This is an optimization exercise on Yosys and OpenROAD, whose aim is small area, a short achievable clock period and few clock cycles per item, not a production implementation. Where RTL was checked, it was by simulation tests only, not by an equivalence proof against the original. Some runs may be left out. An edit can pass the tests and still lose a function that they never use. The RTL of run 4 was laid out without a check of its function. Power and IR drop assume default switching activity.

==> flow/design.v <==
`timescale 1ns / 1ps
`timescale 1ns / 1ps
module mac (
    input  wire        clk,
    input  wire        rst,
    input  wire [31:0] x,
    input  wire [31:0] y,
    input  wire        start,
    output wire [31:0] z,
    output wire        busy
  );
  wire pp1 = ~(x[0] & y[0]);
  wire pp2 = ~(x[0] & y[1]);
  wire pp3 = ~(x[0] & y[2]);
  wire pp4 = ~(x[0] & y[3]);
  wire pp5 = ~(x[0] & y[4]);
  wire pp6 = ~(x[0] & y[5]);
  wire pp7 = ~(x[0] & y[6]);
  wire pp8 = x[0] & y[7];
  wire pp9 = ~(x[1] & y[0]);
  wire pp10 = ~(x[1] & y[1]);
  wire pp11 = ~(x[1] & y[2]);
  wire pp12 = ~(x[1] & y[3]);
  wire pp13 = ~(x[1] & y[4]);
  wire pp14 = ~(x[1] & y[5]);
  wire pp15 = ~(x[1] & y[6]);
  wire pp16 = x[1] & y[7];
  wire pp17 = ~(x[2] & y[0]);
  wire pp18 = ~(x[2] & y[1]);
  wire pp19 = ~(x[2] & y[2]);
  wire pp20 = ~(x[2] & y[3]);
  wire pp21 = ~(x[2] & y[4]);
  wire pp22 = ~(x[2] & y[5]);
  wire pp23 = ~(x[2] & y[6]);
  wire pp24 = x[2] & y[7];
  wire pp25 = ~(x[3] & y[0]);
  wire pp26 = ~(x[3] & y[1]);
  wire pp27 = ~(x[3] & y[2]);
  wire pp28 = ~(x[3] & y[3]);
  wire pp29 = ~(x[3] & y[4]);
  wire pp30 = ~(x[3] & y[5]);
  wire pp31 = ~(x[3] & y[6]);
  wire pp32 = x[3] & y[7];
  wire pp33 = ~(x[4] & y[0]);
  wire pp34 = ~(x[4] & y[1]);
  wire pp35 = ~(x[4] & y[2]);
  wire pp36 = ~(x[4] & y[3]);
  wire pp37 = ~(x[4] & y[4]);
  wire pp38 = ~(x[4] & y[5]);
  wire pp39 = ~(x[4] & y[6]);
  wire pp40 = x[4] & y[7];
  wire pp41 = ~(x[5] & y[0]);
  wire pp42 = ~(x[5] & y[1]);
  wire pp43 = ~(x[5] & y[2]);
  wire pp44 = ~(x[5] & y[3]);
  wire pp45 = ~(x[5] & y[4]);
  wire pp46 = ~(x[5] & y[5]);
  wire pp47 = ~(x[5] & y[6]);
  wire pp48 = x[5] & y[7];
  wire pp49 = ~(x[6] & y[0]);
  wire pp50 = ~(x[6] & y[1]);
  wire pp51 = ~(x[6] & y[2]);
  wire pp52 = ~(x[6] & y[3]);
  wire pp53 = ~(x[6] & y[4]);
  wire pp54 = ~(x[6] & y[5]);
  wire pp55 = ~(x[6] & y[6]);
  wire pp56 = x[6] & y[7];
  wire pp57 = x[7] & y[0];
  wire pp58 = x[7] & y[1];
  wire pp59 = x[7] & y[2];
  wire pp60 = x[7] & y[3];
  wire pp61 = x[7] & y[4];
  wire pp62 = x[7] & y[5];
  wire pp63 = x[7] & y[6];
  wire pp64 = ~(x[7] & y[7]);
  wire pp65 = ~(x[8] & y[8]);
  wire pp66 = ~(x[8] & y[9]);
  wire pp67 = ~(x[8] & y[10]);
  wire pp68 = ~(x[8] & y[11]);
  wire pp69 = ~(x[8] & y[12]);
  wire pp70 = ~(x[8] & y[13]);
  wire pp71 = ~(x[8] & y[14]);
  wire pp72 = x[8] & y[15];
  wire pp73 = ~(x[9] & y[8]);
  wire pp74 = ~(x[9] & y[9]);
  wire pp75 = ~(x[9] & y[10]);
  wire pp76 = ~(x[9] & y[11]);
  wire pp77 = ~(x[9] & y[12]);
  wire pp78 = ~(x[9] & y[13]);
  wire pp79 = ~(x[9] & y[14]);
  wire pp80 = x[9] & y[15];
  wire pp81 = ~(x[10] & y[8]);
  wire pp82 = ~(x[10] & y[9]);
  wire pp83 = ~(x[10] & y[10]);
  wire pp84 = ~(x[10] & y[11]);
  wire pp85 = ~(x[10] & y[12]);
  wire pp86 = ~(x[10] & y[13]);
  wire pp87 = ~(x[10] & y[14]);
  wire pp88 = x[10] & y[15];
  wire pp89 = ~(x[11] & y[8]);
  wire pp90 = ~(x[11] & y[9]);
  wire pp91 = ~(x[11] & y[10]);
  wire pp92 = ~(x[11] & y[11]);
  wire pp93 = ~(x[11] & y[12]);
  wire pp94 = ~(x[11] & y[13]);
  wire pp95 = ~(x[11] & y[14]);
  wire pp96 = x[11] & y[15];
  wire pp97 = ~(x[12] & y[8]);
  wire pp98 = ~(x[12] & y[9]);
  wire pp99 = ~(x[12] & y[10]);
  wire pp100 = ~(x[12] & y[11]);
  wire pp101 = ~(x[12] & y[12]);
  wire pp102 = ~(x[12] & y[13]);
  wire pp103 = ~(x[12] & y[14]);
  wire pp104 = x[12] & y[15];
  wire pp105 = ~(x[13] & y[8]);
  wire pp106 = ~(x[13] & y[9]);
  wire pp107 = ~(x[13] & y[10]);
  wire pp108 = ~(x[13] & y[11]);
  wire pp109 = ~(x[13] & y[12]);
  wire pp110 = ~(x[13] & y[13]);
  wire pp111 = ~(x[13] & y[14]);
  wire pp112 = x[13] & y[15];
  wire pp113 = ~(x[14] & y[8]);
  wire pp114 = ~(x[14] & y[9]);
  wire pp115 = ~(x[14] & y[10]);
  wire pp116 = ~(x[14] & y[11]);
  wire pp117 = ~(x[14] & y[12]);
  wire pp118 = ~(x[14] & y[13]);
  wire pp119 = ~(x[14] & y[14]);
  wire pp120 = x[14] & y[15];
  wire pp121 = x[15] & y[8];
  wire pp122 = x[15] & y[9];
  wire pp123 = x[15] & y[10];
  wire pp124 = x[15] & y[11];
  wire pp125 = x[15] & y[12];
  wire pp126 = x[15] & y[13];
  wire pp127 = x[15] & y[14];
  wire pp128 = ~(x[15] & y[15]);
  wire pp129 = ~(x[16] & y[16]);
  wire pp130 = ~(x[16] & y[17]);
  wire pp131 = ~(x[16] & y[18]);
  wire pp132 = ~(x[16] & y[19]);
  wire pp133 = ~(x[16] & y[20]);
  wire pp134 = ~(x[16] & y[21]);
  wire pp135 = ~(x[16] & y[22]);
  wire pp136 = x[16] & y[23];
  wire pp137 = ~(x[17] & y[16]);
  wire pp138 = ~(x[17] & y[17]);
  wire pp139 = ~(x[17] & y[18]);
  wire pp140 = ~(x[17] & y[19]);
  wire pp141 = ~(x[17] & y[20]);
  wire pp142 = ~(x[17] & y[21]);
  wire pp143 = ~(x[17] & y[22]);
  wire pp144 = x[17] & y[23];
  wire pp145 = ~(x[18] & y[16]);
  wire pp146 = ~(x[18] & y[17]);
  wire pp147 = ~(x[18] & y[18]);
  wire pp148 = ~(x[18] & y[19]);
  wire pp149 = ~(x[18] & y[20]);
  wire pp150 = ~(x[18] & y[21]);
  wire pp151 = ~(x[18] & y[22]);
  wire pp152 = x[18] & y[23];
  wire pp153 = ~(x[19] & y[16]);
  wire pp154 = ~(x[19] & y[17]);
  wire pp155 = ~(x[19] & y[18]);
  wire pp156 = ~(x[19] & y[19]);
  wire pp157 = ~(x[19] & y[20]);
  wire pp158 = ~(x[19] & y[21]);
  wire pp159 = ~(x[19] & y[22]);
  wire pp160 = x[19] & y[23];
  wire pp161 = ~(x[20] & y[16]);
  wire pp162 = ~(x[20] & y[17]);
  wire pp163 = ~(x[20] & y[18]);
  wire pp164 = ~(x[20] & y[19]);
  wire pp165 = ~(x[20] & y[20]);
  wire pp166 = ~(x[20] & y[21]);
  wire pp167 = ~(x[20] & y[22]);
  wire pp168 = x[20] & y[23];
  wire pp169 = ~(x[21] & y[16]);
  wire pp170 = ~(x[21] & y[17]);
  wire pp171 = ~(x[21] & y[18]);
  wire pp172 = ~(x[21] & y[19]);
  wire pp173 = ~(x[21] & y[20]);
  wire pp174 = ~(x[21] & y[21]);
  wire pp175 = ~(x[21] & y[22]);
  wire pp176 = x[21] & y[23];
  wire pp177 = ~(x[22] & y[16]);
  wire pp178 = ~(x[22] & y[17]);
  wire pp179 = ~(x[22] & y[18]);
  wire pp180 = ~(x[22] & y[19]);
  wire pp181 = ~(x[22] & y[20]);
  wire pp182 = ~(x[22] & y[21]);
  wire pp183 = ~(x[22] & y[22]);
  wire pp184 = x[22] & y[23];
  wire pp185 = x[23] & y[16];
  wire pp186 = x[23] & y[17];
  wire pp187 = x[23] & y[18];
  wire pp188 = x[23] & y[19];
  wire pp189 = x[23] & y[20];
  wire pp190 = x[23] & y[21];
  wire pp191 = x[23] & y[22];
  wire pp192 = ~(x[23] & y[23]);
  wire pp193 = ~(x[24] & y[24]);
  wire pp194 = ~(x[24] & y[25]);
  wire pp195 = ~(x[24] & y[26]);
  wire pp196 = ~(x[24] & y[27]);
  wire pp197 = ~(x[24] & y[28]);
  wire pp198 = ~(x[24] & y[29]);
  wire pp199 = ~(x[24] & y[30]);
  wire pp200 = x[24] & y[31];
  wire pp201 = ~(x[25] & y[24]);
  wire pp202 = ~(x[25] & y[25]);
  wire pp203 = ~(x[25] & y[26]);
  wire pp204 = ~(x[25] & y[27]);
  wire pp205 = ~(x[25] & y[28]);
  wire pp206 = ~(x[25] & y[29]);
  wire pp207 = ~(x[25] & y[30]);
  wire pp208 = x[25] & y[31];
  wire pp209 = ~(x[26] & y[24]);
  wire pp210 = ~(x[26] & y[25]);
  wire pp211 = ~(x[26] & y[26]);
  wire pp212 = ~(x[26] & y[27]);
  wire pp213 = ~(x[26] & y[28]);
  wire pp214 = ~(x[26] & y[29]);
  wire pp215 = ~(x[26] & y[30]);
  wire pp216 = x[26] & y[31];
  wire pp217 = ~(x[27] & y[24]);
  wire pp218 = ~(x[27] & y[25]);
  wire pp219 = ~(x[27] & y[26]);
  wire pp220 = ~(x[27] & y[27]);
  wire pp221 = ~(x[27] & y[28]);
  wire pp222 = ~(x[27] & y[29]);
  wire pp223 = ~(x[27] & y[30]);
  wire pp224 = x[27] & y[31];
  wire pp225 = ~(x[28] & y[24]);
  wire pp226 = ~(x[28] & y[25]);
  wire pp227 = ~(x[28] & y[26]);
  wire pp228 = ~(x[28] & y[27]);
  wire pp229 = ~(x[28] & y[28]);
  wire pp230 = ~(x[28] & y[29]);
  wire pp231 = ~(x[28] & y[30]);
  wire pp232 = x[28] & y[31];
  wire pp233 = ~(x[29] & y[24]);
  wire pp234 = ~(x[29] & y[25]);
  wire pp235 = ~(x[29] & y[26]);
  wire pp236 = ~(x[29] & y[27]);
  wire pp237 = ~(x[29] & y[28]);
  wire pp238 = ~(x[29] & y[29]);
  wire pp239 = ~(x[29] & y[30]);
  wire pp240 = x[29] & y[31];
  wire pp241 = ~(x[30] & y[24]);
  wire pp242 = ~(x[30] & y[25]);
  wire pp243 = ~(x[30] & y[26]);
  wire pp244 = ~(x[30] & y[27]);
  wire pp245 = ~(x[30] & y[28]);
  wire pp246 = ~(x[30] & y[29]);
  wire pp247 = ~(x[30] & y[30]);
  wire pp248 = x[30] & y[31];
  wire pp249 = x[31] & y[24];
  wire pp250 = x[31] & y[25];
  wire pp251 = x[31] & y[26];
  wire pp252 = x[31] & y[27];
  wire pp253 = x[31] & y[28];
  wire pp254 = x[31] & y[29];
  wire pp255 = x[31] & y[30];
  wire pp256 = ~(x[31] & y[31]);
  wire s257 = ~(pp1 ^ pp65);
  wire c258 = pp1 | pp65;
  wire s259, c259;
  mac_fa u259 (.a(pp129), .b(pp193), .ci(s257), .s(s259), .co(c259));
  wire s260 = ~(pp2 ^ pp9);
  wire c261 = pp2 | pp9;
  wire s262, c262;
  mac_fa u262 (.a(pp66), .b(pp73), .ci(pp130), .s(s262), .co(c262));
  wire s263, c263;
  mac_fa u263 (.a(pp137), .b(pp194), .ci(pp201), .s(s263), .co(c263));
  wire s264, c264;
  mac_fa u264 (.a(c258), .b(s260), .ci(s262), .s(s264), .co(c264));
  wire s265, c265;
  mac_fa u265 (.a(s263), .b(c259), .ci(s264), .s(s265), .co(c265));
  wire s266, c266;
  mac_fa u266 (.a(pp3), .b(pp10), .ci(pp17), .s(s266), .co(c266));
  wire s267, c267;
  mac_fa u267 (.a(pp67), .b(pp74), .ci(pp81), .s(s267), .co(c267));
  wire s268, c268;
  mac_fa u268 (.a(pp131), .b(pp138), .ci(pp145), .s(s268), .co(c268));
  wire s269, c269;
  mac_fa u269 (.a(pp195), .b(pp202), .ci(pp209), .s(s269), .co(c269));
  wire s270, c270;
  mac_fa u270 (.a(c261), .b(c262), .ci(c263), .s(s270), .co(c270));
  wire s271, c271;
  mac_fa u271 (.a(s266), .b(s267), .ci(s268), .s(s271), .co(c271));
  wire s272, c272;
  mac_fa u272 (.a(s269), .b(c264), .ci(s270), .s(s272), .co(c272));
  wire s273, c273;
  mac_fa u273 (.a(s271), .b(c265), .ci(s272), .s(s273), .co(c273));
  wire s274 = ~(pp4 ^ pp11);
  wire c275 = pp4 | pp11;
  wire s276, c276;
  mac_fa u276 (.a(pp18), .b(pp25), .ci(pp68), .s(s276), .co(c276));
  wire s277, c277;
  mac_fa u277 (.a(pp75), .b(pp82), .ci(pp89), .s(s277), .co(c277));
  wire s278, c278;
  mac_fa u278 (.a(pp132), .b(pp139), .ci(pp146), .s(s278), .co(c278));
  wire s279, c279;
  mac_fa u279 (.a(pp153), .b(pp196), .ci(pp203), .s(s279), .co(c279));
  wire s280, c280;
  mac_fa u280 (.a(pp210), .b(pp217), .ci(s274), .s(s280), .co(c280));
  wire s281, c281;
  mac_fa u281 (.a(c266), .b(c267), .ci(c268), .s(s281), .co(c281));
  wire s282, c282;
  mac_fa u282 (.a(c269), .b(s276), .ci(s277), .s(s282), .co(c282));
  wire s283, c283;
  mac_fa u283 (.a(s278), .b(s279), .ci(s280), .s(s283), .co(c283));
  wire s284, c284;
  mac_fa u284 (.a(c270), .b(c271), .ci(s281), .s(s284), .co(c284));
  wire s285, c285;
  mac_fa u285 (.a(s282), .b(s283), .ci(c272), .s(s285), .co(c285));
  wire s286, c286;
  mac_fa u286 (.a(s284), .b(c273), .ci(s285), .s(s286), .co(c286));
  wire s287 = ~(pp5 ^ pp12);
  wire c288 = pp5 | pp12;
  wire s289, c289;
  mac_fa u289 (.a(pp19), .b(pp26), .ci(pp33), .s(s289), .co(c289));
  wire s290, c290;
  mac_fa u290 (.a(pp69), .b(pp76), .ci(pp83), .s(s290), .co(c290));
  wire s291, c291;
  mac_fa u291 (.a(pp90), .b(pp97), .ci(pp133), .s(s291), .co(c291));
  wire s292, c292;
  mac_fa u292 (.a(pp140), .b(pp147), .ci(pp154), .s(s292), .co(c292));
  wire s293, c293;
  mac_fa u293 (.a(pp161), .b(pp197), .ci(pp204), .s(s293), .co(c293));
  wire s294, c294;
  mac_fa u294 (.a(pp211), .b(pp218), .ci(pp225), .s(s294), .co(c294));
  wire s295, c295;
  mac_fa u295 (.a(c275), .b(s287), .ci(c276), .s(s295), .co(c295));
  wire s296, c296;
  mac_fa u296 (.a(c277), .b(c278), .ci(c279), .s(s296), .co(c296));
  wire s297, c297;
  mac_fa u297 (.a(s289), .b(s290), .ci(s291), .s(s297), .co(c297));
  wire s298, c298;
  mac_fa u298 (.a(s292), .b(s293), .ci(s294), .s(s298), .co(c298));
  wire s299, c299;
  mac_fa u299 (.a(c280), .b(c281), .ci(c282), .s(s299), .co(c299));
  wire s300, c300;
  mac_fa u300 (.a(s295), .b(s296), .ci(s297), .s(s300), .co(c300));
  wire s301, c301;
  mac_fa u301 (.a(s298), .b(c283), .ci(c284), .s(s301), .co(c301));
  wire s302, c302;
  mac_fa u302 (.a(s299), .b(s300), .ci(c285), .s(s302), .co(c302));
  wire s303, c303;
  mac_fa u303 (.a(s301), .b(c286), .ci(s302), .s(s303), .co(c303));
  wire s304 = ~(pp6 ^ pp13);
  wire c305 = pp6 | pp13;
  wire s306, c306;
  mac_fa u306 (.a(pp20), .b(pp27), .ci(pp34), .s(s306), .co(c306));
  wire s307, c307;
  mac_fa u307 (.a(pp41), .b(pp70), .ci(pp77), .s(s307), .co(c307));
  wire s308, c308;
  mac_fa u308 (.a(pp84), .b(pp91), .ci(pp98), .s(s308), .co(c308));
  wire s309, c309;
  mac_fa u309 (.a(pp105), .b(pp134), .ci(pp141), .s(s309), .co(c309));
  wire s310, c310;
  mac_fa u310 (.a(pp148), .b(pp155), .ci(pp162), .s(s310), .co(c310));
  wire s311, c311;
  mac_fa u311 (.a(pp169), .b(pp198), .ci(pp205), .s(s311), .co(c311));
  wire s312, c312;
  mac_fa u312 (.a(pp212), .b(pp219), .ci(pp226), .s(s312), .co(c312));
  wire s313, c313;
  mac_fa u313 (.a(pp233), .b(c288), .ci(s304), .s(s313), .co(c313));
  wire s314, c314;
  mac_fa u314 (.a(c289), .b(c290), .ci(c291), .s(s314), .co(c314));
  wire s315, c315;
  mac_fa u315 (.a(c292), .b(c293), .ci(c294), .s(s315), .co(c315));
  wire s316, c316;
  mac_fa u316 (.a(s306), .b(s307), .ci(s308), .s(s316), .co(c316));
  wire s317, c317;
  mac_fa u317 (.a(s309), .b(s310), .ci(s311), .s(s317), .co(c317));
  wire s318, c318;
  mac_fa u318 (.a(s312), .b(s313), .ci(c295), .s(s318), .co(c318));
  wire s319, c319;
  mac_fa u319 (.a(c296), .b(c297), .ci(c298), .s(s319), .co(c319));
  wire s320, c320;
  mac_fa u320 (.a(s314), .b(s315), .ci(s316), .s(s320), .co(c320));
  wire s321, c321;
  mac_fa u321 (.a(s317), .b(c299), .ci(c300), .s(s321), .co(c321));
  wire s322, c322;
  mac_fa u322 (.a(s318), .b(s319), .ci(s320), .s(s322), .co(c322));
  wire s323, c323;
  mac_fa u323 (.a(c301), .b(s321), .ci(s322), .s(s323), .co(c323));
  wire s324, c324;
  mac_fa u324 (.a(c302), .b(s323), .ci(c303), .s(s324), .co(c324));
  wire s325 = ~(pp7 ^ pp14);
  wire c326 = pp7 | pp14;
  wire s327, c327;
  mac_fa u327 (.a(pp21), .b(pp28), .ci(pp35), .s(s327), .co(c327));
  wire s328, c328;
  mac_fa u328 (.a(pp42), .b(pp49), .ci(pp71), .s(s328), .co(c328));
  wire s329, c329;
  mac_fa u329 (.a(pp78), .b(pp85), .ci(pp92), .s(s329), .co(c329));
  wire s330, c330;
  mac_fa u330 (.a(pp99), .b(pp106), .ci(pp113), .s(s330), .co(c330));
  wire s331, c331;
  mac_fa u331 (.a(pp135), .b(pp142), .ci(pp149), .s(s331), .co(c331));
  wire s332, c332;
  mac_fa u332 (.a(pp156), .b(pp163), .ci(pp170), .s(s332), .co(c332));
  wire s333, c333;
  mac_fa u333 (.a(pp177), .b(pp199), .ci(pp206), .s(s333), .co(c333));
  wire s334, c334;
  mac_fa u334 (.a(pp213), .b(pp220), .ci(pp227), .s(s334), .co(c334));
  wire s335, c335;
  mac_fa u335 (.a(pp234), .b(pp241), .ci(c305), .s(s335), .co(c335));
  wire s336, c336;
  mac_fa u336 (.a(s325), .b(c306), .ci(c307), .s(s336), .co(c336));
  wire s337, c337;
  mac_fa u337 (.a(c308), .b(c309), .ci(c310), .s(s337), .co(c337));
  wire s338, c338;
  mac_fa u338 (.a(c311), .b(c312), .ci(s327), .s(s338), .co(c338));
  wire s339, c339;
  mac_fa u339 (.a(s328), .b(s329), .ci(s330), .s(s339), .co(c339));
  wire s340, c340;
  mac_fa u340 (.a(s331), .b(s332), .ci(s333), .s(s340), .co(c340));
  wire s341, c341;
  mac_fa u341 (.a(s334), .b(s335), .ci(c313), .s(s341), .co(c341));
  wire s342, c342;
  mac_fa u342 (.a(c314), .b(c315), .ci(c316), .s(s342), .co(c342));
  wire s343, c343;
  mac_fa u343 (.a(c317), .b(s336), .ci(s337), .s(s343), .co(c343));
  wire s344, c344;
  mac_fa u344 (.a(s338), .b(s339), .ci(s340), .s(s344), .co(c344));
  wire s345, c345;
  mac_fa u345 (.a(s341), .b(c318), .ci(c319), .s(s345), .co(c345));
  wire s346, c346;
  mac_fa u346 (.a(c320), .b(s342), .ci(s343), .s(s346), .co(c346));
  wire s347, c347;
  mac_fa u347 (.a(s344), .b(c321), .ci(c322), .s(s347), .co(c347));
  wire s348, c348;
  mac_fa u348 (.a(s345), .b(s346), .ci(c323), .s(s348), .co(c348));
  wire s349, c349;
  mac_fa u349 (.a(s347), .b(s348), .ci(c324), .s(s349), .co(c349));
  wire s350 = ~(pp8 ^ pp15);
  wire c351 = pp8 | pp15;
  wire s352, c352;
  mac_fa u352 (.a(pp22), .b(pp29), .ci(pp36), .s(s352), .co(c352));
  wire s353, c353;
  mac_fa u353 (.a(pp43), .b(pp50), .ci(pp57), .s(s353), .co(c353));
  wire s354, c354;
  mac_fa u354 (.a(pp72), .b(pp79), .ci(pp86), .s(s354), .co(c354));
  wire s355, c355;
  mac_fa u355 (.a(pp93), .b(pp100), .ci(pp107), .s(s355), .co(c355));
  wire s356, c356;
  mac_fa u356 (.a(pp114), .b(pp121), .ci(pp136), .s(s356), .co(c356));
  wire s357, c357;
  mac_fa u357 (.a(pp143), .b(pp150), .ci(pp157), .s(s357), .co(c357));
  wire s358, c358;
  mac_fa u358 (.a(pp164), .b(pp171), .ci(pp178), .s(s358), .co(c358));
  wire s359, c359;
  mac_fa u359 (.a(pp185), .b(pp200), .ci(pp207), .s(s359), .co(c359));
  wire s360, c360;
  mac_fa u360 (.a(pp214), .b(pp221), .ci(pp228), .s(s360), .co(c360));
  wire s361, c361;
  mac_fa u361 (.a(pp235), .b(pp242), .ci(pp249), .s(s361), .co(c361));
  wire s362, c362;
  mac_fa u362 (.a(c326), .b(s350), .ci(c327), .s(s362), .co(c362));
  wire s363, c363;
  mac_fa u363 (.a(c328), .b(c329), .ci(c330), .s(s363), .co(c363));
  wire s364, c364;
  mac_fa u364 (.a(c331), .b(c332), .ci(c333), .s(s364), .co(c364));
  wire s365, c365;
  mac_fa u365 (.a(c334), .b(s352), .ci(s353), .s(s365), .co(c365));
  wire s366, c366;
  mac_fa u366 (.a(s354), .b(s355), .ci(s356), .s(s366), .co(c366));
  wire s367, c367;
  mac_fa u367 (.a(s357), .b(s358), .ci(s359), .s(s367), .co(c367));
  wire s368, c368;
  mac_fa u368 (.a(s360), .b(s361), .ci(c335), .s(s368), .co(c368));
  wire s369, c369;
  mac_fa u369 (.a(c336), .b(c337), .ci(c338), .s(s369), .co(c369));
  wire s370, c370;
  mac_fa u370 (.a(c339), .b(c340), .ci(s362), .s(s370), .co(c370));
  wire s371, c371;
  mac_fa u371 (.a(s363), .b(s364), .ci(s365), .s(s371), .co(c371));
  wire s372, c372;
  mac_fa u372 (.a(s366), .b(s367), .ci(s368), .s(s372), .co(c372));
  wire s373, c373;
  mac_fa u373 (.a(c341), .b(c342), .ci(c343), .s(s373), .co(c373));
  wire s374, c374;
  mac_fa u374 (.a(c344), .b(s369), .ci(s370), .s(s374), .co(c374));
  wire s375, c375;
  mac_fa u375 (.a(s371), .b(s372), .ci(c345), .s(s375), .co(c375));
  wire s376, c376;
  mac_fa u376 (.a(c346), .b(s373), .ci(s374), .s(s376), .co(c376));
  wire s377, c377;
  mac_fa u377 (.a(c347), .b(s375), .ci(s376), .s(s377), .co(c377));
  wire s378 = c348 ^ s377;
  wire c379 = c348 & s377;
  wire s380 = ~(pp16 ^ pp23);
  wire c381 = pp16 | pp23;
  wire s382, c382;
  mac_fa u382 (.a(pp30), .b(pp37), .ci(pp44), .s(s382), .co(c382));
  wire s383, c383;
  mac_fa u383 (.a(pp51), .b(pp58), .ci(pp80), .s(s383), .co(c383));
  wire s384, c384;
  mac_fa u384 (.a(pp87), .b(pp94), .ci(pp101), .s(s384), .co(c384));
  wire s385, c385;
  mac_fa u385 (.a(pp108), .b(pp115), .ci(pp122), .s(s385), .co(c385));
  wire s386, c386;
  mac_fa u386 (.a(pp144), .b(pp151), .ci(pp158), .s(s386), .co(c386));
  wire s387, c387;
  mac_fa u387 (.a(pp165), .b(pp172), .ci(pp179), .s(s387), .co(c387));
  wire s388, c388;
  mac_fa u388 (.a(pp186), .b(pp208), .ci(pp215), .s(s388), .co(c388));
  wire s389, c389;
  mac_fa u389 (.a(pp222), .b(pp229), .ci(pp236), .s(s389), .co(c389));
  wire s390, c390;
  mac_fa u390 (.a(pp243), .b(pp250), .ci(c351), .s(s390), .co(c390));
  wire s391, c391;
  mac_fa u391 (.a(s380), .b(c352), .ci(c353), .s(s391), .co(c391));
  wire s392, c392;
  mac_fa u392 (.a(c354), .b(c355), .ci(c356), .s(s392), .co(c392));
  wire s393, c393;
  mac_fa u393 (.a(c357), .b(c358), .ci(c359), .s(s393), .co(c393));
  wire s394, c394;
  mac_fa u394 (.a(c360), .b(c361), .ci(s382), .s(s394), .co(c394));
  wire s395, c395;
  mac_fa u395 (.a(s383), .b(s384), .ci(s385), .s(s395), .co(c395));
  wire s396, c396;
  mac_fa u396 (.a(s386), .b(s387), .ci(s388), .s(s396), .co(c396));
  wire s397, c397;
  mac_fa u397 (.a(s389), .b(s390), .ci(c362), .s(s397), .co(c397));
  wire s398, c398;
  mac_fa u398 (.a(c363), .b(c364), .ci(c365), .s(s398), .co(c398));
  wire s399, c399;
  mac_fa u399 (.a(c366), .b(c367), .ci(s391), .s(s399), .co(c399));
  wire s400, c400;
  mac_fa u400 (.a(s392), .b(s393), .ci(s394), .s(s400), .co(c400));
  wire s401, c401;
  mac_fa u401 (.a(s395), .b(s396), .ci(c368), .s(s401), .co(c401));
  wire s402, c402;
  mac_fa u402 (.a(c369), .b(c370), .ci(c371), .s(s402), .co(c402));
  wire s403, c403;
  mac_fa u403 (.a(s397), .b(s398), .ci(s399), .s(s403), .co(c403));
  wire s404, c404;
  mac_fa u404 (.a(s400), .b(c372), .ci(s401), .s(s404), .co(c404));
  wire s405, c405;
  mac_fa u405 (.a(c373), .b(c374), .ci(s402), .s(s405), .co(c405));
  wire s406, c406;
  mac_fa u406 (.a(s403), .b(s404), .ci(c375), .s(s406), .co(c406));
  wire s407, c407;
  mac_fa u407 (.a(c376), .b(s405), .ci(c377), .s(s407), .co(c407));
  wire s408, c408;
  mac_fa u408 (.a(s406), .b(c379), .ci(s407), .s(s408), .co(c408));
  wire s409 = ~(pp24 ^ pp31);
  wire c410 = pp24 | pp31;
  wire s411, c411;
  mac_fa u411 (.a(pp38), .b(pp45), .ci(pp52), .s(s411), .co(c411));
  wire s412, c412;
  mac_fa u412 (.a(pp59), .b(pp88), .ci(pp95), .s(s412), .co(c412));
  wire s413, c413;
  mac_fa u413 (.a(pp102), .b(pp109), .ci(pp116), .s(s413), .co(c413));
  wire s414, c414;
  mac_fa u414 (.a(pp123), .b(pp152), .ci(pp159), .s(s414), .co(c414));
  wire s415, c415;
  mac_fa u415 (.a(pp166), .b(pp173), .ci(pp180), .s(s415), .co(c415));
  wire s416, c416;
  mac_fa u416 (.a(pp187), .b(pp216), .ci(pp223), .s(s416), .co(c416));
  wire s417, c417;
  mac_fa u417 (.a(pp230), .b(pp237), .ci(pp244), .s(s417), .co(c417));
  wire s418, c418;
  mac_fa u418 (.a(pp251), .b(c381), .ci(s409), .s(s418), .co(c418));
  wire s419, c419;
  mac_fa u419 (.a(c382), .b(c383), .ci(c384), .s(s419), .co(c419));
  wire s420, c420;
  mac_fa u420 (.a(c385), .b(c386), .ci(c387), .s(s420), .co(c420));
  wire s421, c421;
  mac_fa u421 (.a(c388), .b(c389), .ci(s411), .s(s421), .co(c421));
  wire s422, c422;
  mac_fa u422 (.a(s412), .b(s413), .ci(s414), .s(s422), .co(c422));
  wire s423, c423;
  mac_fa u423 (.a(s415), .b(s416), .ci(s417), .s(s423), .co(c423));
  wire s424, c424;
  mac_fa u424 (.a(c390), .b(s418), .ci(c391), .s(s424), .co(c424));
  wire s425, c425;
  mac_fa u425 (.a(c392), .b(c393), .ci(c394), .s(s425), .co(c425));
  wire s426, c426;
  mac_fa u426 (.a(c395), .b(c396), .ci(s419), .s(s426), .co(c426));
  wire s427, c427;
  mac_fa u427 (.a(s420), .b(s421), .ci(s422), .s(s427), .co(c427));
  wire s428, c428;
  mac_fa u428 (.a(s423), .b(c397), .ci(c398), .s(s428), .co(c428));
  wire s429, c429;
  mac_fa u429 (.a(c399), .b(c400), .ci(s424), .s(s429), .co(c429));
  wire s430, c430;
  mac_fa u430 (.a(s425), .b(s426), .ci(s427), .s(s430), .co(c430));
  wire s431, c431;
  mac_fa u431 (.a(c401), .b(c402), .ci(c403), .s(s431), .co(c431));
  wire s432, c432;
  mac_fa u432 (.a(s428), .b(s429), .ci(s430), .s(s432), .co(c432));
  wire s433, c433;
  mac_fa u433 (.a(c404), .b(c405), .ci(s431), .s(s433), .co(c433));
  wire s434, c434;
  mac_fa u434 (.a(s432), .b(c406), .ci(s433), .s(s434), .co(c434));
  wire s435 = c407 ^ s434;
  wire c436 = c407 & s434;
  wire s437, c437;
  mac_fa u437 (.a(pp32), .b(pp39), .ci(pp46), .s(s437), .co(c437));
  wire s438, c438;
  mac_fa u438 (.a(pp53), .b(pp60), .ci(pp96), .s(s438), .co(c438));
  wire s439, c439;
  mac_fa u439 (.a(pp103), .b(pp110), .ci(pp117), .s(s439), .co(c439));
  wire s440, c440;
  mac_fa u440 (.a(pp124), .b(pp160), .ci(pp167), .s(s440), .co(c440));
  wire s441, c441;
  mac_fa u441 (.a(pp174), .b(pp181), .ci(pp188), .s(s441), .co(c441));
  wire s442, c442;
  mac_fa u442 (.a(pp224), .b(pp231), .ci(pp238), .s(s442), .co(c442));
  wire s443, c443;
  mac_fa u443 (.a(pp245), .b(pp252), .ci(c410), .s(s443), .co(c443));
  wire s444, c444;
  mac_fa u444 (.a(c411), .b(c412), .ci(c413), .s(s444), .co(c444));
  wire s445, c445;
  mac_fa u445 (.a(c414), .b(c415), .ci(c416), .s(s445), .co(c445));
  wire s446, c446;
  mac_fa u446 (.a(c417), .b(s437), .ci(s438), .s(s446), .co(c446));
  wire s447, c447;
  mac_fa u447 (.a(s439), .b(s440), .ci(s441), .s(s447), .co(c447));
  wire s448, c448;
  mac_fa u448 (.a(s442), .b(s443), .ci(c418), .s(s448), .co(c448));
  wire s449, c449;
  mac_fa u449 (.a(c419), .b(c420), .ci(c421), .s(s449), .co(c449));
  wire s450, c450;
  mac_fa u450 (.a(c422), .b(c423), .ci(s444), .s(s450), .co(c450));
  wire s451, c451;
  mac_fa u451 (.a(s445), .b(s446), .ci(s447), .s(s451), .co(c451));
  wire s452, c452;
  mac_fa u452 (.a(s448), .b(c424), .ci(c425), .s(s452), .co(c452));
  wire s453, c453;
  mac_fa u453 (.a(c426), .b(c427), .ci(s449), .s(s453), .co(c453));
  wire s454, c454;
  mac_fa u454 (.a(s450), .b(s451), .ci(c428), .s(s454), .co(c454));
  wire s455, c455;
  mac_fa u455 (.a(c429), .b(c430), .ci(s452), .s(s455), .co(c455));
  wire s456, c456;
  mac_fa u456 (.a(s453), .b(c431), .ci(c432), .s(s456), .co(c456));
  wire s457, c457;
  mac_fa u457 (.a(s454), .b(s455), .ci(c433), .s(s457), .co(c457));
  wire s458, c458;
  mac_fa u458 (.a(s456), .b(c434), .ci(s457), .s(s458), .co(c458));
  wire s459, c459;
  mac_fa u459 (.a(pp40), .b(pp47), .ci(pp54), .s(s459), .co(c459));
  wire s460, c460;
  mac_fa u460 (.a(pp61), .b(pp104), .ci(pp111), .s(s460), .co(c460));
  wire s461, c461;
  mac_fa u461 (.a(pp118), .b(pp125), .ci(pp168), .s(s461), .co(c461));
  wire s462, c462;
  mac_fa u462 (.a(pp175), .b(pp182), .ci(pp189), .s(s462), .co(c462));
  wire s463, c463;
  mac_fa u463 (.a(pp232), .b(pp239), .ci(pp246), .s(s463), .co(c463));
  wire s464, c464;
  mac_fa u464 (.a(pp253), .b(c437), .ci(c438), .s(s464), .co(c464));
  wire s465, c465;
  mac_fa u465 (.a(c439), .b(c440), .ci(c441), .s(s465), .co(c465));
  wire s466, c466;
  mac_fa u466 (.a(c442), .b(s459), .ci(s460), .s(s466), .co(c466));
  wire s467, c467;
  mac_fa u467 (.a(s461), .b(s462), .ci(s463), .s(s467), .co(c467));
  wire s468, c468;
  mac_fa u468 (.a(c443), .b(c444), .ci(c445), .s(s468), .co(c468));
  wire s469, c469;
  mac_fa u469 (.a(c446), .b(c447), .ci(s464), .s(s469), .co(c469));
  wire s470, c470;
  mac_fa u470 (.a(s465), .b(s466), .ci(s467), .s(s470), .co(c470));
  wire s471, c471;
  mac_fa u471 (.a(c448), .b(c449), .ci(c450), .s(s471), .co(c471));
  wire s472, c472;
  mac_fa u472 (.a(c451), .b(s468), .ci(s469), .s(s472), .co(c472));
  wire s473, c473;
  mac_fa u473 (.a(s470), .b(c452), .ci(c453), .s(s473), .co(c473));
  wire s474, c474;
  mac_fa u474 (.a(s471), .b(s472), .ci(c454), .s(s474), .co(c474));
  wire s475, c475;
  mac_fa u475 (.a(c455), .b(s473), .ci(c456), .s(s475), .co(c475));
  wire s476, c476;
  mac_fa u476 (.a(s474), .b(c457), .ci(s475), .s(s476), .co(c476));
  wire s477, c477;
  mac_fa u477 (.a(pp48), .b(pp55), .ci(pp62), .s(s477), .co(c477));
  wire s478, c478;
  mac_fa u478 (.a(pp112), .b(pp119), .ci(pp126), .s(s478), .co(c478));
  wire s479, c479;
  mac_fa u479 (.a(pp176), .b(pp183), .ci(pp190), .s(s479), .co(c479));
  wire s480, c480;
  mac_fa u480 (.a(pp240), .b(pp247), .ci(pp254), .s(s480), .co(c480));
  wire s481, c481;
  mac_fa u481 (.a(c459), .b(c460), .ci(c461), .s(s481), .co(c481));
  wire s482, c482;
  mac_fa u482 (.a(c462), .b(c463), .ci(s477), .s(s482), .co(c482));
  wire s483, c483;
  mac_fa u483 (.a(s478), .b(s479), .ci(s480), .s(s483), .co(c483));
  wire s484, c484;
  mac_fa u484 (.a(c464), .b(c465), .ci(c466), .s(s484), .co(c484));
  wire s485, c485;
  mac_fa u485 (.a(c467), .b(s481), .ci(s482), .s(s485), .co(c485));
  wire s486, c486;
  mac_fa u486 (.a(s483), .b(c468), .ci(c469), .s(s486), .co(c486));
  wire s487, c487;
  mac_fa u487 (.a(c470), .b(s484), .ci(s485), .s(s487), .co(c487));
  wire s488, c488;
  mac_fa u488 (.a(c471), .b(c472), .ci(s486), .s(s488), .co(c488));
  wire s489, c489;
  mac_fa u489 (.a(s487), .b(c473), .ci(s488), .s(s489), .co(c489));
  wire s490, c490;
  mac_fa u490 (.a(c474), .b(s489), .ci(c475), .s(s490), .co(c490));
  wire s491, c491;
  mac_fa u491 (.a(pp56), .b(pp63), .ci(pp120), .s(s491), .co(c491));
  wire s492, c492;
  mac_fa u492 (.a(pp127), .b(pp184), .ci(pp191), .s(s492), .co(c492));
  wire s493, c493;
  mac_fa u493 (.a(pp248), .b(pp255), .ci(c477), .s(s493), .co(c493));
  wire s494, c494;
  mac_fa u494 (.a(c478), .b(c479), .ci(c480), .s(s494), .co(c494));
  wire s495, c495;
  mac_fa u495 (.a(s491), .b(s492), .ci(c481), .s(s495), .co(c495));
  wire s496, c496;
  mac_fa u496 (.a(c482), .b(c483), .ci(s493), .s(s496), .co(c496));
  wire s497, c497;
  mac_fa u497 (.a(s494), .b(c484), .ci(c485), .s(s497), .co(c497));
  wire s498, c498;
  mac_fa u498 (.a(s495), .b(s496), .ci(c486), .s(s498), .co(c498));
  wire s499, c499;
  mac_fa u499 (.a(c487), .b(s497), .ci(c488), .s(s499), .co(c499));
  wire s500, c500;
  mac_fa u500 (.a(s498), .b(c489), .ci(s499), .s(s500), .co(c500));
  wire s501, c501;
  mac_fa u501 (.a(pp64), .b(pp128), .ci(pp192), .s(s501), .co(c501));
  wire s502, c502;
  mac_fa u502 (.a(pp256), .b(c491), .ci(c492), .s(s502), .co(c502));
  wire s503, c503;
  mac_fa u503 (.a(s501), .b(c493), .ci(c494), .s(s503), .co(c503));
  wire s504, c504;
  mac_fa u504 (.a(s502), .b(c495), .ci(c496), .s(s504), .co(c504));
  wire s505, c505;
  mac_fa u505 (.a(s503), .b(c497), .ci(s504), .s(s505), .co(c505));
  wire s506, c506;
  mac_fa u506 (.a(c498), .b(s505), .ci(c499), .s(s506), .co(c506));
  wire s507, c507;
  mac_fa u507 (.a(c501), .b(c502), .ci(c503), .s(s507), .co(c507));
  wire s508, c508;
  mac_fa u508 (.a(c504), .b(s507), .ci(c505), .s(s508), .co(c508));
  reg  [16:0] ra;
  reg  [8:0] rb;
  always @(posedge clk)
  begin
    if (start)
    begin
      ra <= {c507, s508, c500, s500, c476, c458, c436, s435, s408, s378, s349, s324, s303, s286, s273, s265, s259};
      rb <= {c508, c506, s506, c490, s490, s476, s458, c408, c349};
    end
  end
  wire [17:0] va = {1'b1, ra[16], ra[15], ra[14], ra[13], ra[12], ra[11], ra[10], ra[9], ra[8], ra[7], ra[6], ra[5], ra[4], ra[3], ra[2], ra[1], ra[0]};
  wire [17:0] vb = {1'b0, rb[8], rb[7], rb[6], rb[5], rb[4], rb[3], rb[2], rb[1], 1'b0, rb[0], 1'b0, 1'b0, 1'b0, 1'b0, 1'b0, 1'b0, 1'b0};
  wire [17:0] sum = ~(va + vb);
  assign z    = {{14{sum[17]}}, sum};
  assign busy = 1'b0;
endmodule
module mac_fa (
    input  wire a,
    input  wire b,
    input  wire ci,
    output wire s,
    output wire co
  );
  assign s  = a ^ b ^ ci;
  assign co = (a & b) | (a & ci) | (b & ci);
endmodule
==> flow/flow/run.sh <==
#!/bin/bash
# Standard layout, with port buffers of a smaller cell than buffer_ports picks by default.
set -euo pipefail
export BUFFER_PORTS_ARGS="-buffer_cell sky130_fd_sc_hd__buf_2"
bash standard.sh > standard.log 2>&1
==> flow/standard.sh <==
#!/bin/bash
# synth_recipe.tcl (not shown) runs the flow's synth.tcl, then flattens the netlist and writes it again
# the make line also repeats each setting of config.mk as NAME=value (left out here)
make -C /OpenROAD-flow-scripts/flow DESIGN_CONFIG=/design/flow/config.mk WORK_HOME=/design/flow/orfs CLKGATE_MAP_FILE= SYNTH_SCRIPT=/design/flow/synth_recipe.tcl "${@:-finish}"
==> flow/config.mk <==
export PLATFORM = sky130hd
export DESIGN_NAME = mac
export DESIGN_NICKNAME = mac
export VERILOG_FILES = /design/flow/design.v
export SDC_FILE = /design/flow/constraint.sdc
export NUM_CORES = 4
export LEC_CHECK = 0
export CAP_MARGIN = 20
export CORE_MARGIN = 2
export CORE_UTILIZATION = 40
export SLEW_MARGIN = 20
export SYNTH_HIERARCHICAL = 1
export SYNTH_MINIMUM_KEEP_SIZE = 0
==> flow/constraint.sdc <==
create_clock -name core_clock -period 7.0 [get_ports {clk}]
set_input_delay 1.4000 -clock core_clock [delete_from_list [all_inputs] [get_ports {clk}]]
set_output_delay 1.4000 -clock core_clock [all_outputs]
set_load 0.01 [all_outputs]
==> metrics.md, run 1 <==
| Metric | Value |
|---|---|
| Critical path required time | 7.02 ns |
| Biggest Area Class | multi-input combinational cells |
| Final WS setup | 1.49 ns |
| Sequential Area | between 700 and 800 µm² |
| Largest registers | ra: 17 flops, rb: 9 flops |
| Yosys cell types | 34 |
| Switching Fraction | 0.456 |
| Internal power | roughly 0.0020 W |
| Worst-path fanout max | 8 |
| P_comb | about 0.003 W |
| CP most frequent cell | fa_1 |
| Worst Hold End | ra[0] |
| DR vias/cell | 5.31 |
| Async SR Flop Fraction | 0 |
| Detail Placement HPWL | 17300 µm |
| DR top layer | met4 |
| Tcrit/Tclk final | 0.787 |
| Met3 Resource Use GR | 0.0313 |
| Seq/total area | 0.0966 |
| WHS Path Cells | 3 |
| Dpl cells | about 930 |
| Min cycle time layout | roughly 5.5 ns |
| Layout cells sized above 1 | 0.151 |
| Tap Cells | ~230 |
| RD Place Congestion | 0.912 |
| PD cells | 460 nW/µm² |
| DRT antenna net count | 0 |
| Most common cell in the netlist | fa_1 |
| Global routing's busiest layer | met2 |
| Multi-input combinational area share | 0.780 |
| CTS resizes | 0 |
| Fin. Hold Viols | 0 |
| Multi-input gate area | approximately 6300 µm² |
| Post-synth top cells | fa_1, nand2_1, and2_1 |
| Mean Syn Cell Area | around 12 µm² |
| M1 WL | about 7400 µm |
| Met1 GRT Util | 0.267 |
| Peak VDD IR | around 0.33 mV |
| Max_cap viols | 0 |
| Sequential share of the synthesized area | 0.106 |
| Met3 Wirelength | 1170 µm |
| Top power group | combinational cells |
| Worst Min Path Start | y[24] |
| P&R area growth vs syn | 9.50% |
| Multi-input gates | around 550 |
| Clock transition at path regs | approximately 0.07 ns |
| Syn nets | ~960 |
| Fin cells | roughly 940 |
| DIE WIDTH | 140 µm |
| Synth area leaders | fa_1, edfxtp_1, nand2_1 |
| Root buf cell | clkbuf_16 |
| Post-Synth Adder-Cell Area | 0.660 |
| Post-Synth XOR/XNOR Area | 0.00831 |
| CP endpoint kind | flop |
| Max Freq | 0.182 GHz |
| Final TNS setup | 0 ns |
| Post-synth top area share | 0.624 |
| Signal buf overhead | 0.0601 |
| Part of the power in registers | 0.148 |
| Setup crit start | y[19] |
| CTS tree | done |
| Hold-fix buffers, CTS | 0 |
| Max Slew Vio Count | 0 |
| Critical Path End | ra[8] |
| First-pass GRT wire length | around 31000 µm |
| Worst Setup Start Kind | input pin |
| Most flops, register | ra |
| Setup Fix Bufs, Post-CTS | 0 |
| Die height | around 140 µm |
| Predominant post-synthesis flop cell | edfxtp_1 |
| Status | timing/DRC/antenna clean |
| Hold Crit Class | in2reg |
| Cell accounting for the most synthesized area | fa_1 |
| Max incr delay on CP | 0.54 ns |
| Setup CP Type | in2reg |
| DR DRC count | 0 |
| Largest net degree at the start of global routing | 27 |
| Nets@finish | about 1000 |
| Pre-CTS setup slack | ~1.2 ns |
| Inverters | 32 |
| Clock tree buffer depth | 2 |
| Met2 wire length | about 9800 µm |
| First-pass detailed-route iteration total | 7 |
| Netlist Area Pre-Place | between 7000 and 8000 µm² |
| Critical Path AT | between 5 and 6 ns |
| Unrepaired setup endpoints after global routing | no |
| GR Layer Usage met2 | 0.353 |
| Overflow left after global routing | 0 |
| Slew at the pin with the worst max-slew slack | 0.625 ns |
| Static Leak | 3.14 nW |
| Simple-gate share of the synthesized area | 0.164 |
| Max reg flops | 17 |
| Most frequent cells in the layout | fa_1, nand2_1, buf_2, and2_1, inv_1 |
| Power in sequential cells | around 0.00055 W |
| Initial antenna violation count | 0 |
| Mux cell area share after synthesis | 0 |
| #FFs+latches synth | 26 |
| Hold slack | around 1.7 ns |
Testbench counts for the RTL of run 1, summed over its fixed seeds: cycles 512, items 512.
Figure 1. The clock network (run 1).
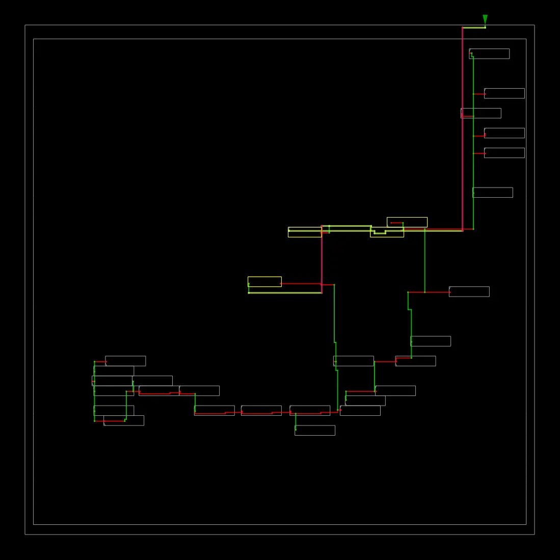
sequential cells: 26
Clk. pwr: 0.000174 W
cts bufs inserted: 3
Num Clock Sinks: 26
clock buffer count: 3

Figure 2. Routed metal, one color a layer (run 1).
Two of the layers only.
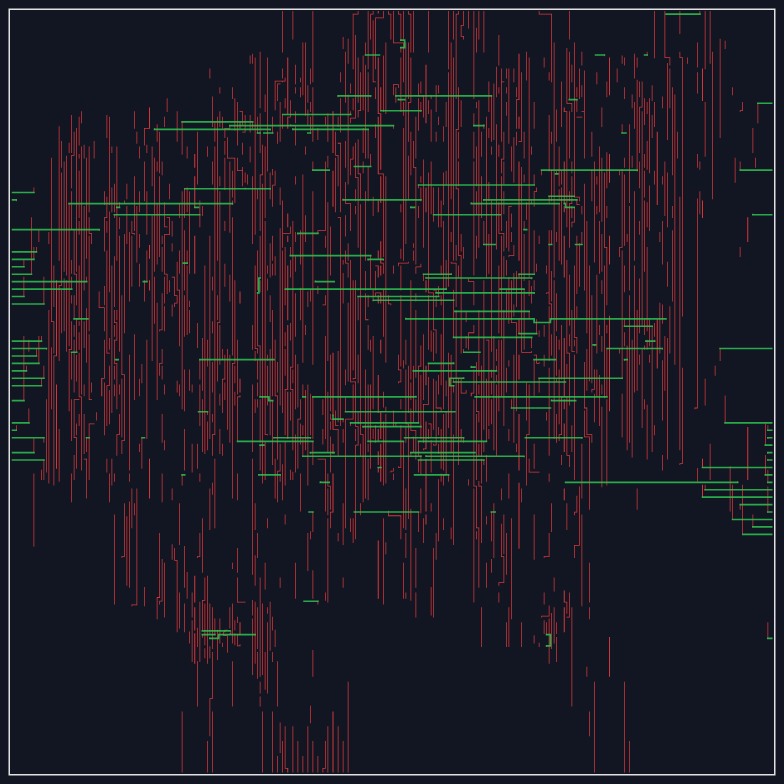
Key: red = metal 2 [wire length 9760 µm]; green = metal 3 [wire length 1170 µm]
Post-Route WL: 19600 µm
overall routing resource usage: 0.211
Vias: 4974
drt wl/cell: 20.9 µm

Figure 3. Wires at chosen ports, followed through buffers (run 1).
Bar = 50 µm.
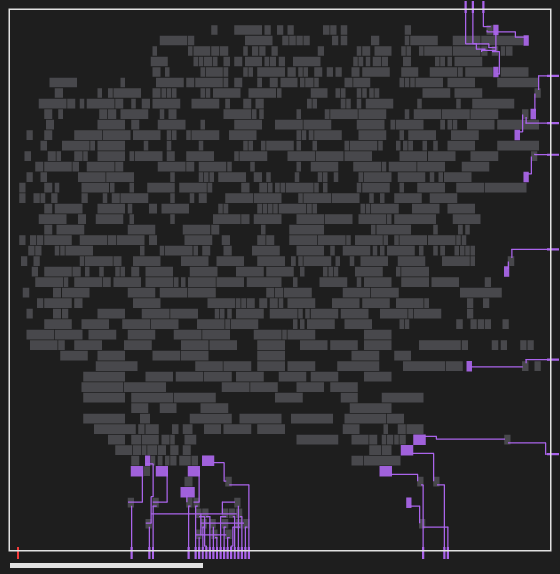
Key: red = rst [bits 1, direction input, edge bottom, end cells 0, buffers 0]; purple = z [bits 32, direction output, edge 23 bottom, 6 right, 3 top, end cells 18, buffers 32, wire 529 µm]
I/O pin total: 100
port bufs: 97

Figure 4. Placement by cell class (run 1).
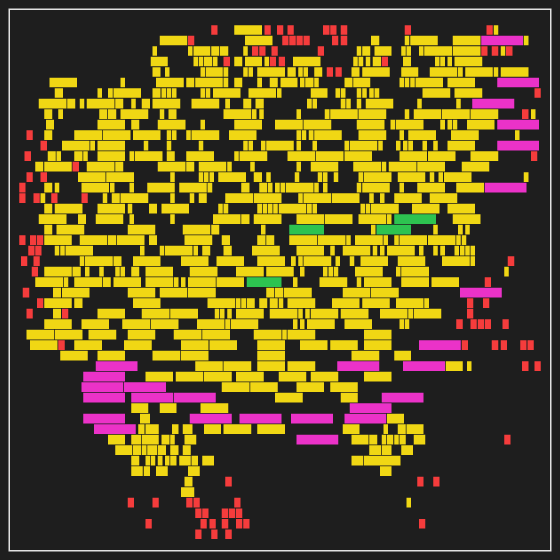
Key: red = remaining buffers and delay cells [cells 97, share of their area 6.2%]; magenta = sequential cells [cells 26, share of their area 10%]; yellow = combinational and other logic [cells 580, share of their area 82%]; green = clock drivers and dummy loads [cells 4, share of their area 1.3%]
Finished Core Util: 0.448
row cnt: 49
Post-Layout Inst Area: 8080 µm²
CORE AREA: 18000 µm²

==> run 2, diff against run 1 <==
==> flow/flow/run.sh (replaced) <==
#!/bin/bash
# Standard layout, with port buffers of a smaller cell than buffer_ports picks by default.
set -euo pipefail
export BUFFER_PORTS_ARGS="-buffer_cell sky130_fd_sc_hd__buf_1"
bash standard.sh > standard.log 2>&1
Figure 5. Routed metal, one color a layer (run 2).
Two of the layers only.
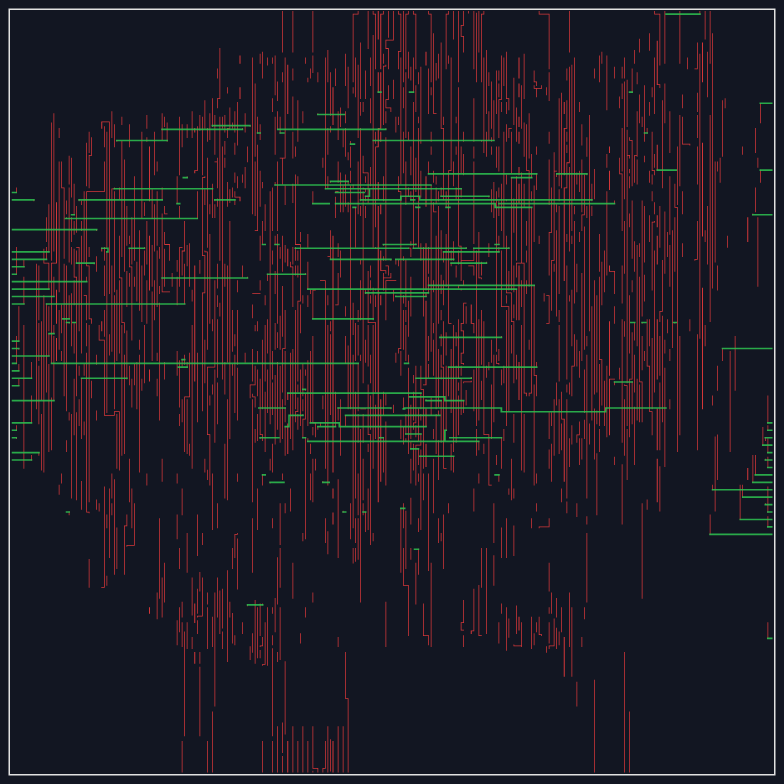
Key: red = metal 2 [wire length 9710 µm]; green = metal 3 [wire length 1080 µm]
Vias: 4977
drt wl/cell: 20.9 µm
Post-Route WL: 19600 µm

Figure 6. Wires at chosen ports, followed through buffers (run 2).
Bar = 50 µm.
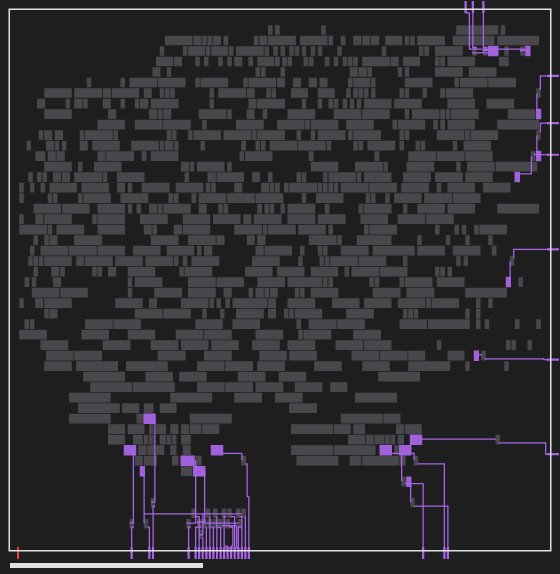
Key: red = rst [bits 1, direction input, edge bottom, end cells 0, buffers 0]; purple = z [bits 32, direction output, edge 23 bottom, 6 right, 3 top, end cells 18, buffers 32, wire 551 µm]

Figure 7. Placement by cell class (run 2).
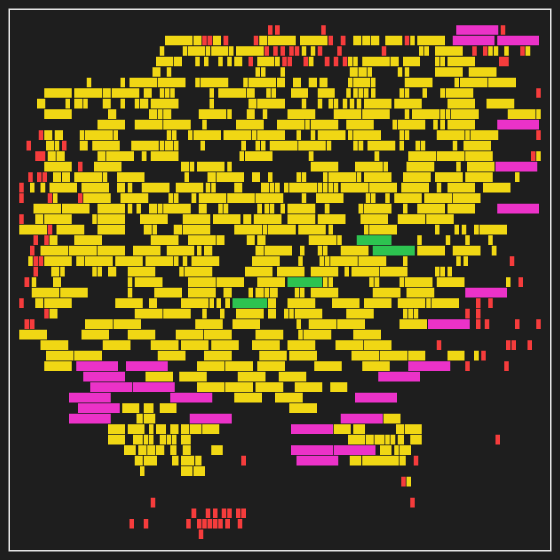
Post-Layout Inst Area: 7970 µm²
Seq/total area: 0.0979
Finished Core Util: 0.442

==> run 2 against run 1 <==
Against the previous run:
- sequential power hardly changed
- power is 1.4% lower
- routed wire length is 0.11% higher
- flip-flop and latch count stayed put
- via count hardly changed
- cell area is 1.3% lower
- die area stayed put
- largest cell class unchanged
- largest power group unchanged
- highest routed layer unchanged
==> metrics.md, run 2 <==
| Metric | Value |
|---|---|
| Status | timing/DRC/antenna clean |
| Netlist Area Pre-Place | 7380 µm² (unchanged) |
| Sw power | around 0.0017 W |
| Depth of the CTS H-tree | 1 |
| DP Area | between 7000 and 8000 µm² |
| Biggest Area Class | multi-input combinational cells |
| Multi-input combinational area share | 0.790 (+0.0104) |
| Simple-gate share of the synthesized area | 0.164 (unchanged) |
| Cell accounting for the most synthesized area | fa_1 |
| Setup crit start | x[6] |
| Cts bufs inserted | 3 (unchanged) |
| Port bufs | 97 (unchanged) |
| Min cycle time layout | 5.75 ns (+0.243 ns) |
| Sequential Area | 781 µm² (unchanged) |
| Row cnt | 49 (unchanged) |
| Critical path required time | 7.01 ns (about the same) |
| Post-Synth Adder-Cell Area | 0.660 (unchanged) |
| Final Power | approximately 0.0037 W |
| Initial antenna violation count | 0 (unchanged) |
| Fin cells | 938 (+0.21%) |
| WHS Path Cells | 2 (-1) |
| # fillers | roughly 1700 |
| Met2 wire length | 9710 µm (-0.51%) |
| Mean Syn Cell Area | 11.6 µm² (unchanged) |
| Final WS setup | 1.25 ns (-0.243 ns) |
| DR iter-0 viols | about 330 |
| Vias in the first global route | around 5800 |
| Nets@finish | 1028 (+0.19%) |
| Max Freq | 0.174 GHz (-4.2%) |
| Most frequent cells in the layout | fa_1, nand2_1, buf_1, and2_1, inv_1 |
| Cells along the critical path | buf_1, nand2_1, fa_1, fa_1, fa_1, fa_1, fa_1, fa_1, fa_1, fa_1 |
| Setup Fix Bufs, Post-CTS | 0 (unchanged) |
| DIE WIDTH | 140 µm (unchanged) |
| Diode count | 0 |
| Max incr delay on CP | 0.58 ns (+0.04 ns) |
| Peak VDD IR | 0.298 mV (-8.5%) |
| Normalized max-slew margin | 0.544 |
| Setup CP Type | in2reg |
| Static Leak | 2.87 nW (-8.6%) |
| Pre-CTS setup slack | 0.966 ns (-0.224 ns) |
| Clk network pwr share | 0.048 |
| Max reg flops | 17 (unchanged) |
| Largest net degree at the start of global routing | 27 (unchanged) |
| Tcrit/Tclk final | 0.821 (+0.0347) |
| Worst Min Path Start | start |
| Final setup vio count | 0 |
| Synth area leaders | fa_1, edfxtp_1, nand2_1 |
| P&R area growth vs syn | 8.05% |
| Clk. pwr | 0.000174 W (about the same) |
| I/O pin total | 100 (unchanged) |
| PD cells | 459 nW/µm² (about the same) |
| Met3 Resource Use GR | 0.0303 (-0.00103) |
| CP max stage cell | fa_1 |
| Final TNS setup | 0 ns (unchanged) |
| Critical Path AT | 5.76 ns (+0.24 ns) |
| Yosys warns | 7 |
| Max_cap viols | 0 (unchanged) |
| Largest registers | ra: 17 flops, rb: 9 flops |
| Syn nets | 956 (unchanged) |
| Slew at the pin with the worst max-slew slack | 0.681 ns (+0.0557 ns) |
| Switching Fraction | 0.464 (+0.00823) |
| Layout cells sized above 1 | 0.0169 (-0.134) |
| CORE AREA | 18000 µm² (unchanged) |
| Internal power | 0.00196 W (-2.9%) |
| Worst-path fanout max | 8 (unchanged) |
| Main combinational cell family by area after synthesis | adder cells |
| Tap Cells | 229 (unchanged) |
| Top power group | combinational cells |
| Num Clock Sinks | 26 (unchanged) |
| Overall routing resource usage | 0.211 (-0.000705) |
| Synth Area in Compound Gates | 0.0210 |
| Post-synth EDFFs | 26 |
| Buf/Inv on CP | 1 |
| First-pass GRT wire length | 31500 µm (about the same) |
| P_comb | 0.00294 W (-2%) |
| RD Place Congestion | 0.898 (-1.6%) |
| Part of the power in registers | 0.149 (about the same) |
| Most common cell in the netlist | fa_1 |
| Signal buf overhead | 0.0476 (-0.0125) |
| CTS tree | done |
| Post-synth top area share | 0.624 (unchanged) |
| Most flops, register | ra |
| Post-synth top cells | fa_1, nand2_1, and2_1 |
| Yosys cell types | 34 (unchanged) |
| Max Slew Vio Count | 0 (unchanged) |
| Clock buffer count | 3 (unchanged) |
| Global routing's busiest layer | met2 |
| DRT antenna net count | 0 (unchanged) |
| DR vias/cell | 5.31 (-0.15%) |
| DR DRC count | 0 (unchanged) |
| Hold-fix buffers, CTS | 0 (unchanged) |
| CP endpoint kind | flop |
| DR top layer | met4 |
| Mux cell area share after synthesis | 0 (unchanged) |
| Mapped Cells | 638 |
| GR Layer Usage met2 | 0.347 (-0.00642) |
| Worst Setup Start Kind | input pin |
| Delay-heaviest family, CP | adder cells |
| Sequential share of the synthesized area | 0.106 (unchanged) |
| Worst Hold End | ra[2] |
| Met3 Wirelength | 1080 µm (-7.7%) |
| Predominant post-synthesis flop cell | edfxtp_1 |
| Unrepaired setup endpoints after global routing | no |
| Non-clk bufs | between 90 and 100 |
| Critical Path End | rb[3] |
| Die ar. | 19500 µm² |
| Gate power share | 0.803 |
| M1 WL | 7720 µm (+4.1%) |
| Hold slack | 1.64 ns (-0.0221 ns) |
| Clock network share of area | 0.0132 |
| Clock transition at path regs | 0.07 ns (about the same) |
| Async SR Flop Fraction | 0 (unchanged) |
| Fin. Hold Viols | 0 (unchanged) |
| Hold Crit Class | in2reg |
| Most common cell after layout, fill and taps aside | fa_1 |
| CP most frequent cell | fa_1 |
| Root buf cell | clkbuf_16 |
| Clock tree buffer depth | 2 (unchanged) |
| CTS resizes | 0 (unchanged) |
| Die height | 140 µm (unchanged) |
| First-pass detailed-route iteration total | 4 (-3) |
| Met1 GRT Util | 0.277 (+0.00969) |
| Multi-input gates | 548 (unchanged) |
| Overflow left after global routing | 0 (unchanged) |
| Multi-input gate area | 6300 µm² (unchanged) |
| Power in sequential cells | 0.000547 W (about the same) |
| Detail Placement HPWL | 17300 µm (about the same) |
| Inverters | 32 (unchanged) |
| Post-Synth XOR/XNOR Area | 0.00831 (unchanged) |
| #FFs+latches synth | 26 (unchanged) |
| Worst path depth | 10 |
| Sequential cells | 26 (unchanged) |
| Dpl cells | 934 (+0.21%) |
| Initial Util | 0.409 |
==> run 3, diff against run 2 <==
==> flow/run.sh (new file) <==
#!/bin/bash
# synth_recipe.tcl (not shown) runs the flow's synth.tcl, then flattens the netlist and writes it again
# the make line also repeats each setting of config.mk as NAME=value (left out here)
make -C /OpenROAD-flow-scripts/flow DESIGN_CONFIG=/design/flow/config.mk WORK_HOME=/design/flow/orfs CLKGATE_MAP_FILE= SYNTH_SCRIPT=/design/flow/synth_recipe.tcl finish
removed: flow/flow/run.sh
removed: flow/standard.sh
Figure 8. Placement by cell class (run 3).
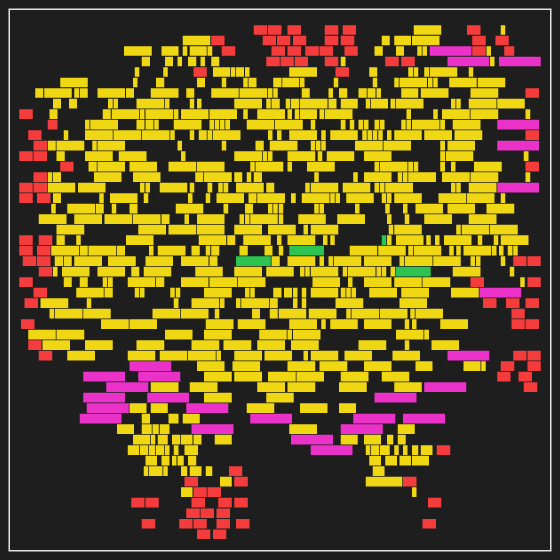
Key: green = clock drivers and dummy loads [cells 4, share of their area 0.95%]; magenta = sequential cells [cells 26, share of their area 9.4%]; yellow = combinational and other logic [cells 580, share of their area 78%]; red = remaining buffers and delay cells [cells 99, share of their area 12%]
Seq/total area: 0.0913
Post-Layout Inst Area: 8550 µm²
Finished Core Util: 0.475

Figure 9. Signal metal coverage by tile (run 3).
Bar = 50 µm. 28 x 28 tiles, from dark blue (low) to red (high), scaled to the fullest tile. Values are wire area over tile area, all layers added.
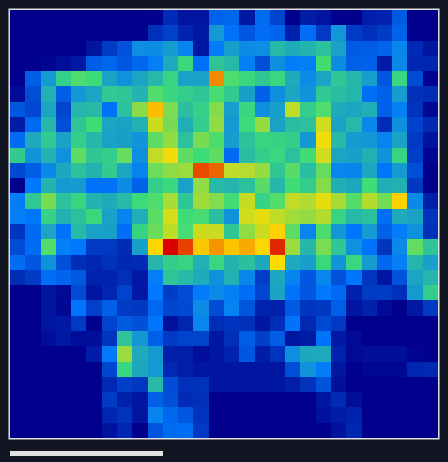
The fullest tile reaches 0.66. The mean over all tiles is 0.16. 19% of the tiles are nearly empty. 12% of the tiles are over half the peak. The emptiest ninth of the die: lower right.
Vias: 4993
overall routing resource usage: 0.220
drt wl/cell: 21.6 µm

Figure 10. Wires at chosen ports, followed through buffers (run 3).
Bar = 50 µm.
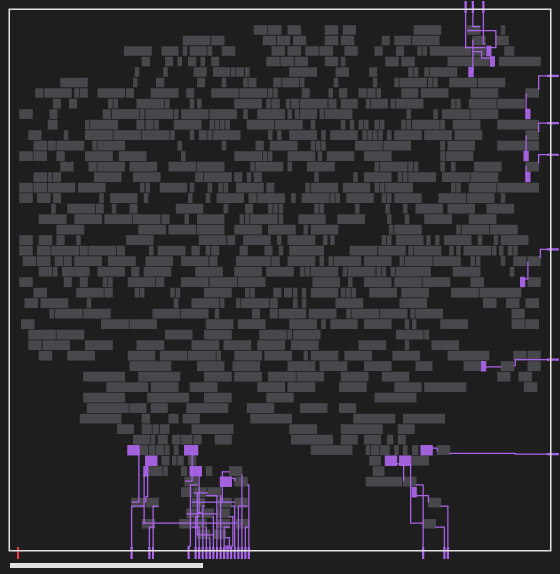
Key: red = rst [bits 1, direction input, edge bottom, end cells 0, buffers 0]; purple = z [bits 32, direction output, edge 23 bottom, 6 right, 3 top, end cells 18, buffers 32, wire 564 µm]

==> run 3 against run 2 <==
Against the previous run:
- highest routed layer unchanged
- flip-flop and latch count unchanged
- via count is 0.32% higher
- critical path depth is the same
- still clean
- largest cell class unchanged
- sequential share of layout area shrank 0.66 points
- sequential power is essentially flat
- non-clock buffer count is the same
==> metrics.md, run 3 <==
| Metric | Value |
|---|---|
| Status | timing/DRC/antenna clean |
| Mean Syn Cell Area | 11.6 µm² (unchanged) |
| Predominant post-synthesis flop cell | edfxtp_1 |
| Peak VDD IR | 0.255 mV (-14%) |
| Worst path depth | 10 (unchanged) |
| Detail Placement HPWL | 17700 µm (+2.3%) |
| Final TNS setup | 0 ns (unchanged) |
| Mux cell area share after synthesis | 0 (unchanged) |
| Max Freq | 0.164 GHz (-5.6%) |
| # fillers | 1658 (-4.1%) |
| Tap Cells | 229 (unchanged) |
| Slew at the pin with the worst max-slew slack | 0.769 ns (+0.0880 ns) |
| Hold-fix buffers, CTS | 0 (unchanged) |
| Row cnt | 49 (unchanged) |
| Cell accounting for the most synthesized area | fa_1 |
| Nets@finish | 1028 (unchanged) |
| Static Leak | 3.12 nW (+8.7%) |
| Gate power share | 0.825 (+0.022) |
| DRT antenna net count | 0 (unchanged) |
| M1 WL | 7960 µm (+3.0%) |
| Biggest Area Class | multi-input combinational cells |
| Diode count | 0 (unchanged) |
| Critical path required time | 7.02 ns (about the same) |
| Layout cells sized above 1 | 0.0155 (-0.00141) |
| CTS resizes | 0 (unchanged) |
| Met3 Resource Use GR | 0.0275 (-0.00275) |
| Met3 Wirelength | 906 µm (-16%) |
| Cts bufs inserted | 3 (unchanged) |
| Top power group | combinational cells |
| CP most frequent cell | fa_1 |
| DIE WIDTH | 140 µm (unchanged) |
| Setup crit start | x[26] |
| P_comb | 0.00322 W (+9.5%) |
| Setup CP Type | in2reg |
| Simple-gate share of the synthesized area | 0.164 (unchanged) |
| Main combinational cell family by area after synthesis | adder cells |
| Min cycle time layout | 6.09 ns (+0.343 ns) |
| Worst Hold End | ra[2] |
| Inverters | 32 (unchanged) |
| Dpl cells | 934 (unchanged) |
| Most flops, register | ra |
| Critical Path AT | 6.11 ns (+0.35 ns) |
| Sequential share of the synthesized area | 0.106 (unchanged) |
| Yosys warns | 7 (unchanged) |
| PD cells | 456 nW/µm² (-0.71%) |
| Netlist Area Pre-Place | 7380 µm² (unchanged) |
| DR top layer | met4 |
| First-pass detailed-route iteration total | 5 (+1) |
| Met1 GRT Util | 0.289 (+0.0118) |
| Die height | 140 µm (unchanged) |
| Initial antenna violation count | 0 (unchanged) |
| Global routing's busiest layer | met2 |
| CORE AREA | 18000 µm² (unchanged) |
| Buf/Inv on CP | 1 (unchanged) |
| Max_cap viols | 0 (unchanged) |
| Fin cells | 938 (unchanged) |
| Worst Min Path Start | start |
| Final Power | 0.00390 W (+6.5%) |
| Max Slew Vio Count | 0 (unchanged) |
| Fin. Hold Viols | 0 (unchanged) |
| Part of the power in registers | 0.140 (-0.009) |
| DR iter-0 viols | 311 (-6.9%) |
| Critical Path End | ra[8] |
| Syn nets | 956 (unchanged) |
| Clock transition at path regs | 0.08 ns (about the same) |
| P&R area growth vs syn | 15.9% |
| RD Place Congestion | 0.926 (+3.1%) |
| Initial Util | 0.409 (unchanged) |
| Most common cell after layout, fill and taps aside | fa_1 |
| Depth of the CTS H-tree | 1 (unchanged) |
| Sequential Area | 781 µm² (unchanged) |
| WHS Path Cells | 2 (unchanged) |
| Root buf cell | clkbuf_16 |
| CP max stage cell | clkdlybuf4s50_1 |
| Clk network pwr share | 0.035 (-0.013) |
| Cells along the critical path | clkdlybuf4s50_1, nand2_1, fa_1, fa_1, fa_1, fa_1, fa_1, fa_1, fa_1, fa_1 |
| Yosys cell types | 34 (unchanged) |
| Clk. pwr | 0.000136 W (-22%) |
| Pre-CTS setup slack | 0.609 ns (-0.357 ns) |
| Post-Synth XOR/XNOR Area | 0.00831 (unchanged) |
| CTS tree | done |
| Clock buffer count | 3 (unchanged) |
| Final setup vio count | 0 (unchanged) |
| Unrepaired setup endpoints after global routing | no |
| Synth area leaders | fa_1, edfxtp_1, nand2_1 |
| Overflow left after global routing | 0 (unchanged) |
| Async SR Flop Fraction | 0 (unchanged) |
| Mapped Cells | 638 (unchanged) |
| Max incr delay on CP | 0.75 ns (+0.17 ns) |
| Post-Synth Adder-Cell Area | 0.660 (unchanged) |
| CP endpoint kind | flop |
| Largest registers | ra: 17 flops, rb: 9 flops |
| Worst Setup Start Kind | input pin |
| Tcrit/Tclk final | 0.870 (+0.0489) |
| Multi-input gates | 548 (unchanged) |
| Num Clock Sinks | 26 (unchanged) |
| Final WS setup | 0.907 ns (-0.343 ns) |
| Normalized max-slew margin | 0.486 (-0.0589) |
| Hold Crit Class | in2reg |
| Clock tree buffer depth | 2 (unchanged) |
| Vias in the first global route | 5832 (-0.26%) |
| Largest net degree at the start of global routing | 27 (unchanged) |
| Die ar. | 19500 µm² (unchanged) |
| Sw power | 0.00170 W (-0.25%) |
| Delay-heaviest family, CP | adder cells |
| Signal buf overhead | 0.115 (+0.0677) |
--- run 4 (changed files replaced; the others as in run 3) ---
removed: flow/run.sh
==> flow/design.v <==
`timescale 1ns / 1ps
`timescale 1ns / 1ps
module mac (
    input  wire        clk,
    input  wire        rst,
    input  wire [31:0] x,
    input  wire [31:0] y,
    input  wire        start,
    output wire [31:0] z,
    output wire        busy
  );
  wire pp1 = ~(x[0] & y[0]);
  wire pp2 = ~(x[0] & y[1]);
  wire pp3 = ~(x[0] & y[2]);
  wire pp4 = ~(x[0] & y[3]);
  wire pp5 = ~(x[0] & y[4]);
  wire pp6 = ~(x[0] & y[5]);
  wire pp7 = ~(x[0] & y[6]);
  wire pp8 = x[0] & y[7];
  wire pp9 = ~(x[1] & y[0]);
  wire pp10 = ~(x[1] & y[1]);
  wire pp11 = ~(x[1] & y[2]);
  wire pp12 = ~(x[1] & y[3]);
  wire pp13 = ~(x[1] & y[4]);
  wire pp14 = ~(x[1] & y[5]);
  wire pp15 = ~(x[1] & y[6]);
  wire pp16 = x[1] & y[7];
  wire pp17 = ~(x[2] & y[0]);
  wire pp18 = ~(x[2] & y[1]);
  wire pp19 = ~(x[2] & y[2]);
  wire pp20 = ~(x[2] & y[3]);
  wire pp21 = ~(x[2] & y[4]);
  wire pp22 = ~(x[2] & y[5]);
  wire pp23 = ~(x[2] & y[6]);
  wire pp24 = x[2] & y[7];
  wire pp25 = ~(x[3] & y[0]);
  wire pp26 = ~(x[3] & y[1]);
  wire pp27 = ~(x[3] & y[2]);
  wire pp28 = ~(x[3] & y[3]);
  wire pp29 = ~(x[3] & y[4]);
  wire pp30 = ~(x[3] & y[5]);
  wire pp31 = ~(x[3] & y[6]);
  wire pp32 = x[3] & y[7];
  wire pp33 = ~(x[4] & y[0]);
  wire pp34 = ~(x[4] & y[1]);
  wire pp35 = ~(x[4] & y[2]);
  wire pp36 = ~(x[4] & y[3]);
  wire pp37 = ~(x[4] & y[4]);
  wire pp38 = ~(x[4] & y[5]);
  wire pp39 = ~(x[4] & y[6]);
  wire pp40 = x[4] & y[7];
  wire pp41 = ~(x[5] & y[0]);
  wire pp42 = ~(x[5] & y[1]);
  wire pp43 = ~(x[5] & y[2]);
  wire pp44 = ~(x[5] & y[3]);
  wire pp45 = ~(x[5] & y[4]);
  wire pp46 = ~(x[5] & y[5]);
  wire pp47 = ~(x[5] & y[6]);
  wire pp48 = x[5] & y[7];
  wire pp49 = ~(x[6] & y[0]);
  wire pp50 = ~(x[6] & y[1]);
  wire pp51 = ~(x[6] & y[2]);
  wire pp52 = ~(x[6] & y[3]);
  wire pp53 = ~(x[6] & y[4]);
  wire pp54 = ~(x[6] & y[5]);
  wire pp55 = ~(x[6] & y[6]);
  wire pp56 = x[6] & y[7];
  wire pp57 = x[7] & y[0];
  wire pp58 = x[7] & y[1];
  wire pp59 = x[7] & y[2];
  wire pp60 = x[7] & y[3];
  wire pp61 = x[7] & y[4];
  wire pp62 = x[7] & y[5];
  wire pp63 = x[7] & y[6];
  wire pp64 = ~(x[7] & y[7]);
  wire pp65 = ~(x[8] & y[8]);
  wire pp66 = ~(x[8] & y[9]);
  wire pp67 = ~(x[8] & y[10]);
  wire pp68 = ~(x[8] & y[11]);
  wire pp69 = ~(x[8] & y[12]);
  wire pp70 = ~(x[8] & y[13]);
  wire pp71 = ~(x[8] & y[14]);
  wire pp72 = x[8] & y[15];
  wire pp73 = ~(x[9] & y[8]);
  wire pp74 = ~(x[9] & y[9]);
  wire pp75 = ~(x[9] & y[10]);
  wire pp76 = ~(x[9] & y[11]);
  wire pp77 = ~(x[9] & y[12]);
  wire pp78 = ~(x[9] & y[13]);
  wire pp79 = ~(x[9] & y[14]);
  wire pp80 = x[9] & y[15];
  wire pp81 = ~(x[10] & y[8]);
  wire pp82 = ~(x[10] & y[9]);
  wire pp83 = ~(x[10] & y[10]);
  wire pp84 = ~(x[10] & y[11]);
  wire pp85 = ~(x[10] & y[12]);
  wire pp86 = ~(x[10] & y[13]);
  wire pp87 = ~(x[10] & y[14]);
  wire pp88 = x[10] & y[15];
  wire pp89 = ~(x[11] & y[8]);
  wire pp90 = ~(x[11] & y[9]);
  wire pp91 = ~(x[11] & y[10]);
  wire pp92 = ~(x[11] & y[11]);
  wire pp93 = ~(x[11] & y[12]);
  wire pp94 = ~(x[11] & y[13]);
  wire pp95 = ~(x[11] & y[14]);
  wire pp96 = x[11] & y[15];
  wire pp97 = ~(x[12] & y[8]);
  wire pp98 = ~(x[12] & y[9]);
  wire pp99 = ~(x[12] & y[10]);
  wire pp100 = ~(x[12] & y[11]);
  wire pp101 = ~(x[12] & y[12]);
  wire pp102 = ~(x[12] & y[13]);
  wire pp103 = ~(x[12] & y[14]);
  wire pp104 = x[12] & y[15];
  wire pp105 = ~(x[13] & y[8]);
  wire pp106 = ~(x[13] & y[9]);
  wire pp107 = ~(x[13] & y[10]);
  wire pp108 = ~(x[13] & y[11]);
  wire pp109 = ~(x[13] & y[12]);
  wire pp110 = ~(x[13] & y[13]);
  wire pp111 = ~(x[13] & y[14]);
  wire pp112 = x[13] & y[15];
  wire pp113 = ~(x[14] & y[8]);
  wire pp114 = ~(x[14] & y[9]);
  wire pp115 = ~(x[14] & y[10]);
  wire pp116 = ~(x[14] & y[11]);
  wire pp117 = ~(x[14] & y[12]);
  wire pp118 = ~(x[14] & y[13]);
  wire pp119 = ~(x[14] & y[14]);
  wire pp120 = x[14] & y[15];
  wire pp121 = x[15] & y[8];
  wire pp122 = x[15] & y[9];
  wire pp123 = x[15] & y[10];
  wire pp124 = x[15] & y[11];
  wire pp125 = x[15] & y[12];
  wire pp126 = x[15] & y[13];
  wire pp127 = x[15] & y[14];
  wire pp128 = ~(x[15] & y[15]);
  wire pp129 = ~(x[16] & y[16]);
  wire pp130 = ~(x[16] & y[17]);
  wire pp131 = ~(x[16] & y[18]);
  wire pp132 = ~(x[16] & y[19]);
  wire pp133 = ~(x[16] & y[20]);
  wire pp134 = ~(x[16] & y[21]);
  wire pp135 = ~(x[16] & y[22]);
  wire pp136 = x[16] & y[23];
  wire pp137 = ~(x[17] & y[16]);
  wire pp138 = ~(x[17] & y[17]);
  wire pp139 = ~(x[17] & y[18]);
  wire pp140 = ~(x[17] & y[19]);
  wire pp141 = ~(x[17] & y[20]);
  wire pp142 = ~(x[17] & y[21]);
  wire pp143 = ~(x[17] & y[22]);
  wire pp144 = x[17] & y[23];
  wire pp145 = ~(x[18] & y[16]);
  wire pp146 = ~(x[18] & y[17]);
  wire pp147 = ~(x[18] & y[18]);
  wire pp148 = ~(x[18] & y[19]);
  wire pp149 = ~(x[18] & y[20]);
  wire pp150 = ~(x[18] & y[21]);
  wire pp151 = ~(x[18] & y[22]);
  wire pp152 = x[18] & y[23];
  wire pp153 = ~(x[19] & y[16]);
  wire pp154 = ~(x[19] & y[17]);
  wire pp155 = ~(x[19] & y[18]);
  wire pp156 = ~(x[19] & y[19]);
  wire pp157 = ~(x[19] & y[20]);
  wire pp158 = ~(x[19] & y[21]);
  wire pp159 = ~(x[19] & y[22]);
  wire pp160 = x[19] & y[23];
  wire pp161 = ~(x[20] & y[16]);
  wire pp162 = ~(x[20] & y[17]);
  wire pp163 = ~(x[20] & y[18]);
  wire pp164 = ~(x[20] & y[19]);
  wire pp165 = ~(x[20] & y[20]);
  wire pp166 = ~(x[20] & y[21]);
  wire pp167 = ~(x[20] & y[22]);
  wire pp168 = x[20] & y[23];
  wire pp169 = ~(x[21] & y[16]);
  wire pp170 = ~(x[21] & y[17]);
  wire pp171 = ~(x[21] & y[18]);
  wire pp172 = ~(x[21] & y[19]);
  wire pp173 = ~(x[21] & y[20]);
  wire pp174 = ~(x[21] & y[21]);
  wire pp175 = ~(x[21] & y[22]);
  wire pp176 = x[21] & y[23];
  wire pp177 = ~(x[22] & y[16]);
  wire pp178 = ~(x[22] & y[17]);
  wire pp179 = ~(x[22] & y[18]);
  wire pp180 = ~(x[22] & y[19]);
  wire pp181 = ~(x[22] & y[20]);
  wire pp182 = ~(x[22] & y[21]);
  wire pp183 = ~(x[22] & y[22]);
  wire pp184 = x[22] & y[23];
  wire pp185 = x[23] & y[16];
  wire pp186 = x[23] & y[17];
  wire pp187 = x[23] & y[18];
  wire pp188 = x[23] & y[19];
  wire pp189 = x[23] & y[20];
  wire pp190 = x[23] & y[21];
  wire pp191 = x[23] & y[22];
  wire pp192 = ~(x[23] & y[23]);
  wire pp193 = ~(x[24] & y[24]);
  wire pp194 = ~(x[24] & y[25]);
  wire pp195 = ~(x[24] & y[26]);
  wire pp196 = ~(x[24] & y[27]);
  wire pp197 = ~(x[24] & y[28]);
  wire pp198 = ~(x[24] & y[29]);
  wire pp199 = ~(x[24] & y[30]);
  wire pp200 = x[24] & y[31];
  wire pp201 = ~(x[25] & y[24]);
  wire pp202 = ~(x[25] & y[25]);
  wire pp203 = ~(x[25] & y[26]);
  wire pp204 = ~(x[25] & y[27]);
  wire pp205 = ~(x[25] & y[28]);
  wire pp206 = ~(x[25] & y[29]);
  wire pp207 = ~(x[25] & y[30]);
  wire pp208 = x[25] & y[31];
  wire pp209 = ~(x[26] & y[24]);
  wire pp210 = ~(x[26] & y[25]);
  wire pp211 = ~(x[26] & y[26]);
  wire pp212 = ~(x[26] & y[27]);
  wire pp213 = ~(x[26] & y[28]);
  wire pp214 = ~(x[26] & y[29]);
  wire pp215 = ~(x[26] & y[30]);
  wire pp216 = x[26] & y[31];
  wire pp217 = ~(x[27] & y[24]);
  wire pp218 = ~(x[27] & y[25]);
  wire pp219 = ~(x[27] & y[26]);
  wire pp220 = ~(x[27] & y[27]);
  wire pp221 = ~(x[27] & y[28]);
  wire pp222 = ~(x[27] & y[29]);
  wire pp223 = ~(x[27] & y[30]);
  wire pp224 = x[27] & y[31];
  wire pp225 = ~(x[28] & y[24]);
  wire pp226 = ~(x[28] & y[25]);
  wire pp227 = ~(x[28] & y[26]);
  wire pp228 = ~(x[28] & y[27]);
  wire pp229 = ~(x[28] & y[28]);
  wire pp230 = ~(x[28] & y[29]);
  wire pp231 = ~(x[28] & y[30]);
  wire pp232 = x[28] & y[31];
  wire pp233 = ~(x[29] & y[24]);
  wire pp234 = ~(x[29] & y[25]);
  wire pp235 = ~(x[29] & y[26]);
  wire pp236 = ~(x[29] & y[27]);
  wire pp237 = ~(x[29] & y[28]);
  wire pp238 = ~(x[29] & y[29]);
  wire pp239 = ~(x[29] & y[30]);
  wire pp240 = x[29] & y[31];
  wire pp241 = ~(x[30] & y[24]);
  wire pp242 = ~(x[30] & y[25]);
  wire pp243 = ~(x[30] & y[26]);
  wire pp244 = ~(x[30] & y[27]);
  wire pp245 = ~(x[30] & y[28]);
  wire pp246 = ~(x[30] & y[29]);
  wire pp247 = ~(x[30] & y[30]);
  wire pp248 = x[30] & y[31];
  wire pp249 = x[31] & y[24];
  wire pp250 = x[31] & y[25];
  wire pp251 = x[31] & y[26];
  wire pp252 = x[31] & y[27];
  wire pp253 = x[31] & y[28];
  wire pp254 = x[31] & y[29];
  wire pp255 = x[31] & y[30];
  wire pp256 = ~(x[31] & y[31]);
  wire s257 = ~(pp1 ^ pp65);
  wire c258 = pp1 | pp65;
  wire s259, c259;
  mac_fa u259 (.a(pp129), .b(pp193), .ci(s257), .s(s259), .co(c259));
  wire s260 = ~(pp2 ^ pp9);
  wire c261 = pp2 | pp9;
  wire s262, c262;
  mac_fa u262 (.a(pp66), .b(pp73), .ci(pp130), .s(s262), .co(c262));
  wire s263, c263;
  mac_fa u263 (.a(pp137), .b(pp194), .ci(pp201), .s(s263), .co(c263));
  wire s264, c264;
  mac_fa u264 (.a(c258), .b(s260), .ci(s262), .s(s264), .co(c264));
  wire s265, c265;
  mac_fa u265 (.a(s263), .b(c259), .ci(s264), .s(s265), .co(c265));
  wire s266, c266;
  mac_fa u266 (.a(pp3), .b(pp10), .ci(pp17), .s(s266), .co(c266));
  wire s267, c267;
  mac_fa u267 (.a(pp67), .b(pp74), .ci(pp81), .s(s267), .co(c267));
  wire s268, c268;
  mac_fa u268 (.a(pp131), .b(pp138), .ci(pp145), .s(s268), .co(c268));
  wire s269, c269;
  mac_fa u269 (.a(pp195), .b(pp202), .ci(pp209), .s(s269), .co(c269));
  wire s270, c270;
  mac_fa u270 (.a(c261), .b(c262), .ci(c263), .s(s270), .co(c270));
  wire s271, c271;
  mac_fa u271 (.a(s266), .b(s267), .ci(s268), .s(s271), .co(c271));
  wire s272, c272;
  mac_fa u272 (.a(s269), .b(c264), .ci(s270), .s(s272), .co(c272));
  wire s273, c273;
  mac_fa u273 (.a(s271), .b(c265), .ci(s272), .s(s273), .co(c273));
  wire s274 = ~(pp4 ^ pp11);
  wire c275 = pp4 | pp11;
  wire s276, c276;
  mac_fa u276 (.a(pp18), .b(pp25), .ci(pp68), .s(s276), .co(c276));
  wire s277, c277;
  mac_fa u277 (.a(pp75), .b(pp82), .ci(pp89), .s(s277), .co(c277));
  wire s278, c278;
  mac_fa u278 (.a(pp132), .b(pp139), .ci(pp146), .s(s278), .co(c278));
  wire s279, c279;
  mac_fa u279 (.a(pp153), .b(pp196), .ci(pp203), .s(s279), .co(c279));
  wire s280, c280;
  mac_fa u280 (.a(pp210), .b(pp217), .ci(s274), .s(s280), .co(c280));
  wire s281, c281;
  mac_fa u281 (.a(c266), .b(c267), .ci(c268), .s(s281), .co(c281));
  wire s282, c282;
  mac_fa u282 (.a(c269), .b(s276), .ci(s277), .s(s282), .co(c282));
  wire s283, c283;
  mac_fa u283 (.a(s278), .b(s279), .ci(s280), .s(s283), .co(c283));
  wire s284, c284;
  mac_fa u284 (.a(c270), .b(c271), .ci(s281), .s(s284), .co(c284));
  wire s285, c285;
  mac_fa u285 (.a(s282), .b(s283), .ci(c272), .s(s285), .co(c285));
  wire s286, c286;
  mac_fa u286 (.a(s284), .b(c273), .ci(s285), .s(s286), .co(c286));
  wire s287 = ~(pp5 ^ pp12);
  wire c288 = pp5 | pp12;
  wire s289, c289;
  mac_fa u289 (.a(pp19), .b(pp26), .ci(pp33), .s(s289), .co(c289));
  wire s290, c290;
  mac_fa u290 (.a(pp69), .b(pp76), .ci(pp83), .s(s290), .co(c290));
  wire s291, c291;
  mac_fa u291 (.a(pp90), .b(pp97), .ci(pp133), .s(s291), .co(c291));
  wire s292, c292;
  mac_fa u292 (.a(pp140), .b(pp147), .ci(pp154), .s(s292), .co(c292));
  wire s293, c293;
  mac_fa u293 (.a(pp161), .b(pp197), .ci(pp204), .s(s293), .co(c293));
  wire s294, c294;
  mac_fa u294 (.a(pp211), .b(pp218), .ci(pp225), .s(s294), .co(c294));
  wire s295, c295;
  mac_fa u295 (.a(c275), .b(s287), .ci(c276), .s(s295), .co(c295));
  wire s296, c296;
  mac_fa u296 (.a(c277), .b(c278), .ci(c279), .s(s296), .co(c296));
  wire s297, c297;
  mac_fa u297 (.a(s289), .b(s290), .ci(s291), .s(s297), .co(c297));
  wire s298, c298;
  mac_fa u298 (.a(s292), .b(s293), .ci(s294), .s(s298), .co(c298));
  wire s299, c299;
  mac_fa u299 (.a(c280), .b(c281), .ci(c282), .s(s299), .co(c299));
  wire s300, c300;
  mac_fa u300 (.a(s295), .b(s296), .ci(s297), .s(s300), .co(c300));
  wire s301, c301;
  mac_fa u301 (.a(s298), .b(c283), .ci(c284), .s(s301), .co(c301));
  wire s302, c302;
  mac_fa u302 (.a(s299), .b(s300), .ci(c285), .s(s302), .co(c302));
  wire s303, c303;
  mac_fa u303 (.a(s301), .b(c286), .ci(s302), .s(s303), .co(c303));
  wire s304 = ~(pp6 ^ pp13);
  wire c305 = pp6 | pp13;
  wire s306, c306;
  mac_fa u306 (.a(pp20), .b(pp27), .ci(pp34), .s(s306), .co(c306));
  wire s307, c307;
  mac_fa u307 (.a(pp41), .b(pp70), .ci(pp77), .s(s307), .co(c307));
  wire s308, c308;
  mac_fa u308 (.a(pp84), .b(pp91), .ci(pp98), .s(s308), .co(c308));
  wire s309, c309;
  mac_fa u309 (.a(pp105), .b(pp134), .ci(pp141), .s(s309), .co(c309));
  wire s310, c310;
  mac_fa u310 (.a(pp148), .b(pp155), .ci(pp162), .s(s310), .co(c310));
  wire s311, c311;
  mac_fa u311 (.a(pp169), .b(pp198), .ci(pp205), .s(s311), .co(c311));
  wire s312, c312;
  mac_fa u312 (.a(pp212), .b(pp219), .ci(pp226), .s(s312), .co(c312));
  wire s313, c313;
  mac_fa u313 (.a(pp233), .b(c288), .ci(s304), .s(s313), .co(c313));
  wire s314, c314;
  mac_fa u314 (.a(c289), .b(c290), .ci(c291), .s(s314), .co(c314));
  wire s315, c315;
  mac_fa u315 (.a(c292), .b(c293), .ci(c294), .s(s315), .co(c315));
  wire s316, c316;
  mac_fa u316 (.a(s306), .b(s307), .ci(s308), .s(s316), .co(c316));
  wire s317, c317;
  mac_fa u317 (.a(s309), .b(s310), .ci(s311), .s(s317), .co(c317));
  wire s318, c318;
  mac_fa u318 (.a(s312), .b(s313), .ci(c295), .s(s318), .co(c318));
  wire s319, c319;
  mac_fa u319 (.a(c296), .b(c297), .ci(c298), .s(s319), .co(c319));
  wire s320, c320;
  mac_fa u320 (.a(s314), .b(s315), .ci(s316), .s(s320), .co(c320));
  wire s321, c321;
  mac_fa u321 (.a(s317), .b(c299), .ci(c300), .s(s321), .co(c321));
  wire s322, c322;
  mac_fa u322 (.a(s318), .b(s319), .ci(s320), .s(s322), .co(c322));
  wire s323, c323;
  mac_fa u323 (.a(c301), .b(s321), .ci(s322), .s(s323), .co(c323));
  wire s324, c324;
  mac_fa u324 (.a(c302), .b(s323), .ci(c303), .s(s324), .co(c324));
  wire s325 = ~(pp7 ^ pp14);
  wire c326 = pp7 | pp14;
  wire s327, c327;
  mac_fa u327 (.a(pp21), .b(pp28), .ci(pp35), .s(s327), .co(c327));
  wire s328, c328;
  mac_fa u328 (.a(pp42), .b(pp49), .ci(pp71), .s(s328), .co(c328));
  wire s329, c329;
  mac_fa u329 (.a(pp78), .b(pp85), .ci(pp92), .s(s329), .co(c329));
  wire s330, c330;
  mac_fa u330 (.a(pp99), .b(pp106), .ci(pp113), .s(s330), .co(c330));
  wire s331, c331;
  mac_fa u331 (.a(pp135), .b(pp142), .ci(pp149), .s(s331), .co(c331));
  wire s332, c332;
  mac_fa u332 (.a(pp156), .b(pp163), .ci(pp170), .s(s332), .co(c332));
  wire s333, c333;
  mac_fa u333 (.a(pp177), .b(pp199), .ci(pp206), .s(s333), .co(c333));
  wire s334, c334;
  mac_fa u334 (.a(pp213), .b(pp220), .ci(pp227), .s(s334), .co(c334));
  wire s335, c335;
  mac_fa u335 (.a(pp234), .b(pp241), .ci(c305), .s(s335), .co(c335));
  wire s336, c336;
  mac_fa u336 (.a(s325), .b(c306), .ci(c307), .s(s336), .co(c336));
  wire s337, c337;
  mac_fa u337 (.a(c308), .b(c309), .ci(c310), .s(s337), .co(c337));
  wire s338, c338;
  mac_fa u338 (.a(c311), .b(c312), .ci(s327), .s(s338), .co(c338));
  wire s339, c339;
  mac_fa u339 (.a(s328), .b(s329), .ci(s330), .s(s339), .co(c339));
  wire s340, c340;
  mac_fa u340 (.a(s331), .b(s332), .ci(s333), .s(s340), .co(c340));
  wire s341, c341;
  mac_fa u341 (.a(s334), .b(s335), .ci(c313), .s(s341), .co(c341));
  wire s342, c342;
  mac_fa u342 (.a(c314), .b(c315), .ci(c316), .s(s342), .co(c342));
  wire s343, c343;
  mac_fa u343 (.a(c317), .b(s336), .ci(s337), .s(s343), .co(c343));
  wire s344, c344;
  mac_fa u344 (.a(s338), .b(s339), .ci(s340), .s(s344), .co(c344));
  wire s345, c345;
  mac_fa u345 (.a(s341), .b(c318), .ci(c319), .s(s345), .co(c345));
  wire s346, c346;
  mac_fa u346 (.a(c320), .b(s342), .ci(s343), .s(s346), .co(c346));
  wire s347, c347;
  mac_fa u347 (.a(s344), .b(c321), .ci(c322), .s(s347), .co(c347));
  wire s348, c348;
  mac_fa u348 (.a(s345), .b(s346), .ci(c323), .s(s348), .co(c348));
  wire s349 = ~(pp8 ^ pp15);
  wire c350 = pp8 | pp15;
  wire s351, c351;
  mac_fa u351 (.a(pp22), .b(pp29), .ci(pp36), .s(s351), .co(c351));
  wire s352, c352;
  mac_fa u352 (.a(pp43), .b(pp50), .ci(pp57), .s(s352), .co(c352));
  wire s353, c353;
  mac_fa u353 (.a(pp72), .b(pp79), .ci(pp86), .s(s353), .co(c353));
  wire s354, c354;
  mac_fa u354 (.a(pp93), .b(pp100), .ci(pp107), .s(s354), .co(c354));
  wire s355, c355;
  mac_fa u355 (.a(pp114), .b(pp121), .ci(pp136), .s(s355), .co(c355));
  wire s356, c356;
  mac_fa u356 (.a(pp143), .b(pp150), .ci(pp157), .s(s356), .co(c356));
  wire s357, c357;
  mac_fa u357 (.a(pp164), .b(pp171), .ci(pp178), .s(s357), .co(c357));
  wire s358, c358;
  mac_fa u358 (.a(pp185), .b(pp200), .ci(pp207), .s(s358), .co(c358));
  wire s359, c359;
  mac_fa u359 (.a(pp214), .b(pp221), .ci(pp228), .s(s359), .co(c359));
  wire s360, c360;
  mac_fa u360 (.a(pp235), .b(pp242), .ci(pp249), .s(s360), .co(c360));
  wire s361, c361;
  mac_fa u361 (.a(c326), .b(s349), .ci(c327), .s(s361), .co(c361));
  wire s362, c362;
  mac_fa u362 (.a(c328), .b(c329), .ci(c330), .s(s362), .co(c362));
  wire s363, c363;
  mac_fa u363 (.a(c331), .b(c332), .ci(c333), .s(s363), .co(c363));
  wire s364, c364;
  mac_fa u364 (.a(c334), .b(s351), .ci(s352), .s(s364), .co(c364));
  wire s365, c365;
  mac_fa u365 (.a(s353), .b(s354), .ci(s355), .s(s365), .co(c365));
  wire s366, c366;
  mac_fa u366 (.a(s356), .b(s357), .ci(s358), .s(s366), .co(c366));
  wire s367, c367;
  mac_fa u367 (.a(s359), .b(s360), .ci(c335), .s(s367), .co(c367));
  wire s368, c368;
  mac_fa u368 (.a(c336), .b(c337), .ci(c338), .s(s368), .co(c368));
  wire s369, c369;
  mac_fa u369 (.a(c339), .b(c340), .ci(s361), .s(s369), .co(c369));
  wire s370, c370;
  mac_fa u370 (.a(s362), .b(s363), .ci(s364), .s(s370), .co(c370));
  wire s371, c371;
  mac_fa u371 (.a(s365), .b(s366), .ci(s367), .s(s371), .co(c371));
  wire s372, c372;
  mac_fa u372 (.a(c341), .b(c342), .ci(c343), .s(s372), .co(c372));
  wire s373, c373;
  mac_fa u373 (.a(c344), .b(s368), .ci(s369), .s(s373), .co(c373));
  wire s374, c374;
  mac_fa u374 (.a(s370), .b(s371), .ci(c345), .s(s374), .co(c374));
  wire s375, c375;
  mac_fa u375 (.a(c346), .b(s372), .ci(s373), .s(s375), .co(c375));
  wire s376, c376;
  mac_fa u376 (.a(c347), .b(s374), .ci(s375), .s(s376), .co(c376));
  wire s377 = ~(pp16 ^ pp23);
  wire c378 = pp16 | pp23;
  wire s379, c379;
  mac_fa u379 (.a(pp30), .b(pp37), .ci(pp44), .s(s379), .co(c379));
  wire s380, c380;
  mac_fa u380 (.a(pp51), .b(pp58), .ci(pp80), .s(s380), .co(c380));
  wire s381, c381;
  mac_fa u381 (.a(pp87), .b(pp94), .ci(pp101), .s(s381), .co(c381));
  wire s382, c382;
  mac_fa u382 (.a(pp108), .b(pp115), .ci(pp122), .s(s382), .co(c382));
  wire s383, c383;
  mac_fa u383 (.a(pp144), .b(pp151), .ci(pp158), .s(s383), .co(c383));
  wire s384, c384;
  mac_fa u384 (.a(pp165), .b(pp172), .ci(pp179), .s(s384), .co(c384));
  wire s385, c385;
  mac_fa u385 (.a(pp186), .b(pp208), .ci(pp215), .s(s385), .co(c385));
  wire s386, c386;
  mac_fa u386 (.a(pp222), .b(pp229), .ci(pp236), .s(s386), .co(c386));
  wire s387, c387;
  mac_fa u387 (.a(pp243), .b(pp250), .ci(c350), .s(s387), .co(c387));
  wire s388, c388;
  mac_fa u388 (.a(s377), .b(c351), .ci(c352), .s(s388), .co(c388));
  wire s389, c389;
  mac_fa u389 (.a(c353), .b(c354), .ci(c355), .s(s389), .co(c389));
  wire s390, c390;
  mac_fa u390 (.a(c356), .b(c357), .ci(c358), .s(s390), .co(c390));
  wire s391, c391;
  mac_fa u391 (.a(c359), .b(c360), .ci(s379), .s(s391), .co(c391));
  wire s392, c392;
  mac_fa u392 (.a(s380), .b(s381), .ci(s382), .s(s392), .co(c392));
  wire s393, c393;
  mac_fa u393 (.a(s383), .b(s384), .ci(s385), .s(s393), .co(c393));
  wire s394, c394;
  mac_fa u394 (.a(s386), .b(s387), .ci(c361), .s(s394), .co(c394));
  wire s395, c395;
  mac_fa u395 (.a(c362), .b(c363), .ci(c364), .s(s395), .co(c395));
  wire s396, c396;
  mac_fa u396 (.a(c365), .b(c366), .ci(s388), .s(s396), .co(c396));
  wire s397, c397;
  mac_fa u397 (.a(s389), .b(s390), .ci(s391), .s(s397), .co(c397));
  wire s398, c398;
  mac_fa u398 (.a(s392), .b(s393), .ci(c367), .s(s398), .co(c398));
  wire s399, c399;
  mac_fa u399 (.a(c368), .b(c369), .ci(c370), .s(s399), .co(c399));
  wire s400, c400;
  mac_fa u400 (.a(s394), .b(s395), .ci(s396), .s(s400), .co(c400));
  wire s401, c401;
  mac_fa u401 (.a(s397), .b(c371), .ci(s398), .s(s401), .co(c401));
  wire s402, c402;
  mac_fa u402 (.a(c372), .b(c373), .ci(s399), .s(s402), .co(c402));
  wire s403, c403;
  mac_fa u403 (.a(s400), .b(s401), .ci(c374), .s(s403), .co(c403));
  wire s404, c404;
  mac_fa u404 (.a(c375), .b(s402), .ci(c376), .s(s404), .co(c404));
  wire s405 = ~(pp24 ^ pp31);
  wire c406 = pp24 | pp31;
  wire s407, c407;
  mac_fa u407 (.a(pp38), .b(pp45), .ci(pp52), .s(s407), .co(c407));
  wire s408, c408;
  mac_fa u408 (.a(pp59), .b(pp88), .ci(pp95), .s(s408), .co(c408));
  wire s409, c409;
  mac_fa u409 (.a(pp102), .b(pp109), .ci(pp116), .s(s409), .co(c409));
  wire s410, c410;
  mac_fa u410 (.a(pp123), .b(pp152), .ci(pp159), .s(s410), .co(c410));
  wire s411, c411;
  mac_fa u411 (.a(pp166), .b(pp173), .ci(pp180), .s(s411), .co(c411));
  wire s412, c412;
  mac_fa u412 (.a(pp187), .b(pp216), .ci(pp223), .s(s412), .co(c412));
  wire s413, c413;
  mac_fa u413 (.a(pp230), .b(pp237), .ci(pp244), .s(s413), .co(c413));
  wire s414, c414;
  mac_fa u414 (.a(pp251), .b(c378), .ci(s405), .s(s414), .co(c414));
  wire s415, c415;
  mac_fa u415 (.a(c379), .b(c380), .ci(c381), .s(s415), .co(c415));
  wire s416, c416;
  mac_fa u416 (.a(c382), .b(c383), .ci(c384), .s(s416), .co(c416));
  wire s417, c417;
  mac_fa u417 (.a(c385), .b(c386), .ci(s407), .s(s417), .co(c417));
  wire s418, c418;
  mac_fa u418 (.a(s408), .b(s409), .ci(s410), .s(s418), .co(c418));
  wire s419, c419;
  mac_fa u419 (.a(s411), .b(s412), .ci(s413), .s(s419), .co(c419));
  wire s420, c420;
  mac_fa u420 (.a(c387), .b(s414), .ci(c388), .s(s420), .co(c420));
  wire s421, c421;
  mac_fa u421 (.a(c389), .b(c390), .ci(c391), .s(s421), .co(c421));
  wire s422, c422;
  mac_fa u422 (.a(c392), .b(c393), .ci(s415), .s(s422), .co(c422));
  wire s423, c423;
  mac_fa u423 (.a(s416), .b(s417), .ci(s418), .s(s423), .co(c423));
  wire s424, c424;
  mac_fa u424 (.a(s419), .b(c394), .ci(c395), .s(s424), .co(c424));
  wire s425, c425;
  mac_fa u425 (.a(c396), .b(c397), .ci(s420), .s(s425), .co(c425));
  wire s426, c426;
  mac_fa u426 (.a(s421), .b(s422), .ci(s423), .s(s426), .co(c426));
  wire s427, c427;
  mac_fa u427 (.a(c398), .b(c399), .ci(c400), .s(s427), .co(c427));
  wire s428, c428;
  mac_fa u428 (.a(s424), .b(s425), .ci(s426), .s(s428), .co(c428));
  wire s429, c429;
  mac_fa u429 (.a(c401), .b(c402), .ci(s427), .s(s429), .co(c429));
  wire s430, c430;
  mac_fa u430 (.a(s428), .b(c403), .ci(s429), .s(s430), .co(c430));
  wire s431, c431;
  mac_fa u431 (.a(pp32), .b(pp39), .ci(pp46), .s(s431), .co(c431));
  wire s432, c432;
  mac_fa u432 (.a(pp53), .b(pp60), .ci(pp96), .s(s432), .co(c432));
  wire s433, c433;
  mac_fa u433 (.a(pp103), .b(pp110), .ci(pp117), .s(s433), .co(c433));
  wire s434, c434;
  mac_fa u434 (.a(pp124), .b(pp160), .ci(pp167), .s(s434), .co(c434));
  wire s435, c435;
  mac_fa u435 (.a(pp174), .b(pp181), .ci(pp188), .s(s435), .co(c435));
  wire s436, c436;
  mac_fa u436 (.a(pp224), .b(pp231), .ci(pp238), .s(s436), .co(c436));
  wire s437, c437;
  mac_fa u437 (.a(pp245), .b(pp252), .ci(c406), .s(s437), .co(c437));
  wire s438, c438;
  mac_fa u438 (.a(c407), .b(c408), .ci(c409), .s(s438), .co(c438));
  wire s439, c439;
  mac_fa u439 (.a(c410), .b(c411), .ci(c412), .s(s439), .co(c439));
  wire s440, c440;
  mac_fa u440 (.a(c413), .b(s431), .ci(s432), .s(s440), .co(c440));
  wire s441, c441;
  mac_fa u441 (.a(s433), .b(s434), .ci(s435), .s(s441), .co(c441));
  wire s442, c442;
  mac_fa u442 (.a(s436), .b(s437), .ci(c414), .s(s442), .co(c442));
  wire s443, c443;
  mac_fa u443 (.a(c415), .b(c416), .ci(c417), .s(s443), .co(c443));
  wire s444, c444;
  mac_fa u444 (.a(c418), .b(c419), .ci(s438), .s(s444), .co(c444));
  wire s445, c445;
  mac_fa u445 (.a(s439), .b(s440), .ci(s441), .s(s445), .co(c445));
  wire s446, c446;
  mac_fa u446 (.a(s442), .b(c420), .ci(c421), .s(s446), .co(c446));
  wire s447, c447;
  mac_fa u447 (.a(c422), .b(c423), .ci(s443), .s(s447), .co(c447));
  wire s448, c448;
  mac_fa u448 (.a(s444), .b(s445), .ci(c424), .s(s448), .co(c448));
  wire s449, c449;
  mac_fa u449 (.a(c425), .b(c426), .ci(s446), .s(s449), .co(c449));
  wire s450, c450;
  mac_fa u450 (.a(s447), .b(c427), .ci(c428), .s(s450), .co(c450));
  wire s451, c451;
  mac_fa u451 (.a(s448), .b(s449), .ci(c429), .s(s451), .co(c451));
  wire s452, c452;
  mac_fa u452 (.a(pp40), .b(pp47), .ci(pp54), .s(s452), .co(c452));
  wire s453, c453;
  mac_fa u453 (.a(pp61), .b(pp104), .ci(pp111), .s(s453), .co(c453));
  wire s454, c454;
  mac_fa u454 (.a(pp118), .b(pp125), .ci(pp168), .s(s454), .co(c454));
  wire s455, c455;
  mac_fa u455 (.a(pp175), .b(pp182), .ci(pp189), .s(s455), .co(c455));
  wire s456, c456;
  mac_fa u456 (.a(pp232), .b(pp239), .ci(pp246), .s(s456), .co(c456));
  wire s457, c457;
  mac_fa u457 (.a(pp253), .b(c431), .ci(c432), .s(s457), .co(c457));
  wire s458, c458;
  mac_fa u458 (.a(c433), .b(c434), .ci(c435), .s(s458), .co(c458));
  wire s459, c459;
  mac_fa u459 (.a(c436), .b(s452), .ci(s453), .s(s459), .co(c459));
  wire s460, c460;
  mac_fa u460 (.a(s454), .b(s455), .ci(s456), .s(s460), .co(c460));
  wire s461, c461;
  mac_fa u461 (.a(c437), .b(c438), .ci(c439), .s(s461), .co(c461));
  wire s462, c462;
  mac_fa u462 (.a(c440), .b(c441), .ci(s457), .s(s462), .co(c462));
  wire s463, c463;
  mac_fa u463 (.a(s458), .b(s459), .ci(s460), .s(s463), .co(c463));
  wire s464, c464;
  mac_fa u464 (.a(c442), .b(c443), .ci(c444), .s(s464), .co(c464));
  wire s465, c465;
  mac_fa u465 (.a(c445), .b(s461), .ci(s462), .s(s465), .co(c465));
  wire s466, c466;
  mac_fa u466 (.a(s463), .b(c446), .ci(c447), .s(s466), .co(c466));
  wire s467, c467;
  mac_fa u467 (.a(s464), .b(s465), .ci(c448), .s(s467), .co(c467));
  wire s468, c468;
  mac_fa u468 (.a(c449), .b(s466), .ci(c450), .s(s468), .co(c468));
  wire s469, c469;
  mac_fa u469 (.a(pp48), .b(pp55), .ci(pp62), .s(s469), .co(c469));
  wire s470, c470;
  mac_fa u470 (.a(pp112), .b(pp119), .ci(pp126), .s(s470), .co(c470));
  wire s471, c471;
  mac_fa u471 (.a(pp176), .b(pp183), .ci(pp190), .s(s471), .co(c471));
  wire s472, c472;
  mac_fa u472 (.a(pp240), .b(pp247), .ci(pp254), .s(s472), .co(c472));
  wire s473, c473;
  mac_fa u473 (.a(c452), .b(c453), .ci(c454), .s(s473), .co(c473));
  wire s474, c474;
  mac_fa u474 (.a(c455), .b(c456), .ci(s469), .s(s474), .co(c474));
  wire s475, c475;
  mac_fa u475 (.a(s470), .b(s471), .ci(s472), .s(s475), .co(c475));
  wire s476, c476;
  mac_fa u476 (.a(c457), .b(c458), .ci(c459), .s(s476), .co(c476));
  wire s477, c477;
  mac_fa u477 (.a(c460), .b(s473), .ci(s474), .s(s477), .co(c477));
  wire s478, c478;
  mac_fa u478 (.a(s475), .b(c461), .ci(c462), .s(s478), .co(c478));
  wire s479, c479;
  mac_fa u479 (.a(c463), .b(s476), .ci(s477), .s(s479), .co(c479));
  wire s480, c480;
  mac_fa u480 (.a(c464), .b(c465), .ci(s478), .s(s480), .co(c480));
  wire s481, c481;
  mac_fa u481 (.a(s479), .b(c466), .ci(s480), .s(s481), .co(c481));
  wire s482, c482;
  mac_fa u482 (.a(pp56), .b(pp63), .ci(pp120), .s(s482), .co(c482));
  wire s483, c483;
  mac_fa u483 (.a(pp127), .b(pp184), .ci(pp191), .s(s483), .co(c483));
  wire s484, c484;
  mac_fa u484 (.a(pp248), .b(pp255), .ci(c469), .s(s484), .co(c484));
  wire s485, c485;
  mac_fa u485 (.a(c470), .b(c471), .ci(c472), .s(s485), .co(c485));
  wire s486, c486;
  mac_fa u486 (.a(s482), .b(s483), .ci(c473), .s(s486), .co(c486));
  wire s487, c487;
  mac_fa u487 (.a(c474), .b(c475), .ci(s484), .s(s487), .co(c487));
  wire s488, c488;
  mac_fa u488 (.a(s485), .b(c476), .ci(c477), .s(s488), .co(c488));
  wire s489, c489;
  mac_fa u489 (.a(s486), .b(s487), .ci(c478), .s(s489), .co(c489));
  wire s490, c490;
  mac_fa u490 (.a(c479), .b(s488), .ci(c480), .s(s490), .co(c490));
  wire s491, c491;
  mac_fa u491 (.a(s489), .b(c481), .ci(s490), .s(s491), .co(c491));
  wire s492, c492;
  mac_fa u492 (.a(pp64), .b(pp128), .ci(pp192), .s(s492), .co(c492));
  wire s493, c493;
  mac_fa u493 (.a(pp256), .b(c482), .ci(c483), .s(s493), .co(c493));
  wire s494, c494;
  mac_fa u494 (.a(s492), .b(c484), .ci(c485), .s(s494), .co(c494));
  wire s495, c495;
  mac_fa u495 (.a(s493), .b(c486), .ci(c487), .s(s495), .co(c495));
  wire s496, c496;
  mac_fa u496 (.a(s494), .b(c488), .ci(s495), .s(s496), .co(c496));
  wire s497, c497;
  mac_fa u497 (.a(c489), .b(s496), .ci(c490), .s(s497), .co(c497));
  wire s498, c498;
  mac_fa u498 (.a(c492), .b(c493), .ci(c494), .s(s498), .co(c498));
  wire s499, c499;
  mac_fa u499 (.a(c495), .b(s498), .ci(c496), .s(s499), .co(c499));
  reg  [30:0] r;
  always @(posedge clk)
  begin
    if (start)
      r <= {c499, c498, c497, s499, s497, c491, s491, c468, s481, c467, s468, c451, s467, s451, c430, s450, s430, c404, s404, s403, s376, c348, c324, s348, s347, s324, s303, s286, s273, s265, s259};
  end
  wire s500, c500;
  mac_fa u500 (.a(r[6]), .b(r[7]), .ci(r[8]), .s(s500), .co(c500));
  wire s501, c501;
  mac_fa u501 (.a(r[9]), .b(r[10]), .ci(c500), .s(s501), .co(c501));
  wire s502 = r[11] ^ r[12];
  wire c503 = r[11] & r[12];
  wire s504, c504;
  mac_fa u504 (.a(r[13]), .b(r[14]), .ci(c503), .s(s504), .co(c504));
  wire s505, c505;
  mac_fa u505 (.a(r[15]), .b(r[16]), .ci(r[17]), .s(s505), .co(c505));
  wire s506, c506;
  mac_fa u506 (.a(r[18]), .b(r[19]), .ci(r[20]), .s(s506), .co(c506));
  wire s507, c507;
  mac_fa u507 (.a(r[21]), .b(r[22]), .ci(r[23]), .s(s507), .co(c507));
  wire [17:0] sum = ~({1'b1, r[29], r[27], r[25], r[24], c506, c505, s505, s504, s502, s501, s500, r[5], r[4], r[3], r[2], r[1], r[0]} + {1'b0, r[30], r[28], r[26], c507, s507, s506, c504, 1'b0, c501, 1'b0, 1'b0, 1'b0, 1'b0, 1'b0, 1'b0, 1'b0, 1'b0});
  assign z    = {{14{sum[17]}}, sum};
  assign busy = 1'b0;
endmodule
module mac_fa (
    input  wire a,
    input  wire b,
    input  wire ci,
    output wire s,
    output wire co
  );
  assign s  = a ^ b ^ ci;
  assign co = (a & b) | (a & ci) | (b & ci);
endmodule
==> flow/flow/run.sh <==
#!/bin/bash
# The standard layout (standard.sh), with port buffers of the given cell instead
# of the one buffer_ports picks by default.  make's output goes to standard.log;
# ORFS keeps each step's log under orfs/logs.
set -euo pipefail
export BUFFER_PORTS_ARGS="-buffer_cell sky130_fd_sc_hd__buf_2"
bash standard.sh > standard.log 2>&1
==> flow/standard.sh <==
#!/bin/bash
# synth_recipe.tcl (not shown) runs the flow's synth.tcl, then flattens the netlist and writes it again
# the make line also repeats each setting of config.mk as NAME=value (left out here)
make -C /OpenROAD-flow-scripts/flow DESIGN_CONFIG=/design/flow/config.mk WORK_HOME=/design/flow/orfs CLKGATE_MAP_FILE= SYNTH_SCRIPT=/design/flow/synth_recipe.tcl "${@:-finish}"
Figure 11. Placement by cell class (run 4).
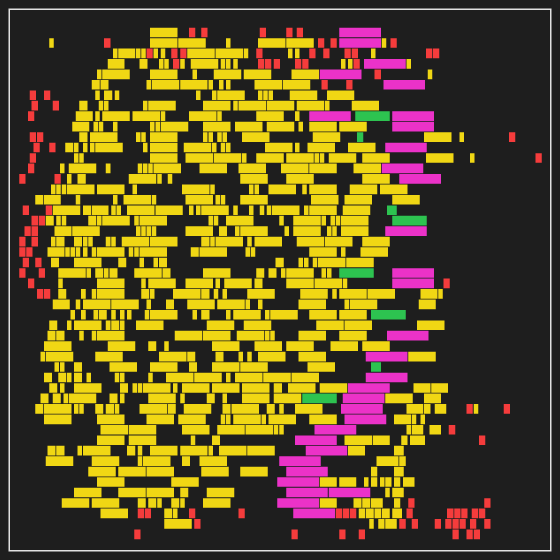
Key: green = clock drivers and dummy loads [cells 8, share of their area 1.8%]; red = remaining buffers and delay cells [cells 97, share of their area 6.1%]; magenta = sequential cells [cells 31, share of their area 12%]; yellow = combinational and other logic [cells 571, share of their area 80%]
CORE AREA: 18100 µm²
Post-Layout Inst Area: 8190 µm²
Seq/total area: 0.114

Figure 12. The clock network (run 4).
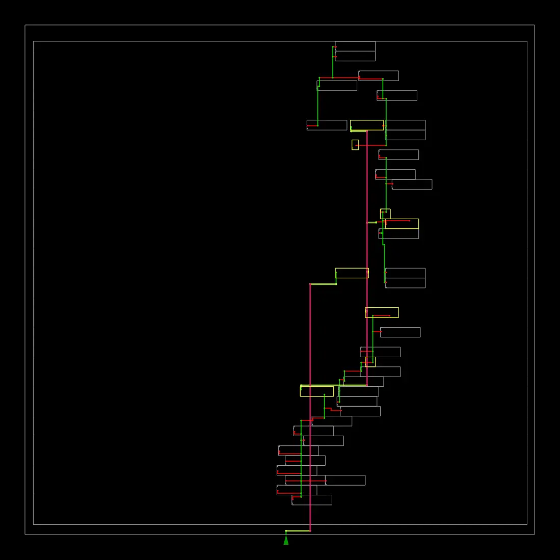
Num Clock Sinks: 31
sequential cells: 31
Clk. pwr: 0.000207 W
clock buffer count: 5

Figure 13. Signal metal coverage by tile (run 4).
Bar = 50 µm. 28 x 28 tiles, from dark blue (low) to red (high), scaled to the fullest tile. Values are wire area over tile area, all layers added.
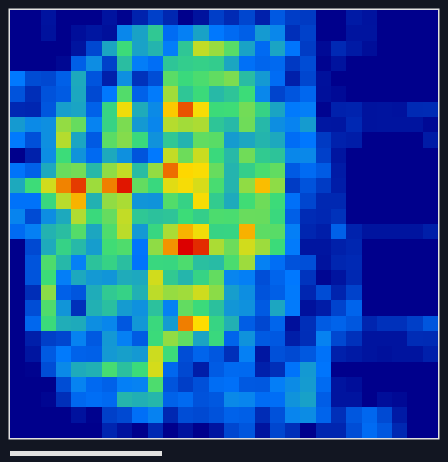
Vias: 4937
overall routing resource usage: 0.211
drt wl/cell: 21.2 µm
Post-Route WL: 19900 µm

==> run 4 against run 3 <==
Against the previous run:
- still clean on timing, DRC and antenna
- setup slack improved by 1.0 ns
- flip-flop and latch count rose by 5
- power fell by 12%
- hold slack got worse by 0.31 ns
- global-route usage fell by 0.90 points
- die area rose by 0.98%
- critical path depth fell by 1
- critical endpoint is now r[14]
- largest power group unchanged
- highest routed layer unchanged
==> metrics.md, run 4 <==
| Metric | Value |
|---|---|
| Status | timing/DRC/antenna clean |
| PD cells | 421 nW/µm² (-7.7%) |
| Worst Min Path Start | y[24] |
| RD Place Congestion | 0.965 (+4.2%) |
| Fin. Hold Viols | 0 (unchanged) |
| Tap Cells | 229 (unchanged) |
| Max Freq | 0.197 GHz (+20%) |
| Max_cap viols | 0 (unchanged) |
| Biggest Area Class | multi-input combinational cells |
| Async SR Flop Fraction | 0 (unchanged) |
| Max Slew Vio Count | 0 (unchanged) |
| Largest net degree at the start of global routing | 32 (+19%) |
| CTS tree | done |
| Clock network share of area | 0.0177 |
| Delay-heaviest family, CP | adder cells |
| Post-synth top area share | 0.621 |
| Main combinational cell family by area after synthesis | adder cells |
| DIE WIDTH | 140 µm (+0.49%) |
| Slew at the pin with the worst max-slew slack | 0.654 ns (-0.115 ns) |
| Clk network pwr share | 0.060 (+0.025) |
| Yosys cell types | 25 (-26%) |
| Detail Placement HPWL | 17300 µm (-2.6%) |
| Normalized max-slew margin | 0.564 (+0.0785) |
| Predominant post-synthesis flop cell | edfxtp_1 |
| Worst Setup Start Kind | input pin |
| Simple-gate share of the synthesized area | 0.161 (-0.00398) |
| Syn nets | 951 (-0.52%) |
| Critical path required time | 7.01 ns (about the same) |
| M1 WL | 8510 µm (+6.9%) |
| DRT antenna net count | 0 (unchanged) |
| Inverters | 29 (-9.4%) |
| Met3 Wirelength | 1590 µm (+75%) |
| DR iter-0 viols | 325 (+4.5%) |
| Initial Util | 0.411 (+0.00130) |
| Max incr delay on CP | 0.58 ns (-0.17 ns) |
| Worst Hold End | r[0] |
| Cell accounting for the most synthesized area | fa_1 |
| Most common cell after layout, fill and taps aside | fa_1 |
| Depth of the CTS H-tree | 2 (+1) |
| Netlist Area Pre-Place | 7450 µm² (+1.0%) |
| Root buf cell | clkbuf_16 |
| DR DRC count | 0 |
| Pre-CTS setup slack | 1.62 ns (+1.02 ns) |
| Port bufs | 97 |
| Critical Path AT | 5.09 ns (-1.02 ns) |
| P&R area growth vs syn | 9.94% |
| Final Power | 0.00345 W (-12%) |
| Setup CP Type | in2reg |
| Tcrit/Tclk final | 0.725 (-0.145) |
| Post-Synth Adder-Cell Area | 0.652 (-0.00721) |
| Fin cells | 936 (-0.21%) |
| Hold-fix buffers, CTS | 0 (unchanged) |
| Signal buf overhead | 0.0593 (-0.0560) |
| Die height | 140 µm (+0.49%) |
| Overflow left after global routing | 0 (unchanged) |
| Cells along the critical path | buf_2, nand2_1, fa_1, fa_1, fa_1, fa_1, fa_1, fa_1, fa_1 |
| Min cycle time layout | 5.08 ns (-1.01 ns) |
| Multi-input gates | 542 (-1.1%) |
| Vias in the first global route | 5436 (-6.8%) |
| Hold slack | between 1.5 and 2 ns |
| Final TNS setup | 0 ns (unchanged) |
| Peak VDD IR | 0.164 mV (-36%) |
| Sw power | 0.00159 W (-6.1%) |
| Row cnt | 49 (unchanged) |
| P_comb | 0.00271 W (-16%) |
| Unrepaired setup endpoints after global routing | no |
| Gate power share | 0.786 (-0.039) |
| CTS resizes | 0 (unchanged) |
| CP most frequent cell | fa_1 |
| Post-Synth XOR/XNOR Area | 0.00705 (-0.00126) |
| Top power group | combinational cells |
| Largest registers | r: 31 flops |
| Most flops, register | r |
| Die ar. | 19700 µm² (+0.98%) |
| Part of the power in registers | 0.154 (+0.014) |
| Cts bufs inserted | 5 (+2) |
| WHS Path Cells | 3 (+1) |
| Critical Path End | r[14] |
| Diode count | 0 (unchanged) |
| # fillers | 1697 (+2.4%) |
| Mean Syn Cell Area | 11.8 µm² (+1.6%) |
| Initial antenna violation count | 0 (unchanged) |
| Finished Core Util | 0.451 (-0.0231) |
| Sequential share of the synthesized area | 0.125 (+0.0191) |
| Buf/Inv on CP | 1 (unchanged) |
| CP max stage cell | fa_1 |
| Static Leak | 3.15 nW (+1.1%) |
| Clock transition at path regs | 0.05 ns (-0.03 ns) |
| Hold Crit Class | in2reg |
| Met1 GRT Util | 0.304 (+0.0149) |
| Met3 Resource Use GR | 0.0335 (+0.00598) |
| DR top layer | met4 |
| Setup crit start | x[5] |
## Run 5: files that changed since run 4, shown whole
==> flow/design.v <==
`timescale 1ns / 1ps
`timescale 1ns / 1ps
module mac (
    input  wire        clk,
    input  wire        rst,
    input  wire [31:0] x,
    input  wire [31:0] y,
    input  wire        start,
    output wire [31:0] z,
    output wire        busy
  );
  wire pp1 = ~(x[0] & y[0]);
  wire pp2 = ~(x[0] & y[1]);
  wire pp3 = ~(x[0] & y[2]);
  wire pp4 = ~(x[0] & y[3]);
  wire pp5 = ~(x[0] & y[4]);
  wire pp6 = ~(x[0] & y[5]);
  wire pp7 = ~(x[0] & y[6]);
  wire pp8 = x[0] & y[7];
  wire pp9 = ~(x[1] & y[0]);
  wire pp10 = ~(x[1] & y[1]);
  wire pp11 = ~(x[1] & y[2]);
  wire pp12 = ~(x[1] & y[3]);
  wire pp13 = ~(x[1] & y[4]);
  wire pp14 = ~(x[1] & y[5]);
  wire pp15 = ~(x[1] & y[6]);
  wire pp16 = x[1] & y[7];
  wire pp17 = ~(x[2] & y[0]);
  wire pp18 = ~(x[2] & y[1]);
  wire pp19 = ~(x[2] & y[2]);
  wire pp20 = ~(x[2] & y[3]);
  wire pp21 = ~(x[2] & y[4]);
  wire pp22 = ~(x[2] & y[5]);
  wire pp23 = ~(x[2] & y[6]);
  wire pp24 = x[2] & y[7];
  wire pp25 = ~(x[3] & y[0]);
  wire pp26 = ~(x[3] & y[1]);
  wire pp27 = ~(x[3] & y[2]);
  wire pp28 = ~(x[3] & y[3]);
  wire pp29 = ~(x[3] & y[4]);
  wire pp30 = ~(x[3] & y[5]);
  wire pp31 = ~(x[3] & y[6]);
  wire pp32 = x[3] & y[7];
  wire pp33 = ~(x[4] & y[0]);
  wire pp34 = ~(x[4] & y[1]);
  wire pp35 = ~(x[4] & y[2]);
  wire pp36 = ~(x[4] & y[3]);
  wire pp37 = ~(x[4] & y[4]);
  wire pp38 = ~(x[4] & y[5]);
  wire pp39 = ~(x[4] & y[6]);
  wire pp40 = x[4] & y[7];
  wire pp41 = ~(x[5] & y[0]);
  wire pp42 = ~(x[5] & y[1]);
  wire pp43 = ~(x[5] & y[2]);
  wire pp44 = ~(x[5] & y[3]);
  wire pp45 = ~(x[5] & y[4]);
  wire pp46 = ~(x[5] & y[5]);
  wire pp47 = ~(x[5] & y[6]);
  wire pp48 = x[5] & y[7];
  wire pp49 = ~(x[6] & y[0]);
  wire pp50 = ~(x[6] & y[1]);
  wire pp51 = ~(x[6] & y[2]);
  wire pp52 = ~(x[6] & y[3]);
  wire pp53 = ~(x[6] & y[4]);
  wire pp54 = ~(x[6] & y[5]);
  wire pp55 = ~(x[6] & y[6]);
  wire pp56 = x[6] & y[7];
  wire pp57 = x[7] & y[0];
  wire pp58 = x[7] & y[1];
  wire pp59 = x[7] & y[2];
  wire pp60 = x[7] & y[3];
  wire pp61 = x[7] & y[4];
  wire pp62 = x[7] & y[5];
  wire pp63 = x[7] & y[6];
  wire pp64 = ~(x[7] & y[7]);
  wire pp65 = ~(x[8] & y[8]);
  wire pp66 = ~(x[8] & y[9]);
  wire pp67 = ~(x[8] & y[10]);
  wire pp68 = ~(x[8] & y[11]);
  wire pp69 = ~(x[8] & y[12]);
  wire pp70 = ~(x[8] & y[13]);
  wire pp71 = ~(x[8] & y[14]);
  wire pp72 = x[8] & y[15];
  wire pp73 = ~(x[9] & y[8]);
  wire pp74 = ~(x[9] & y[9]);
  wire pp75 = ~(x[9] & y[10]);
  wire pp76 = ~(x[9] & y[11]);
  wire pp77 = ~(x[9] & y[12]);
  wire pp78 = ~(x[9] & y[13]);
  wire pp79 = ~(x[9] & y[14]);
  wire pp80 = x[9] & y[15];
  wire pp81 = ~(x[10] & y[8]);
  wire pp82 = ~(x[10] & y[9]);
  wire pp83 = ~(x[10] & y[10]);
  wire pp84 = ~(x[10] & y[11]);
  wire pp85 = ~(x[10] & y[12]);
  wire pp86 = ~(x[10] & y[13]);
  wire pp87 = ~(x[10] & y[14]);
  wire pp88 = x[10] & y[15];
  wire pp89 = ~(x[11] & y[8]);
  wire pp90 = ~(x[11] & y[9]);
  wire pp91 = ~(x[11] & y[10]);
  wire pp92 = ~(x[11] & y[11]);
  wire pp93 = ~(x[11] & y[12]);
  wire pp94 = ~(x[11] & y[13]);
  wire pp95 = ~(x[11] & y[14]);
  wire pp96 = x[11] & y[15];
  wire pp97 = ~(x[12] & y[8]);
  wire pp98 = ~(x[12] & y[9]);
  wire pp99 = ~(x[12] & y[10]);
  wire pp100 = ~(x[12] & y[11]);
  wire pp101 = ~(x[12] & y[12]);
  wire pp102 = ~(x[12] & y[13]);
  wire pp103 = ~(x[12] & y[14]);
  wire pp104 = x[12] & y[15];
  wire pp105 = ~(x[13] & y[8]);
  wire pp106 = ~(x[13] & y[9]);
  wire pp107 = ~(x[13] & y[10]);
  wire pp108 = ~(x[13] & y[11]);
  wire pp109 = ~(x[13] & y[12]);
  wire pp110 = ~(x[13] & y[13]);
  wire pp111 = ~(x[13] & y[14]);
  wire pp112 = x[13] & y[15];
  wire pp113 = ~(x[14] & y[8]);
  wire pp114 = ~(x[14] & y[9]);
  wire pp115 = ~(x[14] & y[10]);
  wire pp116 = ~(x[14] & y[11]);
  wire pp117 = ~(x[14] & y[12]);
  wire pp118 = ~(x[14] & y[13]);
  wire pp119 = ~(x[14] & y[14]);
  wire pp120 = x[14] & y[15];
  wire pp121 = x[15] & y[8];
  wire pp122 = x[15] & y[9];
  wire pp123 = x[15] & y[10];
  wire pp124 = x[15] & y[11];
  wire pp125 = x[15] & y[12];
  wire pp126 = x[15] & y[13];
  wire pp127 = x[15] & y[14];
  wire pp128 = ~(x[15] & y[15]);
  wire pp129 = ~(x[16] & y[16]);
  wire pp130 = ~(x[16] & y[17]);
  wire pp131 = ~(x[16] & y[18]);
  wire pp132 = ~(x[16] & y[19]);
  wire pp133 = ~(x[16] & y[20]);
  wire pp134 = ~(x[16] & y[21]);
  wire pp135 = ~(x[16] & y[22]);
  wire pp136 = x[16] & y[23];
  wire pp137 = ~(x[17] & y[16]);
  wire pp138 = ~(x[17] & y[17]);
  wire pp139 = ~(x[17] & y[18]);
  wire pp140 = ~(x[17] & y[19]);
  wire pp141 = ~(x[17] & y[20]);
  wire pp142 = ~(x[17] & y[21]);
  wire pp143 = ~(x[17] & y[22]);
  wire pp144 = x[17] & y[23];
  wire pp145 = ~(x[18] & y[16]);
  wire pp146 = ~(x[18] & y[17]);
  wire pp147 = ~(x[18] & y[18]);
  wire pp148 = ~(x[18] & y[19]);
  wire pp149 = ~(x[18] & y[20]);
  wire pp150 = ~(x[18] & y[21]);
  wire pp151 = ~(x[18] & y[22]);
  wire pp152 = x[18] & y[23];
  wire pp153 = ~(x[19] & y[16]);
  wire pp154 = ~(x[19] & y[17]);
  wire pp155 = ~(x[19] & y[18]);
  wire pp156 = ~(x[19] & y[19]);
  wire pp157 = ~(x[19] & y[20]);
  wire pp158 = ~(x[19] & y[21]);
  wire pp159 = ~(x[19] & y[22]);
  wire pp160 = x[19] & y[23];
  wire pp161 = ~(x[20] & y[16]);
  wire pp162 = ~(x[20] & y[17]);
  wire pp163 = ~(x[20] & y[18]);
  wire pp164 = ~(x[20] & y[19]);
  wire pp165 = ~(x[20] & y[20]);
  wire pp166 = ~(x[20] & y[21]);
  wire pp167 = ~(x[20] & y[22]);
  wire pp168 = x[20] & y[23];
  wire pp169 = ~(x[21] & y[16]);
  wire pp170 = ~(x[21] & y[17]);
  wire pp171 = ~(x[21] & y[18]);
  wire pp172 = ~(x[21] & y[19]);
  wire pp173 = ~(x[21] & y[20]);
  wire pp174 = ~(x[21] & y[21]);
  wire pp175 = ~(x[21] & y[22]);
  wire pp176 = x[21] & y[23];
  wire pp177 = ~(x[22] & y[16]);
  wire pp178 = ~(x[22] & y[17]);
  wire pp179 = ~(x[22] & y[18]);
  wire pp180 = ~(x[22] & y[19]);
  wire pp181 = ~(x[22] & y[20]);
  wire pp182 = ~(x[22] & y[21]);
  wire pp183 = ~(x[22] & y[22]);
  wire pp184 = x[22] & y[23];
  wire pp185 = x[23] & y[16];
  wire pp186 = x[23] & y[17];
  wire pp187 = x[23] & y[18];
  wire pp188 = x[23] & y[19];
  wire pp189 = x[23] & y[20];
  wire pp190 = x[23] & y[21];
  wire pp191 = x[23] & y[22];
  wire pp192 = ~(x[23] & y[23]);
  wire pp193 = ~(x[24] & y[24]);
  wire pp194 = ~(x[24] & y[25]);
  wire pp195 = ~(x[24] & y[26]);
  wire pp196 = ~(x[24] & y[27]);
  wire pp197 = ~(x[24] & y[28]);
  wire pp198 = ~(x[24] & y[29]);
  wire pp199 = ~(x[24] & y[30]);
  wire pp200 = x[24] & y[31];
  wire pp201 = ~(x[25] & y[24]);
  wire pp202 = ~(x[25] & y[25]);
  wire pp203 = ~(x[25] & y[26]);
  wire pp204 = ~(x[25] & y[27]);
  wire pp205 = ~(x[25] & y[28]);
  wire pp206 = ~(x[25] & y[29]);
  wire pp207 = ~(x[25] & y[30]);
  wire pp208 = x[25] & y[31];
  wire pp209 = ~(x[26] & y[24]);
  wire pp210 = ~(x[26] & y[25]);
  wire pp211 = ~(x[26] & y[26]);
  wire pp212 = ~(x[26] & y[27]);
  wire pp213 = ~(x[26] & y[28]);
  wire pp214 = ~(x[26] & y[29]);
  wire pp215 = ~(x[26] & y[30]);
  wire pp216 = x[26] & y[31];
  wire pp217 = ~(x[27] & y[24]);
  wire pp218 = ~(x[27] & y[25]);
  wire pp219 = ~(x[27] & y[26]);
  wire pp220 = ~(x[27] & y[27]);
  wire pp221 = ~(x[27] & y[28]);
  wire pp222 = ~(x[27] & y[29]);
  wire pp223 = ~(x[27] & y[30]);
  wire pp224 = x[27] & y[31];
  wire pp225 = ~(x[28] & y[24]);
  wire pp226 = ~(x[28] & y[25]);
  wire pp227 = ~(x[28] & y[26]);
  wire pp228 = ~(x[28] & y[27]);
  wire pp229 = ~(x[28] & y[28]);
  wire pp230 = ~(x[28] & y[29]);
  wire pp231 = ~(x[28] & y[30]);
  wire pp232 = x[28] & y[31];
  wire pp233 = ~(x[29] & y[24]);
  wire pp234 = ~(x[29] & y[25]);
  wire pp235 = ~(x[29] & y[26]);
  wire pp236 = ~(x[29] & y[27]);
  wire pp237 = ~(x[29] & y[28]);
  wire pp238 = ~(x[29] & y[29]);
  wire pp239 = ~(x[29] & y[30]);
  wire pp240 = x[29] & y[31];
  wire pp241 = ~(x[30] & y[24]);
  wire pp242 = ~(x[30] & y[25]);
  wire pp243 = ~(x[30] & y[26]);
  wire pp244 = ~(x[30] & y[27]);
  wire pp245 = ~(x[30] & y[28]);
  wire pp246 = ~(x[30] & y[29]);
  wire pp247 = ~(x[30] & y[30]);
  wire pp248 = x[30] & y[31];
  wire pp249 = x[31] & y[24];
  wire pp250 = x[31] & y[25];
  wire pp251 = x[31] & y[26];
  wire pp252 = x[31] & y[27];
  wire pp253 = x[31] & y[28];
  wire pp254 = x[31] & y[29];
  wire pp255 = x[31] & y[30];
  wire pp256 = ~(x[31] & y[31]);
  wire s257 = ~(pp1 ^ pp65);
  wire c258 = pp1 | pp65;
  wire s259, c259;
  mac_fa u259 (.a(pp129), .b(pp193), .ci(s257), .s(s259), .co(c259));
  wire s260 = ~(pp2 ^ pp9);
  wire c261 = pp2 | pp9;
  wire s262, c262;
  mac_fa u262 (.a(pp66), .b(pp73), .ci(pp130), .s(s262), .co(c262));
  wire s263, c263;
  mac_fa u263 (.a(pp137), .b(pp194), .ci(pp201), .s(s263), .co(c263));
  wire s264, c264;
  mac_fa u264 (.a(c258), .b(s260), .ci(s262), .s(s264), .co(c264));
  wire s265, c265;
  mac_fa u265 (.a(s263), .b(c259), .ci(s264), .s(s265), .co(c265));
  wire s266, c266;
  mac_fa u266 (.a(pp3), .b(pp10), .ci(pp17), .s(s266), .co(c266));
  wire s267, c267;
  mac_fa u267 (.a(pp67), .b(pp74), .ci(pp81), .s(s267), .co(c267));
  wire s268, c268;
  mac_fa u268 (.a(pp131), .b(pp138), .ci(pp145), .s(s268), .co(c268));
  wire s269, c269;
  mac_fa u269 (.a(pp195), .b(pp202), .ci(pp209), .s(s269), .co(c269));
  wire s270, c270;
  mac_fa u270 (.a(c261), .b(c262), .ci(c263), .s(s270), .co(c270));
  wire s271, c271;
  mac_fa u271 (.a(s266), .b(s267), .ci(s268), .s(s271), .co(c271));
  wire s272, c272;
  mac_fa u272 (.a(s269), .b(c264), .ci(s270), .s(s272), .co(c272));
  wire s273, c273;
  mac_fa u273 (.a(s271), .b(c265), .ci(s272), .s(s273), .co(c273));
  wire s274 = ~(pp4 ^ pp11);
  wire c275 = pp4 | pp11;
  wire s276, c276;
  mac_fa u276 (.a(pp18), .b(pp25), .ci(pp68), .s(s276), .co(c276));
  wire s277, c277;
  mac_fa u277 (.a(pp75), .b(pp82), .ci(pp89), .s(s277), .co(c277));
  wire s278, c278;
  mac_fa u278 (.a(pp132), .b(pp139), .ci(pp146), .s(s278), .co(c278));
  wire s279, c279;
  mac_fa u279 (.a(pp153), .b(pp196), .ci(pp203), .s(s279), .co(c279));
  wire s280, c280;
  mac_fa u280 (.a(pp210), .b(pp217), .ci(s274), .s(s280), .co(c280));
  wire s281, c281;
  mac_fa u281 (.a(c266), .b(c267), .ci(c268), .s(s281), .co(c281));
  wire s282, c282;
  mac_fa u282 (.a(c269), .b(s276), .ci(s277), .s(s282), .co(c282));
  wire s283, c283;
  mac_fa u283 (.a(s278), .b(s279), .ci(s280), .s(s283), .co(c283));
  wire s284, c284;
  mac_fa u284 (.a(c270), .b(c271), .ci(s281), .s(s284), .co(c284));
  wire s285, c285;
  mac_fa u285 (.a(s282), .b(s283), .ci(c272), .s(s285), .co(c285));
  wire s286, c286;
  mac_fa u286 (.a(s284), .b(c273), .ci(s285), .s(s286), .co(c286));
  wire s287 = ~(pp5 ^ pp12);
  wire c288 = pp5 | pp12;
  wire s289, c289;
  mac_fa u289 (.a(pp19), .b(pp26), .ci(pp33), .s(s289), .co(c289));
  wire s290, c290;
  mac_fa u290 (.a(pp69), .b(pp76), .ci(pp83), .s(s290), .co(c290));
  wire s291, c291;
  mac_fa u291 (.a(pp90), .b(pp97), .ci(pp133), .s(s291), .co(c291));
  wire s292, c292;
  mac_fa u292 (.a(pp140), .b(pp147), .ci(pp154), .s(s292), .co(c292));
  wire s293, c293;
  mac_fa u293 (.a(pp161), .b(pp197), .ci(pp204), .s(s293), .co(c293));
  wire s294, c294;
  mac_fa u294 (.a(pp211), .b(pp218), .ci(pp225), .s(s294), .co(c294));
  wire s295, c295;
  mac_fa u295 (.a(c275), .b(s287), .ci(c276), .s(s295), .co(c295));
  wire s296, c296;
  mac_fa u296 (.a(c277), .b(c278), .ci(c279), .s(s296), .co(c296));
  wire s297, c297;
  mac_fa u297 (.a(s289), .b(s290), .ci(s291), .s(s297), .co(c297));
  wire s298, c298;
  mac_fa u298 (.a(s292), .b(s293), .ci(s294), .s(s298), .co(c298));
  wire s299, c299;
  mac_fa u299 (.a(c280), .b(c281), .ci(c282), .s(s299), .co(c299));
  wire s300, c300;
  mac_fa u300 (.a(s295), .b(s296), .ci(s297), .s(s300), .co(c300));
  wire s301, c301;
  mac_fa u301 (.a(s298), .b(c283), .ci(c284), .s(s301), .co(c301));
  wire s302, c302;
  mac_fa u302 (.a(s299), .b(s300), .ci(c285), .s(s302), .co(c302));
  wire s303, c303;
  mac_fa u303 (.a(s301), .b(c286), .ci(s302), .s(s303), .co(c303));
  wire s304 = ~(pp6 ^ pp13);
  wire c305 = pp6 | pp13;
  wire s306, c306;
  mac_fa u306 (.a(pp20), .b(pp27), .ci(pp34), .s(s306), .co(c306));
  wire s307, c307;
  mac_fa u307 (.a(pp41), .b(pp70), .ci(pp77), .s(s307), .co(c307));
  wire s308, c308;
  mac_fa u308 (.a(pp84), .b(pp91), .ci(pp98), .s(s308), .co(c308));
  wire s309, c309;
  mac_fa u309 (.a(pp105), .b(pp134), .ci(pp141), .s(s309), .co(c309));
  wire s310, c310;
  mac_fa u310 (.a(pp148), .b(pp155), .ci(pp162), .s(s310), .co(c310));
  wire s311, c311;
  mac_fa u311 (.a(pp169), .b(pp198), .ci(pp205), .s(s311), .co(c311));
  wire s312, c312;
  mac_fa u312 (.a(pp212), .b(pp219), .ci(pp226), .s(s312), .co(c312));
  wire s313, c313;
  mac_fa u313 (.a(pp233), .b(c288), .ci(s304), .s(s313), .co(c313));
  wire s314, c314;
  mac_fa u314 (.a(c289), .b(c290), .ci(c291), .s(s314), .co(c314));
  wire s315, c315;
  mac_fa u315 (.a(c292), .b(c293), .ci(c294), .s(s315), .co(c315));
  wire s316, c316;
  mac_fa u316 (.a(s306), .b(s307), .ci(s308), .s(s316), .co(c316));
  wire s317, c317;
  mac_fa u317 (.a(s309), .b(s310), .ci(s311), .s(s317), .co(c317));
  wire s318, c318;
  mac_fa u318 (.a(s312), .b(s313), .ci(c295), .s(s318), .co(c318));
  wire s319, c319;
  mac_fa u319 (.a(c296), .b(c297), .ci(c298), .s(s319), .co(c319));
  wire s320, c320;
  mac_fa u320 (.a(s314), .b(s315), .ci(s316), .s(s320), .co(c320));
  wire s321, c321;
  mac_fa u321 (.a(s317), .b(c299), .ci(c300), .s(s321), .co(c321));
  wire s322, c322;
  mac_fa u322 (.a(s318), .b(s319), .ci(s320), .s(s322), .co(c322));
  wire s323, c323;
  mac_fa u323 (.a(c301), .b(s321), .ci(s322), .s(s323), .co(c323));
  wire s324 = ~(pp7 ^ pp14);
  wire c325 = pp7 | pp14;
  wire s326, c326;
  mac_fa u326 (.a(pp21), .b(pp28), .ci(pp35), .s(s326), .co(c326));
  wire s327, c327;
  mac_fa u327 (.a(pp42), .b(pp49), .ci(pp71), .s(s327), .co(c327));
  wire s328, c328;
  mac_fa u328 (.a(pp78), .b(pp85), .ci(pp92), .s(s328), .co(c328));
  wire s329, c329;
  mac_fa u329 (.a(pp99), .b(pp106), .ci(pp113), .s(s329), .co(c329));
  wire s330, c330;
  mac_fa u330 (.a(pp135), .b(pp142), .ci(pp149), .s(s330), .co(c330));
  wire s331, c331;
  mac_fa u331 (.a(pp156), .b(pp163), .ci(pp170), .s(s331), .co(c331));
  wire s332, c332;
  mac_fa u332 (.a(pp177), .b(pp199), .ci(pp206), .s(s332), .co(c332));
  wire s333, c333;
  mac_fa u333 (.a(pp213), .b(pp220), .ci(pp227), .s(s333), .co(c333));
  wire s334, c334;
  mac_fa u334 (.a(pp234), .b(pp241), .ci(c305), .s(s334), .co(c334));
  wire s335, c335;
  mac_fa u335 (.a(s324), .b(c306), .ci(c307), .s(s335), .co(c335));
  wire s336, c336;
  mac_fa u336 (.a(c308), .b(c309), .ci(c310), .s(s336), .co(c336));
  wire s337, c337;
  mac_fa u337 (.a(c311), .b(c312), .ci(s326), .s(s337), .co(c337));
  wire s338, c338;
  mac_fa u338 (.a(s327), .b(s328), .ci(s329), .s(s338), .co(c338));
  wire s339, c339;
  mac_fa u339 (.a(s330), .b(s331), .ci(s332), .s(s339), .co(c339));
  wire s340, c340;
  mac_fa u340 (.a(s333), .b(s334), .ci(c313), .s(s340), .co(c340));
  wire s341, c341;
  mac_fa u341 (.a(c314), .b(c315), .ci(c316), .s(s341), .co(c341));
  wire s342, c342;
  mac_fa u342 (.a(c317), .b(s335), .ci(s336), .s(s342), .co(c342));
  wire s343, c343;
  mac_fa u343 (.a(s337), .b(s338), .ci(s339), .s(s343), .co(c343));
  wire s344, c344;
  mac_fa u344 (.a(s340), .b(c318), .ci(c319), .s(s344), .co(c344));
  wire s345, c345;
  mac_fa u345 (.a(c320), .b(s341), .ci(s342), .s(s345), .co(c345));
  wire s346, c346;
  mac_fa u346 (.a(s343), .b(c321), .ci(c322), .s(s346), .co(c346));
  wire s347, c347;
  mac_fa u347 (.a(s344), .b(s345), .ci(c323), .s(s347), .co(c347));
  wire s348 = ~(pp8 ^ pp15);
  wire c349 = pp8 | pp15;
  wire s350, c350;
  mac_fa u350 (.a(pp22), .b(pp29), .ci(pp36), .s(s350), .co(c350));
  wire s351, c351;
  mac_fa u351 (.a(pp43), .b(pp50), .ci(pp57), .s(s351), .co(c351));
  wire s352, c352;
  mac_fa u352 (.a(pp72), .b(pp79), .ci(pp86), .s(s352), .co(c352));
  wire s353, c353;
  mac_fa u353 (.a(pp93), .b(pp100), .ci(pp107), .s(s353), .co(c353));
  wire s354, c354;
  mac_fa u354 (.a(pp114), .b(pp121), .ci(pp136), .s(s354), .co(c354));
  wire s355, c355;
  mac_fa u355 (.a(pp143), .b(pp150), .ci(pp157), .s(s355), .co(c355));
  wire s356, c356;
  mac_fa u356 (.a(pp164), .b(pp171), .ci(pp178), .s(s356), .co(c356));
  wire s357, c357;
  mac_fa u357 (.a(pp185), .b(pp200), .ci(pp207), .s(s357), .co(c357));
  wire s358, c358;
  mac_fa u358 (.a(pp214), .b(pp221), .ci(pp228), .s(s358), .co(c358));
  wire s359, c359;
  mac_fa u359 (.a(pp235), .b(pp242), .ci(pp249), .s(s359), .co(c359));
  wire s360, c360;
  mac_fa u360 (.a(c325), .b(s348), .ci(c326), .s(s360), .co(c360));
  wire s361, c361;
  mac_fa u361 (.a(c327), .b(c328), .ci(c329), .s(s361), .co(c361));
  wire s362, c362;
  mac_fa u362 (.a(c330), .b(c331), .ci(c332), .s(s362), .co(c362));
  wire s363, c363;
  mac_fa u363 (.a(c333), .b(s350), .ci(s351), .s(s363), .co(c363));
  wire s364, c364;
  mac_fa u364 (.a(s352), .b(s353), .ci(s354), .s(s364), .co(c364));
  wire s365, c365;
  mac_fa u365 (.a(s355), .b(s356), .ci(s357), .s(s365), .co(c365));
  wire s366, c366;
  mac_fa u366 (.a(s358), .b(s359), .ci(c334), .s(s366), .co(c366));
  wire s367, c367;
  mac_fa u367 (.a(c335), .b(c336), .ci(c337), .s(s367), .co(c367));
  wire s368, c368;
  mac_fa u368 (.a(c338), .b(c339), .ci(s360), .s(s368), .co(c368));
  wire s369, c369;
  mac_fa u369 (.a(s361), .b(s362), .ci(s363), .s(s369), .co(c369));
  wire s370, c370;
  mac_fa u370 (.a(s364), .b(s365), .ci(s366), .s(s370), .co(c370));
  wire s371, c371;
  mac_fa u371 (.a(c340), .b(c341), .ci(c342), .s(s371), .co(c371));
  wire s372, c372;
  mac_fa u372 (.a(c343), .b(s367), .ci(s368), .s(s372), .co(c372));
  wire s373, c373;
  mac_fa u373 (.a(s369), .b(s370), .ci(c344), .s(s373), .co(c373));
  wire s374, c374;
  mac_fa u374 (.a(c345), .b(s371), .ci(s372), .s(s374), .co(c374));
  wire s375, c375;
  mac_fa u375 (.a(c346), .b(s373), .ci(s374), .s(s375), .co(c375));
  wire s376 = ~(pp16 ^ pp23);
  wire c377 = pp16 | pp23;
  wire s378, c378;
  mac_fa u378 (.a(pp30), .b(pp37), .ci(pp44), .s(s378), .co(c378));
  wire s379, c379;
  mac_fa u379 (.a(pp51), .b(pp58), .ci(pp80), .s(s379), .co(c379));
  wire s380, c380;
  mac_fa u380 (.a(pp87), .b(pp94), .ci(pp101), .s(s380), .co(c380));
  wire s381, c381;
  mac_fa u381 (.a(pp108), .b(pp115), .ci(pp122), .s(s381), .co(c381));
  wire s382, c382;
  mac_fa u382 (.a(pp144), .b(pp151), .ci(pp158), .s(s382), .co(c382));
  wire s383, c383;
  mac_fa u383 (.a(pp165), .b(pp172), .ci(pp179), .s(s383), .co(c383));
  wire s384, c384;
  mac_fa u384 (.a(pp186), .b(pp208), .ci(pp215), .s(s384), .co(c384));
  wire s385, c385;
  mac_fa u385 (.a(pp222), .b(pp229), .ci(pp236), .s(s385), .co(c385));
  wire s386, c386;
  mac_fa u386 (.a(pp243), .b(pp250), .ci(c349), .s(s386), .co(c386));
  wire s387, c387;
  mac_fa u387 (.a(s376), .b(c350), .ci(c351), .s(s387), .co(c387));
  wire s388, c388;
  mac_fa u388 (.a(c352), .b(c353), .ci(c354), .s(s388), .co(c388));
  wire s389, c389;
  mac_fa u389 (.a(c355), .b(c356), .ci(c357), .s(s389), .co(c389));
  wire s390, c390;
  mac_fa u390 (.a(c358), .b(c359), .ci(s378), .s(s390), .co(c390));
  wire s391, c391;
  mac_fa u391 (.a(s379), .b(s380), .ci(s381), .s(s391), .co(c391));
  wire s392, c392;
  mac_fa u392 (.a(s382), .b(s383), .ci(s384), .s(s392), .co(c392));
  wire s393, c393;
  mac_fa u393 (.a(s385), .b(s386), .ci(c360), .s(s393), .co(c393));
  wire s394, c394;
  mac_fa u394 (.a(c361), .b(c362), .ci(c363), .s(s394), .co(c394));
  wire s395, c395;
  mac_fa u395 (.a(c364), .b(c365), .ci(s387), .s(s395), .co(c395));
  wire s396, c396;
  mac_fa u396 (.a(s388), .b(s389), .ci(s390), .s(s396), .co(c396));
  wire s397, c397;
  mac_fa u397 (.a(s391), .b(s392), .ci(c366), .s(s397), .co(c397));
  wire s398, c398;
  mac_fa u398 (.a(c367), .b(c368), .ci(c369), .s(s398), .co(c398));
  wire s399, c399;
  mac_fa u399 (.a(s393), .b(s394), .ci(s395), .s(s399), .co(c399));
  wire s400, c400;
  mac_fa u400 (.a(s396), .b(c370), .ci(s397), .s(s400), .co(c400));
  wire s401, c401;
  mac_fa u401 (.a(c371), .b(c372), .ci(s398), .s(s401), .co(c401));
  wire s402, c402;
  mac_fa u402 (.a(s399), .b(s400), .ci(c373), .s(s402), .co(c402));
  wire s403 = ~(pp24 ^ pp31);
  wire c404 = pp24 | pp31;
  wire s405, c405;
  mac_fa u405 (.a(pp38), .b(pp45), .ci(pp52), .s(s405), .co(c405));
  wire s406, c406;
  mac_fa u406 (.a(pp59), .b(pp88), .ci(pp95), .s(s406), .co(c406));
  wire s407, c407;
  mac_fa u407 (.a(pp102), .b(pp109), .ci(pp116), .s(s407), .co(c407));
  wire s408, c408;
  mac_fa u408 (.a(pp123), .b(pp152), .ci(pp159), .s(s408), .co(c408));
  wire s409, c409;
  mac_fa u409 (.a(pp166), .b(pp173), .ci(pp180), .s(s409), .co(c409));
  wire s410, c410;
  mac_fa u410 (.a(pp187), .b(pp216), .ci(pp223), .s(s410), .co(c410));
  wire s411, c411;
  mac_fa u411 (.a(pp230), .b(pp237), .ci(pp244), .s(s411), .co(c411));
  wire s412, c412;
  mac_fa u412 (.a(pp251), .b(c377), .ci(s403), .s(s412), .co(c412));
  wire s413, c413;
  mac_fa u413 (.a(c378), .b(c379), .ci(c380), .s(s413), .co(c413));
  wire s414, c414;
  mac_fa u414 (.a(c381), .b(c382), .ci(c383), .s(s414), .co(c414));
  wire s415, c415;
  mac_fa u415 (.a(c384), .b(c385), .ci(s405), .s(s415), .co(c415));
  wire s416, c416;
  mac_fa u416 (.a(s406), .b(s407), .ci(s408), .s(s416), .co(c416));
  wire s417, c417;
  mac_fa u417 (.a(s409), .b(s410), .ci(s411), .s(s417), .co(c417));
  wire s418, c418;
  mac_fa u418 (.a(c386), .b(s412), .ci(c387), .s(s418), .co(c418));
  wire s419, c419;
  mac_fa u419 (.a(c388), .b(c389), .ci(c390), .s(s419), .co(c419));
  wire s420, c420;
  mac_fa u420 (.a(c391), .b(c392), .ci(s413), .s(s420), .co(c420));
  wire s421, c421;
  mac_fa u421 (.a(s414), .b(s415), .ci(s416), .s(s421), .co(c421));
  wire s422, c422;
  mac_fa u422 (.a(s417), .b(c393), .ci(c394), .s(s422), .co(c422));
  wire s423, c423;
  mac_fa u423 (.a(c395), .b(c396), .ci(s418), .s(s423), .co(c423));
  wire s424, c424;
  mac_fa u424 (.a(s419), .b(s420), .ci(s421), .s(s424), .co(c424));
  wire s425, c425;
  mac_fa u425 (.a(c397), .b(c398), .ci(c399), .s(s425), .co(c425));
  wire s426, c426;
  mac_fa u426 (.a(s422), .b(s423), .ci(s424), .s(s426), .co(c426));
  wire s427, c427;
  mac_fa u427 (.a(c400), .b(c401), .ci(s425), .s(s427), .co(c427));
  wire s428, c428;
  mac_fa u428 (.a(pp32), .b(pp39), .ci(pp46), .s(s428), .co(c428));
  wire s429, c429;
  mac_fa u429 (.a(pp53), .b(pp60), .ci(pp96), .s(s429), .co(c429));
  wire s430, c430;
  mac_fa u430 (.a(pp103), .b(pp110), .ci(pp117), .s(s430), .co(c430));
  wire s431, c431;
  mac_fa u431 (.a(pp124), .b(pp160), .ci(pp167), .s(s431), .co(c431));
  wire s432, c432;
  mac_fa u432 (.a(pp174), .b(pp181), .ci(pp188), .s(s432), .co(c432));
  wire s433, c433;
  mac_fa u433 (.a(pp224), .b(pp231), .ci(pp238), .s(s433), .co(c433));
  wire s434, c434;
  mac_fa u434 (.a(pp245), .b(pp252), .ci(c404), .s(s434), .co(c434));
  wire s435, c435;
  mac_fa u435 (.a(c405), .b(c406), .ci(c407), .s(s435), .co(c435));
  wire s436, c436;
  mac_fa u436 (.a(c408), .b(c409), .ci(c410), .s(s436), .co(c436));
  wire s437, c437;
  mac_fa u437 (.a(c411), .b(s428), .ci(s429), .s(s437), .co(c437));
  wire s438, c438;
  mac_fa u438 (.a(s430), .b(s431), .ci(s432), .s(s438), .co(c438));
  wire s439, c439;
  mac_fa u439 (.a(s433), .b(s434), .ci(c412), .s(s439), .co(c439));
  wire s440, c440;
  mac_fa u440 (.a(c413), .b(c414), .ci(c415), .s(s440), .co(c440));
  wire s441, c441;
  mac_fa u441 (.a(c416), .b(c417), .ci(s435), .s(s441), .co(c441));
  wire s442, c442;
  mac_fa u442 (.a(s436), .b(s437), .ci(s438), .s(s442), .co(c442));
  wire s443, c443;
  mac_fa u443 (.a(s439), .b(c418), .ci(c419), .s(s443), .co(c443));
  wire s444, c444;
  mac_fa u444 (.a(c420), .b(c421), .ci(s440), .s(s444), .co(c444));
  wire s445, c445;
  mac_fa u445 (.a(s441), .b(s442), .ci(c422), .s(s445), .co(c445));
  wire s446, c446;
  mac_fa u446 (.a(c423), .b(c424), .ci(s443), .s(s446), .co(c446));
  wire s447, c447;
  mac_fa u447 (.a(s444), .b(c425), .ci(c426), .s(s447), .co(c447));
  wire s448, c448;
  mac_fa u448 (.a(pp40), .b(pp47), .ci(pp54), .s(s448), .co(c448));
  wire s449, c449;
  mac_fa u449 (.a(pp61), .b(pp104), .ci(pp111), .s(s449), .co(c449));
  wire s450, c450;
  mac_fa u450 (.a(pp118), .b(pp125), .ci(pp168), .s(s450), .co(c450));
  wire s451, c451;
  mac_fa u451 (.a(pp175), .b(pp182), .ci(pp189), .s(s451), .co(c451));
  wire s452, c452;
  mac_fa u452 (.a(pp232), .b(pp239), .ci(pp246), .s(s452), .co(c452));
  wire s453, c453;
  mac_fa u453 (.a(pp253), .b(c428), .ci(c429), .s(s453), .co(c453));
  wire s454, c454;
  mac_fa u454 (.a(c430), .b(c431), .ci(c432), .s(s454), .co(c454));
  wire s455, c455;
  mac_fa u455 (.a(c433), .b(s448), .ci(s449), .s(s455), .co(c455));
  wire s456, c456;
  mac_fa u456 (.a(s450), .b(s451), .ci(s452), .s(s456), .co(c456));
  wire s457, c457;
  mac_fa u457 (.a(c434), .b(c435), .ci(c436), .s(s457), .co(c457));
  wire s458, c458;
  mac_fa u458 (.a(c437), .b(c438), .ci(s453), .s(s458), .co(c458));
  wire s459, c459;
  mac_fa u459 (.a(s454), .b(s455), .ci(s456), .s(s459), .co(c459));
  wire s460, c460;
  mac_fa u460 (.a(c439), .b(c440), .ci(c441), .s(s460), .co(c460));
  wire s461, c461;
  mac_fa u461 (.a(c442), .b(s457), .ci(s458), .s(s461), .co(c461));
  wire s462, c462;
  mac_fa u462 (.a(s459), .b(c443), .ci(c444), .s(s462), .co(c462));
  wire s463, c463;
  mac_fa u463 (.a(s460), .b(s461), .ci(c445), .s(s463), .co(c463));
  wire s464, c464;
  mac_fa u464 (.a(pp48), .b(pp55), .ci(pp62), .s(s464), .co(c464));
  wire s465, c465;
  mac_fa u465 (.a(pp112), .b(pp119), .ci(pp126), .s(s465), .co(c465));
  wire s466, c466;
  mac_fa u466 (.a(pp176), .b(pp183), .ci(pp190), .s(s466), .co(c466));
  wire s467, c467;
  mac_fa u467 (.a(pp240), .b(pp247), .ci(pp254), .s(s467), .co(c467));
  wire s468, c468;
  mac_fa u468 (.a(c448), .b(c449), .ci(c450), .s(s468), .co(c468));
  wire s469, c469;
  mac_fa u469 (.a(c451), .b(c452), .ci(s464), .s(s469), .co(c469));
  wire s470, c470;
  mac_fa u470 (.a(s465), .b(s466), .ci(s467), .s(s470), .co(c470));
  wire s471, c471;
  mac_fa u471 (.a(c453), .b(c454), .ci(c455), .s(s471), .co(c471));
  wire s472, c472;
  mac_fa u472 (.a(c456), .b(s468), .ci(s469), .s(s472), .co(c472));
  wire s473, c473;
  mac_fa u473 (.a(s470), .b(c457), .ci(c458), .s(s473), .co(c473));
  wire s474, c474;
  mac_fa u474 (.a(c459), .b(s471), .ci(s472), .s(s474), .co(c474));
  wire s475, c475;
  mac_fa u475 (.a(c460), .b(c461), .ci(s473), .s(s475), .co(c475));
  wire s476, c476;
  mac_fa u476 (.a(s474), .b(c462), .ci(s475), .s(s476), .co(c476));
  wire s477, c477;
  mac_fa u477 (.a(pp56), .b(pp63), .ci(pp120), .s(s477), .co(c477));
  wire s478, c478;
  mac_fa u478 (.a(pp127), .b(pp184), .ci(pp191), .s(s478), .co(c478));
  wire s479, c479;
  mac_fa u479 (.a(pp248), .b(pp255), .ci(c464), .s(s479), .co(c479));
  wire s480, c480;
  mac_fa u480 (.a(c465), .b(c466), .ci(c467), .s(s480), .co(c480));
  wire s481, c481;
  mac_fa u481 (.a(s477), .b(s478), .ci(c468), .s(s481), .co(c481));
  wire s482, c482;
  mac_fa u482 (.a(c469), .b(c470), .ci(s479), .s(s482), .co(c482));
  wire s483, c483;
  mac_fa u483 (.a(s480), .b(c471), .ci(c472), .s(s483), .co(c483));
  wire s484, c484;
  mac_fa u484 (.a(s481), .b(s482), .ci(c473), .s(s484), .co(c484));
  wire s485, c485;
  mac_fa u485 (.a(c474), .b(s483), .ci(c475), .s(s485), .co(c485));
  wire s486, c486;
  mac_fa u486 (.a(pp64), .b(pp128), .ci(pp192), .s(s486), .co(c486));
  wire s487, c487;
  mac_fa u487 (.a(pp256), .b(c477), .ci(c478), .s(s487), .co(c487));
  wire s488, c488;
  mac_fa u488 (.a(s486), .b(c479), .ci(c480), .s(s488), .co(c488));
  wire s489, c489;
  mac_fa u489 (.a(s487), .b(c481), .ci(c482), .s(s489), .co(c489));
  wire s490, c490;
  mac_fa u490 (.a(s488), .b(c483), .ci(s489), .s(s490), .co(c490));
  wire s491, c491;
  mac_fa u491 (.a(c486), .b(c487), .ci(c488), .s(s491), .co(c491));
  wire s492, c492;
  mac_fa u492 (.a(c489), .b(s491), .ci(c490), .s(s492), .co(c492));
  reg  [37:0] r;
  always @(posedge clk)
  begin
    if (start)
      r <= {c492, c491, s492, c485, s490, c484, s485, c476, s484, s476, c463, s463, c447, s462, c446, s447, c427, s446, s445, s427, c402, s426, s402, c375, s401, c374, s375, c347, s347, s346, c303, s323, c302, s303, s286, s273, s265, s259};
  end
  wire s493, c493;
  mac_fa u493 (.a(r[5]), .b(r[6]), .ci(r[7]), .s(s493), .co(c493));
  wire s494, c494;
  mac_fa u494 (.a(r[8]), .b(r[9]), .ci(c493), .s(s494), .co(c494));
  wire s495 = r[10] ^ r[11];
  wire c496 = r[10] & r[11];
  wire s497, c497;
  mac_fa u497 (.a(r[12]), .b(r[13]), .ci(r[14]), .s(s497), .co(c497));
  wire s498, c498;
  mac_fa u498 (.a(r[15]), .b(c496), .ci(s497), .s(s498), .co(c498));
  wire s499, c499;
  mac_fa u499 (.a(r[16]), .b(r[17]), .ci(r[18]), .s(s499), .co(c499));
  wire s500 = c497 ^ s499;
  wire c501 = c497 & s499;
  wire s502, c502;
  mac_fa u502 (.a(r[19]), .b(r[20]), .ci(r[21]), .s(s502), .co(c502));
  wire s503, c503;
  mac_fa u503 (.a(r[22]), .b(c499), .ci(s502), .s(s503), .co(c503));
  wire s504, c504;
  mac_fa u504 (.a(r[23]), .b(r[24]), .ci(r[25]), .s(s504), .co(c504));
  wire s505, c505;
  mac_fa u505 (.a(r[26]), .b(c502), .ci(s504), .s(s505), .co(c505));
  wire s506, c506;
  mac_fa u506 (.a(r[27]), .b(r[28]), .ci(c504), .s(s506), .co(c506));
  wire s507, c507;
  mac_fa u507 (.a(r[29]), .b(r[30]), .ci(r[31]), .s(s507), .co(c507));
  wire s508, c508;
  mac_fa u508 (.a(r[32]), .b(r[33]), .ci(r[34]), .s(s508), .co(c508));
  wire [17:0] sum = ~({1'b1, r[36], r[35], c507, s507, c505, c503, c501, s500, s498, s495, s494, s493, r[4], r[3], r[2], r[1], r[0]} + {1'b0, r[37], c508, s508, c506, s506, s505, s503, c498, 1'b0, c494, 1'b0, 1'b0, 1'b0, 1'b0, 1'b0, 1'b0, 1'b0});
  assign z    = {{14{sum[17]}}, sum};
  assign busy = 1'b0;
endmodule
module mac_fa (
    input  wire a,
    input  wire b,
    input  wire ci,
    output wire s,
    output wire co
  );
  assign s  = a ^ b ^ ci;
  assign co = (a & b) | (a & ci) | (b & ci);
endmodule
==> flow/config.mk <==
export PLATFORM = sky130hd
export DESIGN_NAME = mac
export DESIGN_NICKNAME = mac
export VERILOG_FILES = /design/flow/design.v
export SDC_FILE = /design/flow/constraint.sdc
export NUM_CORES = 4
export LEC_CHECK = 0
export CAP_MARGIN = 20
export CORE_MARGIN = 2
export CORE_UTILIZATION = 40
export SETUP_SLACK_MARGIN = 2.6
export SLEW_MARGIN = 20
export SYNTH_HIERARCHICAL = 1
export SYNTH_MINIMUM_KEEP_SIZE = 0
Figure 14. The clock network (run 5).
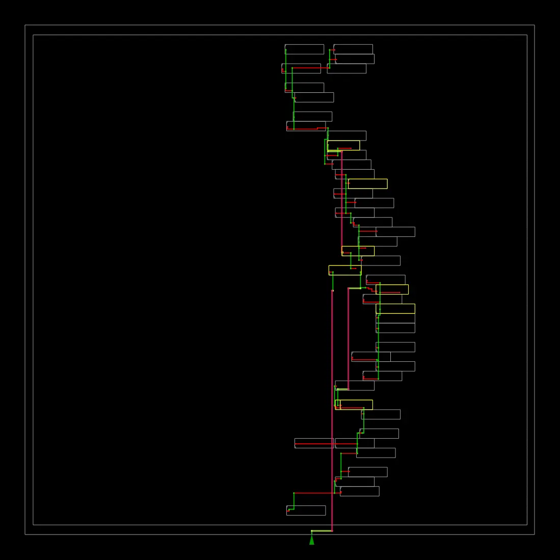
Clk. pwr: 0.000283 W
cts bufs inserted: 5
sequential cells: 38

Figure 15. Routed metal, one color a layer (run 5).
Two of the layers only.
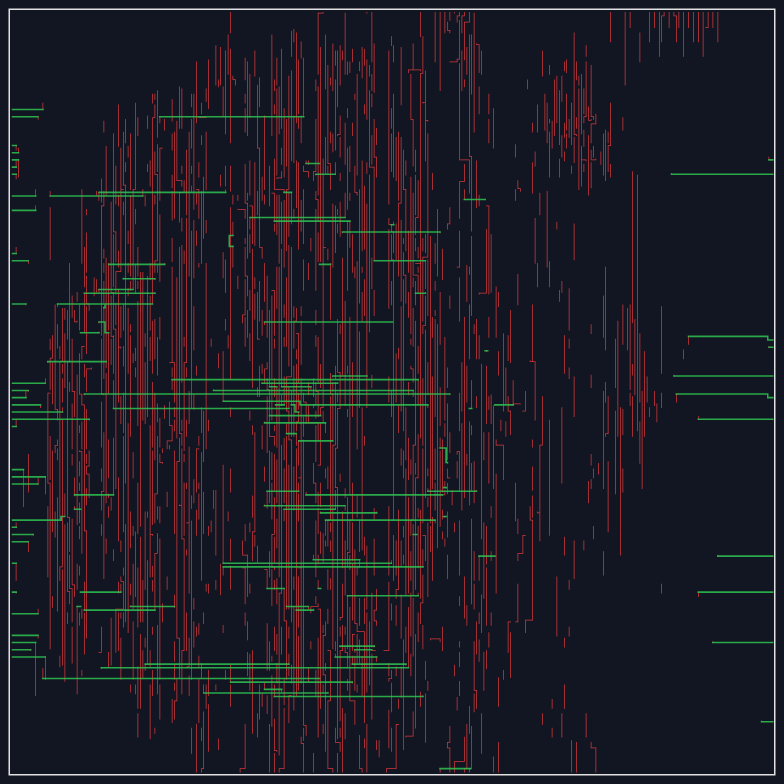
Key: green = metal 3 [wire length 1280 µm]; red = metal 2 [wire length 10200 µm]
drt wl/cell: 20.7 µm
Post-Route WL: 20600 µm
Vias: 5052

Figure 16. Wires at chosen ports, followed through buffers (run 5).
Bar = 50 µm.
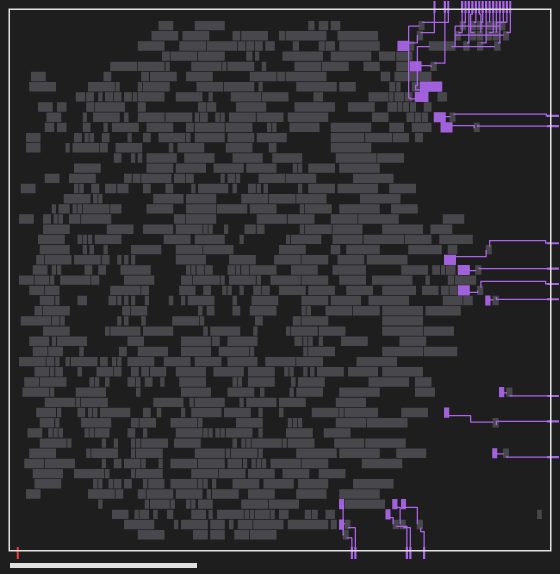

==> run 5 against run 4 <==
Against the previous run:
- clock power grew 37%
- combinational power grew 51%
- die area grew 5.4%
- fmax grew 13%
- non-clock buffer count grew 6
- cell area grew 15%
- core utilization grew 3.3 points
- sequential power grew 7.9%
- setup slack gained 0.59 ns
==> metrics.md, run 5 <==
| Metric | Value |
|---|---|
| Status | timing/DRC/antenna clean |
| P_comb | 0.00409 W (+51%) |
| Final TNS setup | 0 ns (unchanged) |
| Met3 Resource Use GR | 0.0305 (-0.00304) |
| CTS resizes | 104 (+104) |
| Worst-path fanout max | 8 |
| GR Layer Usage met2 | 0.344 |
| Multi-input gate area | 6700 µm² |
| Critical Path AT | 4.50 ns (-0.59 ns) |
| PD cells | 526 nW/µm² (+25%) |
| # fillers | 1765 (+4.0%) |
| Nets@finish | 1044 |
| DRT antenna net count | 0 (unchanged) |
| Clk network pwr share | 0.057 (-0.003) |
| Simple-gate share of the synthesized area | 0.154 (-0.00641) |
| Signal buf overhead | 0.0988 (+0.0396) |
| Initial antenna violation count | 0 (unchanged) |
| Biggest Area Class | multi-input combinational cells |
| Most common cell after layout, fill and taps aside | nand2_1 |
| Top power group | combinational cells |
| Clock buffer count | 5 (unchanged) |
| Internal power | between 0.002 and 0.003 W |
| Max incr delay on CP | 0.55 ns (-0.03 ns) |
| Port bufs | 97 (unchanged) |
| Mean Syn Cell Area | 11.6 µm² (-0.99%) |
| Netlist Area Pre-Place | 7870 µm² (+5.6%) |
| Tcrit/Tclk final | 0.641 (-0.0848) |
| Initial Util | 0.406 (-0.00507) |
| M1 WL | 8790 µm (+3.4%) |
| Cell accounting for the most synthesized area | fa_1 |
| Overflow left after global routing | 0 (unchanged) |
| Detail Placement HPWL | 18000 µm (+4.5%) |
| Post-Synth Adder-Cell Area | 0.619 (-0.0338) |
| Mux cell area share after synthesis | 0 |
| CORE AREA | 19400 µm² (+6.9%) |
| Inverters | 31 (+6.9%) |
| Final Power | 0.00495 W (+44%) |
| I/O pin total | 100 |
| Predominant post-synthesis flop cell | edfxtp_1 |
| Peak VDD IR | 0.296 mV (+81%) |
| Sw power | 0.00228 W (+43%) |
| Max reg flops | 38 |
| Post-synth EDFFs | 38 |
| Layout cells sized above 1 | 0.331 |
| Die height | 144 µm (+2.7%) |
| Part of the power in registers | 0.116 (-0.038) |
| Num Clock Sinks | 38 (+23%) |
| Pre-CTS setup slack | 2.06 ns (+0.438 ns) |
| Mapped Cells | 676 |
| Cells along the critical path | buf_6, nand2_1, fa_1, fa_2, fa_1, fa_2, fa_1, fa_2 |
| Worst Setup Start Kind | input pin |
| Dpl cells | 978 |
| Normalized max-slew margin | 0.470 (-0.0943) |
| Syn nets | 994 (+4.5%) |
| Seq/total area | 0.121 (+0.00769) |
| Met1 GRT Util | 0.284 (-0.0192) |
| Worst path depth | 8 |
| DIE WIDTH | 144 µm (+2.7%) |
| Worst Hold End | r[0] |
| Final WS setup | 2.52 ns |
| Met2 wire length | a little over 10000 µm |
| Finished Core Util | 0.485 (+0.0334) |
| Overall routing resource usage | 0.207 (-0.00333) |
| Min cycle time layout | 4.48 ns (-0.594 ns) |
| Max Slew Vio Count | 0 (unchanged) |
| Critical path required time | 7.02 ns (about the same) |
| Synth Area in Compound Gates | 0.0219 |
| Setup Fix Bufs, Post-CTS | 2 |
| Post-Layout Inst Area | 9410 µm² (+15%) |
| CP max stage cell | fa_1 |
| CTS tree | done |
| Largest net degree at the start of global routing | 39 (+22%) |
| RD Place Congestion | 0.876 (-9.1%) |
| Setup crit start | y[10] |
| Async SR Flop Fraction | 0 (unchanged) |
| Critical Path End | r[11] |
| First-pass detailed-route iteration total | 4 |
| Most frequent cells in the layout | nand2_1, fa_1, fa_2, and2_1, buf_2 |
| Fin. Hold Viols | 0 (unchanged) |
| DR top layer | met4 |
| DR iter-0 viols | 251 (-23%) |
| Die ar. | 20800 µm² (+5.4%) |
| Non-clk bufs | between 100 and 150 |
| Gate power share | 0.827 (+0.041) |
| Most common cell in the netlist | fa_1 |
| Row cnt | 51 (+4.1%) |
| Switching Fraction | 0.461 |
| Unrepaired setup endpoints after global routing | yes |
| Post-Synth XOR/XNOR Area | 0.00779 (+0.000741) |
| Sequential share of the synthesized area | 0.145 (+0.0201) |
| Main combinational cell family by area after synthesis | adder cells |
| Delay-heaviest family, CP | adder cells |
| Fin cells | 992 (+6.0%) |
| Yosys warns | 7 |
| Buf/Inv on CP | 1 (unchanged) |
| Global routing's busiest layer | met2 |
| DP Area | about 8600 µm² |
| Multi-input gates | 547 (+0.92%) |
| Clock network share of area | 0.0201 (+0.00237) |
| Largest registers | r: 38 flops |
| Multi-input combinational area share | 0.712 |
| Clock transition at path regs | 0.05 ns (about the same) |
| Synth area leaders | fa_1, edfxtp_1, nand2_1 |
| Vias in the first global route | 5843 (+7.5%) |
| CP endpoint kind | flop |
| Hold-fix buffers, CTS | 0 (unchanged) |
| Root buf cell | clkbuf_16 |
| Sequential Area | about 1100 µm² |
| Met3 Wirelength | 1280 µm (-19%) |
| Max_cap viols | 0 (unchanged) |
| Clock tree buffer depth | 2 |
| Depth of the CTS H-tree | 2 (unchanged) |
| Static Leak | 3.45 nW (+9.6%) |
| DR vias/cell | 5.09 |
| Setup CP Type | in2reg |
| Diode count | 0 (unchanged) |
| Post-synth top area share | 0.585 (-0.0353) |
| Hold Crit Class | in2reg |
| Post-synth top cells | fa_1, nand2_1, and2_1 |
| Power in sequential cells | about 0.00057 W |
| DR DRC count | 0 (unchanged) |
| Tap Cells | 265 (+16%) |
| First-pass GRT wire length | between 30000 and 40000 µm |
| Worst Min Path Start | y[16] |
| Slew at the pin with the worst max-slew slack | 0.795 ns (+0.142 ns) |
| Most flops, register | r |
| Yosys cell types | 37 (+48%) |
| Final setup vio count | 0 |
| WHS Path Cells | 3 (unchanged) |
| Hold slack | 1.65 ns (-0.00500 ns) |
| #FFs+latches synth | 38 |
| P&R area growth vs syn | 19.6% |
| Max Freq | 0.223 GHz (+13%) |
Testbench counts for the RTL of run 5, summed over its fixed seeds: cycles 512, items 512.
==> run 6, diff against run 5 <==
--- a/flow/config.mk
+++ b/flow/config.mk
@@ -8,7 +8,7 @@
 export CAP_MARGIN = 20
 export CORE_MARGIN = 2
 export CORE_UTILIZATION = 40
-export SETUP_SLACK_MARGIN = 2.6
+export SETUP_SLACK_MARGIN = 2.35
 export SLEW_MARGIN = 20
 export SYNTH_HIERARCHICAL = 1
 export SYNTH_MINIMUM_KEEP_SIZE = 0
Figure 17. Placement by cell class (run 6).
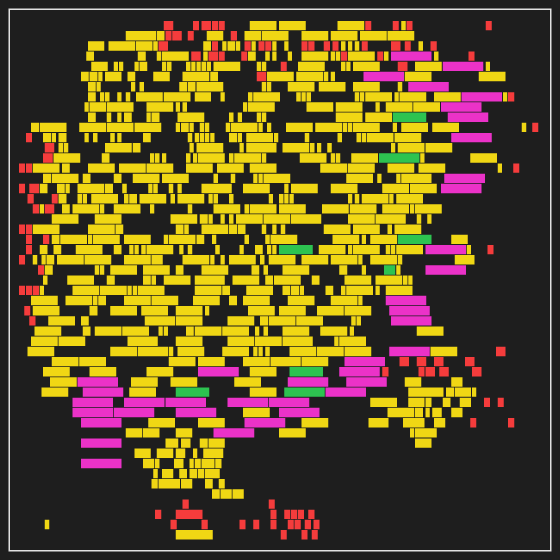
Key: red = remaining buffers and delay cells [cells 98, share of their area 6.6%]; magenta = sequential cells [cells 38, share of their area 14%]; green = clock drivers and dummy loads [cells 8, share of their area 2.3%]; yellow = combinational and other logic [cells 578, share of their area 77%]
Finished Core Util: 0.450
CORE AREA: 19400 µm²
row cnt: 51
Seq/total area: 0.131
Post-Layout Inst Area: 8740 µm²

Figure 18. The clock network (run 6).
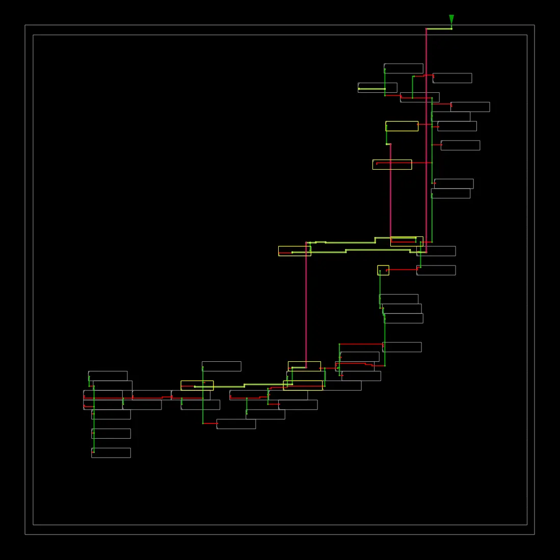
Num Clock Sinks: 38
Clk. pwr: 0.000298 W

Figure 19. Signal metal coverage by tile (run 6).
Bar = 50 µm. 29 x 29 tiles, from dark blue (low) to red (high), scaled to the fullest tile. Values are wire area over tile area, all layers added.
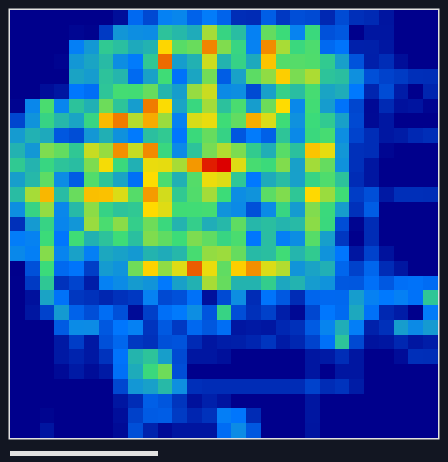
The mean over all tiles is 0.16. 22% of the tiles are nearly empty. The densest ninth of the die: center.
drt wl/cell: 20.7 µm
Vias: 5135
Post-Route WL: 20500 µm
overall routing resource usage: 0.208

==> run 6 against run 5 <==
Against the previous run:
- still clean
- cell area is 7.1% lower
- fmax down 2.0%
- hold slack lost 0.0016 ns
- setup slack got worse by 0.090 ns
- via count grew 1.6%
- critical path depth did not move
- die area stayed put
- power down 7.4%
- sequential power barely moved
- critical path type unchanged
- highest routed layer unchanged
==> metrics.md, run 6 <==
| Metric | Value |
|---|---|
| Most frequent cells in the layout | fa_1, nand2_1, buf_2, and2_1, edfxtp_1 |
| #FFs+latches synth | 38 (unchanged) |
| Cells along the critical path | buf_4, nand2_1, fa_2, fa_1, fa_2, fa_1, fa_1, fa_1 |
| Max Slew Vio Count | 0 (unchanged) |
| DIE WIDTH | 144 µm (unchanged) |
| CP endpoint kind | flop |
| Initial antenna violation count | 0 (unchanged) |
| Dpl cells | 978 (unchanged) |
| Min cycle time layout | 4.57 ns (+0.0895 ns) |
| Root buf cell | clkbuf_16 |
| Final WS setup | 2.43 ns (-0.0895 ns) |
| Met2 wire length | 10400 µm (+2.5%) |
| Mapped Cells | 676 (unchanged) |
| Detail Placement HPWL | 18000 µm (-0.31%) |
| Clock transition at path regs | 0.06 ns (about the same) |
| I/O pin total | 100 (unchanged) |
| Biggest Area Class | multi-input combinational cells |
| Status | timing/DRC/antenna clean |
| Final setup vio count | 0 (unchanged) |
| Buf/Inv on CP | 1 (unchanged) |
| DRT antenna net count | 0 (unchanged) |
| Sequential cells | 38 (unchanged) |
| Max incr delay on CP | 0.64 ns (+0.09 ns) |
| Yosys cell types | 37 (unchanged) |
| Largest net degree at the start of global routing | 39 (unchanged) |
| DR iter-0 viols | 384 (+53%) |
| Non-clk bufs | 98 (-4.9%) |
| Syn nets | 994 (unchanged) |
| PD cells | 525 nW/µm² (-0.34%) |
| Overflow left after global routing | 0 (unchanged) |
| Synth Area in Compound Gates | 0.0219 (unchanged) |
| Synth area leaders | fa_1, edfxtp_1, nand2_1 |
| Vias in the first global route | 5698 (-2.5%) |
| Multi-input combinational area share | 0.732 (+0.0199) |
| CTS tree | done |
| Worst Hold End | r[0] |
| Delay-heaviest family, CP | adder cells |
| Diode count | 0 (unchanged) |
| Main combinational cell family by area after synthesis | adder cells |
| Inverters | 31 (unchanged) |
| Switching Fraction | 0.477 (+0.0157) |
| Predominant post-synthesis flop cell | edfxtp_1 |
| Final Power | 0.00458 W (-7.4%) |
| Worst-path fanout max | 8 (unchanged) |
| Most common cell in the netlist | fa_1 |
| Tcrit/Tclk final | 0.653 (+0.0128) |
| Post-synth top cells | fa_1, nand2_1, and2_1 |
| Mux cell area share after synthesis | 0 (unchanged) |
| First-pass detailed-route iteration total | 5 (+1) |
| Pre-CTS setup slack | 1.99 ns (-0.0697 ns) |
| Clock tree buffer depth | 2 (unchanged) |
| Gate power share | 0.809 (-0.018) |
| Initial Util | 0.406 (unchanged) |
| Hold slack | 1.65 ns (-0.00158 ns) |
| Post-Synth Adder-Cell Area | 0.619 (unchanged) |
| DR DRC count | 0 (unchanged) |
| Worst Setup Start Kind | input pin |
| Cell accounting for the most synthesized area | fa_1 |
| Met3 Wirelength | 1470 µm (+14%) |
| Peak VDD IR | 0.340 mV (+15%) |
| Post-synth EDFFs | 38 (unchanged) |
| CTS resizes | 7 (-93%) |
| Post-synth top area share | 0.585 (unchanged) |
| Setup crit start | x[4] |
| Post-Synth XOR/XNOR Area | 0.00779 (unchanged) |
| WHS Path Cells | 3 (unchanged) |
| M1 WL | 8150 µm (-7.3%) |
| Top power group | combinational cells |
| Most flops, register | r |
| Normalized max-slew margin | 0.432 (-0.0375) |
| Final TNS setup | 0 ns (unchanged) |
| Cts bufs inserted | 5 (unchanged) |
| Clock buffer count | 5 (unchanged) |
| Port bufs | 97 (unchanged) |
| Setup Fix Bufs, Post-CTS | 1 (-1) |
| Die ar. | 20800 µm² (unchanged) |
| Clk network pwr share | 0.065 (+0.008) |
| GR Layer Usage met2 | 0.346 (+0.00201) |
| Power in sequential cells | 0.000577 W (about the same) |
| Fin. Hold Viols | 0 (unchanged) |
| Depth of the CTS H-tree | 2 (unchanged) |
| Sw power | 0.00219 W (-4.3%) |
| Critical Path End | r[11] |
| RD Place Congestion | 0.912 (+4.0%) |
| Die height | 144 µm (unchanged) |
| First-pass GRT wire length | 31700 µm (-0.99%) |
| Critical path required time | 7.03 ns (about the same) |
| P&R area growth vs syn | 11.1% |
| Layout cells sized above 1 | 0.187 (-0.145) |
| Internal power | 0.00240 W (-10%) |
| Most common cell after layout, fill and taps aside | fa_1 |
| Hold Crit Class | in2reg |
| Setup CP Type | in2reg |
| Simple-gate share of the synthesized area | 0.154 (unchanged) |
| Slew at the pin with the worst max-slew slack | 0.852 ns (+0.0563 ns) |
| Max_cap viols | 0 (unchanged) |
==> run 7, diff against run 6 <==
--- a/flow/config.mk
+++ b/flow/config.mk
@@ -8,7 +8,6 @@
 export CAP_MARGIN = 20
 export CORE_MARGIN = 2
 export CORE_UTILIZATION = 40
-export SETUP_SLACK_MARGIN = 2.35
 export SLEW_MARGIN = 20
 export SYNTH_HIERARCHICAL = 1
 export SYNTH_MINIMUM_KEEP_SIZE = 0
Figure 20. Routed metal, one color a layer (run 7).
Two of the layers only.
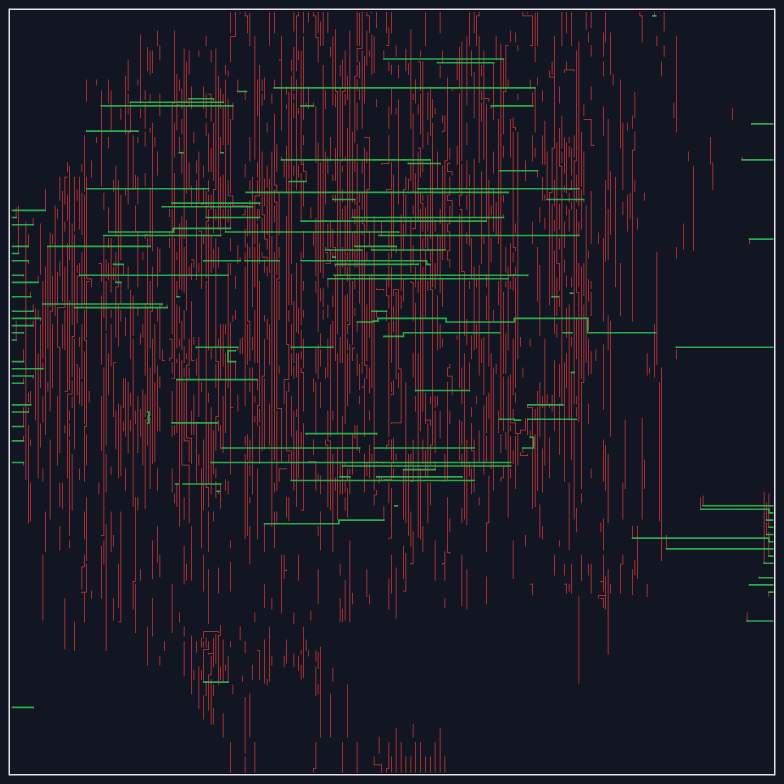
Key: green = metal 3 [wire length 1390 µm]; red = metal 2 [wire length 9950 µm]
Vias: 5061
drt wl/cell: 20.5 µm
overall routing resource usage: 0.208
Post-Route WL: 20200 µm

Figure 21. Wires at chosen ports, followed through buffers (run 7).
Bar = 50 µm.
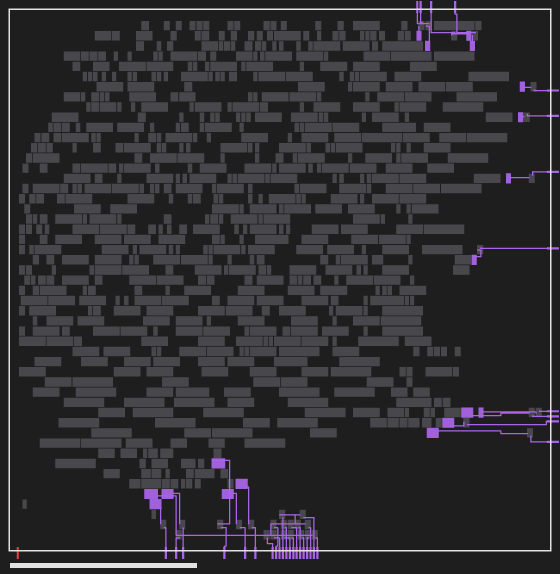
Key: red = rst [bits 1, direction input, edge bottom, end cells 0, buffers 0]; purple = z [bits 32, direction output, edge 20 bottom, 8 right, 4 top, end cells 18, buffers 32, wire 435 µm]

Figure 22. The clock network (run 7).
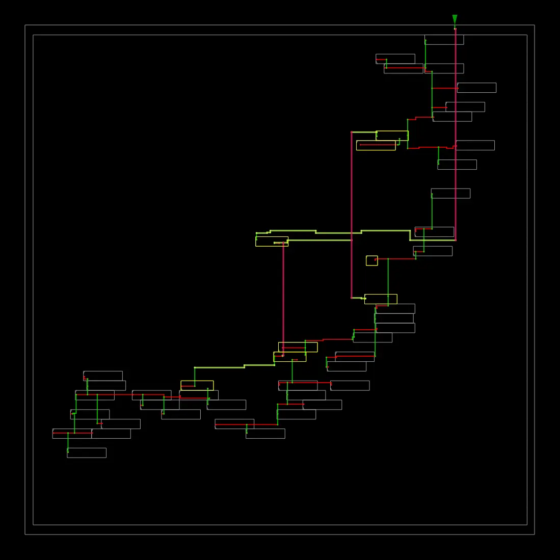
Clk. pwr: 0.000300 W

==> run 7 against run 6 <==
Against the previous run:
- still clean on timing, DRC and antenna
- flip-flop and latch count did not move
- synthesized cell count did not move
- hold slack got worse by 0.016 ns
- power fell by 4.8%
- non-clock buffer count fell by 1
- setup slack got worse by 0.16 ns
- global-route usage barely moved
- combinational power fell by 5.9%
- routed wire length fell by 1.2%
- clock power barely moved
- core utilization fell by 0.76 points
==> metrics.md, run 7 <==
| Metric | Value |
|---|---|
| Status | timing/DRC/antenna clean |
| Initial Util | 0.406 (unchanged) |
| Predominant post-synthesis flop cell | edfxtp_1 |
| Overflow left after global routing | 0 (unchanged) |
| P_comb | 0.00349 W |
| Most common cell in the netlist | fa_1 |
| Met3 Resource Use GR | 0.0377 |
| Met1 GRT Util | 0.297 |
| Buf/Inv on CP | 1 (unchanged) |
| Post-synth top cells | fa_1, nand2_1, and2_1 |
| Synth area leaders | fa_1, edfxtp_1, nand2_1 |
| CP max stage cell | fa_1 |
| Top power group | combinational cells |
| Main combinational cell family by area after synthesis | adder cells |
| Die ar. | 20800 µm² (unchanged) |
| Final setup vio count | 0 (unchanged) |
| Max Slew Vio Count | 0 (unchanged) |
| Peak VDD IR | 0.405 mV (+19%) |
| Final TNS setup | 0 ns (unchanged) |
| Port bufs | 97 (unchanged) |
| Biggest Area Class | multi-input combinational cells |
| Cell accounting for the most synthesized area | fa_1 |
| Fin cells | 986 |
| PD cells | 508 nW/µm² (-3.2%) |
| Part of the power in registers | 0.132 |
| CORE AREA | 19400 µm² (unchanged) |
| Mean Syn Cell Area | between 10 and 15 µm² |
| Mux cell area share after synthesis | 0 (unchanged) |
| Root buf cell | clkbuf_16 |
| Die height | 144 µm (unchanged) |
| Tap Cells | approximately 270 |
| Max incr delay on CP | 0.56 ns (-0.08 ns) |
| DP Area | 8390 µm² |
| Post-synth EDFFs | 38 (unchanged) |
| Largest net degree at the start of global routing | 39 (unchanged) |
| Multi-input combinational area share | 0.736 (+0.00384) |
| Multi-input gates | approximately 550 |
| Layout cells sized above 1 | 0.164 (-0.0233) |
| Delay-heaviest family, CP | adder cells |
| Hold slack | 1.63 ns (-0.0163 ns) |
| Sequential Area | around 1100 µm² |
| Gate power share | 0.800 (-0.009) |
| Fin. Hold Viols | 0 (unchanged) |
| Row cnt | 51 (unchanged) |
| I/O pin total | 100 (unchanged) |
| First-pass GRT wire length | 31700 µm (about the same) |
| Unrepaired setup endpoints after global routing | no |
| Nets@finish | between 1000 and 1500 |
| Initial antenna violation count | 0 (unchanged) |
| Yosys cell types | 37 (unchanged) |
| Non-clk bufs | 97 (-1.0%) |
| First-pass detailed-route iteration total | 5 (unchanged) |
| DIE WIDTH | 144 µm (unchanged) |
| DR top layer | met4 |
| Max Freq | between 0.2 and 0.25 GHz |
| Worst Hold End | r[0] |
| Dpl cells | 978 (unchanged) |
| # fillers | around 1900 |
| Netlist Area Pre-Place | 7870 µm² |
| Worst Setup Start Kind | flop |
| Diode count | 0 (unchanged) |
| CP endpoint kind | output port |
| Vias in the first global route | 5494 (-3.6%) |
| Multi-input gate area | 6320 µm² |
| Critical Path AT | around 3.3 ns |
| CTS tree | done |
| Worst Min Path Start | x[24] |
| Clock network share of area | 0.0226 |
| DRT antenna net count | 0 (unchanged) |
| Clock buffer count | 5 (unchanged) |
| Detail Placement HPWL | 17600 µm (-2.3%) |
| Yosys warns | 7 |
| Clock tree buffer depth | 2 (unchanged) |
| Num Clock Sinks | 38 (unchanged) |
| Final WS setup | 2.27 ns (-0.156 ns) |
| Inverters | 31 (unchanged) |
| Most flops, register | r |
| WHS Path Cells | 3 (unchanged) |
| Pre-CTS setup slack | 2.00 ns (+0.00675 ns) |
| Worst path depth | 8 |
| M1 WL | 8510 µm (+4.4%) |
| Tcrit/Tclk final | 0.676 (+0.0222) |
| Min cycle time layout | 4.73 ns (+0.156 ns) |
| CP most frequent cell | fa_1 |
| Static Leak | approximately 3.3 nW |
| Cells along the critical path | fa_1, fa_1, ha_1, nand2_2, o21ai_2, a2111oi_2, nor3_2, buf_2 |
| Post-Synth Adder-Cell Area | 0.619 (unchanged) |
| Post-synth top area share | 0.585 (unchanged) |
| CTS resizes | 0 (-7) |
| Most frequent cells in the layout | fa_1, nand2_1, buf_2, and2_1, edfxtp_1 |
| Met2 wire length | 9950 µm (-4.4%) |
| Max_cap viols | 0 (unchanged) |
| Async SR Flop Fraction | 0 |
| Setup crit start | r[23] |
| Setup CP Type | reg2out |
| Worst-path fanout max | 15 (+7) |
| Critical Path End | z[24] |
| GR Layer Usage met2 | 0.335 (-0.0108) |
| Sequential cells | 38 (unchanged) |
| Sequential share of the synthesized area | 0.145 |
| Cts bufs inserted | 5 (unchanged) |
| Hold Crit Class | in2reg |
| DR DRC count | 0 (unchanged) |
| Post-Synth XOR/XNOR Area | 0.00779 (unchanged) |
| DR iter-0 viols | 289 (-25%) |
| Critical path required time | 5.60 ns (-1.43 ns) |
| Global routing's busiest layer | met2 |
| Slew at the pin with the worst max-slew slack | 0.847 ns (-0.00423 ns) |
| Signal buf overhead | 0.0565 |
| P&R area growth vs syn | 9.19% |
| DR vias/cell | between 5 and 6 |
| Power in sequential cells | 0.000574 W (about the same) |
| Seq/total area | 0.133 (+0.00224) |
| Hold-fix buffers, CTS | 0 |
| Synth Area in Compound Gates | 0.0219 (unchanged) |
| Clock transition at path regs | 0.06 ns (about the same) |
| #FFs+latches synth | 38 (unchanged) |
| Most common cell after layout, fill and taps aside | fa_1 |
| Normalized max-slew margin | 0.435 (+0.00282) |
| Mapped Cells | 676 (unchanged) |
| Largest registers | r: 38 flops |
| Post-Layout Inst Area | 8590 µm² (-1.7%) |
| RD Place Congestion | 0.884 (-3.1%) |
| Depth of the CTS H-tree | 2 (unchanged) |
| Clk network pwr share | 0.069 (+0.004) |
| Syn nets | 994 (unchanged) |
| Final Power | 0.00436 W (-4.8%) |
| Setup Fix Bufs, Post-CTS | 0 (-1) |
| Finished Core Util | 0.443 (-0.00761) |
| Switching Fraction | 0.479 (+0.00188) |
| Sw power | 0.00209 W (-4.4%) |
| Met3 Wirelength | 1390 µm (-5.6%) |
| Max reg flops | 38 |
| Internal power | 0.00227 W (-5.1%) |
| Simple-gate share of the synthesized area | 0.154 (unchanged) |
==> run 8, diff against run 7 <==
--- a/flow/config.mk
+++ b/flow/config.mk
@@ -8,6 +8,7 @@
 export CAP_MARGIN = 20
 export CORE_MARGIN = 2
 export CORE_UTILIZATION = 40
+export SETUP_SLACK_MARGIN = 2.45
 export SLEW_MARGIN = 20
 export SYNTH_HIERARCHICAL = 1
 export SYNTH_MINIMUM_KEEP_SIZE = 0
Figure 23. The clock network (run 8).
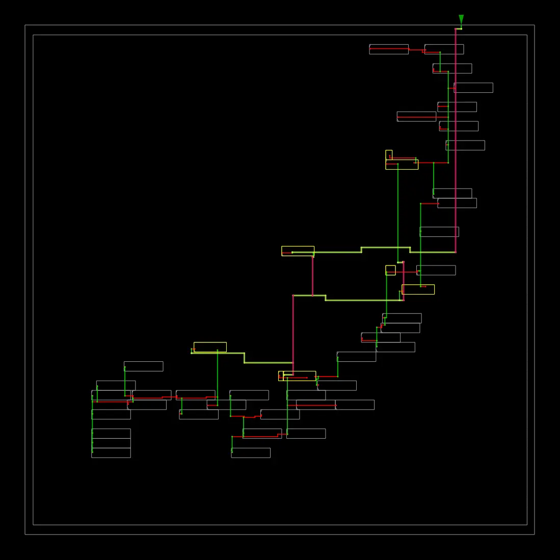
Clk. pwr: 0.000220 W

Figure 24. Wires at chosen ports, followed through buffers (run 8).
Bar = 50 µm.
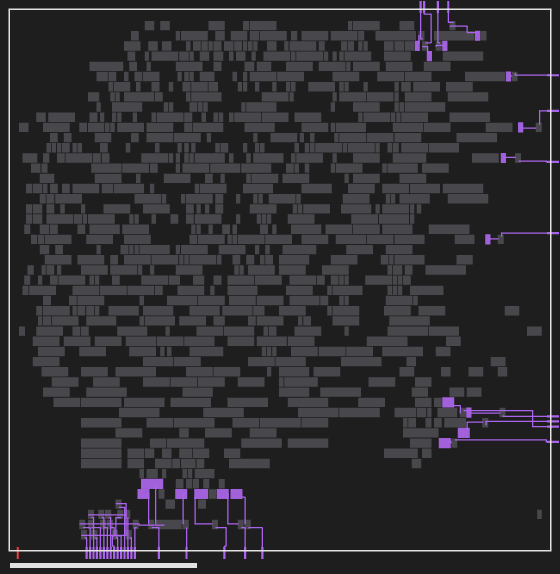
Key: purple = z [bits 32, direction output, edge 20 bottom, 8 right, 4 top, end cells 18, buffers 33, wire 459 µm]; red = rst [bits 1, direction input, edge bottom, end cells 0, buffers 0]

Figure 25. Placement by cell class (run 8).
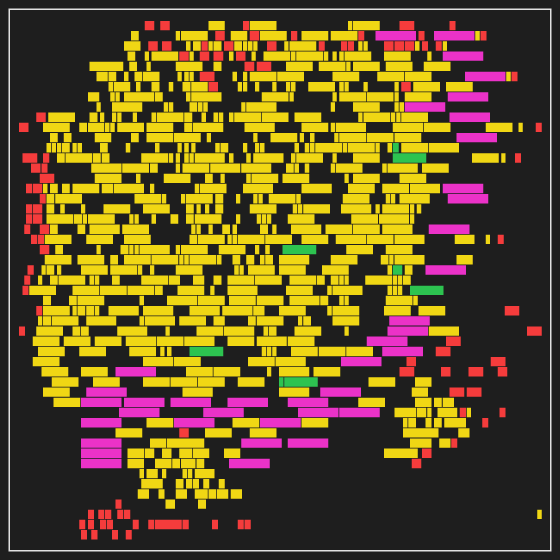
Key: magenta = sequential cells [cells 38, share of their area 13%]; yellow = combinational and other logic [cells 578, share of their area 77%]; green = clock drivers and dummy loads [cells 8, share of their area 1.6%]; red = remaining buffers and delay cells [cells 101, share of their area 8.0%]
Finished Core Util: 0.463
Seq/total area: 0.127
Post-Layout Inst Area: 8990 µm²

==> run 8 against run 7 <==
Against the previous run:
- setup slack better by 0.23 ns
- combinational power up 13%
- global-route usage up 0.20 points
==> metrics.md, run 8 <==
| Metric | Value |
|---|---|
| Met3 Resource Use GR | 0.0371 (-0.000662) |
| Mean Syn Cell Area | 11.6 µm² (unchanged) |
| Max Slew Vio Count | 0 (unchanged) |
| Final TNS setup | 0 ns (unchanged) |
| Synth area leaders | fa_1, edfxtp_1, nand2_1 |
| Post-synth top area share | 0.585 (unchanged) |
| Sequential Area | 1140 µm² (unchanged) |
| Gate power share | 0.832 (+0.032) |
| P&R area growth vs syn | 14.2% |
| Netlist Area Pre-Place | 7870 µm² (unchanged) |
| Yosys cell types | 37 (unchanged) |
| Cell accounting for the most synthesized area | fa_1 |
| Depth of the CTS H-tree | 2 (unchanged) |
| Met1 GRT Util | 0.293 (-0.00333) |
| CP most frequent cell | fa_1 |
| DRT antenna net count | 0 (unchanged) |
| Worst-path fanout max | 8 (-7) |
| CTS tree | done |
| Fin cells | 990 (+0.41%) |
| CP max stage cell | fa_1 |
| Tcrit/Tclk final | 0.643 (-0.0322) |
| Power in sequential cells | 0.000576 W (about the same) |
| Drt wl/cell | 21.1 µm (+2.9%) |
| Buf/Inv on CP | 1 (unchanged) |
| Clock transition at path regs | 0.06 ns (about the same) |
| Mux cell area share after synthesis | 0 (unchanged) |
| Final setup vio count | 0 (unchanged) |
| Setup Fix Bufs, Post-CTS | 2 (+2) |
| Synth Area in Compound Gates | 0.0219 (unchanged) |
| # fillers | 1806 (-3.0%) |
| Sequential cells | 38 (unchanged) |
| Row cnt | 51 (unchanged) |
| Final WS setup | 2.50 ns (+0.225 ns) |
| #FFs+latches synth | 38 (unchanged) |
| Inverters | 31 (unchanged) |
| Peak VDD IR | 0.427 mV (+5.6%) |
| Initial antenna violation count | 0 (unchanged) |
| Top power group | combinational cells |
| Predominant post-synthesis flop cell | edfxtp_1 |
| Biggest Area Class | multi-input combinational cells |
| Worst path depth | 8 (unchanged) |
| Most frequent cells in the layout | fa_1, nand2_1, and2_1, buf_2, fa_2 |
| First-pass detailed-route iteration total | 5 (unchanged) |
| I/O pin total | 100 (unchanged) |
| Final Power | 0.00473 W (+8.3%) |
| Pre-CTS setup slack | 2.06 ns (+0.0641 ns) |
| Max incr delay on CP | 0.61 ns (+0.05 ns) |
| Vias | 5174 (+2.2%) |
| Largest registers | r: 38 flops |
| Die height | 144 µm (unchanged) |
| Initial Util | 0.406 (unchanged) |
| WHS Path Cells | 3 (unchanged) |
| DR top layer | met4 |
| Tap Cells | 265 (unchanged) |
| Worst Hold End | r[0] |
| Mapped Cells | 676 (unchanged) |
| Die ar. | 20800 µm² (unchanged) |
| Worst Min Path Start | x[16] |
| M1 WL | 8450 µm (-0.67%) |
| Non-clk bufs | 101 (+4.1%) |
| Critical Path AT | 4.53 ns (+1.20 ns) |
| Most flops, register | r |
| Max_cap viols | 0 (unchanged) |
| DP Area | 8510 µm² (+1.4%) |
| Multi-input gates | 547 (unchanged) |
| Fin. Hold Viols | 0 (unchanged) |
| Static Leak | 3.34 nW (+1.2%) |
| Clock tree buffer depth | 2 (unchanged) |
| Hold Crit Class | in2reg |
| CTS resizes | 22 (+22) |
| Largest net degree at the start of global routing | 39 (unchanged) |
| Critical path required time | 7.03 ns (+1.43 ns) |
| Async SR Flop Fraction | 0 (unchanged) |
| Post-synth EDFFs | 38 (unchanged) |
| DR vias/cell | 5.23 (+1.8%) |
| Yosys warns | 7 (unchanged) |
| Hold-fix buffers, CTS | 0 (unchanged) |
| Max reg flops | 38 (unchanged) |
| Cts bufs inserted | 5 (unchanged) |
| Critical Path End | r[35] |
| Overall routing resource usage | 0.211 (+0.00202) |
| Post-Synth XOR/XNOR Area | 0.00779 (unchanged) |
| Nets@finish | 1042 (+0.39%) |
| Met2 wire length | 10400 µm (+4.1%) |
| Max Freq | 0.222 GHz (+5.0%) |
| Detail Placement HPWL | 17900 µm (+1.8%) |
| Most common cell in the netlist | fa_1 |
| Multi-input gate area | 6570 µm² (+3.9%) |
| Layout cells sized above 1 | 0.269 (+0.105) |
| Normalized max-slew margin | 0.430 (-0.00483) |
| Clk network pwr share | 0.047 (-0.022) |
| Multi-input combinational area share | 0.731 (-0.00509) |
| CP endpoint kind | flop |
| Cells along the critical path | clkbuf_4, and2_1, fa_1, fa_1, fa_1, fa_1, fa_1, fa_1 |
| Switching Fraction | 0.476 (-0.00255) |
| Signal buf overhead | 0.0766 (+0.0201) |
| Num Clock Sinks | 38 (unchanged) |
| Setup crit start | x[5] |
| DR iter-0 viols | 428 (+48%) |
| Dpl cells | 978 (unchanged) |
| Slew at the pin with the worst max-slew slack | 0.855 ns (+0.00725 ns) |
| Post-Synth Adder-Cell Area | 0.619 (unchanged) |
| Sw power | 0.00225 W (+7.7%) |
| Min cycle time layout | 4.50 ns (-0.225 ns) |
| PD cells | 526 nW/µm² (+3.5%) |
| Post-Route WL | 20900 µm (+3.3%) |
| DIE WIDTH | 144 µm (unchanged) |
| Status | timing/DRC/antenna clean |
| Worst Setup Start Kind | input pin |
| Vias in the first global route | 5810 (+5.8%) |
| DR DRC count | 0 (unchanged) |
| CORE AREA | 19400 µm² (unchanged) |
| Overflow left after global routing | 0 (unchanged) |
| Diode count | 0 (unchanged) |
| Port bufs | 97 (unchanged) |
| Root buf cell | clkbuf_16 |
| Main combinational cell family by area after synthesis | adder cells |
| Simple-gate share of the synthesized area | 0.154 (unchanged) |
| Part of the power in registers | 0.122 (-0.010) |
| Clock buffer count | 5 (unchanged) |
| Internal power | 0.00248 W (+8.8%) |
| Clock network share of area | 0.0157 (-0.00684) |
| Most common cell after layout, fill and taps aside | fa_1 |
| Global routing's busiest layer | met2 |
| Unrepaired setup endpoints after global routing | yes |
| Post-synth top cells | fa_1, nand2_1, and2_1 |
| Hold slack | 1.62 ns (-0.0144 ns) |
| First-pass GRT wire length | 32100 µm (+1.0%) |
| P_comb | 0.00393 W (+13%) |
| Sequential share of the synthesized area | 0.145 (unchanged) |
| Syn nets | 994 (unchanged) |
| Met3 Wirelength | 1570 µm (+13%) |
| RD Place Congestion | 0.895 (+1.3%) |
| Delay-heaviest family, CP | adder cells |
| Setup CP Type | in2reg |
| GR Layer Usage met2 | 0.341 (+0.00627) |
==> run 9, diff against run 8 <==
--- a/flow/design.v
+++ b/flow/design.v
@@ -753,8 +753,110 @@
   mac_fa u507 (.a(r[29]), .b(r[30]), .ci(r[31]), .s(s507), .co(c507));
   wire s508, c508;
   mac_fa u508 (.a(r[32]), .b(r[33]), .ci(r[34]), .s(s508), .co(c508));
-  wire [17:0] sum = ~({1'b1, r[36], r[35], c507, s507, c505, c503, c501, s500, s498, s495, s494, s493, r[4], r[3], r[2], r[1], r[0]} + {1'b0, r[37], c508, s508, c506, s506, s505, s503, c498, 1'b0, c494, 1'b0, 1'b0, 1'b0, 1'b0, 1'b0, 1'b0, 1'b0});
-  assign z    = {{14{sum[17]}}, sum};
+  wire g0 = r[0] & 1'b0;
+  wire p0 = r[0] ^ 1'b0;
+  wire g1 = r[1] & 1'b0;
+  wire p1 = r[1] ^ 1'b0;
+  wire g2 = r[2] & 1'b0;
+  wire p2 = r[2] ^ 1'b0;
+  wire g3 = r[3] & 1'b0;
+  wire p3 = r[3] ^ 1'b0;
+  wire g4 = r[4] & 1'b0;
+  wire p4 = r[4] ^ 1'b0;
+  wire g5 = s493 & 1'b0;
+  wire p5 = s493 ^ 1'b0;
+  wire g6 = s494 & 1'b0;
+  wire p6 = s494 ^ 1'b0;
+  wire g7 = s495 & c494;
+  wire p7 = s495 ^ c494;
+  wire g8 = s498 & 1'b0;
+  wire p8 = s498 ^ 1'b0;
+  wire g9 = s500 & c498;
+  wire p9 = s500 ^ c498;
+  wire g10 = c501 & s503;
+  wire p10 = c501 ^ s503;
+  wire g11 = c503 & s505;
+  wire p11 = c503 ^ s505;
+  wire g12 = c505 & s506;
+  wire p12 = c505 ^ s506;
+  wire g13 = s507 & c506;
+  wire p13 = s507 ^ c506;
+  wire g14 = c507 & s508;
+  wire p14 = c507 ^ s508;
+  wire g15 = r[35] & c508;
+  wire p15 = r[35] ^ c508;
+  wire g16 = r[36] & r[37];
+  wire p16 = r[36] ^ r[37];
+  wire G1_1 = g1 | (p1 & g0);
+  wire P1_1 = p1 & p0;
+  wire G1_3 = g3 | (p3 & g2);
+  wire P1_3 = p3 & p2;
+  wire G1_5 = g5 | (p5 & g4);
+  wire P1_5 = p5 & p4;
+  wire G1_7 = g7 | (p7 & g6);
+  wire P1_7 = p7 & p6;
+  wire G1_9 = g9 | (p9 & g8);
+  wire P1_9 = p9 & p8;
+  wire G1_11 = g11 | (p11 & g10);
+  wire P1_11 = p11 & p10;
+  wire G1_13 = g13 | (p13 & g12);
+  wire P1_13 = p13 & p12;
+  wire G1_15 = g15 | (p15 & g14);
+  wire P1_15 = p15 & p14;
+  wire G2_2 = g2 | (p2 & G1_1);
+  wire P2_2 = p2 & P1_1;
+  wire G2_3 = G1_3 | (P1_3 & G1_1);
+  wire P2_3 = P1_3 & P1_1;
+  wire G2_6 = g6 | (p6 & G1_5);
+  wire P2_6 = p6 & P1_5;
+  wire G2_7 = G1_7 | (P1_7 & G1_5);
+  wire P2_7 = P1_7 & P1_5;
+  wire G2_10 = g10 | (p10 & G1_9);
+  wire P2_10 = p10 & P1_9;
+  wire G2_11 = G1_11 | (P1_11 & G1_9);
+  wire P2_11 = P1_11 & P1_9;
+  wire G2_14 = g14 | (p14 & G1_13);
+  wire P2_14 = p14 & P1_13;
+  wire G2_15 = G1_15 | (P1_15 & G1_13);
+  wire P2_15 = P1_15 & P1_13;
+  wire G4_4 = g4 | (p4 & G2_3);
+  wire P4_4 = p4 & P2_3;
+  wire G4_5 = G1_5 | (P1_5 & G2_3);
+  wire P4_5 = P1_5 & P2_3;
+  wire G4_6 = G2_6 | (P2_6 & G2_3);
+  wire P4_6 = P2_6 & P2_3;
+  wire G4_7 = G2_7 | (P2_7 & G2_3);
+  wire P4_7 = P2_7 & P2_3;
+  wire G4_12 = g12 | (p12 & G2_11);
+  wire P4_12 = p12 & P2_11;
+  wire G4_13 = G1_13 | (P1_13 & G2_11);
+  wire P4_13 = P1_13 & P2_11;
+  wire G4_14 = G2_14 | (P2_14 & G2_11);
+  wire P4_14 = P2_14 & P2_11;
+  wire G4_15 = G2_15 | (P2_15 & G2_11);
+  wire P4_15 = P2_15 & P2_11;
+  wire G8_8 = g8 | (p8 & G4_7);
+  wire P8_8 = p8 & P4_7;
+  wire G8_9 = G1_9 | (P1_9 & G4_7);
+  wire P8_9 = P1_9 & P4_7;
+  wire G8_10 = G2_10 | (P2_10 & G4_7);
+  wire P8_10 = P2_10 & P4_7;
+  wire G8_11 = G2_11 | (P2_11 & G4_7);
+  wire P8_11 = P2_11 & P4_7;
+  wire G8_12 = G4_12 | (P4_12 & G4_7);
+  wire P8_12 = P4_12 & P4_7;
+  wire G8_13 = G4_13 | (P4_13 & G4_7);
+  wire P8_13 = P4_13 & P4_7;
+  wire G8_14 = G4_14 | (P4_14 & G4_7);
+  wire P8_14 = P4_14 & P4_7;
+  wire G8_15 = G4_15 | (P4_15 & G4_7);
+  wire P8_15 = P4_15 & P4_7;
+  wire [2:0] sgn;
+  mac_sgn1 usgn0 (.g(g16), .p(p16), .c(G8_15), .s(sgn[0]));
+  mac_sgn1 usgn1 (.g(g16), .p(p16), .c(G8_15), .s(sgn[1]));
+  mac_sgn1 usgn2 (.g(g16), .p(p16), .c(G8_15), .s(sgn[2]));
+  assign z    = {sgn[2], sgn[2], sgn[2], sgn[2], sgn[2], sgn[1], sgn[1], sgn[1], sgn[1], sgn[1], sgn[0], sgn[0], sgn[0], sgn[0], sgn[0],
+                 ~(p16 ^ G8_15), ~(p15 ^ G8_14), ~(p14 ^ G8_13), ~(p13 ^ G8_12), ~(p12 ^ G8_11), ~(p11 ^ G8_10), ~(p10 ^ G8_9), ~(p9 ^ G8_8), ~(p8 ^ G4_7), ~(p7 ^ G4_6), ~(p6 ^ G4_5), ~(p5 ^ G4_4), ~(p4 ^ G2_3), ~(p3 ^ G2_2), ~(p2 ^ G1_1), ~(p1 ^ g0), ~p0};
   assign busy = 1'b0;
 endmodule
 module mac_fa (
@@ -767,3 +869,28 @@
   assign s  = a ^ b ^ ci;
   assign co = (a & b) | (a & ci) | (b & ci);
 endmodule
+module mac_sgn (
+    input  wire t,
+    input  wire g,
+    input  wire p,
+    input  wire c,
+    output wire s
+  );
+  assign s = ~(t ^ (g | (p & c)));
+endmodule
+module mac_sgn0 (
+    input  wire g,
+    input  wire p,
+    input  wire c,
+    output wire s
+  );
+  assign s = ~(g | (p & c));
+endmodule
+module mac_sgn1 (
+    input  wire g,
+    input  wire p,
+    input  wire c,
+    output wire s
+  );
+  assign s = g | (p & c);
+endmodule
--- a/flow/config.mk
+++ b/flow/config.mk
@@ -8,7 +8,6 @@
 export CAP_MARGIN = 20
 export CORE_MARGIN = 2
 export CORE_UTILIZATION = 40
-export SETUP_SLACK_MARGIN = 2.45
 export SLEW_MARGIN = 20
 export SYNTH_HIERARCHICAL = 1
 export SYNTH_MINIMUM_KEEP_SIZE = 0
Figure 26. Placement by cell class (run 9).
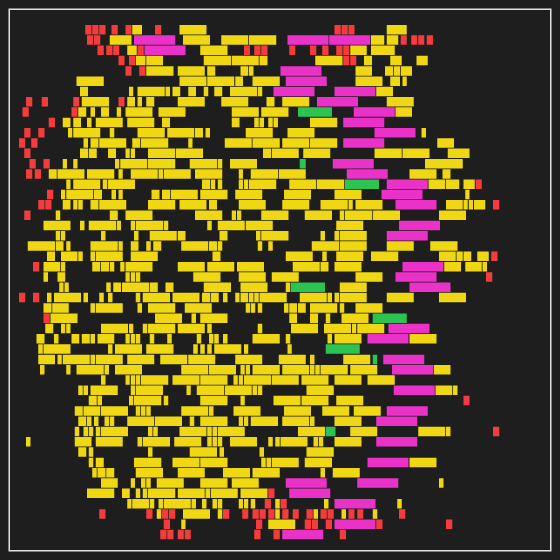
Key: yellow = combinational and other logic [cells 565, share of their area 78%]; magenta = sequential cells [cells 38, share of their area 14%]; red = remaining buffers and delay cells [cells 97, share of their area 6.0%]; green = clock drivers and dummy loads [cells 8, share of their area 1.7%]
Seq/total area: 0.135
row cnt: 50
CORE AREA: 18800 µm²
Finished Core Util: 0.449

Figure 27. Routed metal, one color a layer (run 9).
Two of the layers only.
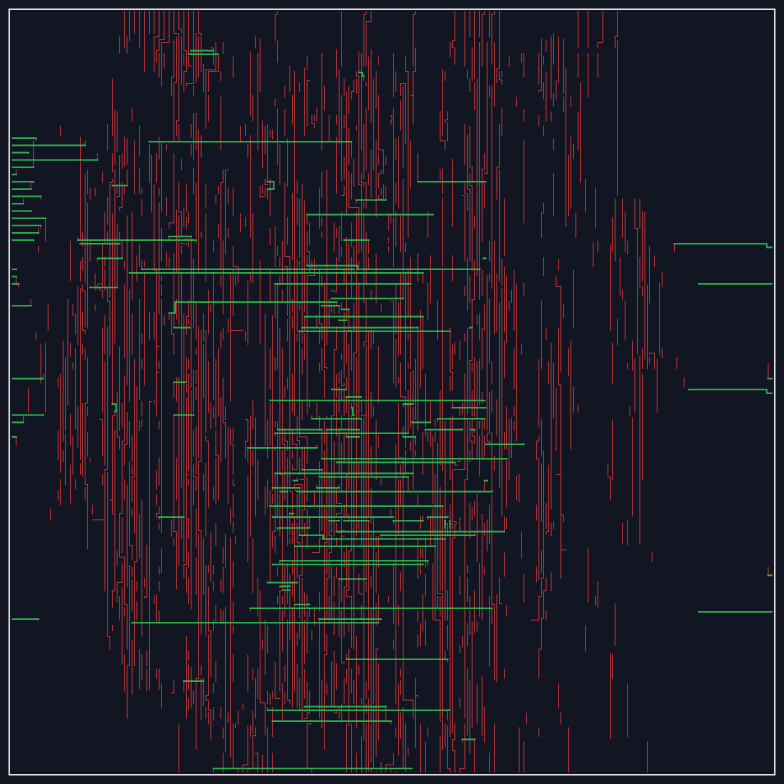
Post-Route WL: 20700 µm
overall routing resource usage: 0.217
Vias: 4975

Figure 28. Wires at chosen ports, followed through buffers (run 9).
Bar = 50 µm.
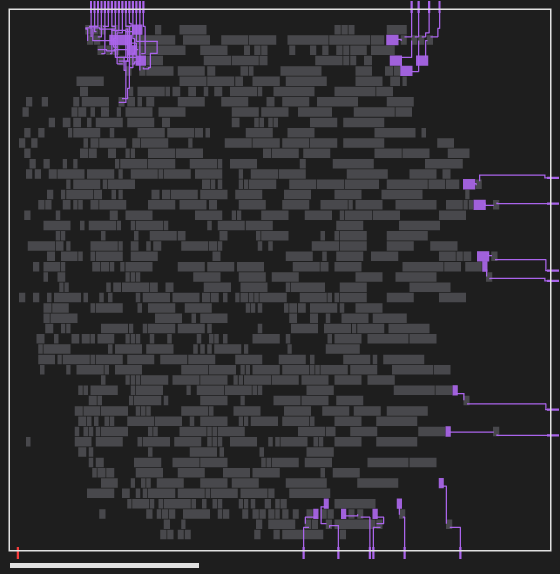
Key: purple = z [bits 32, direction output, edge 20 top, 6 bottom, 6 right, end cells 20, buffers 32, wire 549 µm]; red = rst [bits 1, direction input, edge bottom, end cells 0, buffers 0]

==> run 9 against run 8 <==
Against the previous run:
- critical path depth did not move
- global-route usage grew 0.61 points
- sequential share of layout area up 0.83 points
- via count is 3.8% lower
- fmax fell by 4.1%
- die area down 2.3%
- largest power group unchanged
- core utilization decreased by 1.4 points
- cell area is 6.1% lower
==> metrics.md, run 9 <==
| Metric | Value |
|---|---|
| Worst Setup Start Kind | input pin |
| Vias in the first global route | 5676 (-2.3%) |
| Most frequent cells in the layout | fa_1, nand2_1, buf_2, and2_1, edfxtp_1 |
| Final TNS setup | 0 ns (unchanged) |
| Min cycle time layout | 4.70 ns (+0.191 ns) |
| Buf/Inv on CP | 1 (unchanged) |
| Most common cell in the netlist | fa_1 |
| Predominant post-synthesis flop cell | edfxtp_1 |
| Worst Hold End | r[0] |
| Delay-heaviest family, CP | adder cells |
| Pre-CTS setup slack | 2.04 ns (-0.0206 ns) |
| Static Leak | 3.26 nW (-2.5%) |
| Die height | 143 µm (-1.2%) |
| Unrepaired setup endpoints after global routing | no |
| Sequential cells | 38 (unchanged) |
| Clock buffer count | 5 (unchanged) |
| Switching Fraction | 0.475 (-0.00154) |
| Post-Synth XOR/XNOR Area | 0.0101 (+0.00231) |
| Multi-input gates | 536 (-2.0%) |
| Overflow left after global routing | 0 (unchanged) |
| Async SR Flop Fraction | 0 (unchanged) |
| # fillers | 1783 (-1.3%) |
| Hold slack | 1.68 ns (+0.0628 ns) |
| P&R area growth vs syn | 9.82% |
| Depth of the CTS H-tree | 2 (unchanged) |
| Multi-input combinational area share | 0.743 (+0.0119) |
| First-pass GRT wire length | 32600 µm (+1.5%) |
| Sequential Area | 1140 µm² (unchanged) |
| Final Power | 0.00401 W (-15%) |
| RD Place Congestion | 0.970 (+8.3%) |
| Port bufs | 97 (unchanged) |
| Fin cells | 942 (-4.8%) |
| Mux cell area share after synthesis | 0 (unchanged) |
| Critical path required time | 7.02 ns (about the same) |
| Mean Syn Cell Area | 12.1 µm² (+4.1%) |
| #FFs+latches synth | 38 (unchanged) |
| Hold Crit Class | in2reg |
| P_comb | 0.00322 W (-18%) |
| Detail Placement HPWL | 17900 µm (about the same) |
| Internal power | 0.00211 W (-15%) |
| Setup CP Type | in2reg |
| Simple-gate share of the synthesized area | 0.155 (+0.00116) |
| Synth Area in Compound Gates | 0.0161 (-0.00582) |
| DIE WIDTH | 143 µm (-1.2%) |
| Cells along the critical path | buf_2, nand2_1, fa_1, fa_1, fa_1, fa_1, fa_1, fa_1 |
| Part of the power in registers | 0.143 (+0.021) |
| Slew at the pin with the worst max-slew slack | 0.881 ns (+0.0259 ns) |
| Yosys cell types | 26 (-30%) |
| DP Area | 8290 µm² (-2.6%) |
| DR vias/cell | 5.28 (+1.1%) |
| Inverters | 29 (-6.5%) |
| Most common cell after layout, fill and taps aside | fa_1 |
| Met2 wire length | 10400 µm (+0.42%) |
| Initial Util | 0.409 (+0.00363) |
| I/O pin total | 100 (unchanged) |
| Nets@finish | 1025 (-1.6%) |
| Sw power | 0.00191 W (-15%) |
| Post-Synth Adder-Cell Area | 0.634 (+0.0151) |
| Biggest Area Class | multi-input combinational cells |
| Top power group | combinational cells |
| Synth area leaders | fa_1, edfxtp_1, nand2_1 |
| M1 WL | 8740 µm (+3.4%) |
| Num Clock Sinks | 38 (unchanged) |
| Main combinational cell family by area after synthesis | adder cells |
| Status | timing/DRC/antenna clean |
| Sequential share of the synthesized area | 0.149 (+0.00354) |
| Met3 Wirelength | 1390 µm (-11%) |
| Clk. pwr | 0.000219 W (about the same) |
| Clock network share of area | 0.0168 (+0.00103) |
| Die ar. | 20300 µm² (-2.3%) |
| Global routing's busiest layer | met2 |
| DR DRC count | 0 (unchanged) |
| Tcrit/Tclk final | 0.671 (+0.0273) |
| Signal buf overhead | 0.0576 (-0.0190) |
| Mapped Cells | 634 (-6.2%) |
| Layout cells sized above 1 | 0.158 (-0.111) |
| Drt wl/cell | 22.0 µm (+4.2%) |
| Netlist Area Pre-Place | 7680 µm² (-2.4%) |
| Max Freq | 0.213 GHz (-4.1%) |
| Fin. Hold Viols | 0 (unchanged) |
| Met1 GRT Util | 0.304 (+0.0101) |
| Max Slew Vio Count | 0 (unchanged) |
| DR iter-0 viols | 324 (-24%) |
| Initial antenna violation count | 0 (unchanged) |
| DRT antenna net count | 0 (unchanged) |
| Peak VDD IR | 0.277 mV (-35%) |
| Setup crit start | y[4] |
| Non-clk bufs | 97 (-4.0%) |
| Setup Fix Bufs, Post-CTS | 0 (-2) |
| Post-synth top cells | fa_1, nand2_1, and2_1 |
| Normalized max-slew margin | 0.413 (-0.0173) |
| Max_cap viols | 0 (unchanged) |
| Post-synth EDFFs | 38 (unchanged) |
| Dpl cells | 934 (-4.5%) |
| Worst path depth | 8 (unchanged) |
| Clock tree buffer depth | 2 (unchanged) |
| CP max stage cell | fa_1 |
| PD cells | 476 nW/µm² (-9.5%) |
| Clk network pwr share | 0.054 (+0.007) |
| Largest registers | r: 38 flops |
| Most flops, register | r |
| Cts bufs inserted | 5 (unchanged) |
| Max incr delay on CP | 0.61 ns (about the same) |
| Gate power share | 0.802 (-0.030) |
| DR top layer | met4 |
| Largest net degree at the start of global routing | 39 (unchanged) |
| Critical Path AT | 4.72 ns (+0.19 ns) |
| Cell accounting for the most synthesized area | fa_1 |
| Final setup vio count | 0 (unchanged) |
| Post-Layout Inst Area | 8430 µm² (-6.1%) |
| Tap Cells | 234 (-12%) |
| GR Layer Usage met2 | 0.371 (+0.0301) |
| Post-synth top area share | 0.600 (+0.0143) |
| Diode count | 0 (unchanged) |
| Power in sequential cells | 0.000575 W (about the same) |
| WHS Path Cells | 3 (unchanged) |
| Final WS setup | 2.30 ns (-0.191 ns) |
| CTS resizes | 0 (-100%) |
| Multi-input gate area | 6260 µm² (-4.6%) |
| CP most frequent cell | fa_1 |
| CP endpoint kind | flop |
| First-pass detailed-route iteration total | 5 (unchanged) |
| Max reg flops | 38 (unchanged) |
| Hold-fix buffers, CTS | 0 (unchanged) |
| Clock transition at path regs | 0.06 ns (about the same) |
| Met3 Resource Use GR | 0.0259 (-0.0112) |
| CTS tree | done |
| Worst-path fanout max | 8 (unchanged) |
| Critical Path End | r[11] |
| Syn nets | 952 (-4.2%) |
| Worst Min Path Start | y[24] |
Testbench counts for the RTL of run 9, summed over its fixed seeds: cycles 512, items 512.
==> run 10, diff against run 9 <==
--- a/flow/config.mk
+++ b/flow/config.mk
@@ -8,6 +8,7 @@
 export CAP_MARGIN = 20
 export CORE_MARGIN = 2
 export CORE_UTILIZATION = 40
+export SETUP_SLACK_MARGIN = 2.5
 export SLEW_MARGIN = 20
 export SYNTH_HIERARCHICAL = 1
 export SYNTH_MINIMUM_KEEP_SIZE = 0
Figure 29. Wires at chosen ports, followed through buffers (run 10).
Bar = 50 µm.
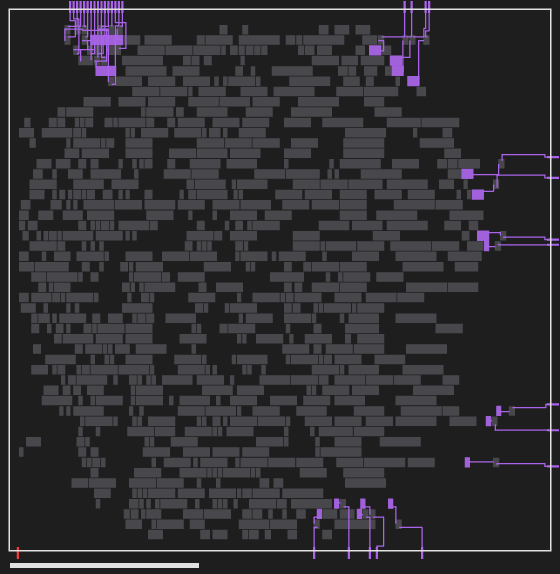
Key: red = rst [bits 1, direction input, edge bottom, end cells 0, buffers 0]; purple = z [bits 32, direction output, edge 20 top, 7 right, 5 bottom, end cells 20, buffers 32, wire 489 µm]

Figure 30. Signal metal coverage by tile (run 10).
Bar = 50 µm. 29 x 29 tiles, from dark blue (low) to red (high), scaled to the fullest tile. Values are wire area over tile area, all layers added.
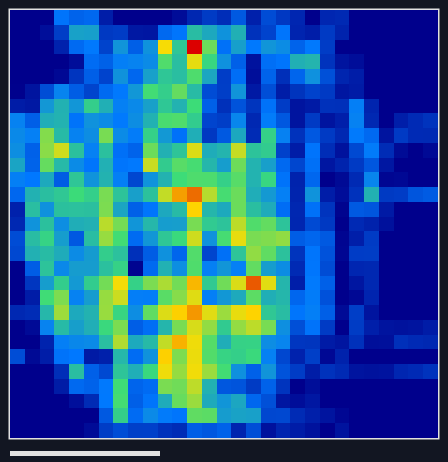
The densest ninth of the die: center. The mean over all tiles is 0.16. 21% of the tiles are nearly empty.
overall routing resource usage: 0.217
Post-Route WL: 20600 µm
Vias: 4919
drt wl/cell: 21.7 µm

Figure 31. The clock network (run 10).
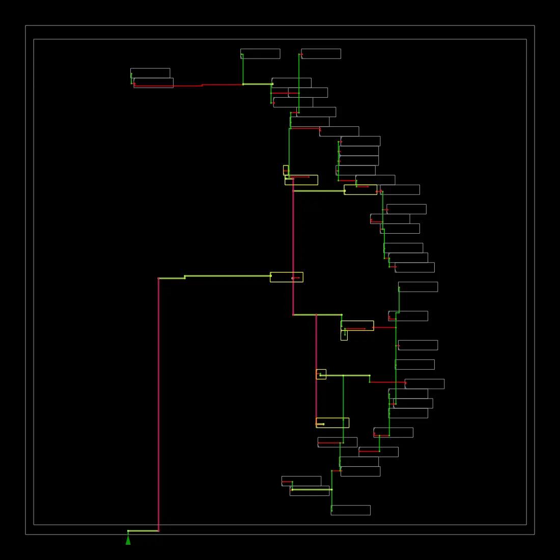
Clk. pwr: 0.000218 W

==> run 10 against run 9 <==
Against the previous run:
- synthesized cell count did not move
- sequential power about the same
- clock-buffer cell count is the same
- still clean
- fmax grew 4.3%
- final cell count grew 0.74%
- global-route usage about the same
- highest routed layer unchanged
==> metrics.md, run 10 <==
| Metric | Value |
|---|---|
| Post-Synth XOR/XNOR Area | 0.0101 (unchanged) |
| Synth Area in Compound Gates | 0.0161 (unchanged) |
| Met1 GRT Util | 0.295 (-0.00809) |
| Multi-input gate area | 6550 µm² (+4.5%) |
| First-pass GRT wire length | 32800 µm (+0.66%) |
| Clock transition at path regs | 0.06 ns (about the same) |
| Fin. Hold Viols | 0 (unchanged) |
| Buf/Inv on CP | 1 (unchanged) |
| Sequential Area | 1140 µm² (unchanged) |
| Global routing's busiest layer | met2 |
| Dpl cells | 934 (unchanged) |
| Final Power | 0.00448 W (+12%) |
| Setup crit start | y[29] |
| CP endpoint kind | flop |
| Async SR Flop Fraction | 0 (unchanged) |
| Peak VDD IR | 0.292 mV (+5.4%) |
| Post-synth top area share | 0.600 (unchanged) |
| P_comb | 0.00369 W (+15%) |
| Initial Util | 0.409 (unchanged) |
| CP most frequent cell | fa_1 |
| Status | timing/DRC/antenna clean |
| Cts bufs inserted | 5 (unchanged) |
| Synth area leaders | fa_1, edfxtp_1, nand2_1 |
| Hold-fix buffers, CTS | 0 (unchanged) |
| Top power group | combinational cells |
| Cells along the critical path | buf_4, nand2_1, fa_1, fa_2, fa_2, fa_1, fa_1, fa_1 |
| Depth of the CTS H-tree | 2 (unchanged) |
| Post-synth EDFFs | 38 (unchanged) |
| Sw power | 0.00202 W (+6.1%) |
| # fillers | 1720 (-3.5%) |
| Normalized max-slew margin | 0.415 (+0.00244) |
| Critical path required time | 7.03 ns (about the same) |
| Layout cells sized above 1 | 0.277 (+0.119) |
| Max Freq | 0.222 GHz (+4.3%) |
| Clk network pwr share | 0.049 (-0.005) |
| Post-synth top cells | fa_1, nand2_1, and2_1 |
| Main combinational cell family by area after synthesis | adder cells |
| Gate power share | 0.823 (+0.021) |
| Unrepaired setup endpoints after global routing | yes |
| I/O pin total | 100 (unchanged) |
| Sequential share of the synthesized area | 0.149 (unchanged) |
| Slew at the pin with the worst max-slew slack | 0.877 ns (-0.00366 ns) |
| Final WS setup | 2.50 ns (+0.192 ns) |
| Max_cap viols | 0 (unchanged) |
| Mapped Cells | 634 (unchanged) |
| Port bufs | 97 (unchanged) |
| Max incr delay on CP | 0.57 ns (-0.04 ns) |
| Vias in the first global route | 5818 (+2.5%) |
| Worst Min Path Start | x[24] |
| Clock tree buffer depth | 2 (unchanged) |
| Overflow left after global routing | 0 (unchanged) |
| Diode count | 0 (unchanged) |
| Clock buffer count | 5 (unchanged) |
| Met2 wire length | 10000 µm (-3.5%) |
| Initial antenna violation count | 0 (unchanged) |
| Detail Placement HPWL | 17800 µm (-0.29%) |
| Nets@finish | 1032 (+0.68%) |
| Die height | 143 µm (unchanged) |
| Inverters | 29 (unchanged) |
| Worst Setup Start Kind | input pin |
| Met3 Resource Use GR | 0.0444 (+0.0185) |
| CTS tree | done |
| Static Leak | 3.38 nW (+3.8%) |
| Multi-input combinational area share | 0.724 (-0.0190) |
| Post-Layout Inst Area | 9040 µm² (+7.2%) |
| Most common cell in the netlist | fa_1 |
| Simple-gate share of the synthesized area | 0.155 (unchanged) |
| Finished Core Util | 0.482 (+0.0324) |
| P&R area growth vs syn | 17.7% |
| Signal buf overhead | 0.0899 (+0.0324) |
| DR DRC count | 0 (unchanged) |
| Min cycle time layout | 4.50 ns (-0.192 ns) |
| Critical Path AT | 4.53 ns (-0.19 ns) |
| Sequential cells | 38 (unchanged) |
| Setup CP Type | in2reg |
| Most flops, register | r |
| Netlist Area Pre-Place | 7680 µm² (unchanged) |
| CTS resizes | 28 (+28) |
| Worst path depth | 8 (unchanged) |
| Non-clk bufs | 104 (+7.2%) |
| M1 WL | 8450 µm (-3.4%) |
| Pre-CTS setup slack | 2.09 ns (+0.0444 ns) |
| Hold Crit Class | in2reg |
| Most common cell after layout, fill and taps aside | fa_1 |
| Critical Path End | r[11] |
| Mean Syn Cell Area | 12.1 µm² (unchanged) |
| Final TNS setup | 0 ns (unchanged) |
| Final setup vio count | 0 (unchanged) |
| Delay-heaviest family, CP | adder cells |
| Multi-input gates | 536 (unchanged) |
| Worst Hold End | r[0] |
| DR iter-0 viols | 226 (-30%) |
| Tcrit/Tclk final | 0.643 (-0.0274) |
| Largest net degree at the start of global routing | 39 (unchanged) |
| Most frequent cells in the layout | fa_1, nand2_1, and2_1, fa_2, buf_2 |
| Switching Fraction | 0.451 (-0.0233) |
| WHS Path Cells | 3 (unchanged) |
| Yosys cell types | 26 (unchanged) |
| Tap Cells | 234 (unchanged) |
| Mux cell area share after synthesis | 0 (unchanged) |
| RD Place Congestion | 0.973 (+0.36%) |
| Fin cells | 949 (+0.74%) |
| Seq/total area | 0.126 (-0.00910) |
| Power in sequential cells | 0.000576 W (about the same) |
| Clock network share of area | 0.0156 (-0.00113) |
| CP max stage cell | fa_1 |
| Largest registers | r: 38 flops |
| DR top layer | met4 |
| Setup Fix Bufs, Post-CTS | 2 (+2) |
| Worst-path fanout max | 8 (unchanged) |
| Part of the power in registers | 0.129 (-0.014) |
| First-pass detailed-route iteration total | 5 (unchanged) |
| Biggest Area Class | multi-input combinational cells |
| Met3 Wirelength | 1740 µm (+25%) |
| Predominant post-synthesis flop cell | edfxtp_1 |
| DR vias/cell | 5.18 (-1.9%) |
| GR Layer Usage met2 | 0.360 (-0.0116) |
| Internal power | 0.00246 W (+17%) |
==> run 11, diff against run 10 <==
--- a/flow/config.mk
+++ b/flow/config.mk
@@ -7,8 +7,8 @@
 export LEC_CHECK = 0
 export CAP_MARGIN = 20
 export CORE_MARGIN = 2
-export CORE_UTILIZATION = 40
-export SETUP_SLACK_MARGIN = 2.5
+export CORE_UTILIZATION = 60
+export SETUP_SLACK_MARGIN = 2.35
 export SLEW_MARGIN = 20
 export SYNTH_HIERARCHICAL = 1
 export SYNTH_MINIMUM_KEEP_SIZE = 0
Figure 32. Placement by cell class (run 11).
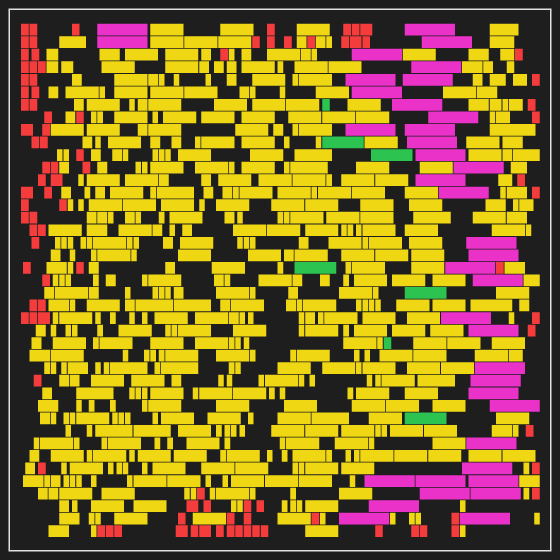
CORE AREA: 12600 µm²
Seq/total area: 0.135
row cnt: 41

Figure 33. Wires at chosen ports, followed through buffers (run 11).
Bar = 20 µm.
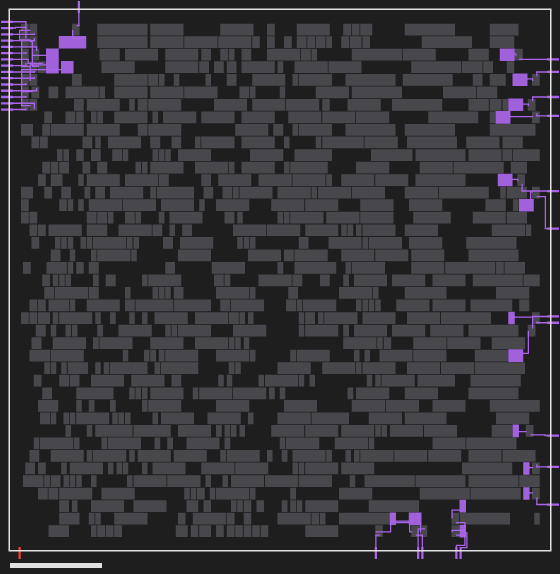
Key: purple = z [bits 32, direction output, edge 15 left, 11 right, 5 bottom, 1 top, end cells 20, buffers 32, wire 265 µm]; red = rst [bits 1, direction input, edge bottom, end cells 0, buffers 0]

Figure 34. Signal metal coverage by tile (run 11).
Bar = 20 µm. 23 x 23 tiles, from dark blue (low) to red (high), scaled to the fullest tile. Values are wire area over tile area, all layers added.
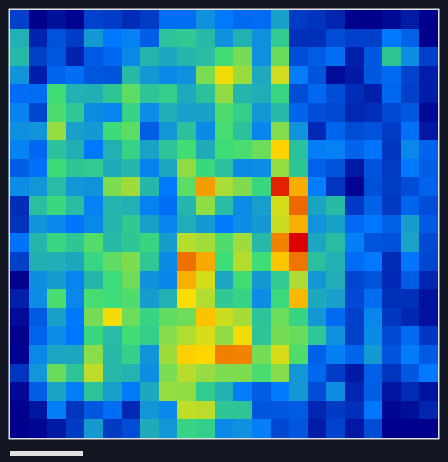
The emptiest ninth of the die: upper right. 19% of the tiles are over half the peak. The fullest tile reaches 0.72. 3.4% of the tiles are nearly empty.
Post-Route WL: 19600 µm
drt wl/cell: 22.3 µm
overall routing resource usage: 0.313
Vias: 5038

==> run 11 against run 10 <==
Against the previous run:
- first-iteration DRC count rose by 35%
- hold slack got worse by 0.012 ns
- still clean
- synthesized cell count did not move
- largest cell class unchanged
==> metrics.md, run 11 <==
| Metric | Value |
|---|---|
| Most frequent cells in the layout | fa_1, nand2_1, buf_2, and2_1, edfxtp_1 |
| Depth of the CTS H-tree | 2 (unchanged) |
| Post-Synth XOR/XNOR Area | 0.0101 (unchanged) |
| Status | timing/DRC/antenna clean |
| Internal power | 0.00217 W (-12%) |
| Met3 Resource Use GR | 0.0989 (+0.0545) |
| Peak VDD IR | 0.327 mV (+12%) |
| Setup Fix Bufs, Post-CTS | 0 (-2) |
| Worst Min Path Start | x[24] |
| Most flops, register | r |
| Sw power | 0.00191 W (-5.4%) |
| Clock buffer count | 5 (unchanged) |
| Mean Syn Cell Area | 12.1 µm² (unchanged) |
| Switching Fraction | 0.468 (+0.0167) |
| Largest net degree at the start of global routing | 39 (unchanged) |
| Mux cell area share after synthesis | 0 (unchanged) |
| PD cells | around 480 nW/µm² |
| Worst Setup Start Kind | input pin |
| Signal buf overhead | 0.0603 (-0.0296) |
| Slew at the pin with the worst max-slew slack | 0.902 ns (+0.0247 ns) |
| Cells along the critical path | buf_2, nand2_1, fa_1, fa_1, fa_2, fa_1, fa_1, fa_1 |
| Predominant post-synthesis flop cell | edfxtp_1 |
| CP most frequent cell | fa_1 |
| Synth Area in Compound Gates | 0.0161 (unchanged) |
| DR DRC count | 0 (unchanged) |
| Fin. Hold Viols | 0 (unchanged) |
| Global routing's busiest layer | met2 |
| Hold-fix buffers, CTS | 0 (unchanged) |
| I/O pin total | 100 (unchanged) |
| Multi-input combinational area share | 0.750 (+0.0260) |
| Initial Util | 0.611 (+0.202) |
| Worst Hold End | r[0] |
| Largest registers | r: 38 flops |
| Critical Path End | r[11] |
| Die height | 117 µm (-18%) |
| Post-synth top cells | fa_1, nand2_1, and2_1 |
| Cell accounting for the most synthesized area | fa_1 |
| Clk network pwr share | 0.053 (+0.004) |
| Sequential Area | 1140 µm² (unchanged) |
| Main combinational cell family by area after synthesis | adder cells |
| Syn nets | approximately 950 |
| First-pass GRT wire length | 30400 µm (-7.3%) |
| Async SR Flop Fraction | 0 (unchanged) |
| Critical Path AT | 4.67 ns (+0.14 ns) |
| Post-synth top area share | 0.600 (unchanged) |
| Worst path depth | 8 (unchanged) |
| Normalized max-slew margin | 0.399 (-0.0165) |
| CTS tree | done |
| Multi-input gates | 536 (unchanged) |
| Netlist Area Pre-Place | 7680 µm² (unchanged) |
| M1 WL | 8130 µm (-3.7%) |
| Gate power share | 0.805 (-0.018) |
| P_comb | 0.00329 W (-11%) |
| P&R area growth vs syn | 9.71% |
| Max incr delay on CP | 0.63 ns (+0.06 ns) |
| CTS resizes | 0 (-100%) |
| Synth area leaders | fa_1, edfxtp_1, nand2_1 |
| Tap Cells | 172 (-26%) |
| Yosys warns | 7 |
| Static Leak | 3.26 nW (-3.5%) |
| Diode count | 0 (unchanged) |
| Clock network share of area | 0.0160 (+0.000402) |
| Detail Placement HPWL | 17100 µm (-4.4%) |
| Clk. pwr | 0.000215 W (about the same) |
| Nets@finish | 1025 (-0.68%) |
| DR vias/cell | 5.73 (+11%) |
| Most common cell after layout, fill and taps aside | fa_1 |
| Biggest Area Class | multi-input combinational cells |
| Port bufs | 97 (unchanged) |
| GR Layer Usage met2 | 0.489 (+0.129) |
| Initial antenna violation count | 0 (unchanged) |
| RD Place Congestion | 1.02 (+4.7%) |
| # fillers | 998 (-42%) |
| Root buf cell | clkbuf_16 |
| Overflow left after global routing | 0 (unchanged) |
| Dpl cells | 872 (-6.6%) |
| Final TNS setup | 0 ns (unchanged) |
| Clock tree buffer depth | 2 (unchanged) |
| Yosys cell types | 26 (unchanged) |
| Final WS setup | 2.35 ns (-0.147 ns) |
| Max_cap viols | 0 (unchanged) |
| Met2 wire length | 9000 µm (-10%) |
| Layout cells sized above 1 | 0.181 (-0.0959) |
| Inverters | 29 (unchanged) |
| Sequential cells | 38 (unchanged) |
| First-pass detailed-route iteration total | 5 (unchanged) |
| Sequential share of the synthesized area | 0.149 (unchanged) |
| Delay-heaviest family, CP | adder cells |
| Mapped Cells | 634 (unchanged) |
| Cts bufs inserted | 5 (unchanged) |
| Met1 GRT Util | 0.444 (+0.149) |
| Power in sequential cells | 0.000580 W (+0.7%) |
| WHS Path Cells | 3 (unchanged) |
| Multi-input gate area | 6320 µm² (-3.5%) |
| Clock transition at path regs | 0.05 ns (about the same) |
| Setup crit start | x[2] |
| Hold Crit Class | in2reg |
| Setup CP Type | in2reg |
| DR top layer | met4 |
| Post-Layout Inst Area | 8430 µm² (-6.8%) |
| Most common cell in the netlist | fa_1 |
| Part of the power in registers | 0.142 (+0.013) |
| Final setup vio count | 0 (unchanged) |
| CP endpoint kind | flop |
| Non-clk bufs | 97 (-6.7%) |
| Pre-CTS setup slack | 2.06 ns (-0.0304 ns) |
| Simple-gate share of the synthesized area | 0.155 (unchanged) |
| DR iter-0 viols | 306 (+35%) |
| Finished Core Util | 0.670 (+0.189) |
| Top power group | combinational cells |
| Vias in the first global route | 5592 (-3.9%) |
| Buf/Inv on CP | 1 (unchanged) |
| Critical path required time | 7.02 ns (about the same) |
| Met3 Wirelength | 2160 µm (+24%) |
| Worst-path fanout max | 8 (unchanged) |
| Tcrit/Tclk final | 0.664 (+0.0210) |
| Min cycle time layout | 4.65 ns (+0.147 ns) |
| Unrepaired setup endpoints after global routing | yes |
| Final Power | 0.00409 W (-8.8%) |
| CP max stage cell | fa_1 |
| Fin cells | 879 (-7.4%) |
| Max Freq | 0.215 GHz (-3.2%) |
| Post-synth EDFFs | 38 (unchanged) |
==> run 12, diff against run 11 <==
--- a/flow/config.mk
+++ b/flow/config.mk
@@ -7,7 +7,7 @@
 export LEC_CHECK = 0
 export CAP_MARGIN = 20
 export CORE_MARGIN = 2
-export CORE_UTILIZATION = 60
+export CORE_UTILIZATION = 75
 export SETUP_SLACK_MARGIN = 2.35
 export SLEW_MARGIN = 20
 export SYNTH_HIERARCHICAL = 1
Figure 35. Signal metal coverage by tile (run 12).
Bar = 20 µm. 21 x 21 tiles, from dark blue (low) to red (high), scaled to the fullest tile. Values are wire area over tile area, all layers added.
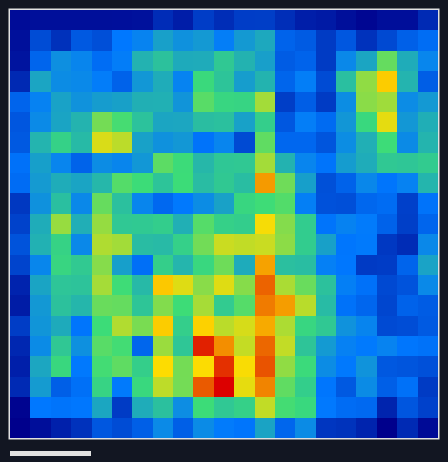
The densest ninth of the die: bottom center. The fullest tile reaches 0.92. 0.90% of the tiles are nearly empty. 20% of the tiles are over half the peak. The mean over all tiles is 0.33.
overall routing resource usage: 0.406
drt wl/cell: 24.6 µm

Figure 36. The clock network (run 12).
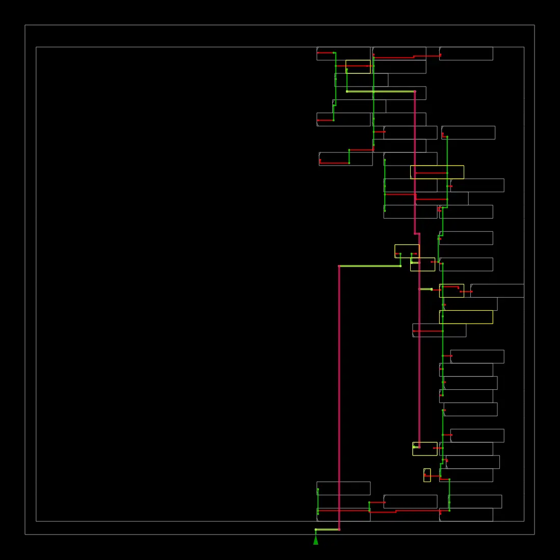
Clk. pwr: 0.000215 W

Figure 37. Routed metal, one color a layer (run 12).
Two of the layers only.
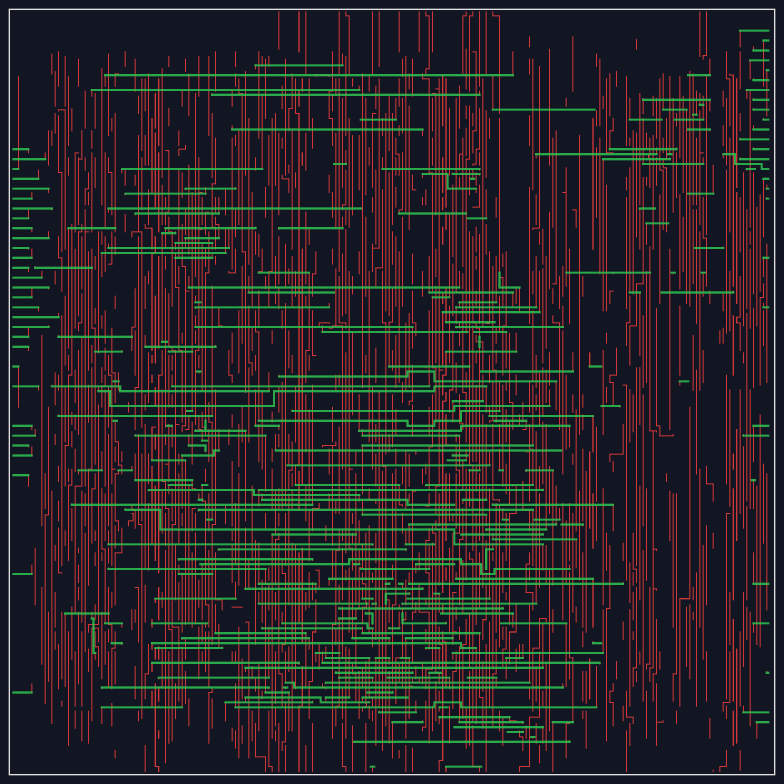
Key: green = metal 3 [wire length 2790 µm]; red = metal 2 [wire length 10100 µm]
Post-Route WL: 20800 µm
Vias: 5267

==> run 12 against run 11 <==
Against the previous run:
- clock power is essentially flat
- final cell count shrank 4.1%
- combinational power grew 12%
- still clean on timing, DRC and antenna
- flip-flop and latch count is the same
- synthesized cell count stayed put
- via count increased by 4.5%
- cell area fell by 0.22%
- core utilization rose by 18 points
- power is 10% higher
- synthesized area stayed put
- largest cell class unchanged
- critical path depth unchanged
==> metrics.md, run 12 <==
| Metric | Value |
|---|---|
| Predominant post-synthesis flop cell | edfxtp_1 |
| Yosys warns | 7 (unchanged) |
| Sequential Area | 1140 µm² (unchanged) |
| Buf/Inv on CP | 1 (unchanged) |
| DR DRC count | 0 (unchanged) |
| Port bufs | 97 (unchanged) |
| Max Freq | 0.214 GHz (-0.52%) |
| Multi-input gates | 536 (unchanged) |
| Cell accounting for the most synthesized area | fa_1 |
| Overflow left after global routing | 0 (unchanged) |
| Clk network pwr share | 0.048 (-0.005) |
| Finished Core Util | 0.852 (+0.182) |
| Tap Cells | 133 (-23%) |
| Worst path depth | 8 (unchanged) |
| Dpl cells | 833 (-4.5%) |
| Setup crit start | y[3] |
| Status | timing/DRC/antenna clean |
| Yosys cell types | 26 (unchanged) |
| Initial antenna violation count | 0 (unchanged) |
| I/O pin total | 100 (unchanged) |
| Initial Util | 0.779 (+0.167) |
| Multi-input combinational area share | 0.754 (+0.00376) |
| Clock network share of area | 0.0158 (-0.000262) |
| Fin. Hold Viols | 0 (unchanged) |
| Clock tree buffer depth | 2 (unchanged) |
| Critical Path End | r[11] |
| Die height | 105 µm (-10%) |
| Multi-input gate area | 6330 µm² (+0.28%) |
| Fin cells | 843 (-4.1%) |
| Detail Placement HPWL | 17400 µm (+2.1%) |
| Simple-gate share of the synthesized area | 0.155 (unchanged) |
| Met1 GRT Util | 0.511 (+0.0661) |
| P&R area growth vs syn | 9.47% |
| CP max stage cell | fa_1 |
| Internal power | 0.00233 W (+7.0%) |
| M1 WL | 7050 µm (-13%) |
| Post-synth top cells | fa_1, nand2_1, and2_1 |
| Root buf cell | clkbuf_8 |
| CP endpoint kind | flop |
| Post-synth EDFFs | 38 (unchanged) |
| Sequential cells | 38 (unchanged) |
| DR vias/cell | 6.25 (+9.0%) |
| Critical Path AT | 4.70 ns (+0.03 ns) |
| CP most frequent cell | fa_1 |
| Seq/total area | 0.136 (+0.000302) |
| Delay-heaviest family, CP | adder cells |
| Mean Syn Cell Area | 12.1 µm² (unchanged) |
| Non-clk bufs | 99 (+2.1%) |
| Max incr delay on CP | 0.60 ns (-0.03 ns) |
| Netlist Area Pre-Place | 7680 µm² (unchanged) |
| Met3 Resource Use GR | 0.140 (+0.0415) |
| Global routing's busiest layer | met2 |
| Largest registers | r: 38 flops |
| Worst Min Path Start | x[24] |
| Most common cell in the netlist | fa_1 |
| Sequential share of the synthesized area | 0.149 (unchanged) |
| Critical path required time | 7.02 ns (about the same) |
| Unrepaired setup endpoints after global routing | yes |
| Post-Synth XOR/XNOR Area | 0.0101 (unchanged) |
| Most common cell after layout, fill and taps aside | fa_1 |
| Post-Layout Inst Area | 8410 µm² (-0.22%) |
| Setup Fix Bufs, Post-CTS | 0 (unchanged) |
| Main combinational cell family by area after synthesis | adder cells |
| # fillers | 527 (-47%) |
| Inverters | 29 (unchanged) |
| Final Power | 0.00451 W (+10%) |
| Most flops, register | r |
| Syn nets | 952 (unchanged) |
| Diode count | 0 (unchanged) |
| Part of the power in registers | 0.131 (-0.011) |
| Synth Area in Compound Gates | 0.0161 (unchanged) |
| First-pass GRT wire length | 32400 µm (+6.7%) |
| Layout cells sized above 1 | 0.187 (+0.00628) |
| Normalized max-slew margin | 0.460 (+0.0614) |
| Depth of the CTS H-tree | 2 (unchanged) |
| CORE AREA | 9860 µm² (-22%) |
| Signal buf overhead | 0.0622 (+0.00192) |
| Post-synth top area share | 0.600 (unchanged) |
| P_comb | 0.00370 W (+12%) |
==> run 13, diff against run 12 <==
--- a/flow/config.mk
+++ b/flow/config.mk
@@ -7,7 +7,7 @@
 export LEC_CHECK = 0
 export CAP_MARGIN = 20
 export CORE_MARGIN = 2
-export CORE_UTILIZATION = 75
+export CORE_UTILIZATION = 40
 export SETUP_SLACK_MARGIN = 2.35
 export SLEW_MARGIN = 20
 export SYNTH_HIERARCHICAL = 1
Figure 38. Signal metal coverage by tile (run 13).
Bar = 50 µm. 29 x 29 tiles, from dark blue (low) to red (high), scaled to the fullest tile. Values are wire area over tile area, all layers added.
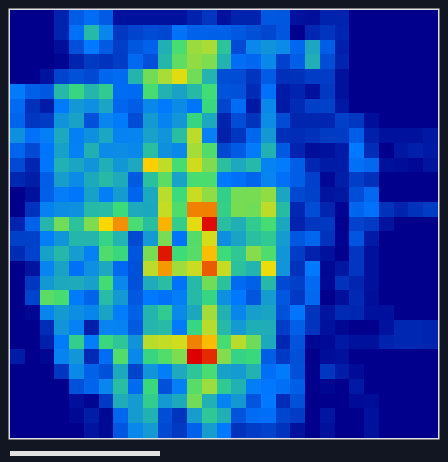
The mean over all tiles is 0.16. 10% of the tiles are over half the peak. The fullest tile reaches 0.76. 23% of the tiles are nearly empty. The emptiest ninth of the die: lower right.
Vias: 4967
drt wl/cell: 22.0 µm
Post-Route WL: 20700 µm

Figure 39. Wires at chosen ports, followed through buffers (run 13).
Bar = 50 µm.
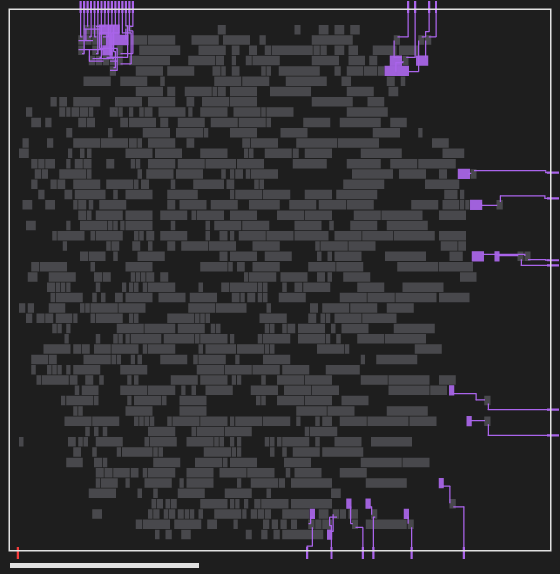
Key: red = rst [bits 1, direction input, edge bottom, end cells 0, buffers 0]; purple = z [bits 32, direction output, edge 20 top, 6 bottom, 6 right, end cells 20, buffers 32, wire 498 µm]

Figure 40. The clock network (run 13).
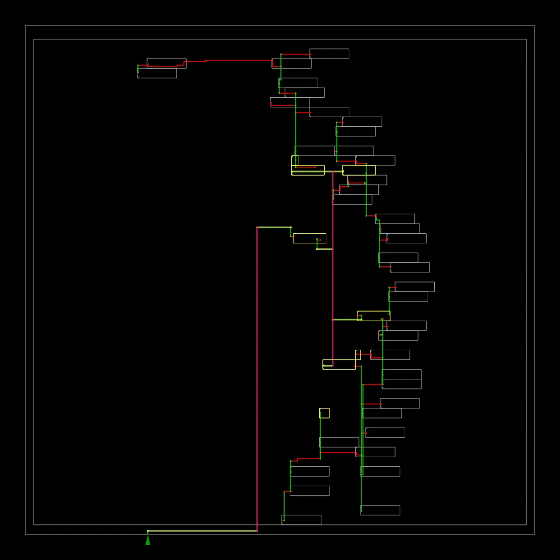
Clk. pwr: 0.000218 W

==> run 13 against run 12 <==
Against the previous run:
- clock-buffer cell count unchanged
- power down 7.7%
- setup slack better by 0.068 ns
==> metrics.md, run 13 <==
| Metric | Value |
|---|---|
| CP endpoint kind | flop |
| Fin cells | 942 (+12%) |
| PD cells | ~490 nW/µm² |
| Clock network share of area | 0.0165 (+0.000761) |
| Initial Util | 0.409 (-0.369) |
| Post-synth top cells | fa_1, nand2_1, and2_1 |
| Slew at the pin with the worst max-slew slack | 0.883 ns |
| Most flops, register | r |
| Root buf cell | clkbuf_16 |
| Overall routing resource usage | 0.215 (-0.191) |
| Layout cells sized above 1 | 0.182 (-0.00512) |
| Biggest Area Class | multi-input combinational cells |
| #FFs+latches synth | 38 |
| Main combinational cell family by area after synthesis | adder cells |
| Max_cap viols | 0 |
| Internal power | 0.00221 W (-4.9%) |
| DR DRC count | 0 (unchanged) |
| CP max stage cell | fa_1 |
| M1 WL | 8350 µm (+18%) |
| Yosys cell types | 26 (unchanged) |
| Clock transition at path regs | around 0.060 ns |
| Sequential cells | 38 (unchanged) |
| Mean Syn Cell Area | 12.1 µm² (unchanged) |
| # fillers | 1731 (+230%) |
| Netlist Area Pre-Place | 7680 µm² (unchanged) |
| Largest registers | r: 38 flops |
| RD Place Congestion | around 0.94 |
| Unrepaired setup endpoints after global routing | no |
| Cells along the critical path | buf_2, nand2_1, fa_1, fa_1, fa_1, fa_1, fa_1, fa_1 |
| Dpl cells | 934 (+12%) |
| CORE AREA | 18800 µm² (+90%) |
| Clock tree buffer depth | 2 (unchanged) |
| Non-clk bufs | 97 (-2.0%) |
| First-pass GRT wire length | 32200 µm (-0.75%) |
| Pre-CTS setup slack | between 2 and 2.5 ns |
| Initial antenna violation count | 0 (unchanged) |
| Top power group | combinational cells |
| Depth of the CTS H-tree | 2 (unchanged) |
| CTS tree | done |
| Yosys warns | 7 (unchanged) |
| Finished Core Util | 0.456 (-0.397) |
| Most common cell in the netlist | fa_1 |
| Power in sequential cells | around 0.00058 W |
| First-pass detailed-route iteration total | 5 |
| Predominant post-synthesis flop cell | edfxtp_1 |
| Critical path required time | 7.02 ns (about the same) |
| Post-Layout Inst Area | 8550 µm² (+1.7%) |
| Final TNS setup | 0 ns |
| Critical Path End | r[11] |
| Met2 wire length | 10500 µm |
| Tap Cells | 234 (+76%) |
| Status | timing/DRC/antenna clean |
| Multi-input gates | 536 (unchanged) |
| Part of the power in registers | 0.139 (+0.008) |
| Signal buf overhead | 0.0626 (+0.000426) |
| Inverters | 29 (unchanged) |
| CTS resizes | 2 |
| Worst Setup Start Kind | input pin |
| Critical Path AT | 4.63 ns (-0.07 ns) |
| Most common cell after layout, fill and taps aside | fa_1 |
| Met3 Resource Use GR | 0.0273 (-0.113) |
| Port bufs | 97 (unchanged) |
| Setup crit start | y[11] |
| Multi-input gate area | 6330 µm² (about the same) |
| Fin. Hold Viols | 0 (unchanged) |
| Delay-heaviest family, CP | adder cells |
| Die height | 143 µm (+36%) |
| Met1 GRT Util | 0.285 (-0.226) |
| Hold Crit Class | in2reg |
| Buf/Inv on CP | 1 (unchanged) |
| Detail Placement HPWL | 17800 µm (+2.3%) |
| Sw power | ~0.0019 W |
| CP most frequent cell | fa_1 |
| DRT antenna net count | 0 |
| Mux cell area share after synthesis | 0 |
| Worst Min Path Start | y[24] |
| Global routing's busiest layer | met2 |
| Sequential Area | 1140 µm² (unchanged) |
| Cell accounting for the most synthesized area | fa_1 |
| P_comb | 0.00336 W (-9.2%) |
| Syn nets | 952 (unchanged) |
| GR Layer Usage met2 | 0.376 |
| Post-Synth Adder-Cell Area | 0.634 |
| Max Freq | 0.217 GHz (+1.5%) |
| Num Clock Sinks | 38 |
| Max incr delay on CP | 0.59 ns (about the same) |
| Setup Fix Bufs, Post-CTS | 0 (unchanged) |
| Synth area leaders | fa_1, edfxtp_1, nand2_1 |
| DR vias/cell | 5.27 (-16%) |
| DR iter-0 viols | between 200 and 300 |
| Overflow left after global routing | 0 (unchanged) |
| Row cnt | 50 |
| Worst-path fanout max | 8 |
| Seq/total area | 0.133 (-0.00226) |
| Switching Fraction | 0.468 |
| Diode count | 0 (unchanged) |
| Largest net degree at the start of global routing | 39 |
| Final setup vio count | 0 |
| P&R area growth vs syn | 11.3% |
| Post-synth top area share | 0.600 (unchanged) |
| Setup CP Type | in2reg |
| Final Power | 0.00416 W (-7.7%) |
| Vias in the first global route | approximately 5700 |
| I/O pin total | 100 (unchanged) |
| Multi-input combinational area share | 0.740 (-0.0132) |
| Static Leak | 3.26 nW |
| Min cycle time layout | ~4.6 ns |
| Post-Synth XOR/XNOR Area | 0.0101 (unchanged) |
| Worst path depth | 8 (unchanged) |
| Simple-gate share of the synthesized area | 0.155 (unchanged) |
| Clk network pwr share | 0.052 (+0.004) |
| Post-synth EDFFs | 38 (unchanged) |
| Normalized max-slew margin | 0.411 (-0.0488) |
| Peak VDD IR | between 0.2 and 0.3 mV |
| Synth Area in Compound Gates | 0.0161 (unchanged) |
| Sequential share of the synthesized area | 0.149 (unchanged) |
==> run 14, diff against run 13 <==
--- a/flow/config.mk
+++ b/flow/config.mk
@@ -8,6 +8,7 @@
 export CAP_MARGIN = 20
 export CORE_MARGIN = 2
 export CORE_UTILIZATION = 40
+export PLACE_DENSITY = 0.85
 export SETUP_SLACK_MARGIN = 2.35
 export SLEW_MARGIN = 20
 export SYNTH_HIERARCHICAL = 1
Figure 41. Routed metal, one color a layer (run 14).
Two of the layers only.
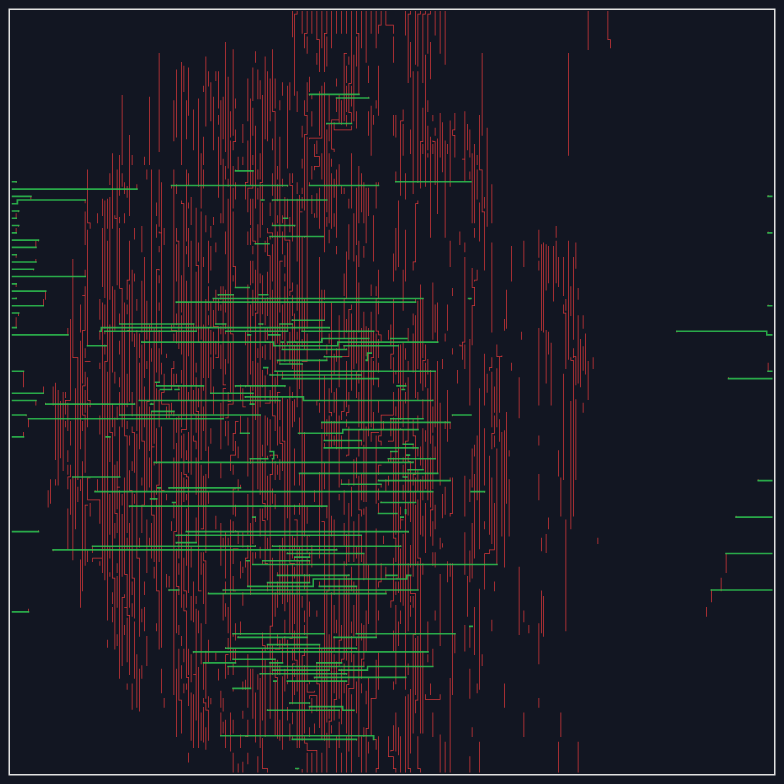
drt wl/cell: 20.7 µm
Vias: 5076
Post-Route WL: 19500 µm
overall routing resource usage: 0.207

Figure 42. The clock network (run 14).
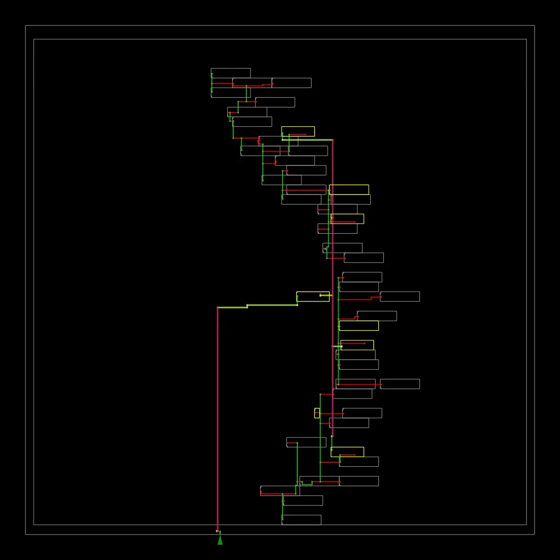
Clk. pwr: 0.000290 W

Figure 43. Wires at chosen ports, followed through buffers (run 14).
Bar = 50 µm.
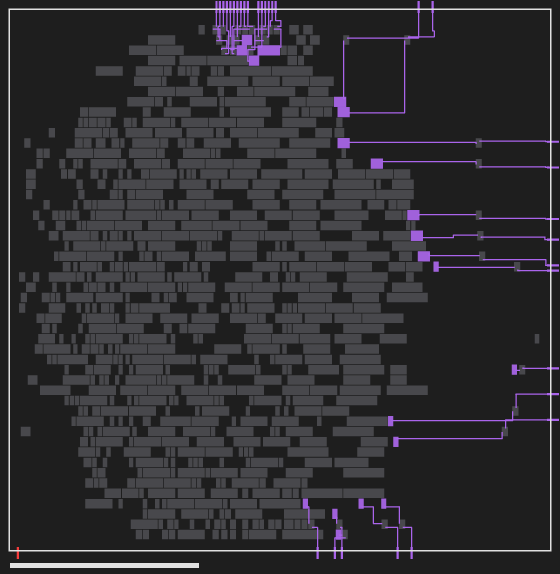

==> run 14 against run 13 <==
Against the previous run:
- still clean
- setup slack better by 0.0012 ns
- final cell count unchanged
- sequential share of layout area about the same
- synthesized area unchanged
- sequential power about the same
- clock power up 33%
- die area unchanged
- combinational power about the same
- hold slack worse by 0.026 ns
- core utilization up 0.16 points
- power up 0.87%
- critical path type unchanged
- largest cell class unchanged
==> metrics.md, run 14 <==
| Metric | Value |
|---|---|
| CP endpoint kind | flop |
| Critical Path End | r[18] |
| Worst Hold End | r[0] |
| Clock buffer count | 5 |
| Syn nets | 952 (unchanged) |
| Mux cell area share after synthesis | 0 (unchanged) |
| CTS resizes | 1 (-1) |
| Final TNS setup | 0 ns (unchanged) |
| Met3 Resource Use GR | 0.0448 (+0.0175) |
| Sw power | 0.00196 W (+0.65%) |
| Diode count | 0 (unchanged) |
| Delay-heaviest family, CP | adder cells |
| Worst Setup Start Kind | input pin |
| Post-synth EDFFs | 38 (unchanged) |
| Post-synth top cells | fa_1, nand2_1, and2_1 |
| Worst-path fanout max | 8 (unchanged) |
| Power in sequential cells | 0.000577 W (about the same) |
| Met3 Wirelength | approximately 1900 µm |
| Detail Placement HPWL | 17200 µm (-3.7%) |
| Normalized max-slew margin | 0.442 (+0.0306) |
| Yosys warns | 7 (unchanged) |
| Overflow left after global routing | 0 (unchanged) |
| DP Area | around 8300 µm² |
| Seq/total area | 0.133 (-0.000467) |
| Sequential Area | 1140 µm² (unchanged) |
| Clock network share of area | 0.0220 (+0.00548) |
| Worst path depth | 8 (unchanged) |
| Hold slack | about 1.7 ns |
| Predominant post-synthesis flop cell | edfxtp_1 |
| Sequential cells | 38 (unchanged) |
| Synth Area in Compound Gates | 0.0161 (unchanged) |
| RD Place Congestion | 0.963 (+2.8%) |
| Multi-input gates | 536 (unchanged) |
| Hold Crit Class | in2reg |
| Setup Fix Bufs, Post-CTS | 0 (unchanged) |
| P&R area growth vs syn | 11.7% |
| Fin. Hold Viols | 0 (unchanged) |
| Min cycle time layout | 4.61 ns (-0.00120 ns) |
| Hold-fix buffers, CTS | 0 |
| Largest net degree at the start of global routing | 39 (unchanged) |
| Met2 wire length | 9630 µm (-8.4%) |
| #FFs+latches synth | 38 (unchanged) |
| Most common cell after layout, fill and taps aside | fa_1 |
| Status | timing/DRC/antenna clean |
| M1 WL | 7450 µm (-11%) |
| Inverters | 29 (unchanged) |
| Finished Core Util | 0.457 (+0.00160) |
| Top power group | combinational cells |
| WHS Path Cells | 3 |
| Buf/Inv on CP | 1 (unchanged) |
| Nets@finish | around 1000 |
| DR iter-0 viols | 313 (+8.3%) |
| Max incr delay on CP | 0.66 ns (+0.07 ns) |
| Critical Path AT | 4.63 ns (about the same) |
| Vias in the first global route | 5925 (+3.1%) |
| Max Freq | 0.217 GHz (about the same) |
| I/O pin total | 100 (unchanged) |
| Worst Min Path Start | y[16] |
| Setup crit start | y[5] |
| Depth of the CTS H-tree | 2 (unchanged) |
| Slew at the pin with the worst max-slew slack | 0.837 ns (-0.0458 ns) |
| Die height | 143 µm (unchanged) |
| Final setup vio count | 0 (unchanged) |
| DIE WIDTH | around 140 µm |
| DR vias/cell | 5.39 (+2.2%) |
| Max reg flops | 38 |
| GR Layer Usage met2 | 0.347 (-0.0286) |
| Synth area leaders | fa_1, edfxtp_1, nand2_1 |
| Peak VDD IR | 0.303 mV (+16%) |
| Initial antenna violation count | 0 (unchanged) |
| Row cnt | 50 (unchanged) |
| Mean Syn Cell Area | 12.1 µm² (unchanged) |
| Most flops, register | r |
| Post-Synth Adder-Cell Area | 0.634 (unchanged) |
| Num Clock Sinks | 38 (unchanged) |
| Tap Cells | 234 (unchanged) |
| First-pass detailed-route iteration total | 5 (unchanged) |
| Post-synth top area share | 0.600 (unchanged) |
| CORE AREA | 18800 µm² (unchanged) |
| Layout cells sized above 1 | 0.182 (unchanged) |
| Dpl cells | 934 (unchanged) |
| Clock tree buffer depth | 2 (unchanged) |
| Global routing's busiest layer | met2 |
| Initial Util | 0.409 (unchanged) |
| Cell accounting for the most synthesized area | fa_1 |
| Final WS setup | around 2.4 ns |
| Pre-CTS setup slack | 2.05 ns (+0.0132 ns) |
| # fillers | 1697 (-2.0%) |
| Port bufs | 97 (unchanged) |
| Most frequent cells in the layout | fa_1, nand2_1, buf_2, and2_1, edfxtp_1 |
| Clk network pwr share | 0.069 (+0.017) |
| CP max stage cell | fa_1 |
| DRT antenna net count | 0 (unchanged) |
| Main combinational cell family by area after synthesis | adder cells |
| Largest registers | r: 38 flops |
| Tcrit/Tclk final | 0.658 |
| DR top layer | met4 |
| Biggest Area Class | multi-input combinational cells |
| Post-Synth XOR/XNOR Area | 0.0101 (unchanged) |
| Part of the power in registers | 0.138 (about the same) |
| Setup CP Type | in2reg |
| Die ar. | between 20000 and 25000 µm² |
| DR DRC count | 0 (unchanged) |
| Cells along the critical path | buf_2, nand2_1, fa_1, fa_1, fa_1, fa_1, fa_1, fa_1 |
| Netlist Area Pre-Place | 7680 µm² (unchanged) |
| Gate power share | 0.793 |
| Cts bufs inserted | 5 |
| Internal power | 0.00224 W (+1.1%) |
| Yosys cell types | 26 (unchanged) |
| Post-Layout Inst Area | 8580 µm² (+0.35%) |
| Fin cells | 942 (unchanged) |
| Max_cap viols | 0 (unchanged) |
| Static Leak | 3.28 nW (+0.69%) |
| Final Power | 0.00419 W (+0.87%) |
| Critical path required time | 7.02 ns (about the same) |
| CTS tree | done |
| Multi-input gate area | 6320 µm² (-0.16%) |
| Simple-gate share of the synthesized area | 0.155 (unchanged) |
| Root buf cell | clkbuf_16 |
| Met1 GRT Util | 0.265 (-0.0191) |
| Signal buf overhead | 0.0615 (-0.00109) |
| Max Slew Vio Count | 0 |
| Sequential share of the synthesized area | 0.149 (unchanged) |
| Most common cell in the netlist | fa_1 |
| Mapped Cells | approximately 630 |
| First-pass GRT wire length | 31700 µm (-1.4%) |
| P_comb | 0.00333 W (about the same) |
| PD cells | 489 nW/µm² (+0.52%) |
| Unrepaired setup endpoints after global routing | yes |
| Clock transition at path regs | 0.06 ns (about the same) |
| CP most frequent cell | fa_1 |
| Async SR Flop Fraction | 0 |
| Non-clk bufs | 97 (unchanged) |
| Multi-input combinational area share | 0.737 (-0.00376) |
| Switching Fraction | 0.467 (-0.00102) |
==> run 15, diff against run 14 <==
--- a/flow/config.mk
+++ b/flow/config.mk
@@ -8,7 +8,7 @@
 export CAP_MARGIN = 20
 export CORE_MARGIN = 2
 export CORE_UTILIZATION = 40
-export PLACE_DENSITY = 0.85
+export PLACE_DENSITY = 0.95
 export SETUP_SLACK_MARGIN = 2.35
 export SLEW_MARGIN = 20
 export SYNTH_HIERARCHICAL = 1
Figure 44. Signal metal coverage by tile (run 15).
Bar = 50 µm. 29 x 29 tiles, from dark blue (low) to red (high), scaled to the fullest tile. Values are wire area over tile area, all layers added.
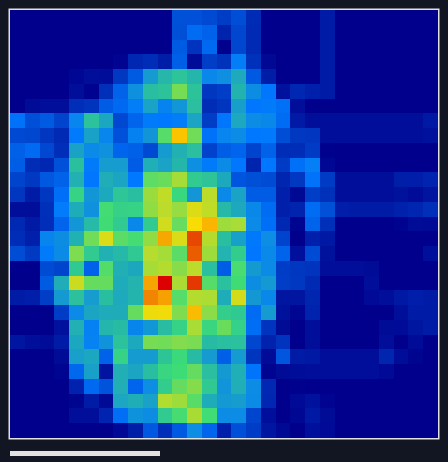
9.6% of the tiles are over half the peak. The fullest tile reaches 0.97. The mean over all tiles is 0.17. The densest ninth of the die: center. 33% of the tiles are nearly empty.
Vias: 5306
drt wl/cell: 21.5 µm

Figure 45. Wires at chosen ports, followed through buffers (run 15).
Bar = 50 µm.
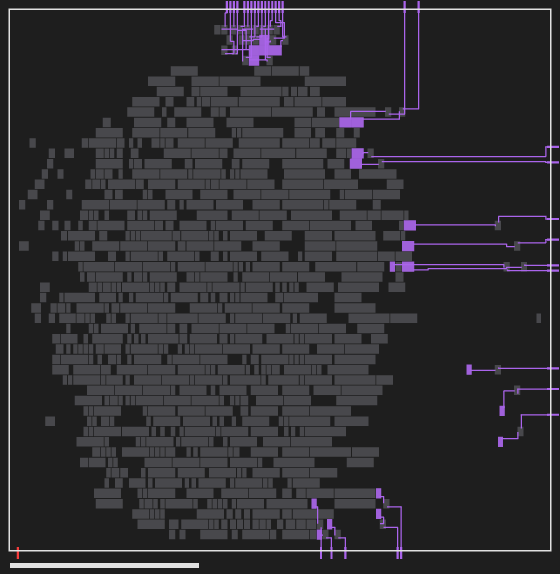

Figure 46. Placement by cell class (run 15).
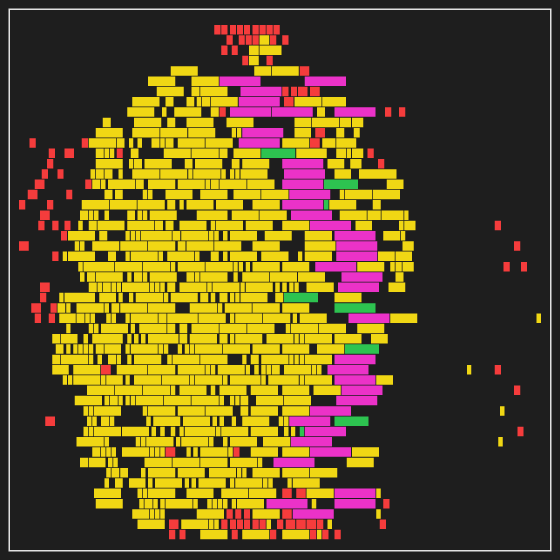
Key: yellow = combinational and other logic [cells 565, share of their area 78%]; green = clock drivers and dummy loads [cells 8, share of their area 2.0%]; red = remaining buffers and delay cells [cells 97, share of their area 6.6%]; magenta = sequential cells [cells 38, share of their area 14%]
Seq/total area: 0.133
Finished Core Util: 0.455
Post-Layout Inst Area: 8550 µm²

==> run 15 against run 14 <==
Against the previous run:
- largest cell class unchanged
- die area unchanged
- sequential power increased by 0.7%
- still clean on timing, DRC and antenna
- flip-flop and latch count unchanged
- combinational power about the same
==> metrics.md, run 15 <==
| Metric | Value |
|---|---|
| Largest net degree at the start of global routing | 39 (unchanged) |
| Sequential Area | 1140 µm² (unchanged) |
| Max_cap viols | 0 (unchanged) |
| Post-synth EDFFs | 38 (unchanged) |
| Hold Crit Class | in2reg |
| Max Slew Vio Count | 0 (unchanged) |
| #FFs+latches synth | 38 (unchanged) |
| Delay-heaviest family, CP | adder cells |
| Post-Synth XOR/XNOR Area | 0.0101 (unchanged) |
| Final setup vio count | 0 (unchanged) |
| DRT antenna net count | 0 (unchanged) |
| CTS tree | done |
| Biggest Area Class | multi-input combinational cells |
| CTS resizes | 2 (+1) |
| Worst Min Path Start | x[24] |
| Most frequent cells in the layout | fa_1, nand2_1, buf_2, and2_1, edfxtp_1 |
| DR vias/cell | 5.63 (+4.4%) |
| Netlist Area Pre-Place | 7680 µm² (unchanged) |
| PD cells | 489 nW/µm² (about the same) |
| Max incr delay on CP | 0.61 ns (-0.05 ns) |
| Vias in the first global route | 6138 (+3.6%) |
| Multi-input gate area | 6300 µm² (-0.36%) |
| Critical Path End | r[11] |
| Final WS setup | 2.36 ns (-0.0363 ns) |
| CP endpoint kind | flop |
| Power in sequential cells | 0.000581 W (+0.7%) |
| Mapped Cells | 634 (unchanged) |
| DP Area | 8310 µm² (unchanged) |
| Clock buffer count | 7 (+2) |
| WHS Path Cells | 3 (unchanged) |
| Signal buf overhead | 0.0635 (+0.00198) |
| Initial antenna violation count | 0 (unchanged) |
| Inverters | 29 (unchanged) |
| Most common cell in the netlist | fa_1 |
| Top power group | combinational cells |
| Post-synth top area share | 0.600 (unchanged) |
| Min cycle time layout | 4.64 ns (+0.0363 ns) |
| Clock transition at path regs | 0.06 ns (about the same) |
| Mean Syn Cell Area | 12.1 µm² (unchanged) |
| Switching Fraction | 0.477 (+0.0105) |
| Tcrit/Tclk final | 0.663 (+0.00518) |
| Part of the power in registers | 0.139 (about the same) |
| Worst path depth | 8 (unchanged) |
| Die ar. | 20300 µm² (unchanged) |
| Slew at the pin with the worst max-slew slack | 0.834 ns (-0.00300 ns) |
| Yosys warns | 7 (unchanged) |
| Fin. Hold Viols | 0 (unchanged) |
| Sw power | 0.00199 W (+1.9%) |
| Max Freq | 0.215 GHz (-0.78%) |
| Gate power share | 0.801 (+0.008) |
| DR top layer | met4 |
| Overall routing resource usage | 0.211 (+0.00401) |
| Worst-path fanout max | 8 (unchanged) |
| Most common cell after layout, fill and taps aside | fa_1 |
| Layout cells sized above 1 | 0.175 (-0.00706) |
| Simple-gate share of the synthesized area | 0.155 (unchanged) |
| Setup CP Type | in2reg |
| Non-clk bufs | 97 (unchanged) |
| Post-Synth Adder-Cell Area | 0.634 (unchanged) |
| Main combinational cell family by area after synthesis | adder cells |
| Depth of the CTS H-tree | 2 (unchanged) |
| Synth area leaders | fa_1, edfxtp_1, nand2_1 |
| CP most frequent cell | fa_1 |
| Cells along the critical path | clkbuf_4, nand2_1, fa_1, fa_1, fa_2, fa_1, fa_1, fa_1 |
| Internal power | 0.00218 W (-2.3%) |
| Multi-input gates | 536 (unchanged) |
| Met3 Resource Use GR | 0.0622 (+0.0175) |
| # fillers | 1627 (-4.1%) |
| Die height | 143 µm (unchanged) |
| Num Clock Sinks | 38 (unchanged) |
| P_comb | 0.00334 W (about the same) |
| DIE WIDTH | 143 µm (unchanged) |
| Unrepaired setup endpoints after global routing | yes |
| Peak VDD IR | 0.352 mV (+16%) |
| Clk. pwr | 0.000252 W (-13%) |
| Predominant post-synthesis flop cell | edfxtp_1 |
| Detail Placement HPWL | 17200 µm (+0.19%) |
| DR DRC count | 0 (unchanged) |
| Pre-CTS setup slack | 2.04 ns (-0.00796 ns) |
| Setup crit start | x[2] |
| Post-synth top cells | fa_1, nand2_1, and2_1 |
| Clock tree buffer depth | 2 (unchanged) |
| Syn nets | 952 (unchanged) |
| GR Layer Usage met2 | 0.367 (+0.0197) |
| Normalized max-slew margin | 0.444 (+0.00200) |
| Most flops, register | r |
| Fin cells | 943 (+0.11%) |
| RD Place Congestion | 1.05 (+9.3%) |
| Diode count | 1 (+1) |
| Met3 Wirelength | 2510 µm (+32%) |
| DR iter-0 viols | 431 (+38%) |
| Global routing's busiest layer | met2 |
| M1 WL | 6800 µm (-8.8%) |
| First-pass detailed-route iteration total | 9 (+4) |
| Async SR Flop Fraction | 0 (unchanged) |
| CP max stage cell | fa_1 |
| P&R area growth vs syn | 11.3% |
| Overflow left after global routing | 0 (unchanged) |
| Status | timing/DRC/antenna clean |
| Setup Fix Bufs, Post-CTS | 0 (unchanged) |
| Max reg flops | 38 (unchanged) |
| Final Power | 0.00418 W (-0.38%) |
| Dpl cells | 934 (unchanged) |
| Hold-fix buffers, CTS | 0 (unchanged) |
| Critical Path AT | 4.66 ns (+0.03 ns) |
| Largest registers | r: 38 flops |
| I/O pin total | 100 (unchanged) |
| Sequential share of the synthesized area | 0.149 (unchanged) |
| Port bufs | 97 (unchanged) |
| Met1 GRT Util | 0.237 (-0.0287) |
| Critical path required time | 7.02 ns (about the same) |
| Tap Cells | 234 (unchanged) |
| Nets@finish | 1025 (unchanged) |
| Met2 wire length | 10000 µm (+4.1%) |
| Cell accounting for the most synthesized area | fa_1 |
| Multi-input combinational area share | 0.737 (about the same) |
| Clock network share of area | 0.0190 (-0.00299) |
| Synth Area in Compound Gates | 0.0161 (unchanged) |
| Sequential cells | 38 (unchanged) |
| Mux cell area share after synthesis | 0 (unchanged) |
| Worst Hold End | r[0] |
| First-pass GRT wire length | 32100 µm (+1.2%) |
| Clk network pwr share | 0.060 (-0.009) |
| CORE AREA | 18800 µm² (unchanged) |
| Hold slack | 1.64 ns (-0.0279 ns) |

## port drivers added, routing unchanged
Ports are ideal in the flow. The routed layouts listed here were re-timed in OpenROAD. Step 1 sets driving cells, clkbuf_16 on the clock port and buf_2 on the other inputs (assumed; they add their load-dependent delay and slew). Step 2, shift: input delay + t, output delay - t, t = (earliest + latest rising clock arrival at the registers) / 2. This alone moves slack from input paths to output paths. Slacks: ideal ports / drivers / drivers and shift; pairs: ideal ports / drivers.
run | t (ns) | setup WS [ns]
run 1 | 0.314 | 1.492 / 1.513 / 1.199
run 2 | 0.315 | 1.250 / 1.264 / 0.949
run 3 | 0.312 | 0.907 / 0.921 / 0.608
run 4 | 0.309 | 1.922 / 1.934 / 1.625
run 5 | 0.311 | 2.516 / 2.509 / 2.198
run 6 | 0.331 | 2.426 / 2.426 / 2.096
run 7 | 0.334 | 2.270 / 2.228 / 1.986
run 8 | 0.331 | 2.496 / 2.493 / 2.163
run 9 | 0.324 | 2.304 / 2.316 / 1.992
run 10 | 0.329 | 2.496 / 2.479 / 2.150
run 11 | 0.323 | 2.349 / 2.368 / 2.045
run 12 | 0.321 | 2.325 / 2.334 / 2.013
run 13 | 0.329 | 2.393 / 2.408 / 2.079
run 14 | 0.323 | 2.394 / 2.413 / 2.090
run 15 | 0.318 | 2.358 / 2.357 / 2.040
After both steps setup and hold are still met in every run listed.
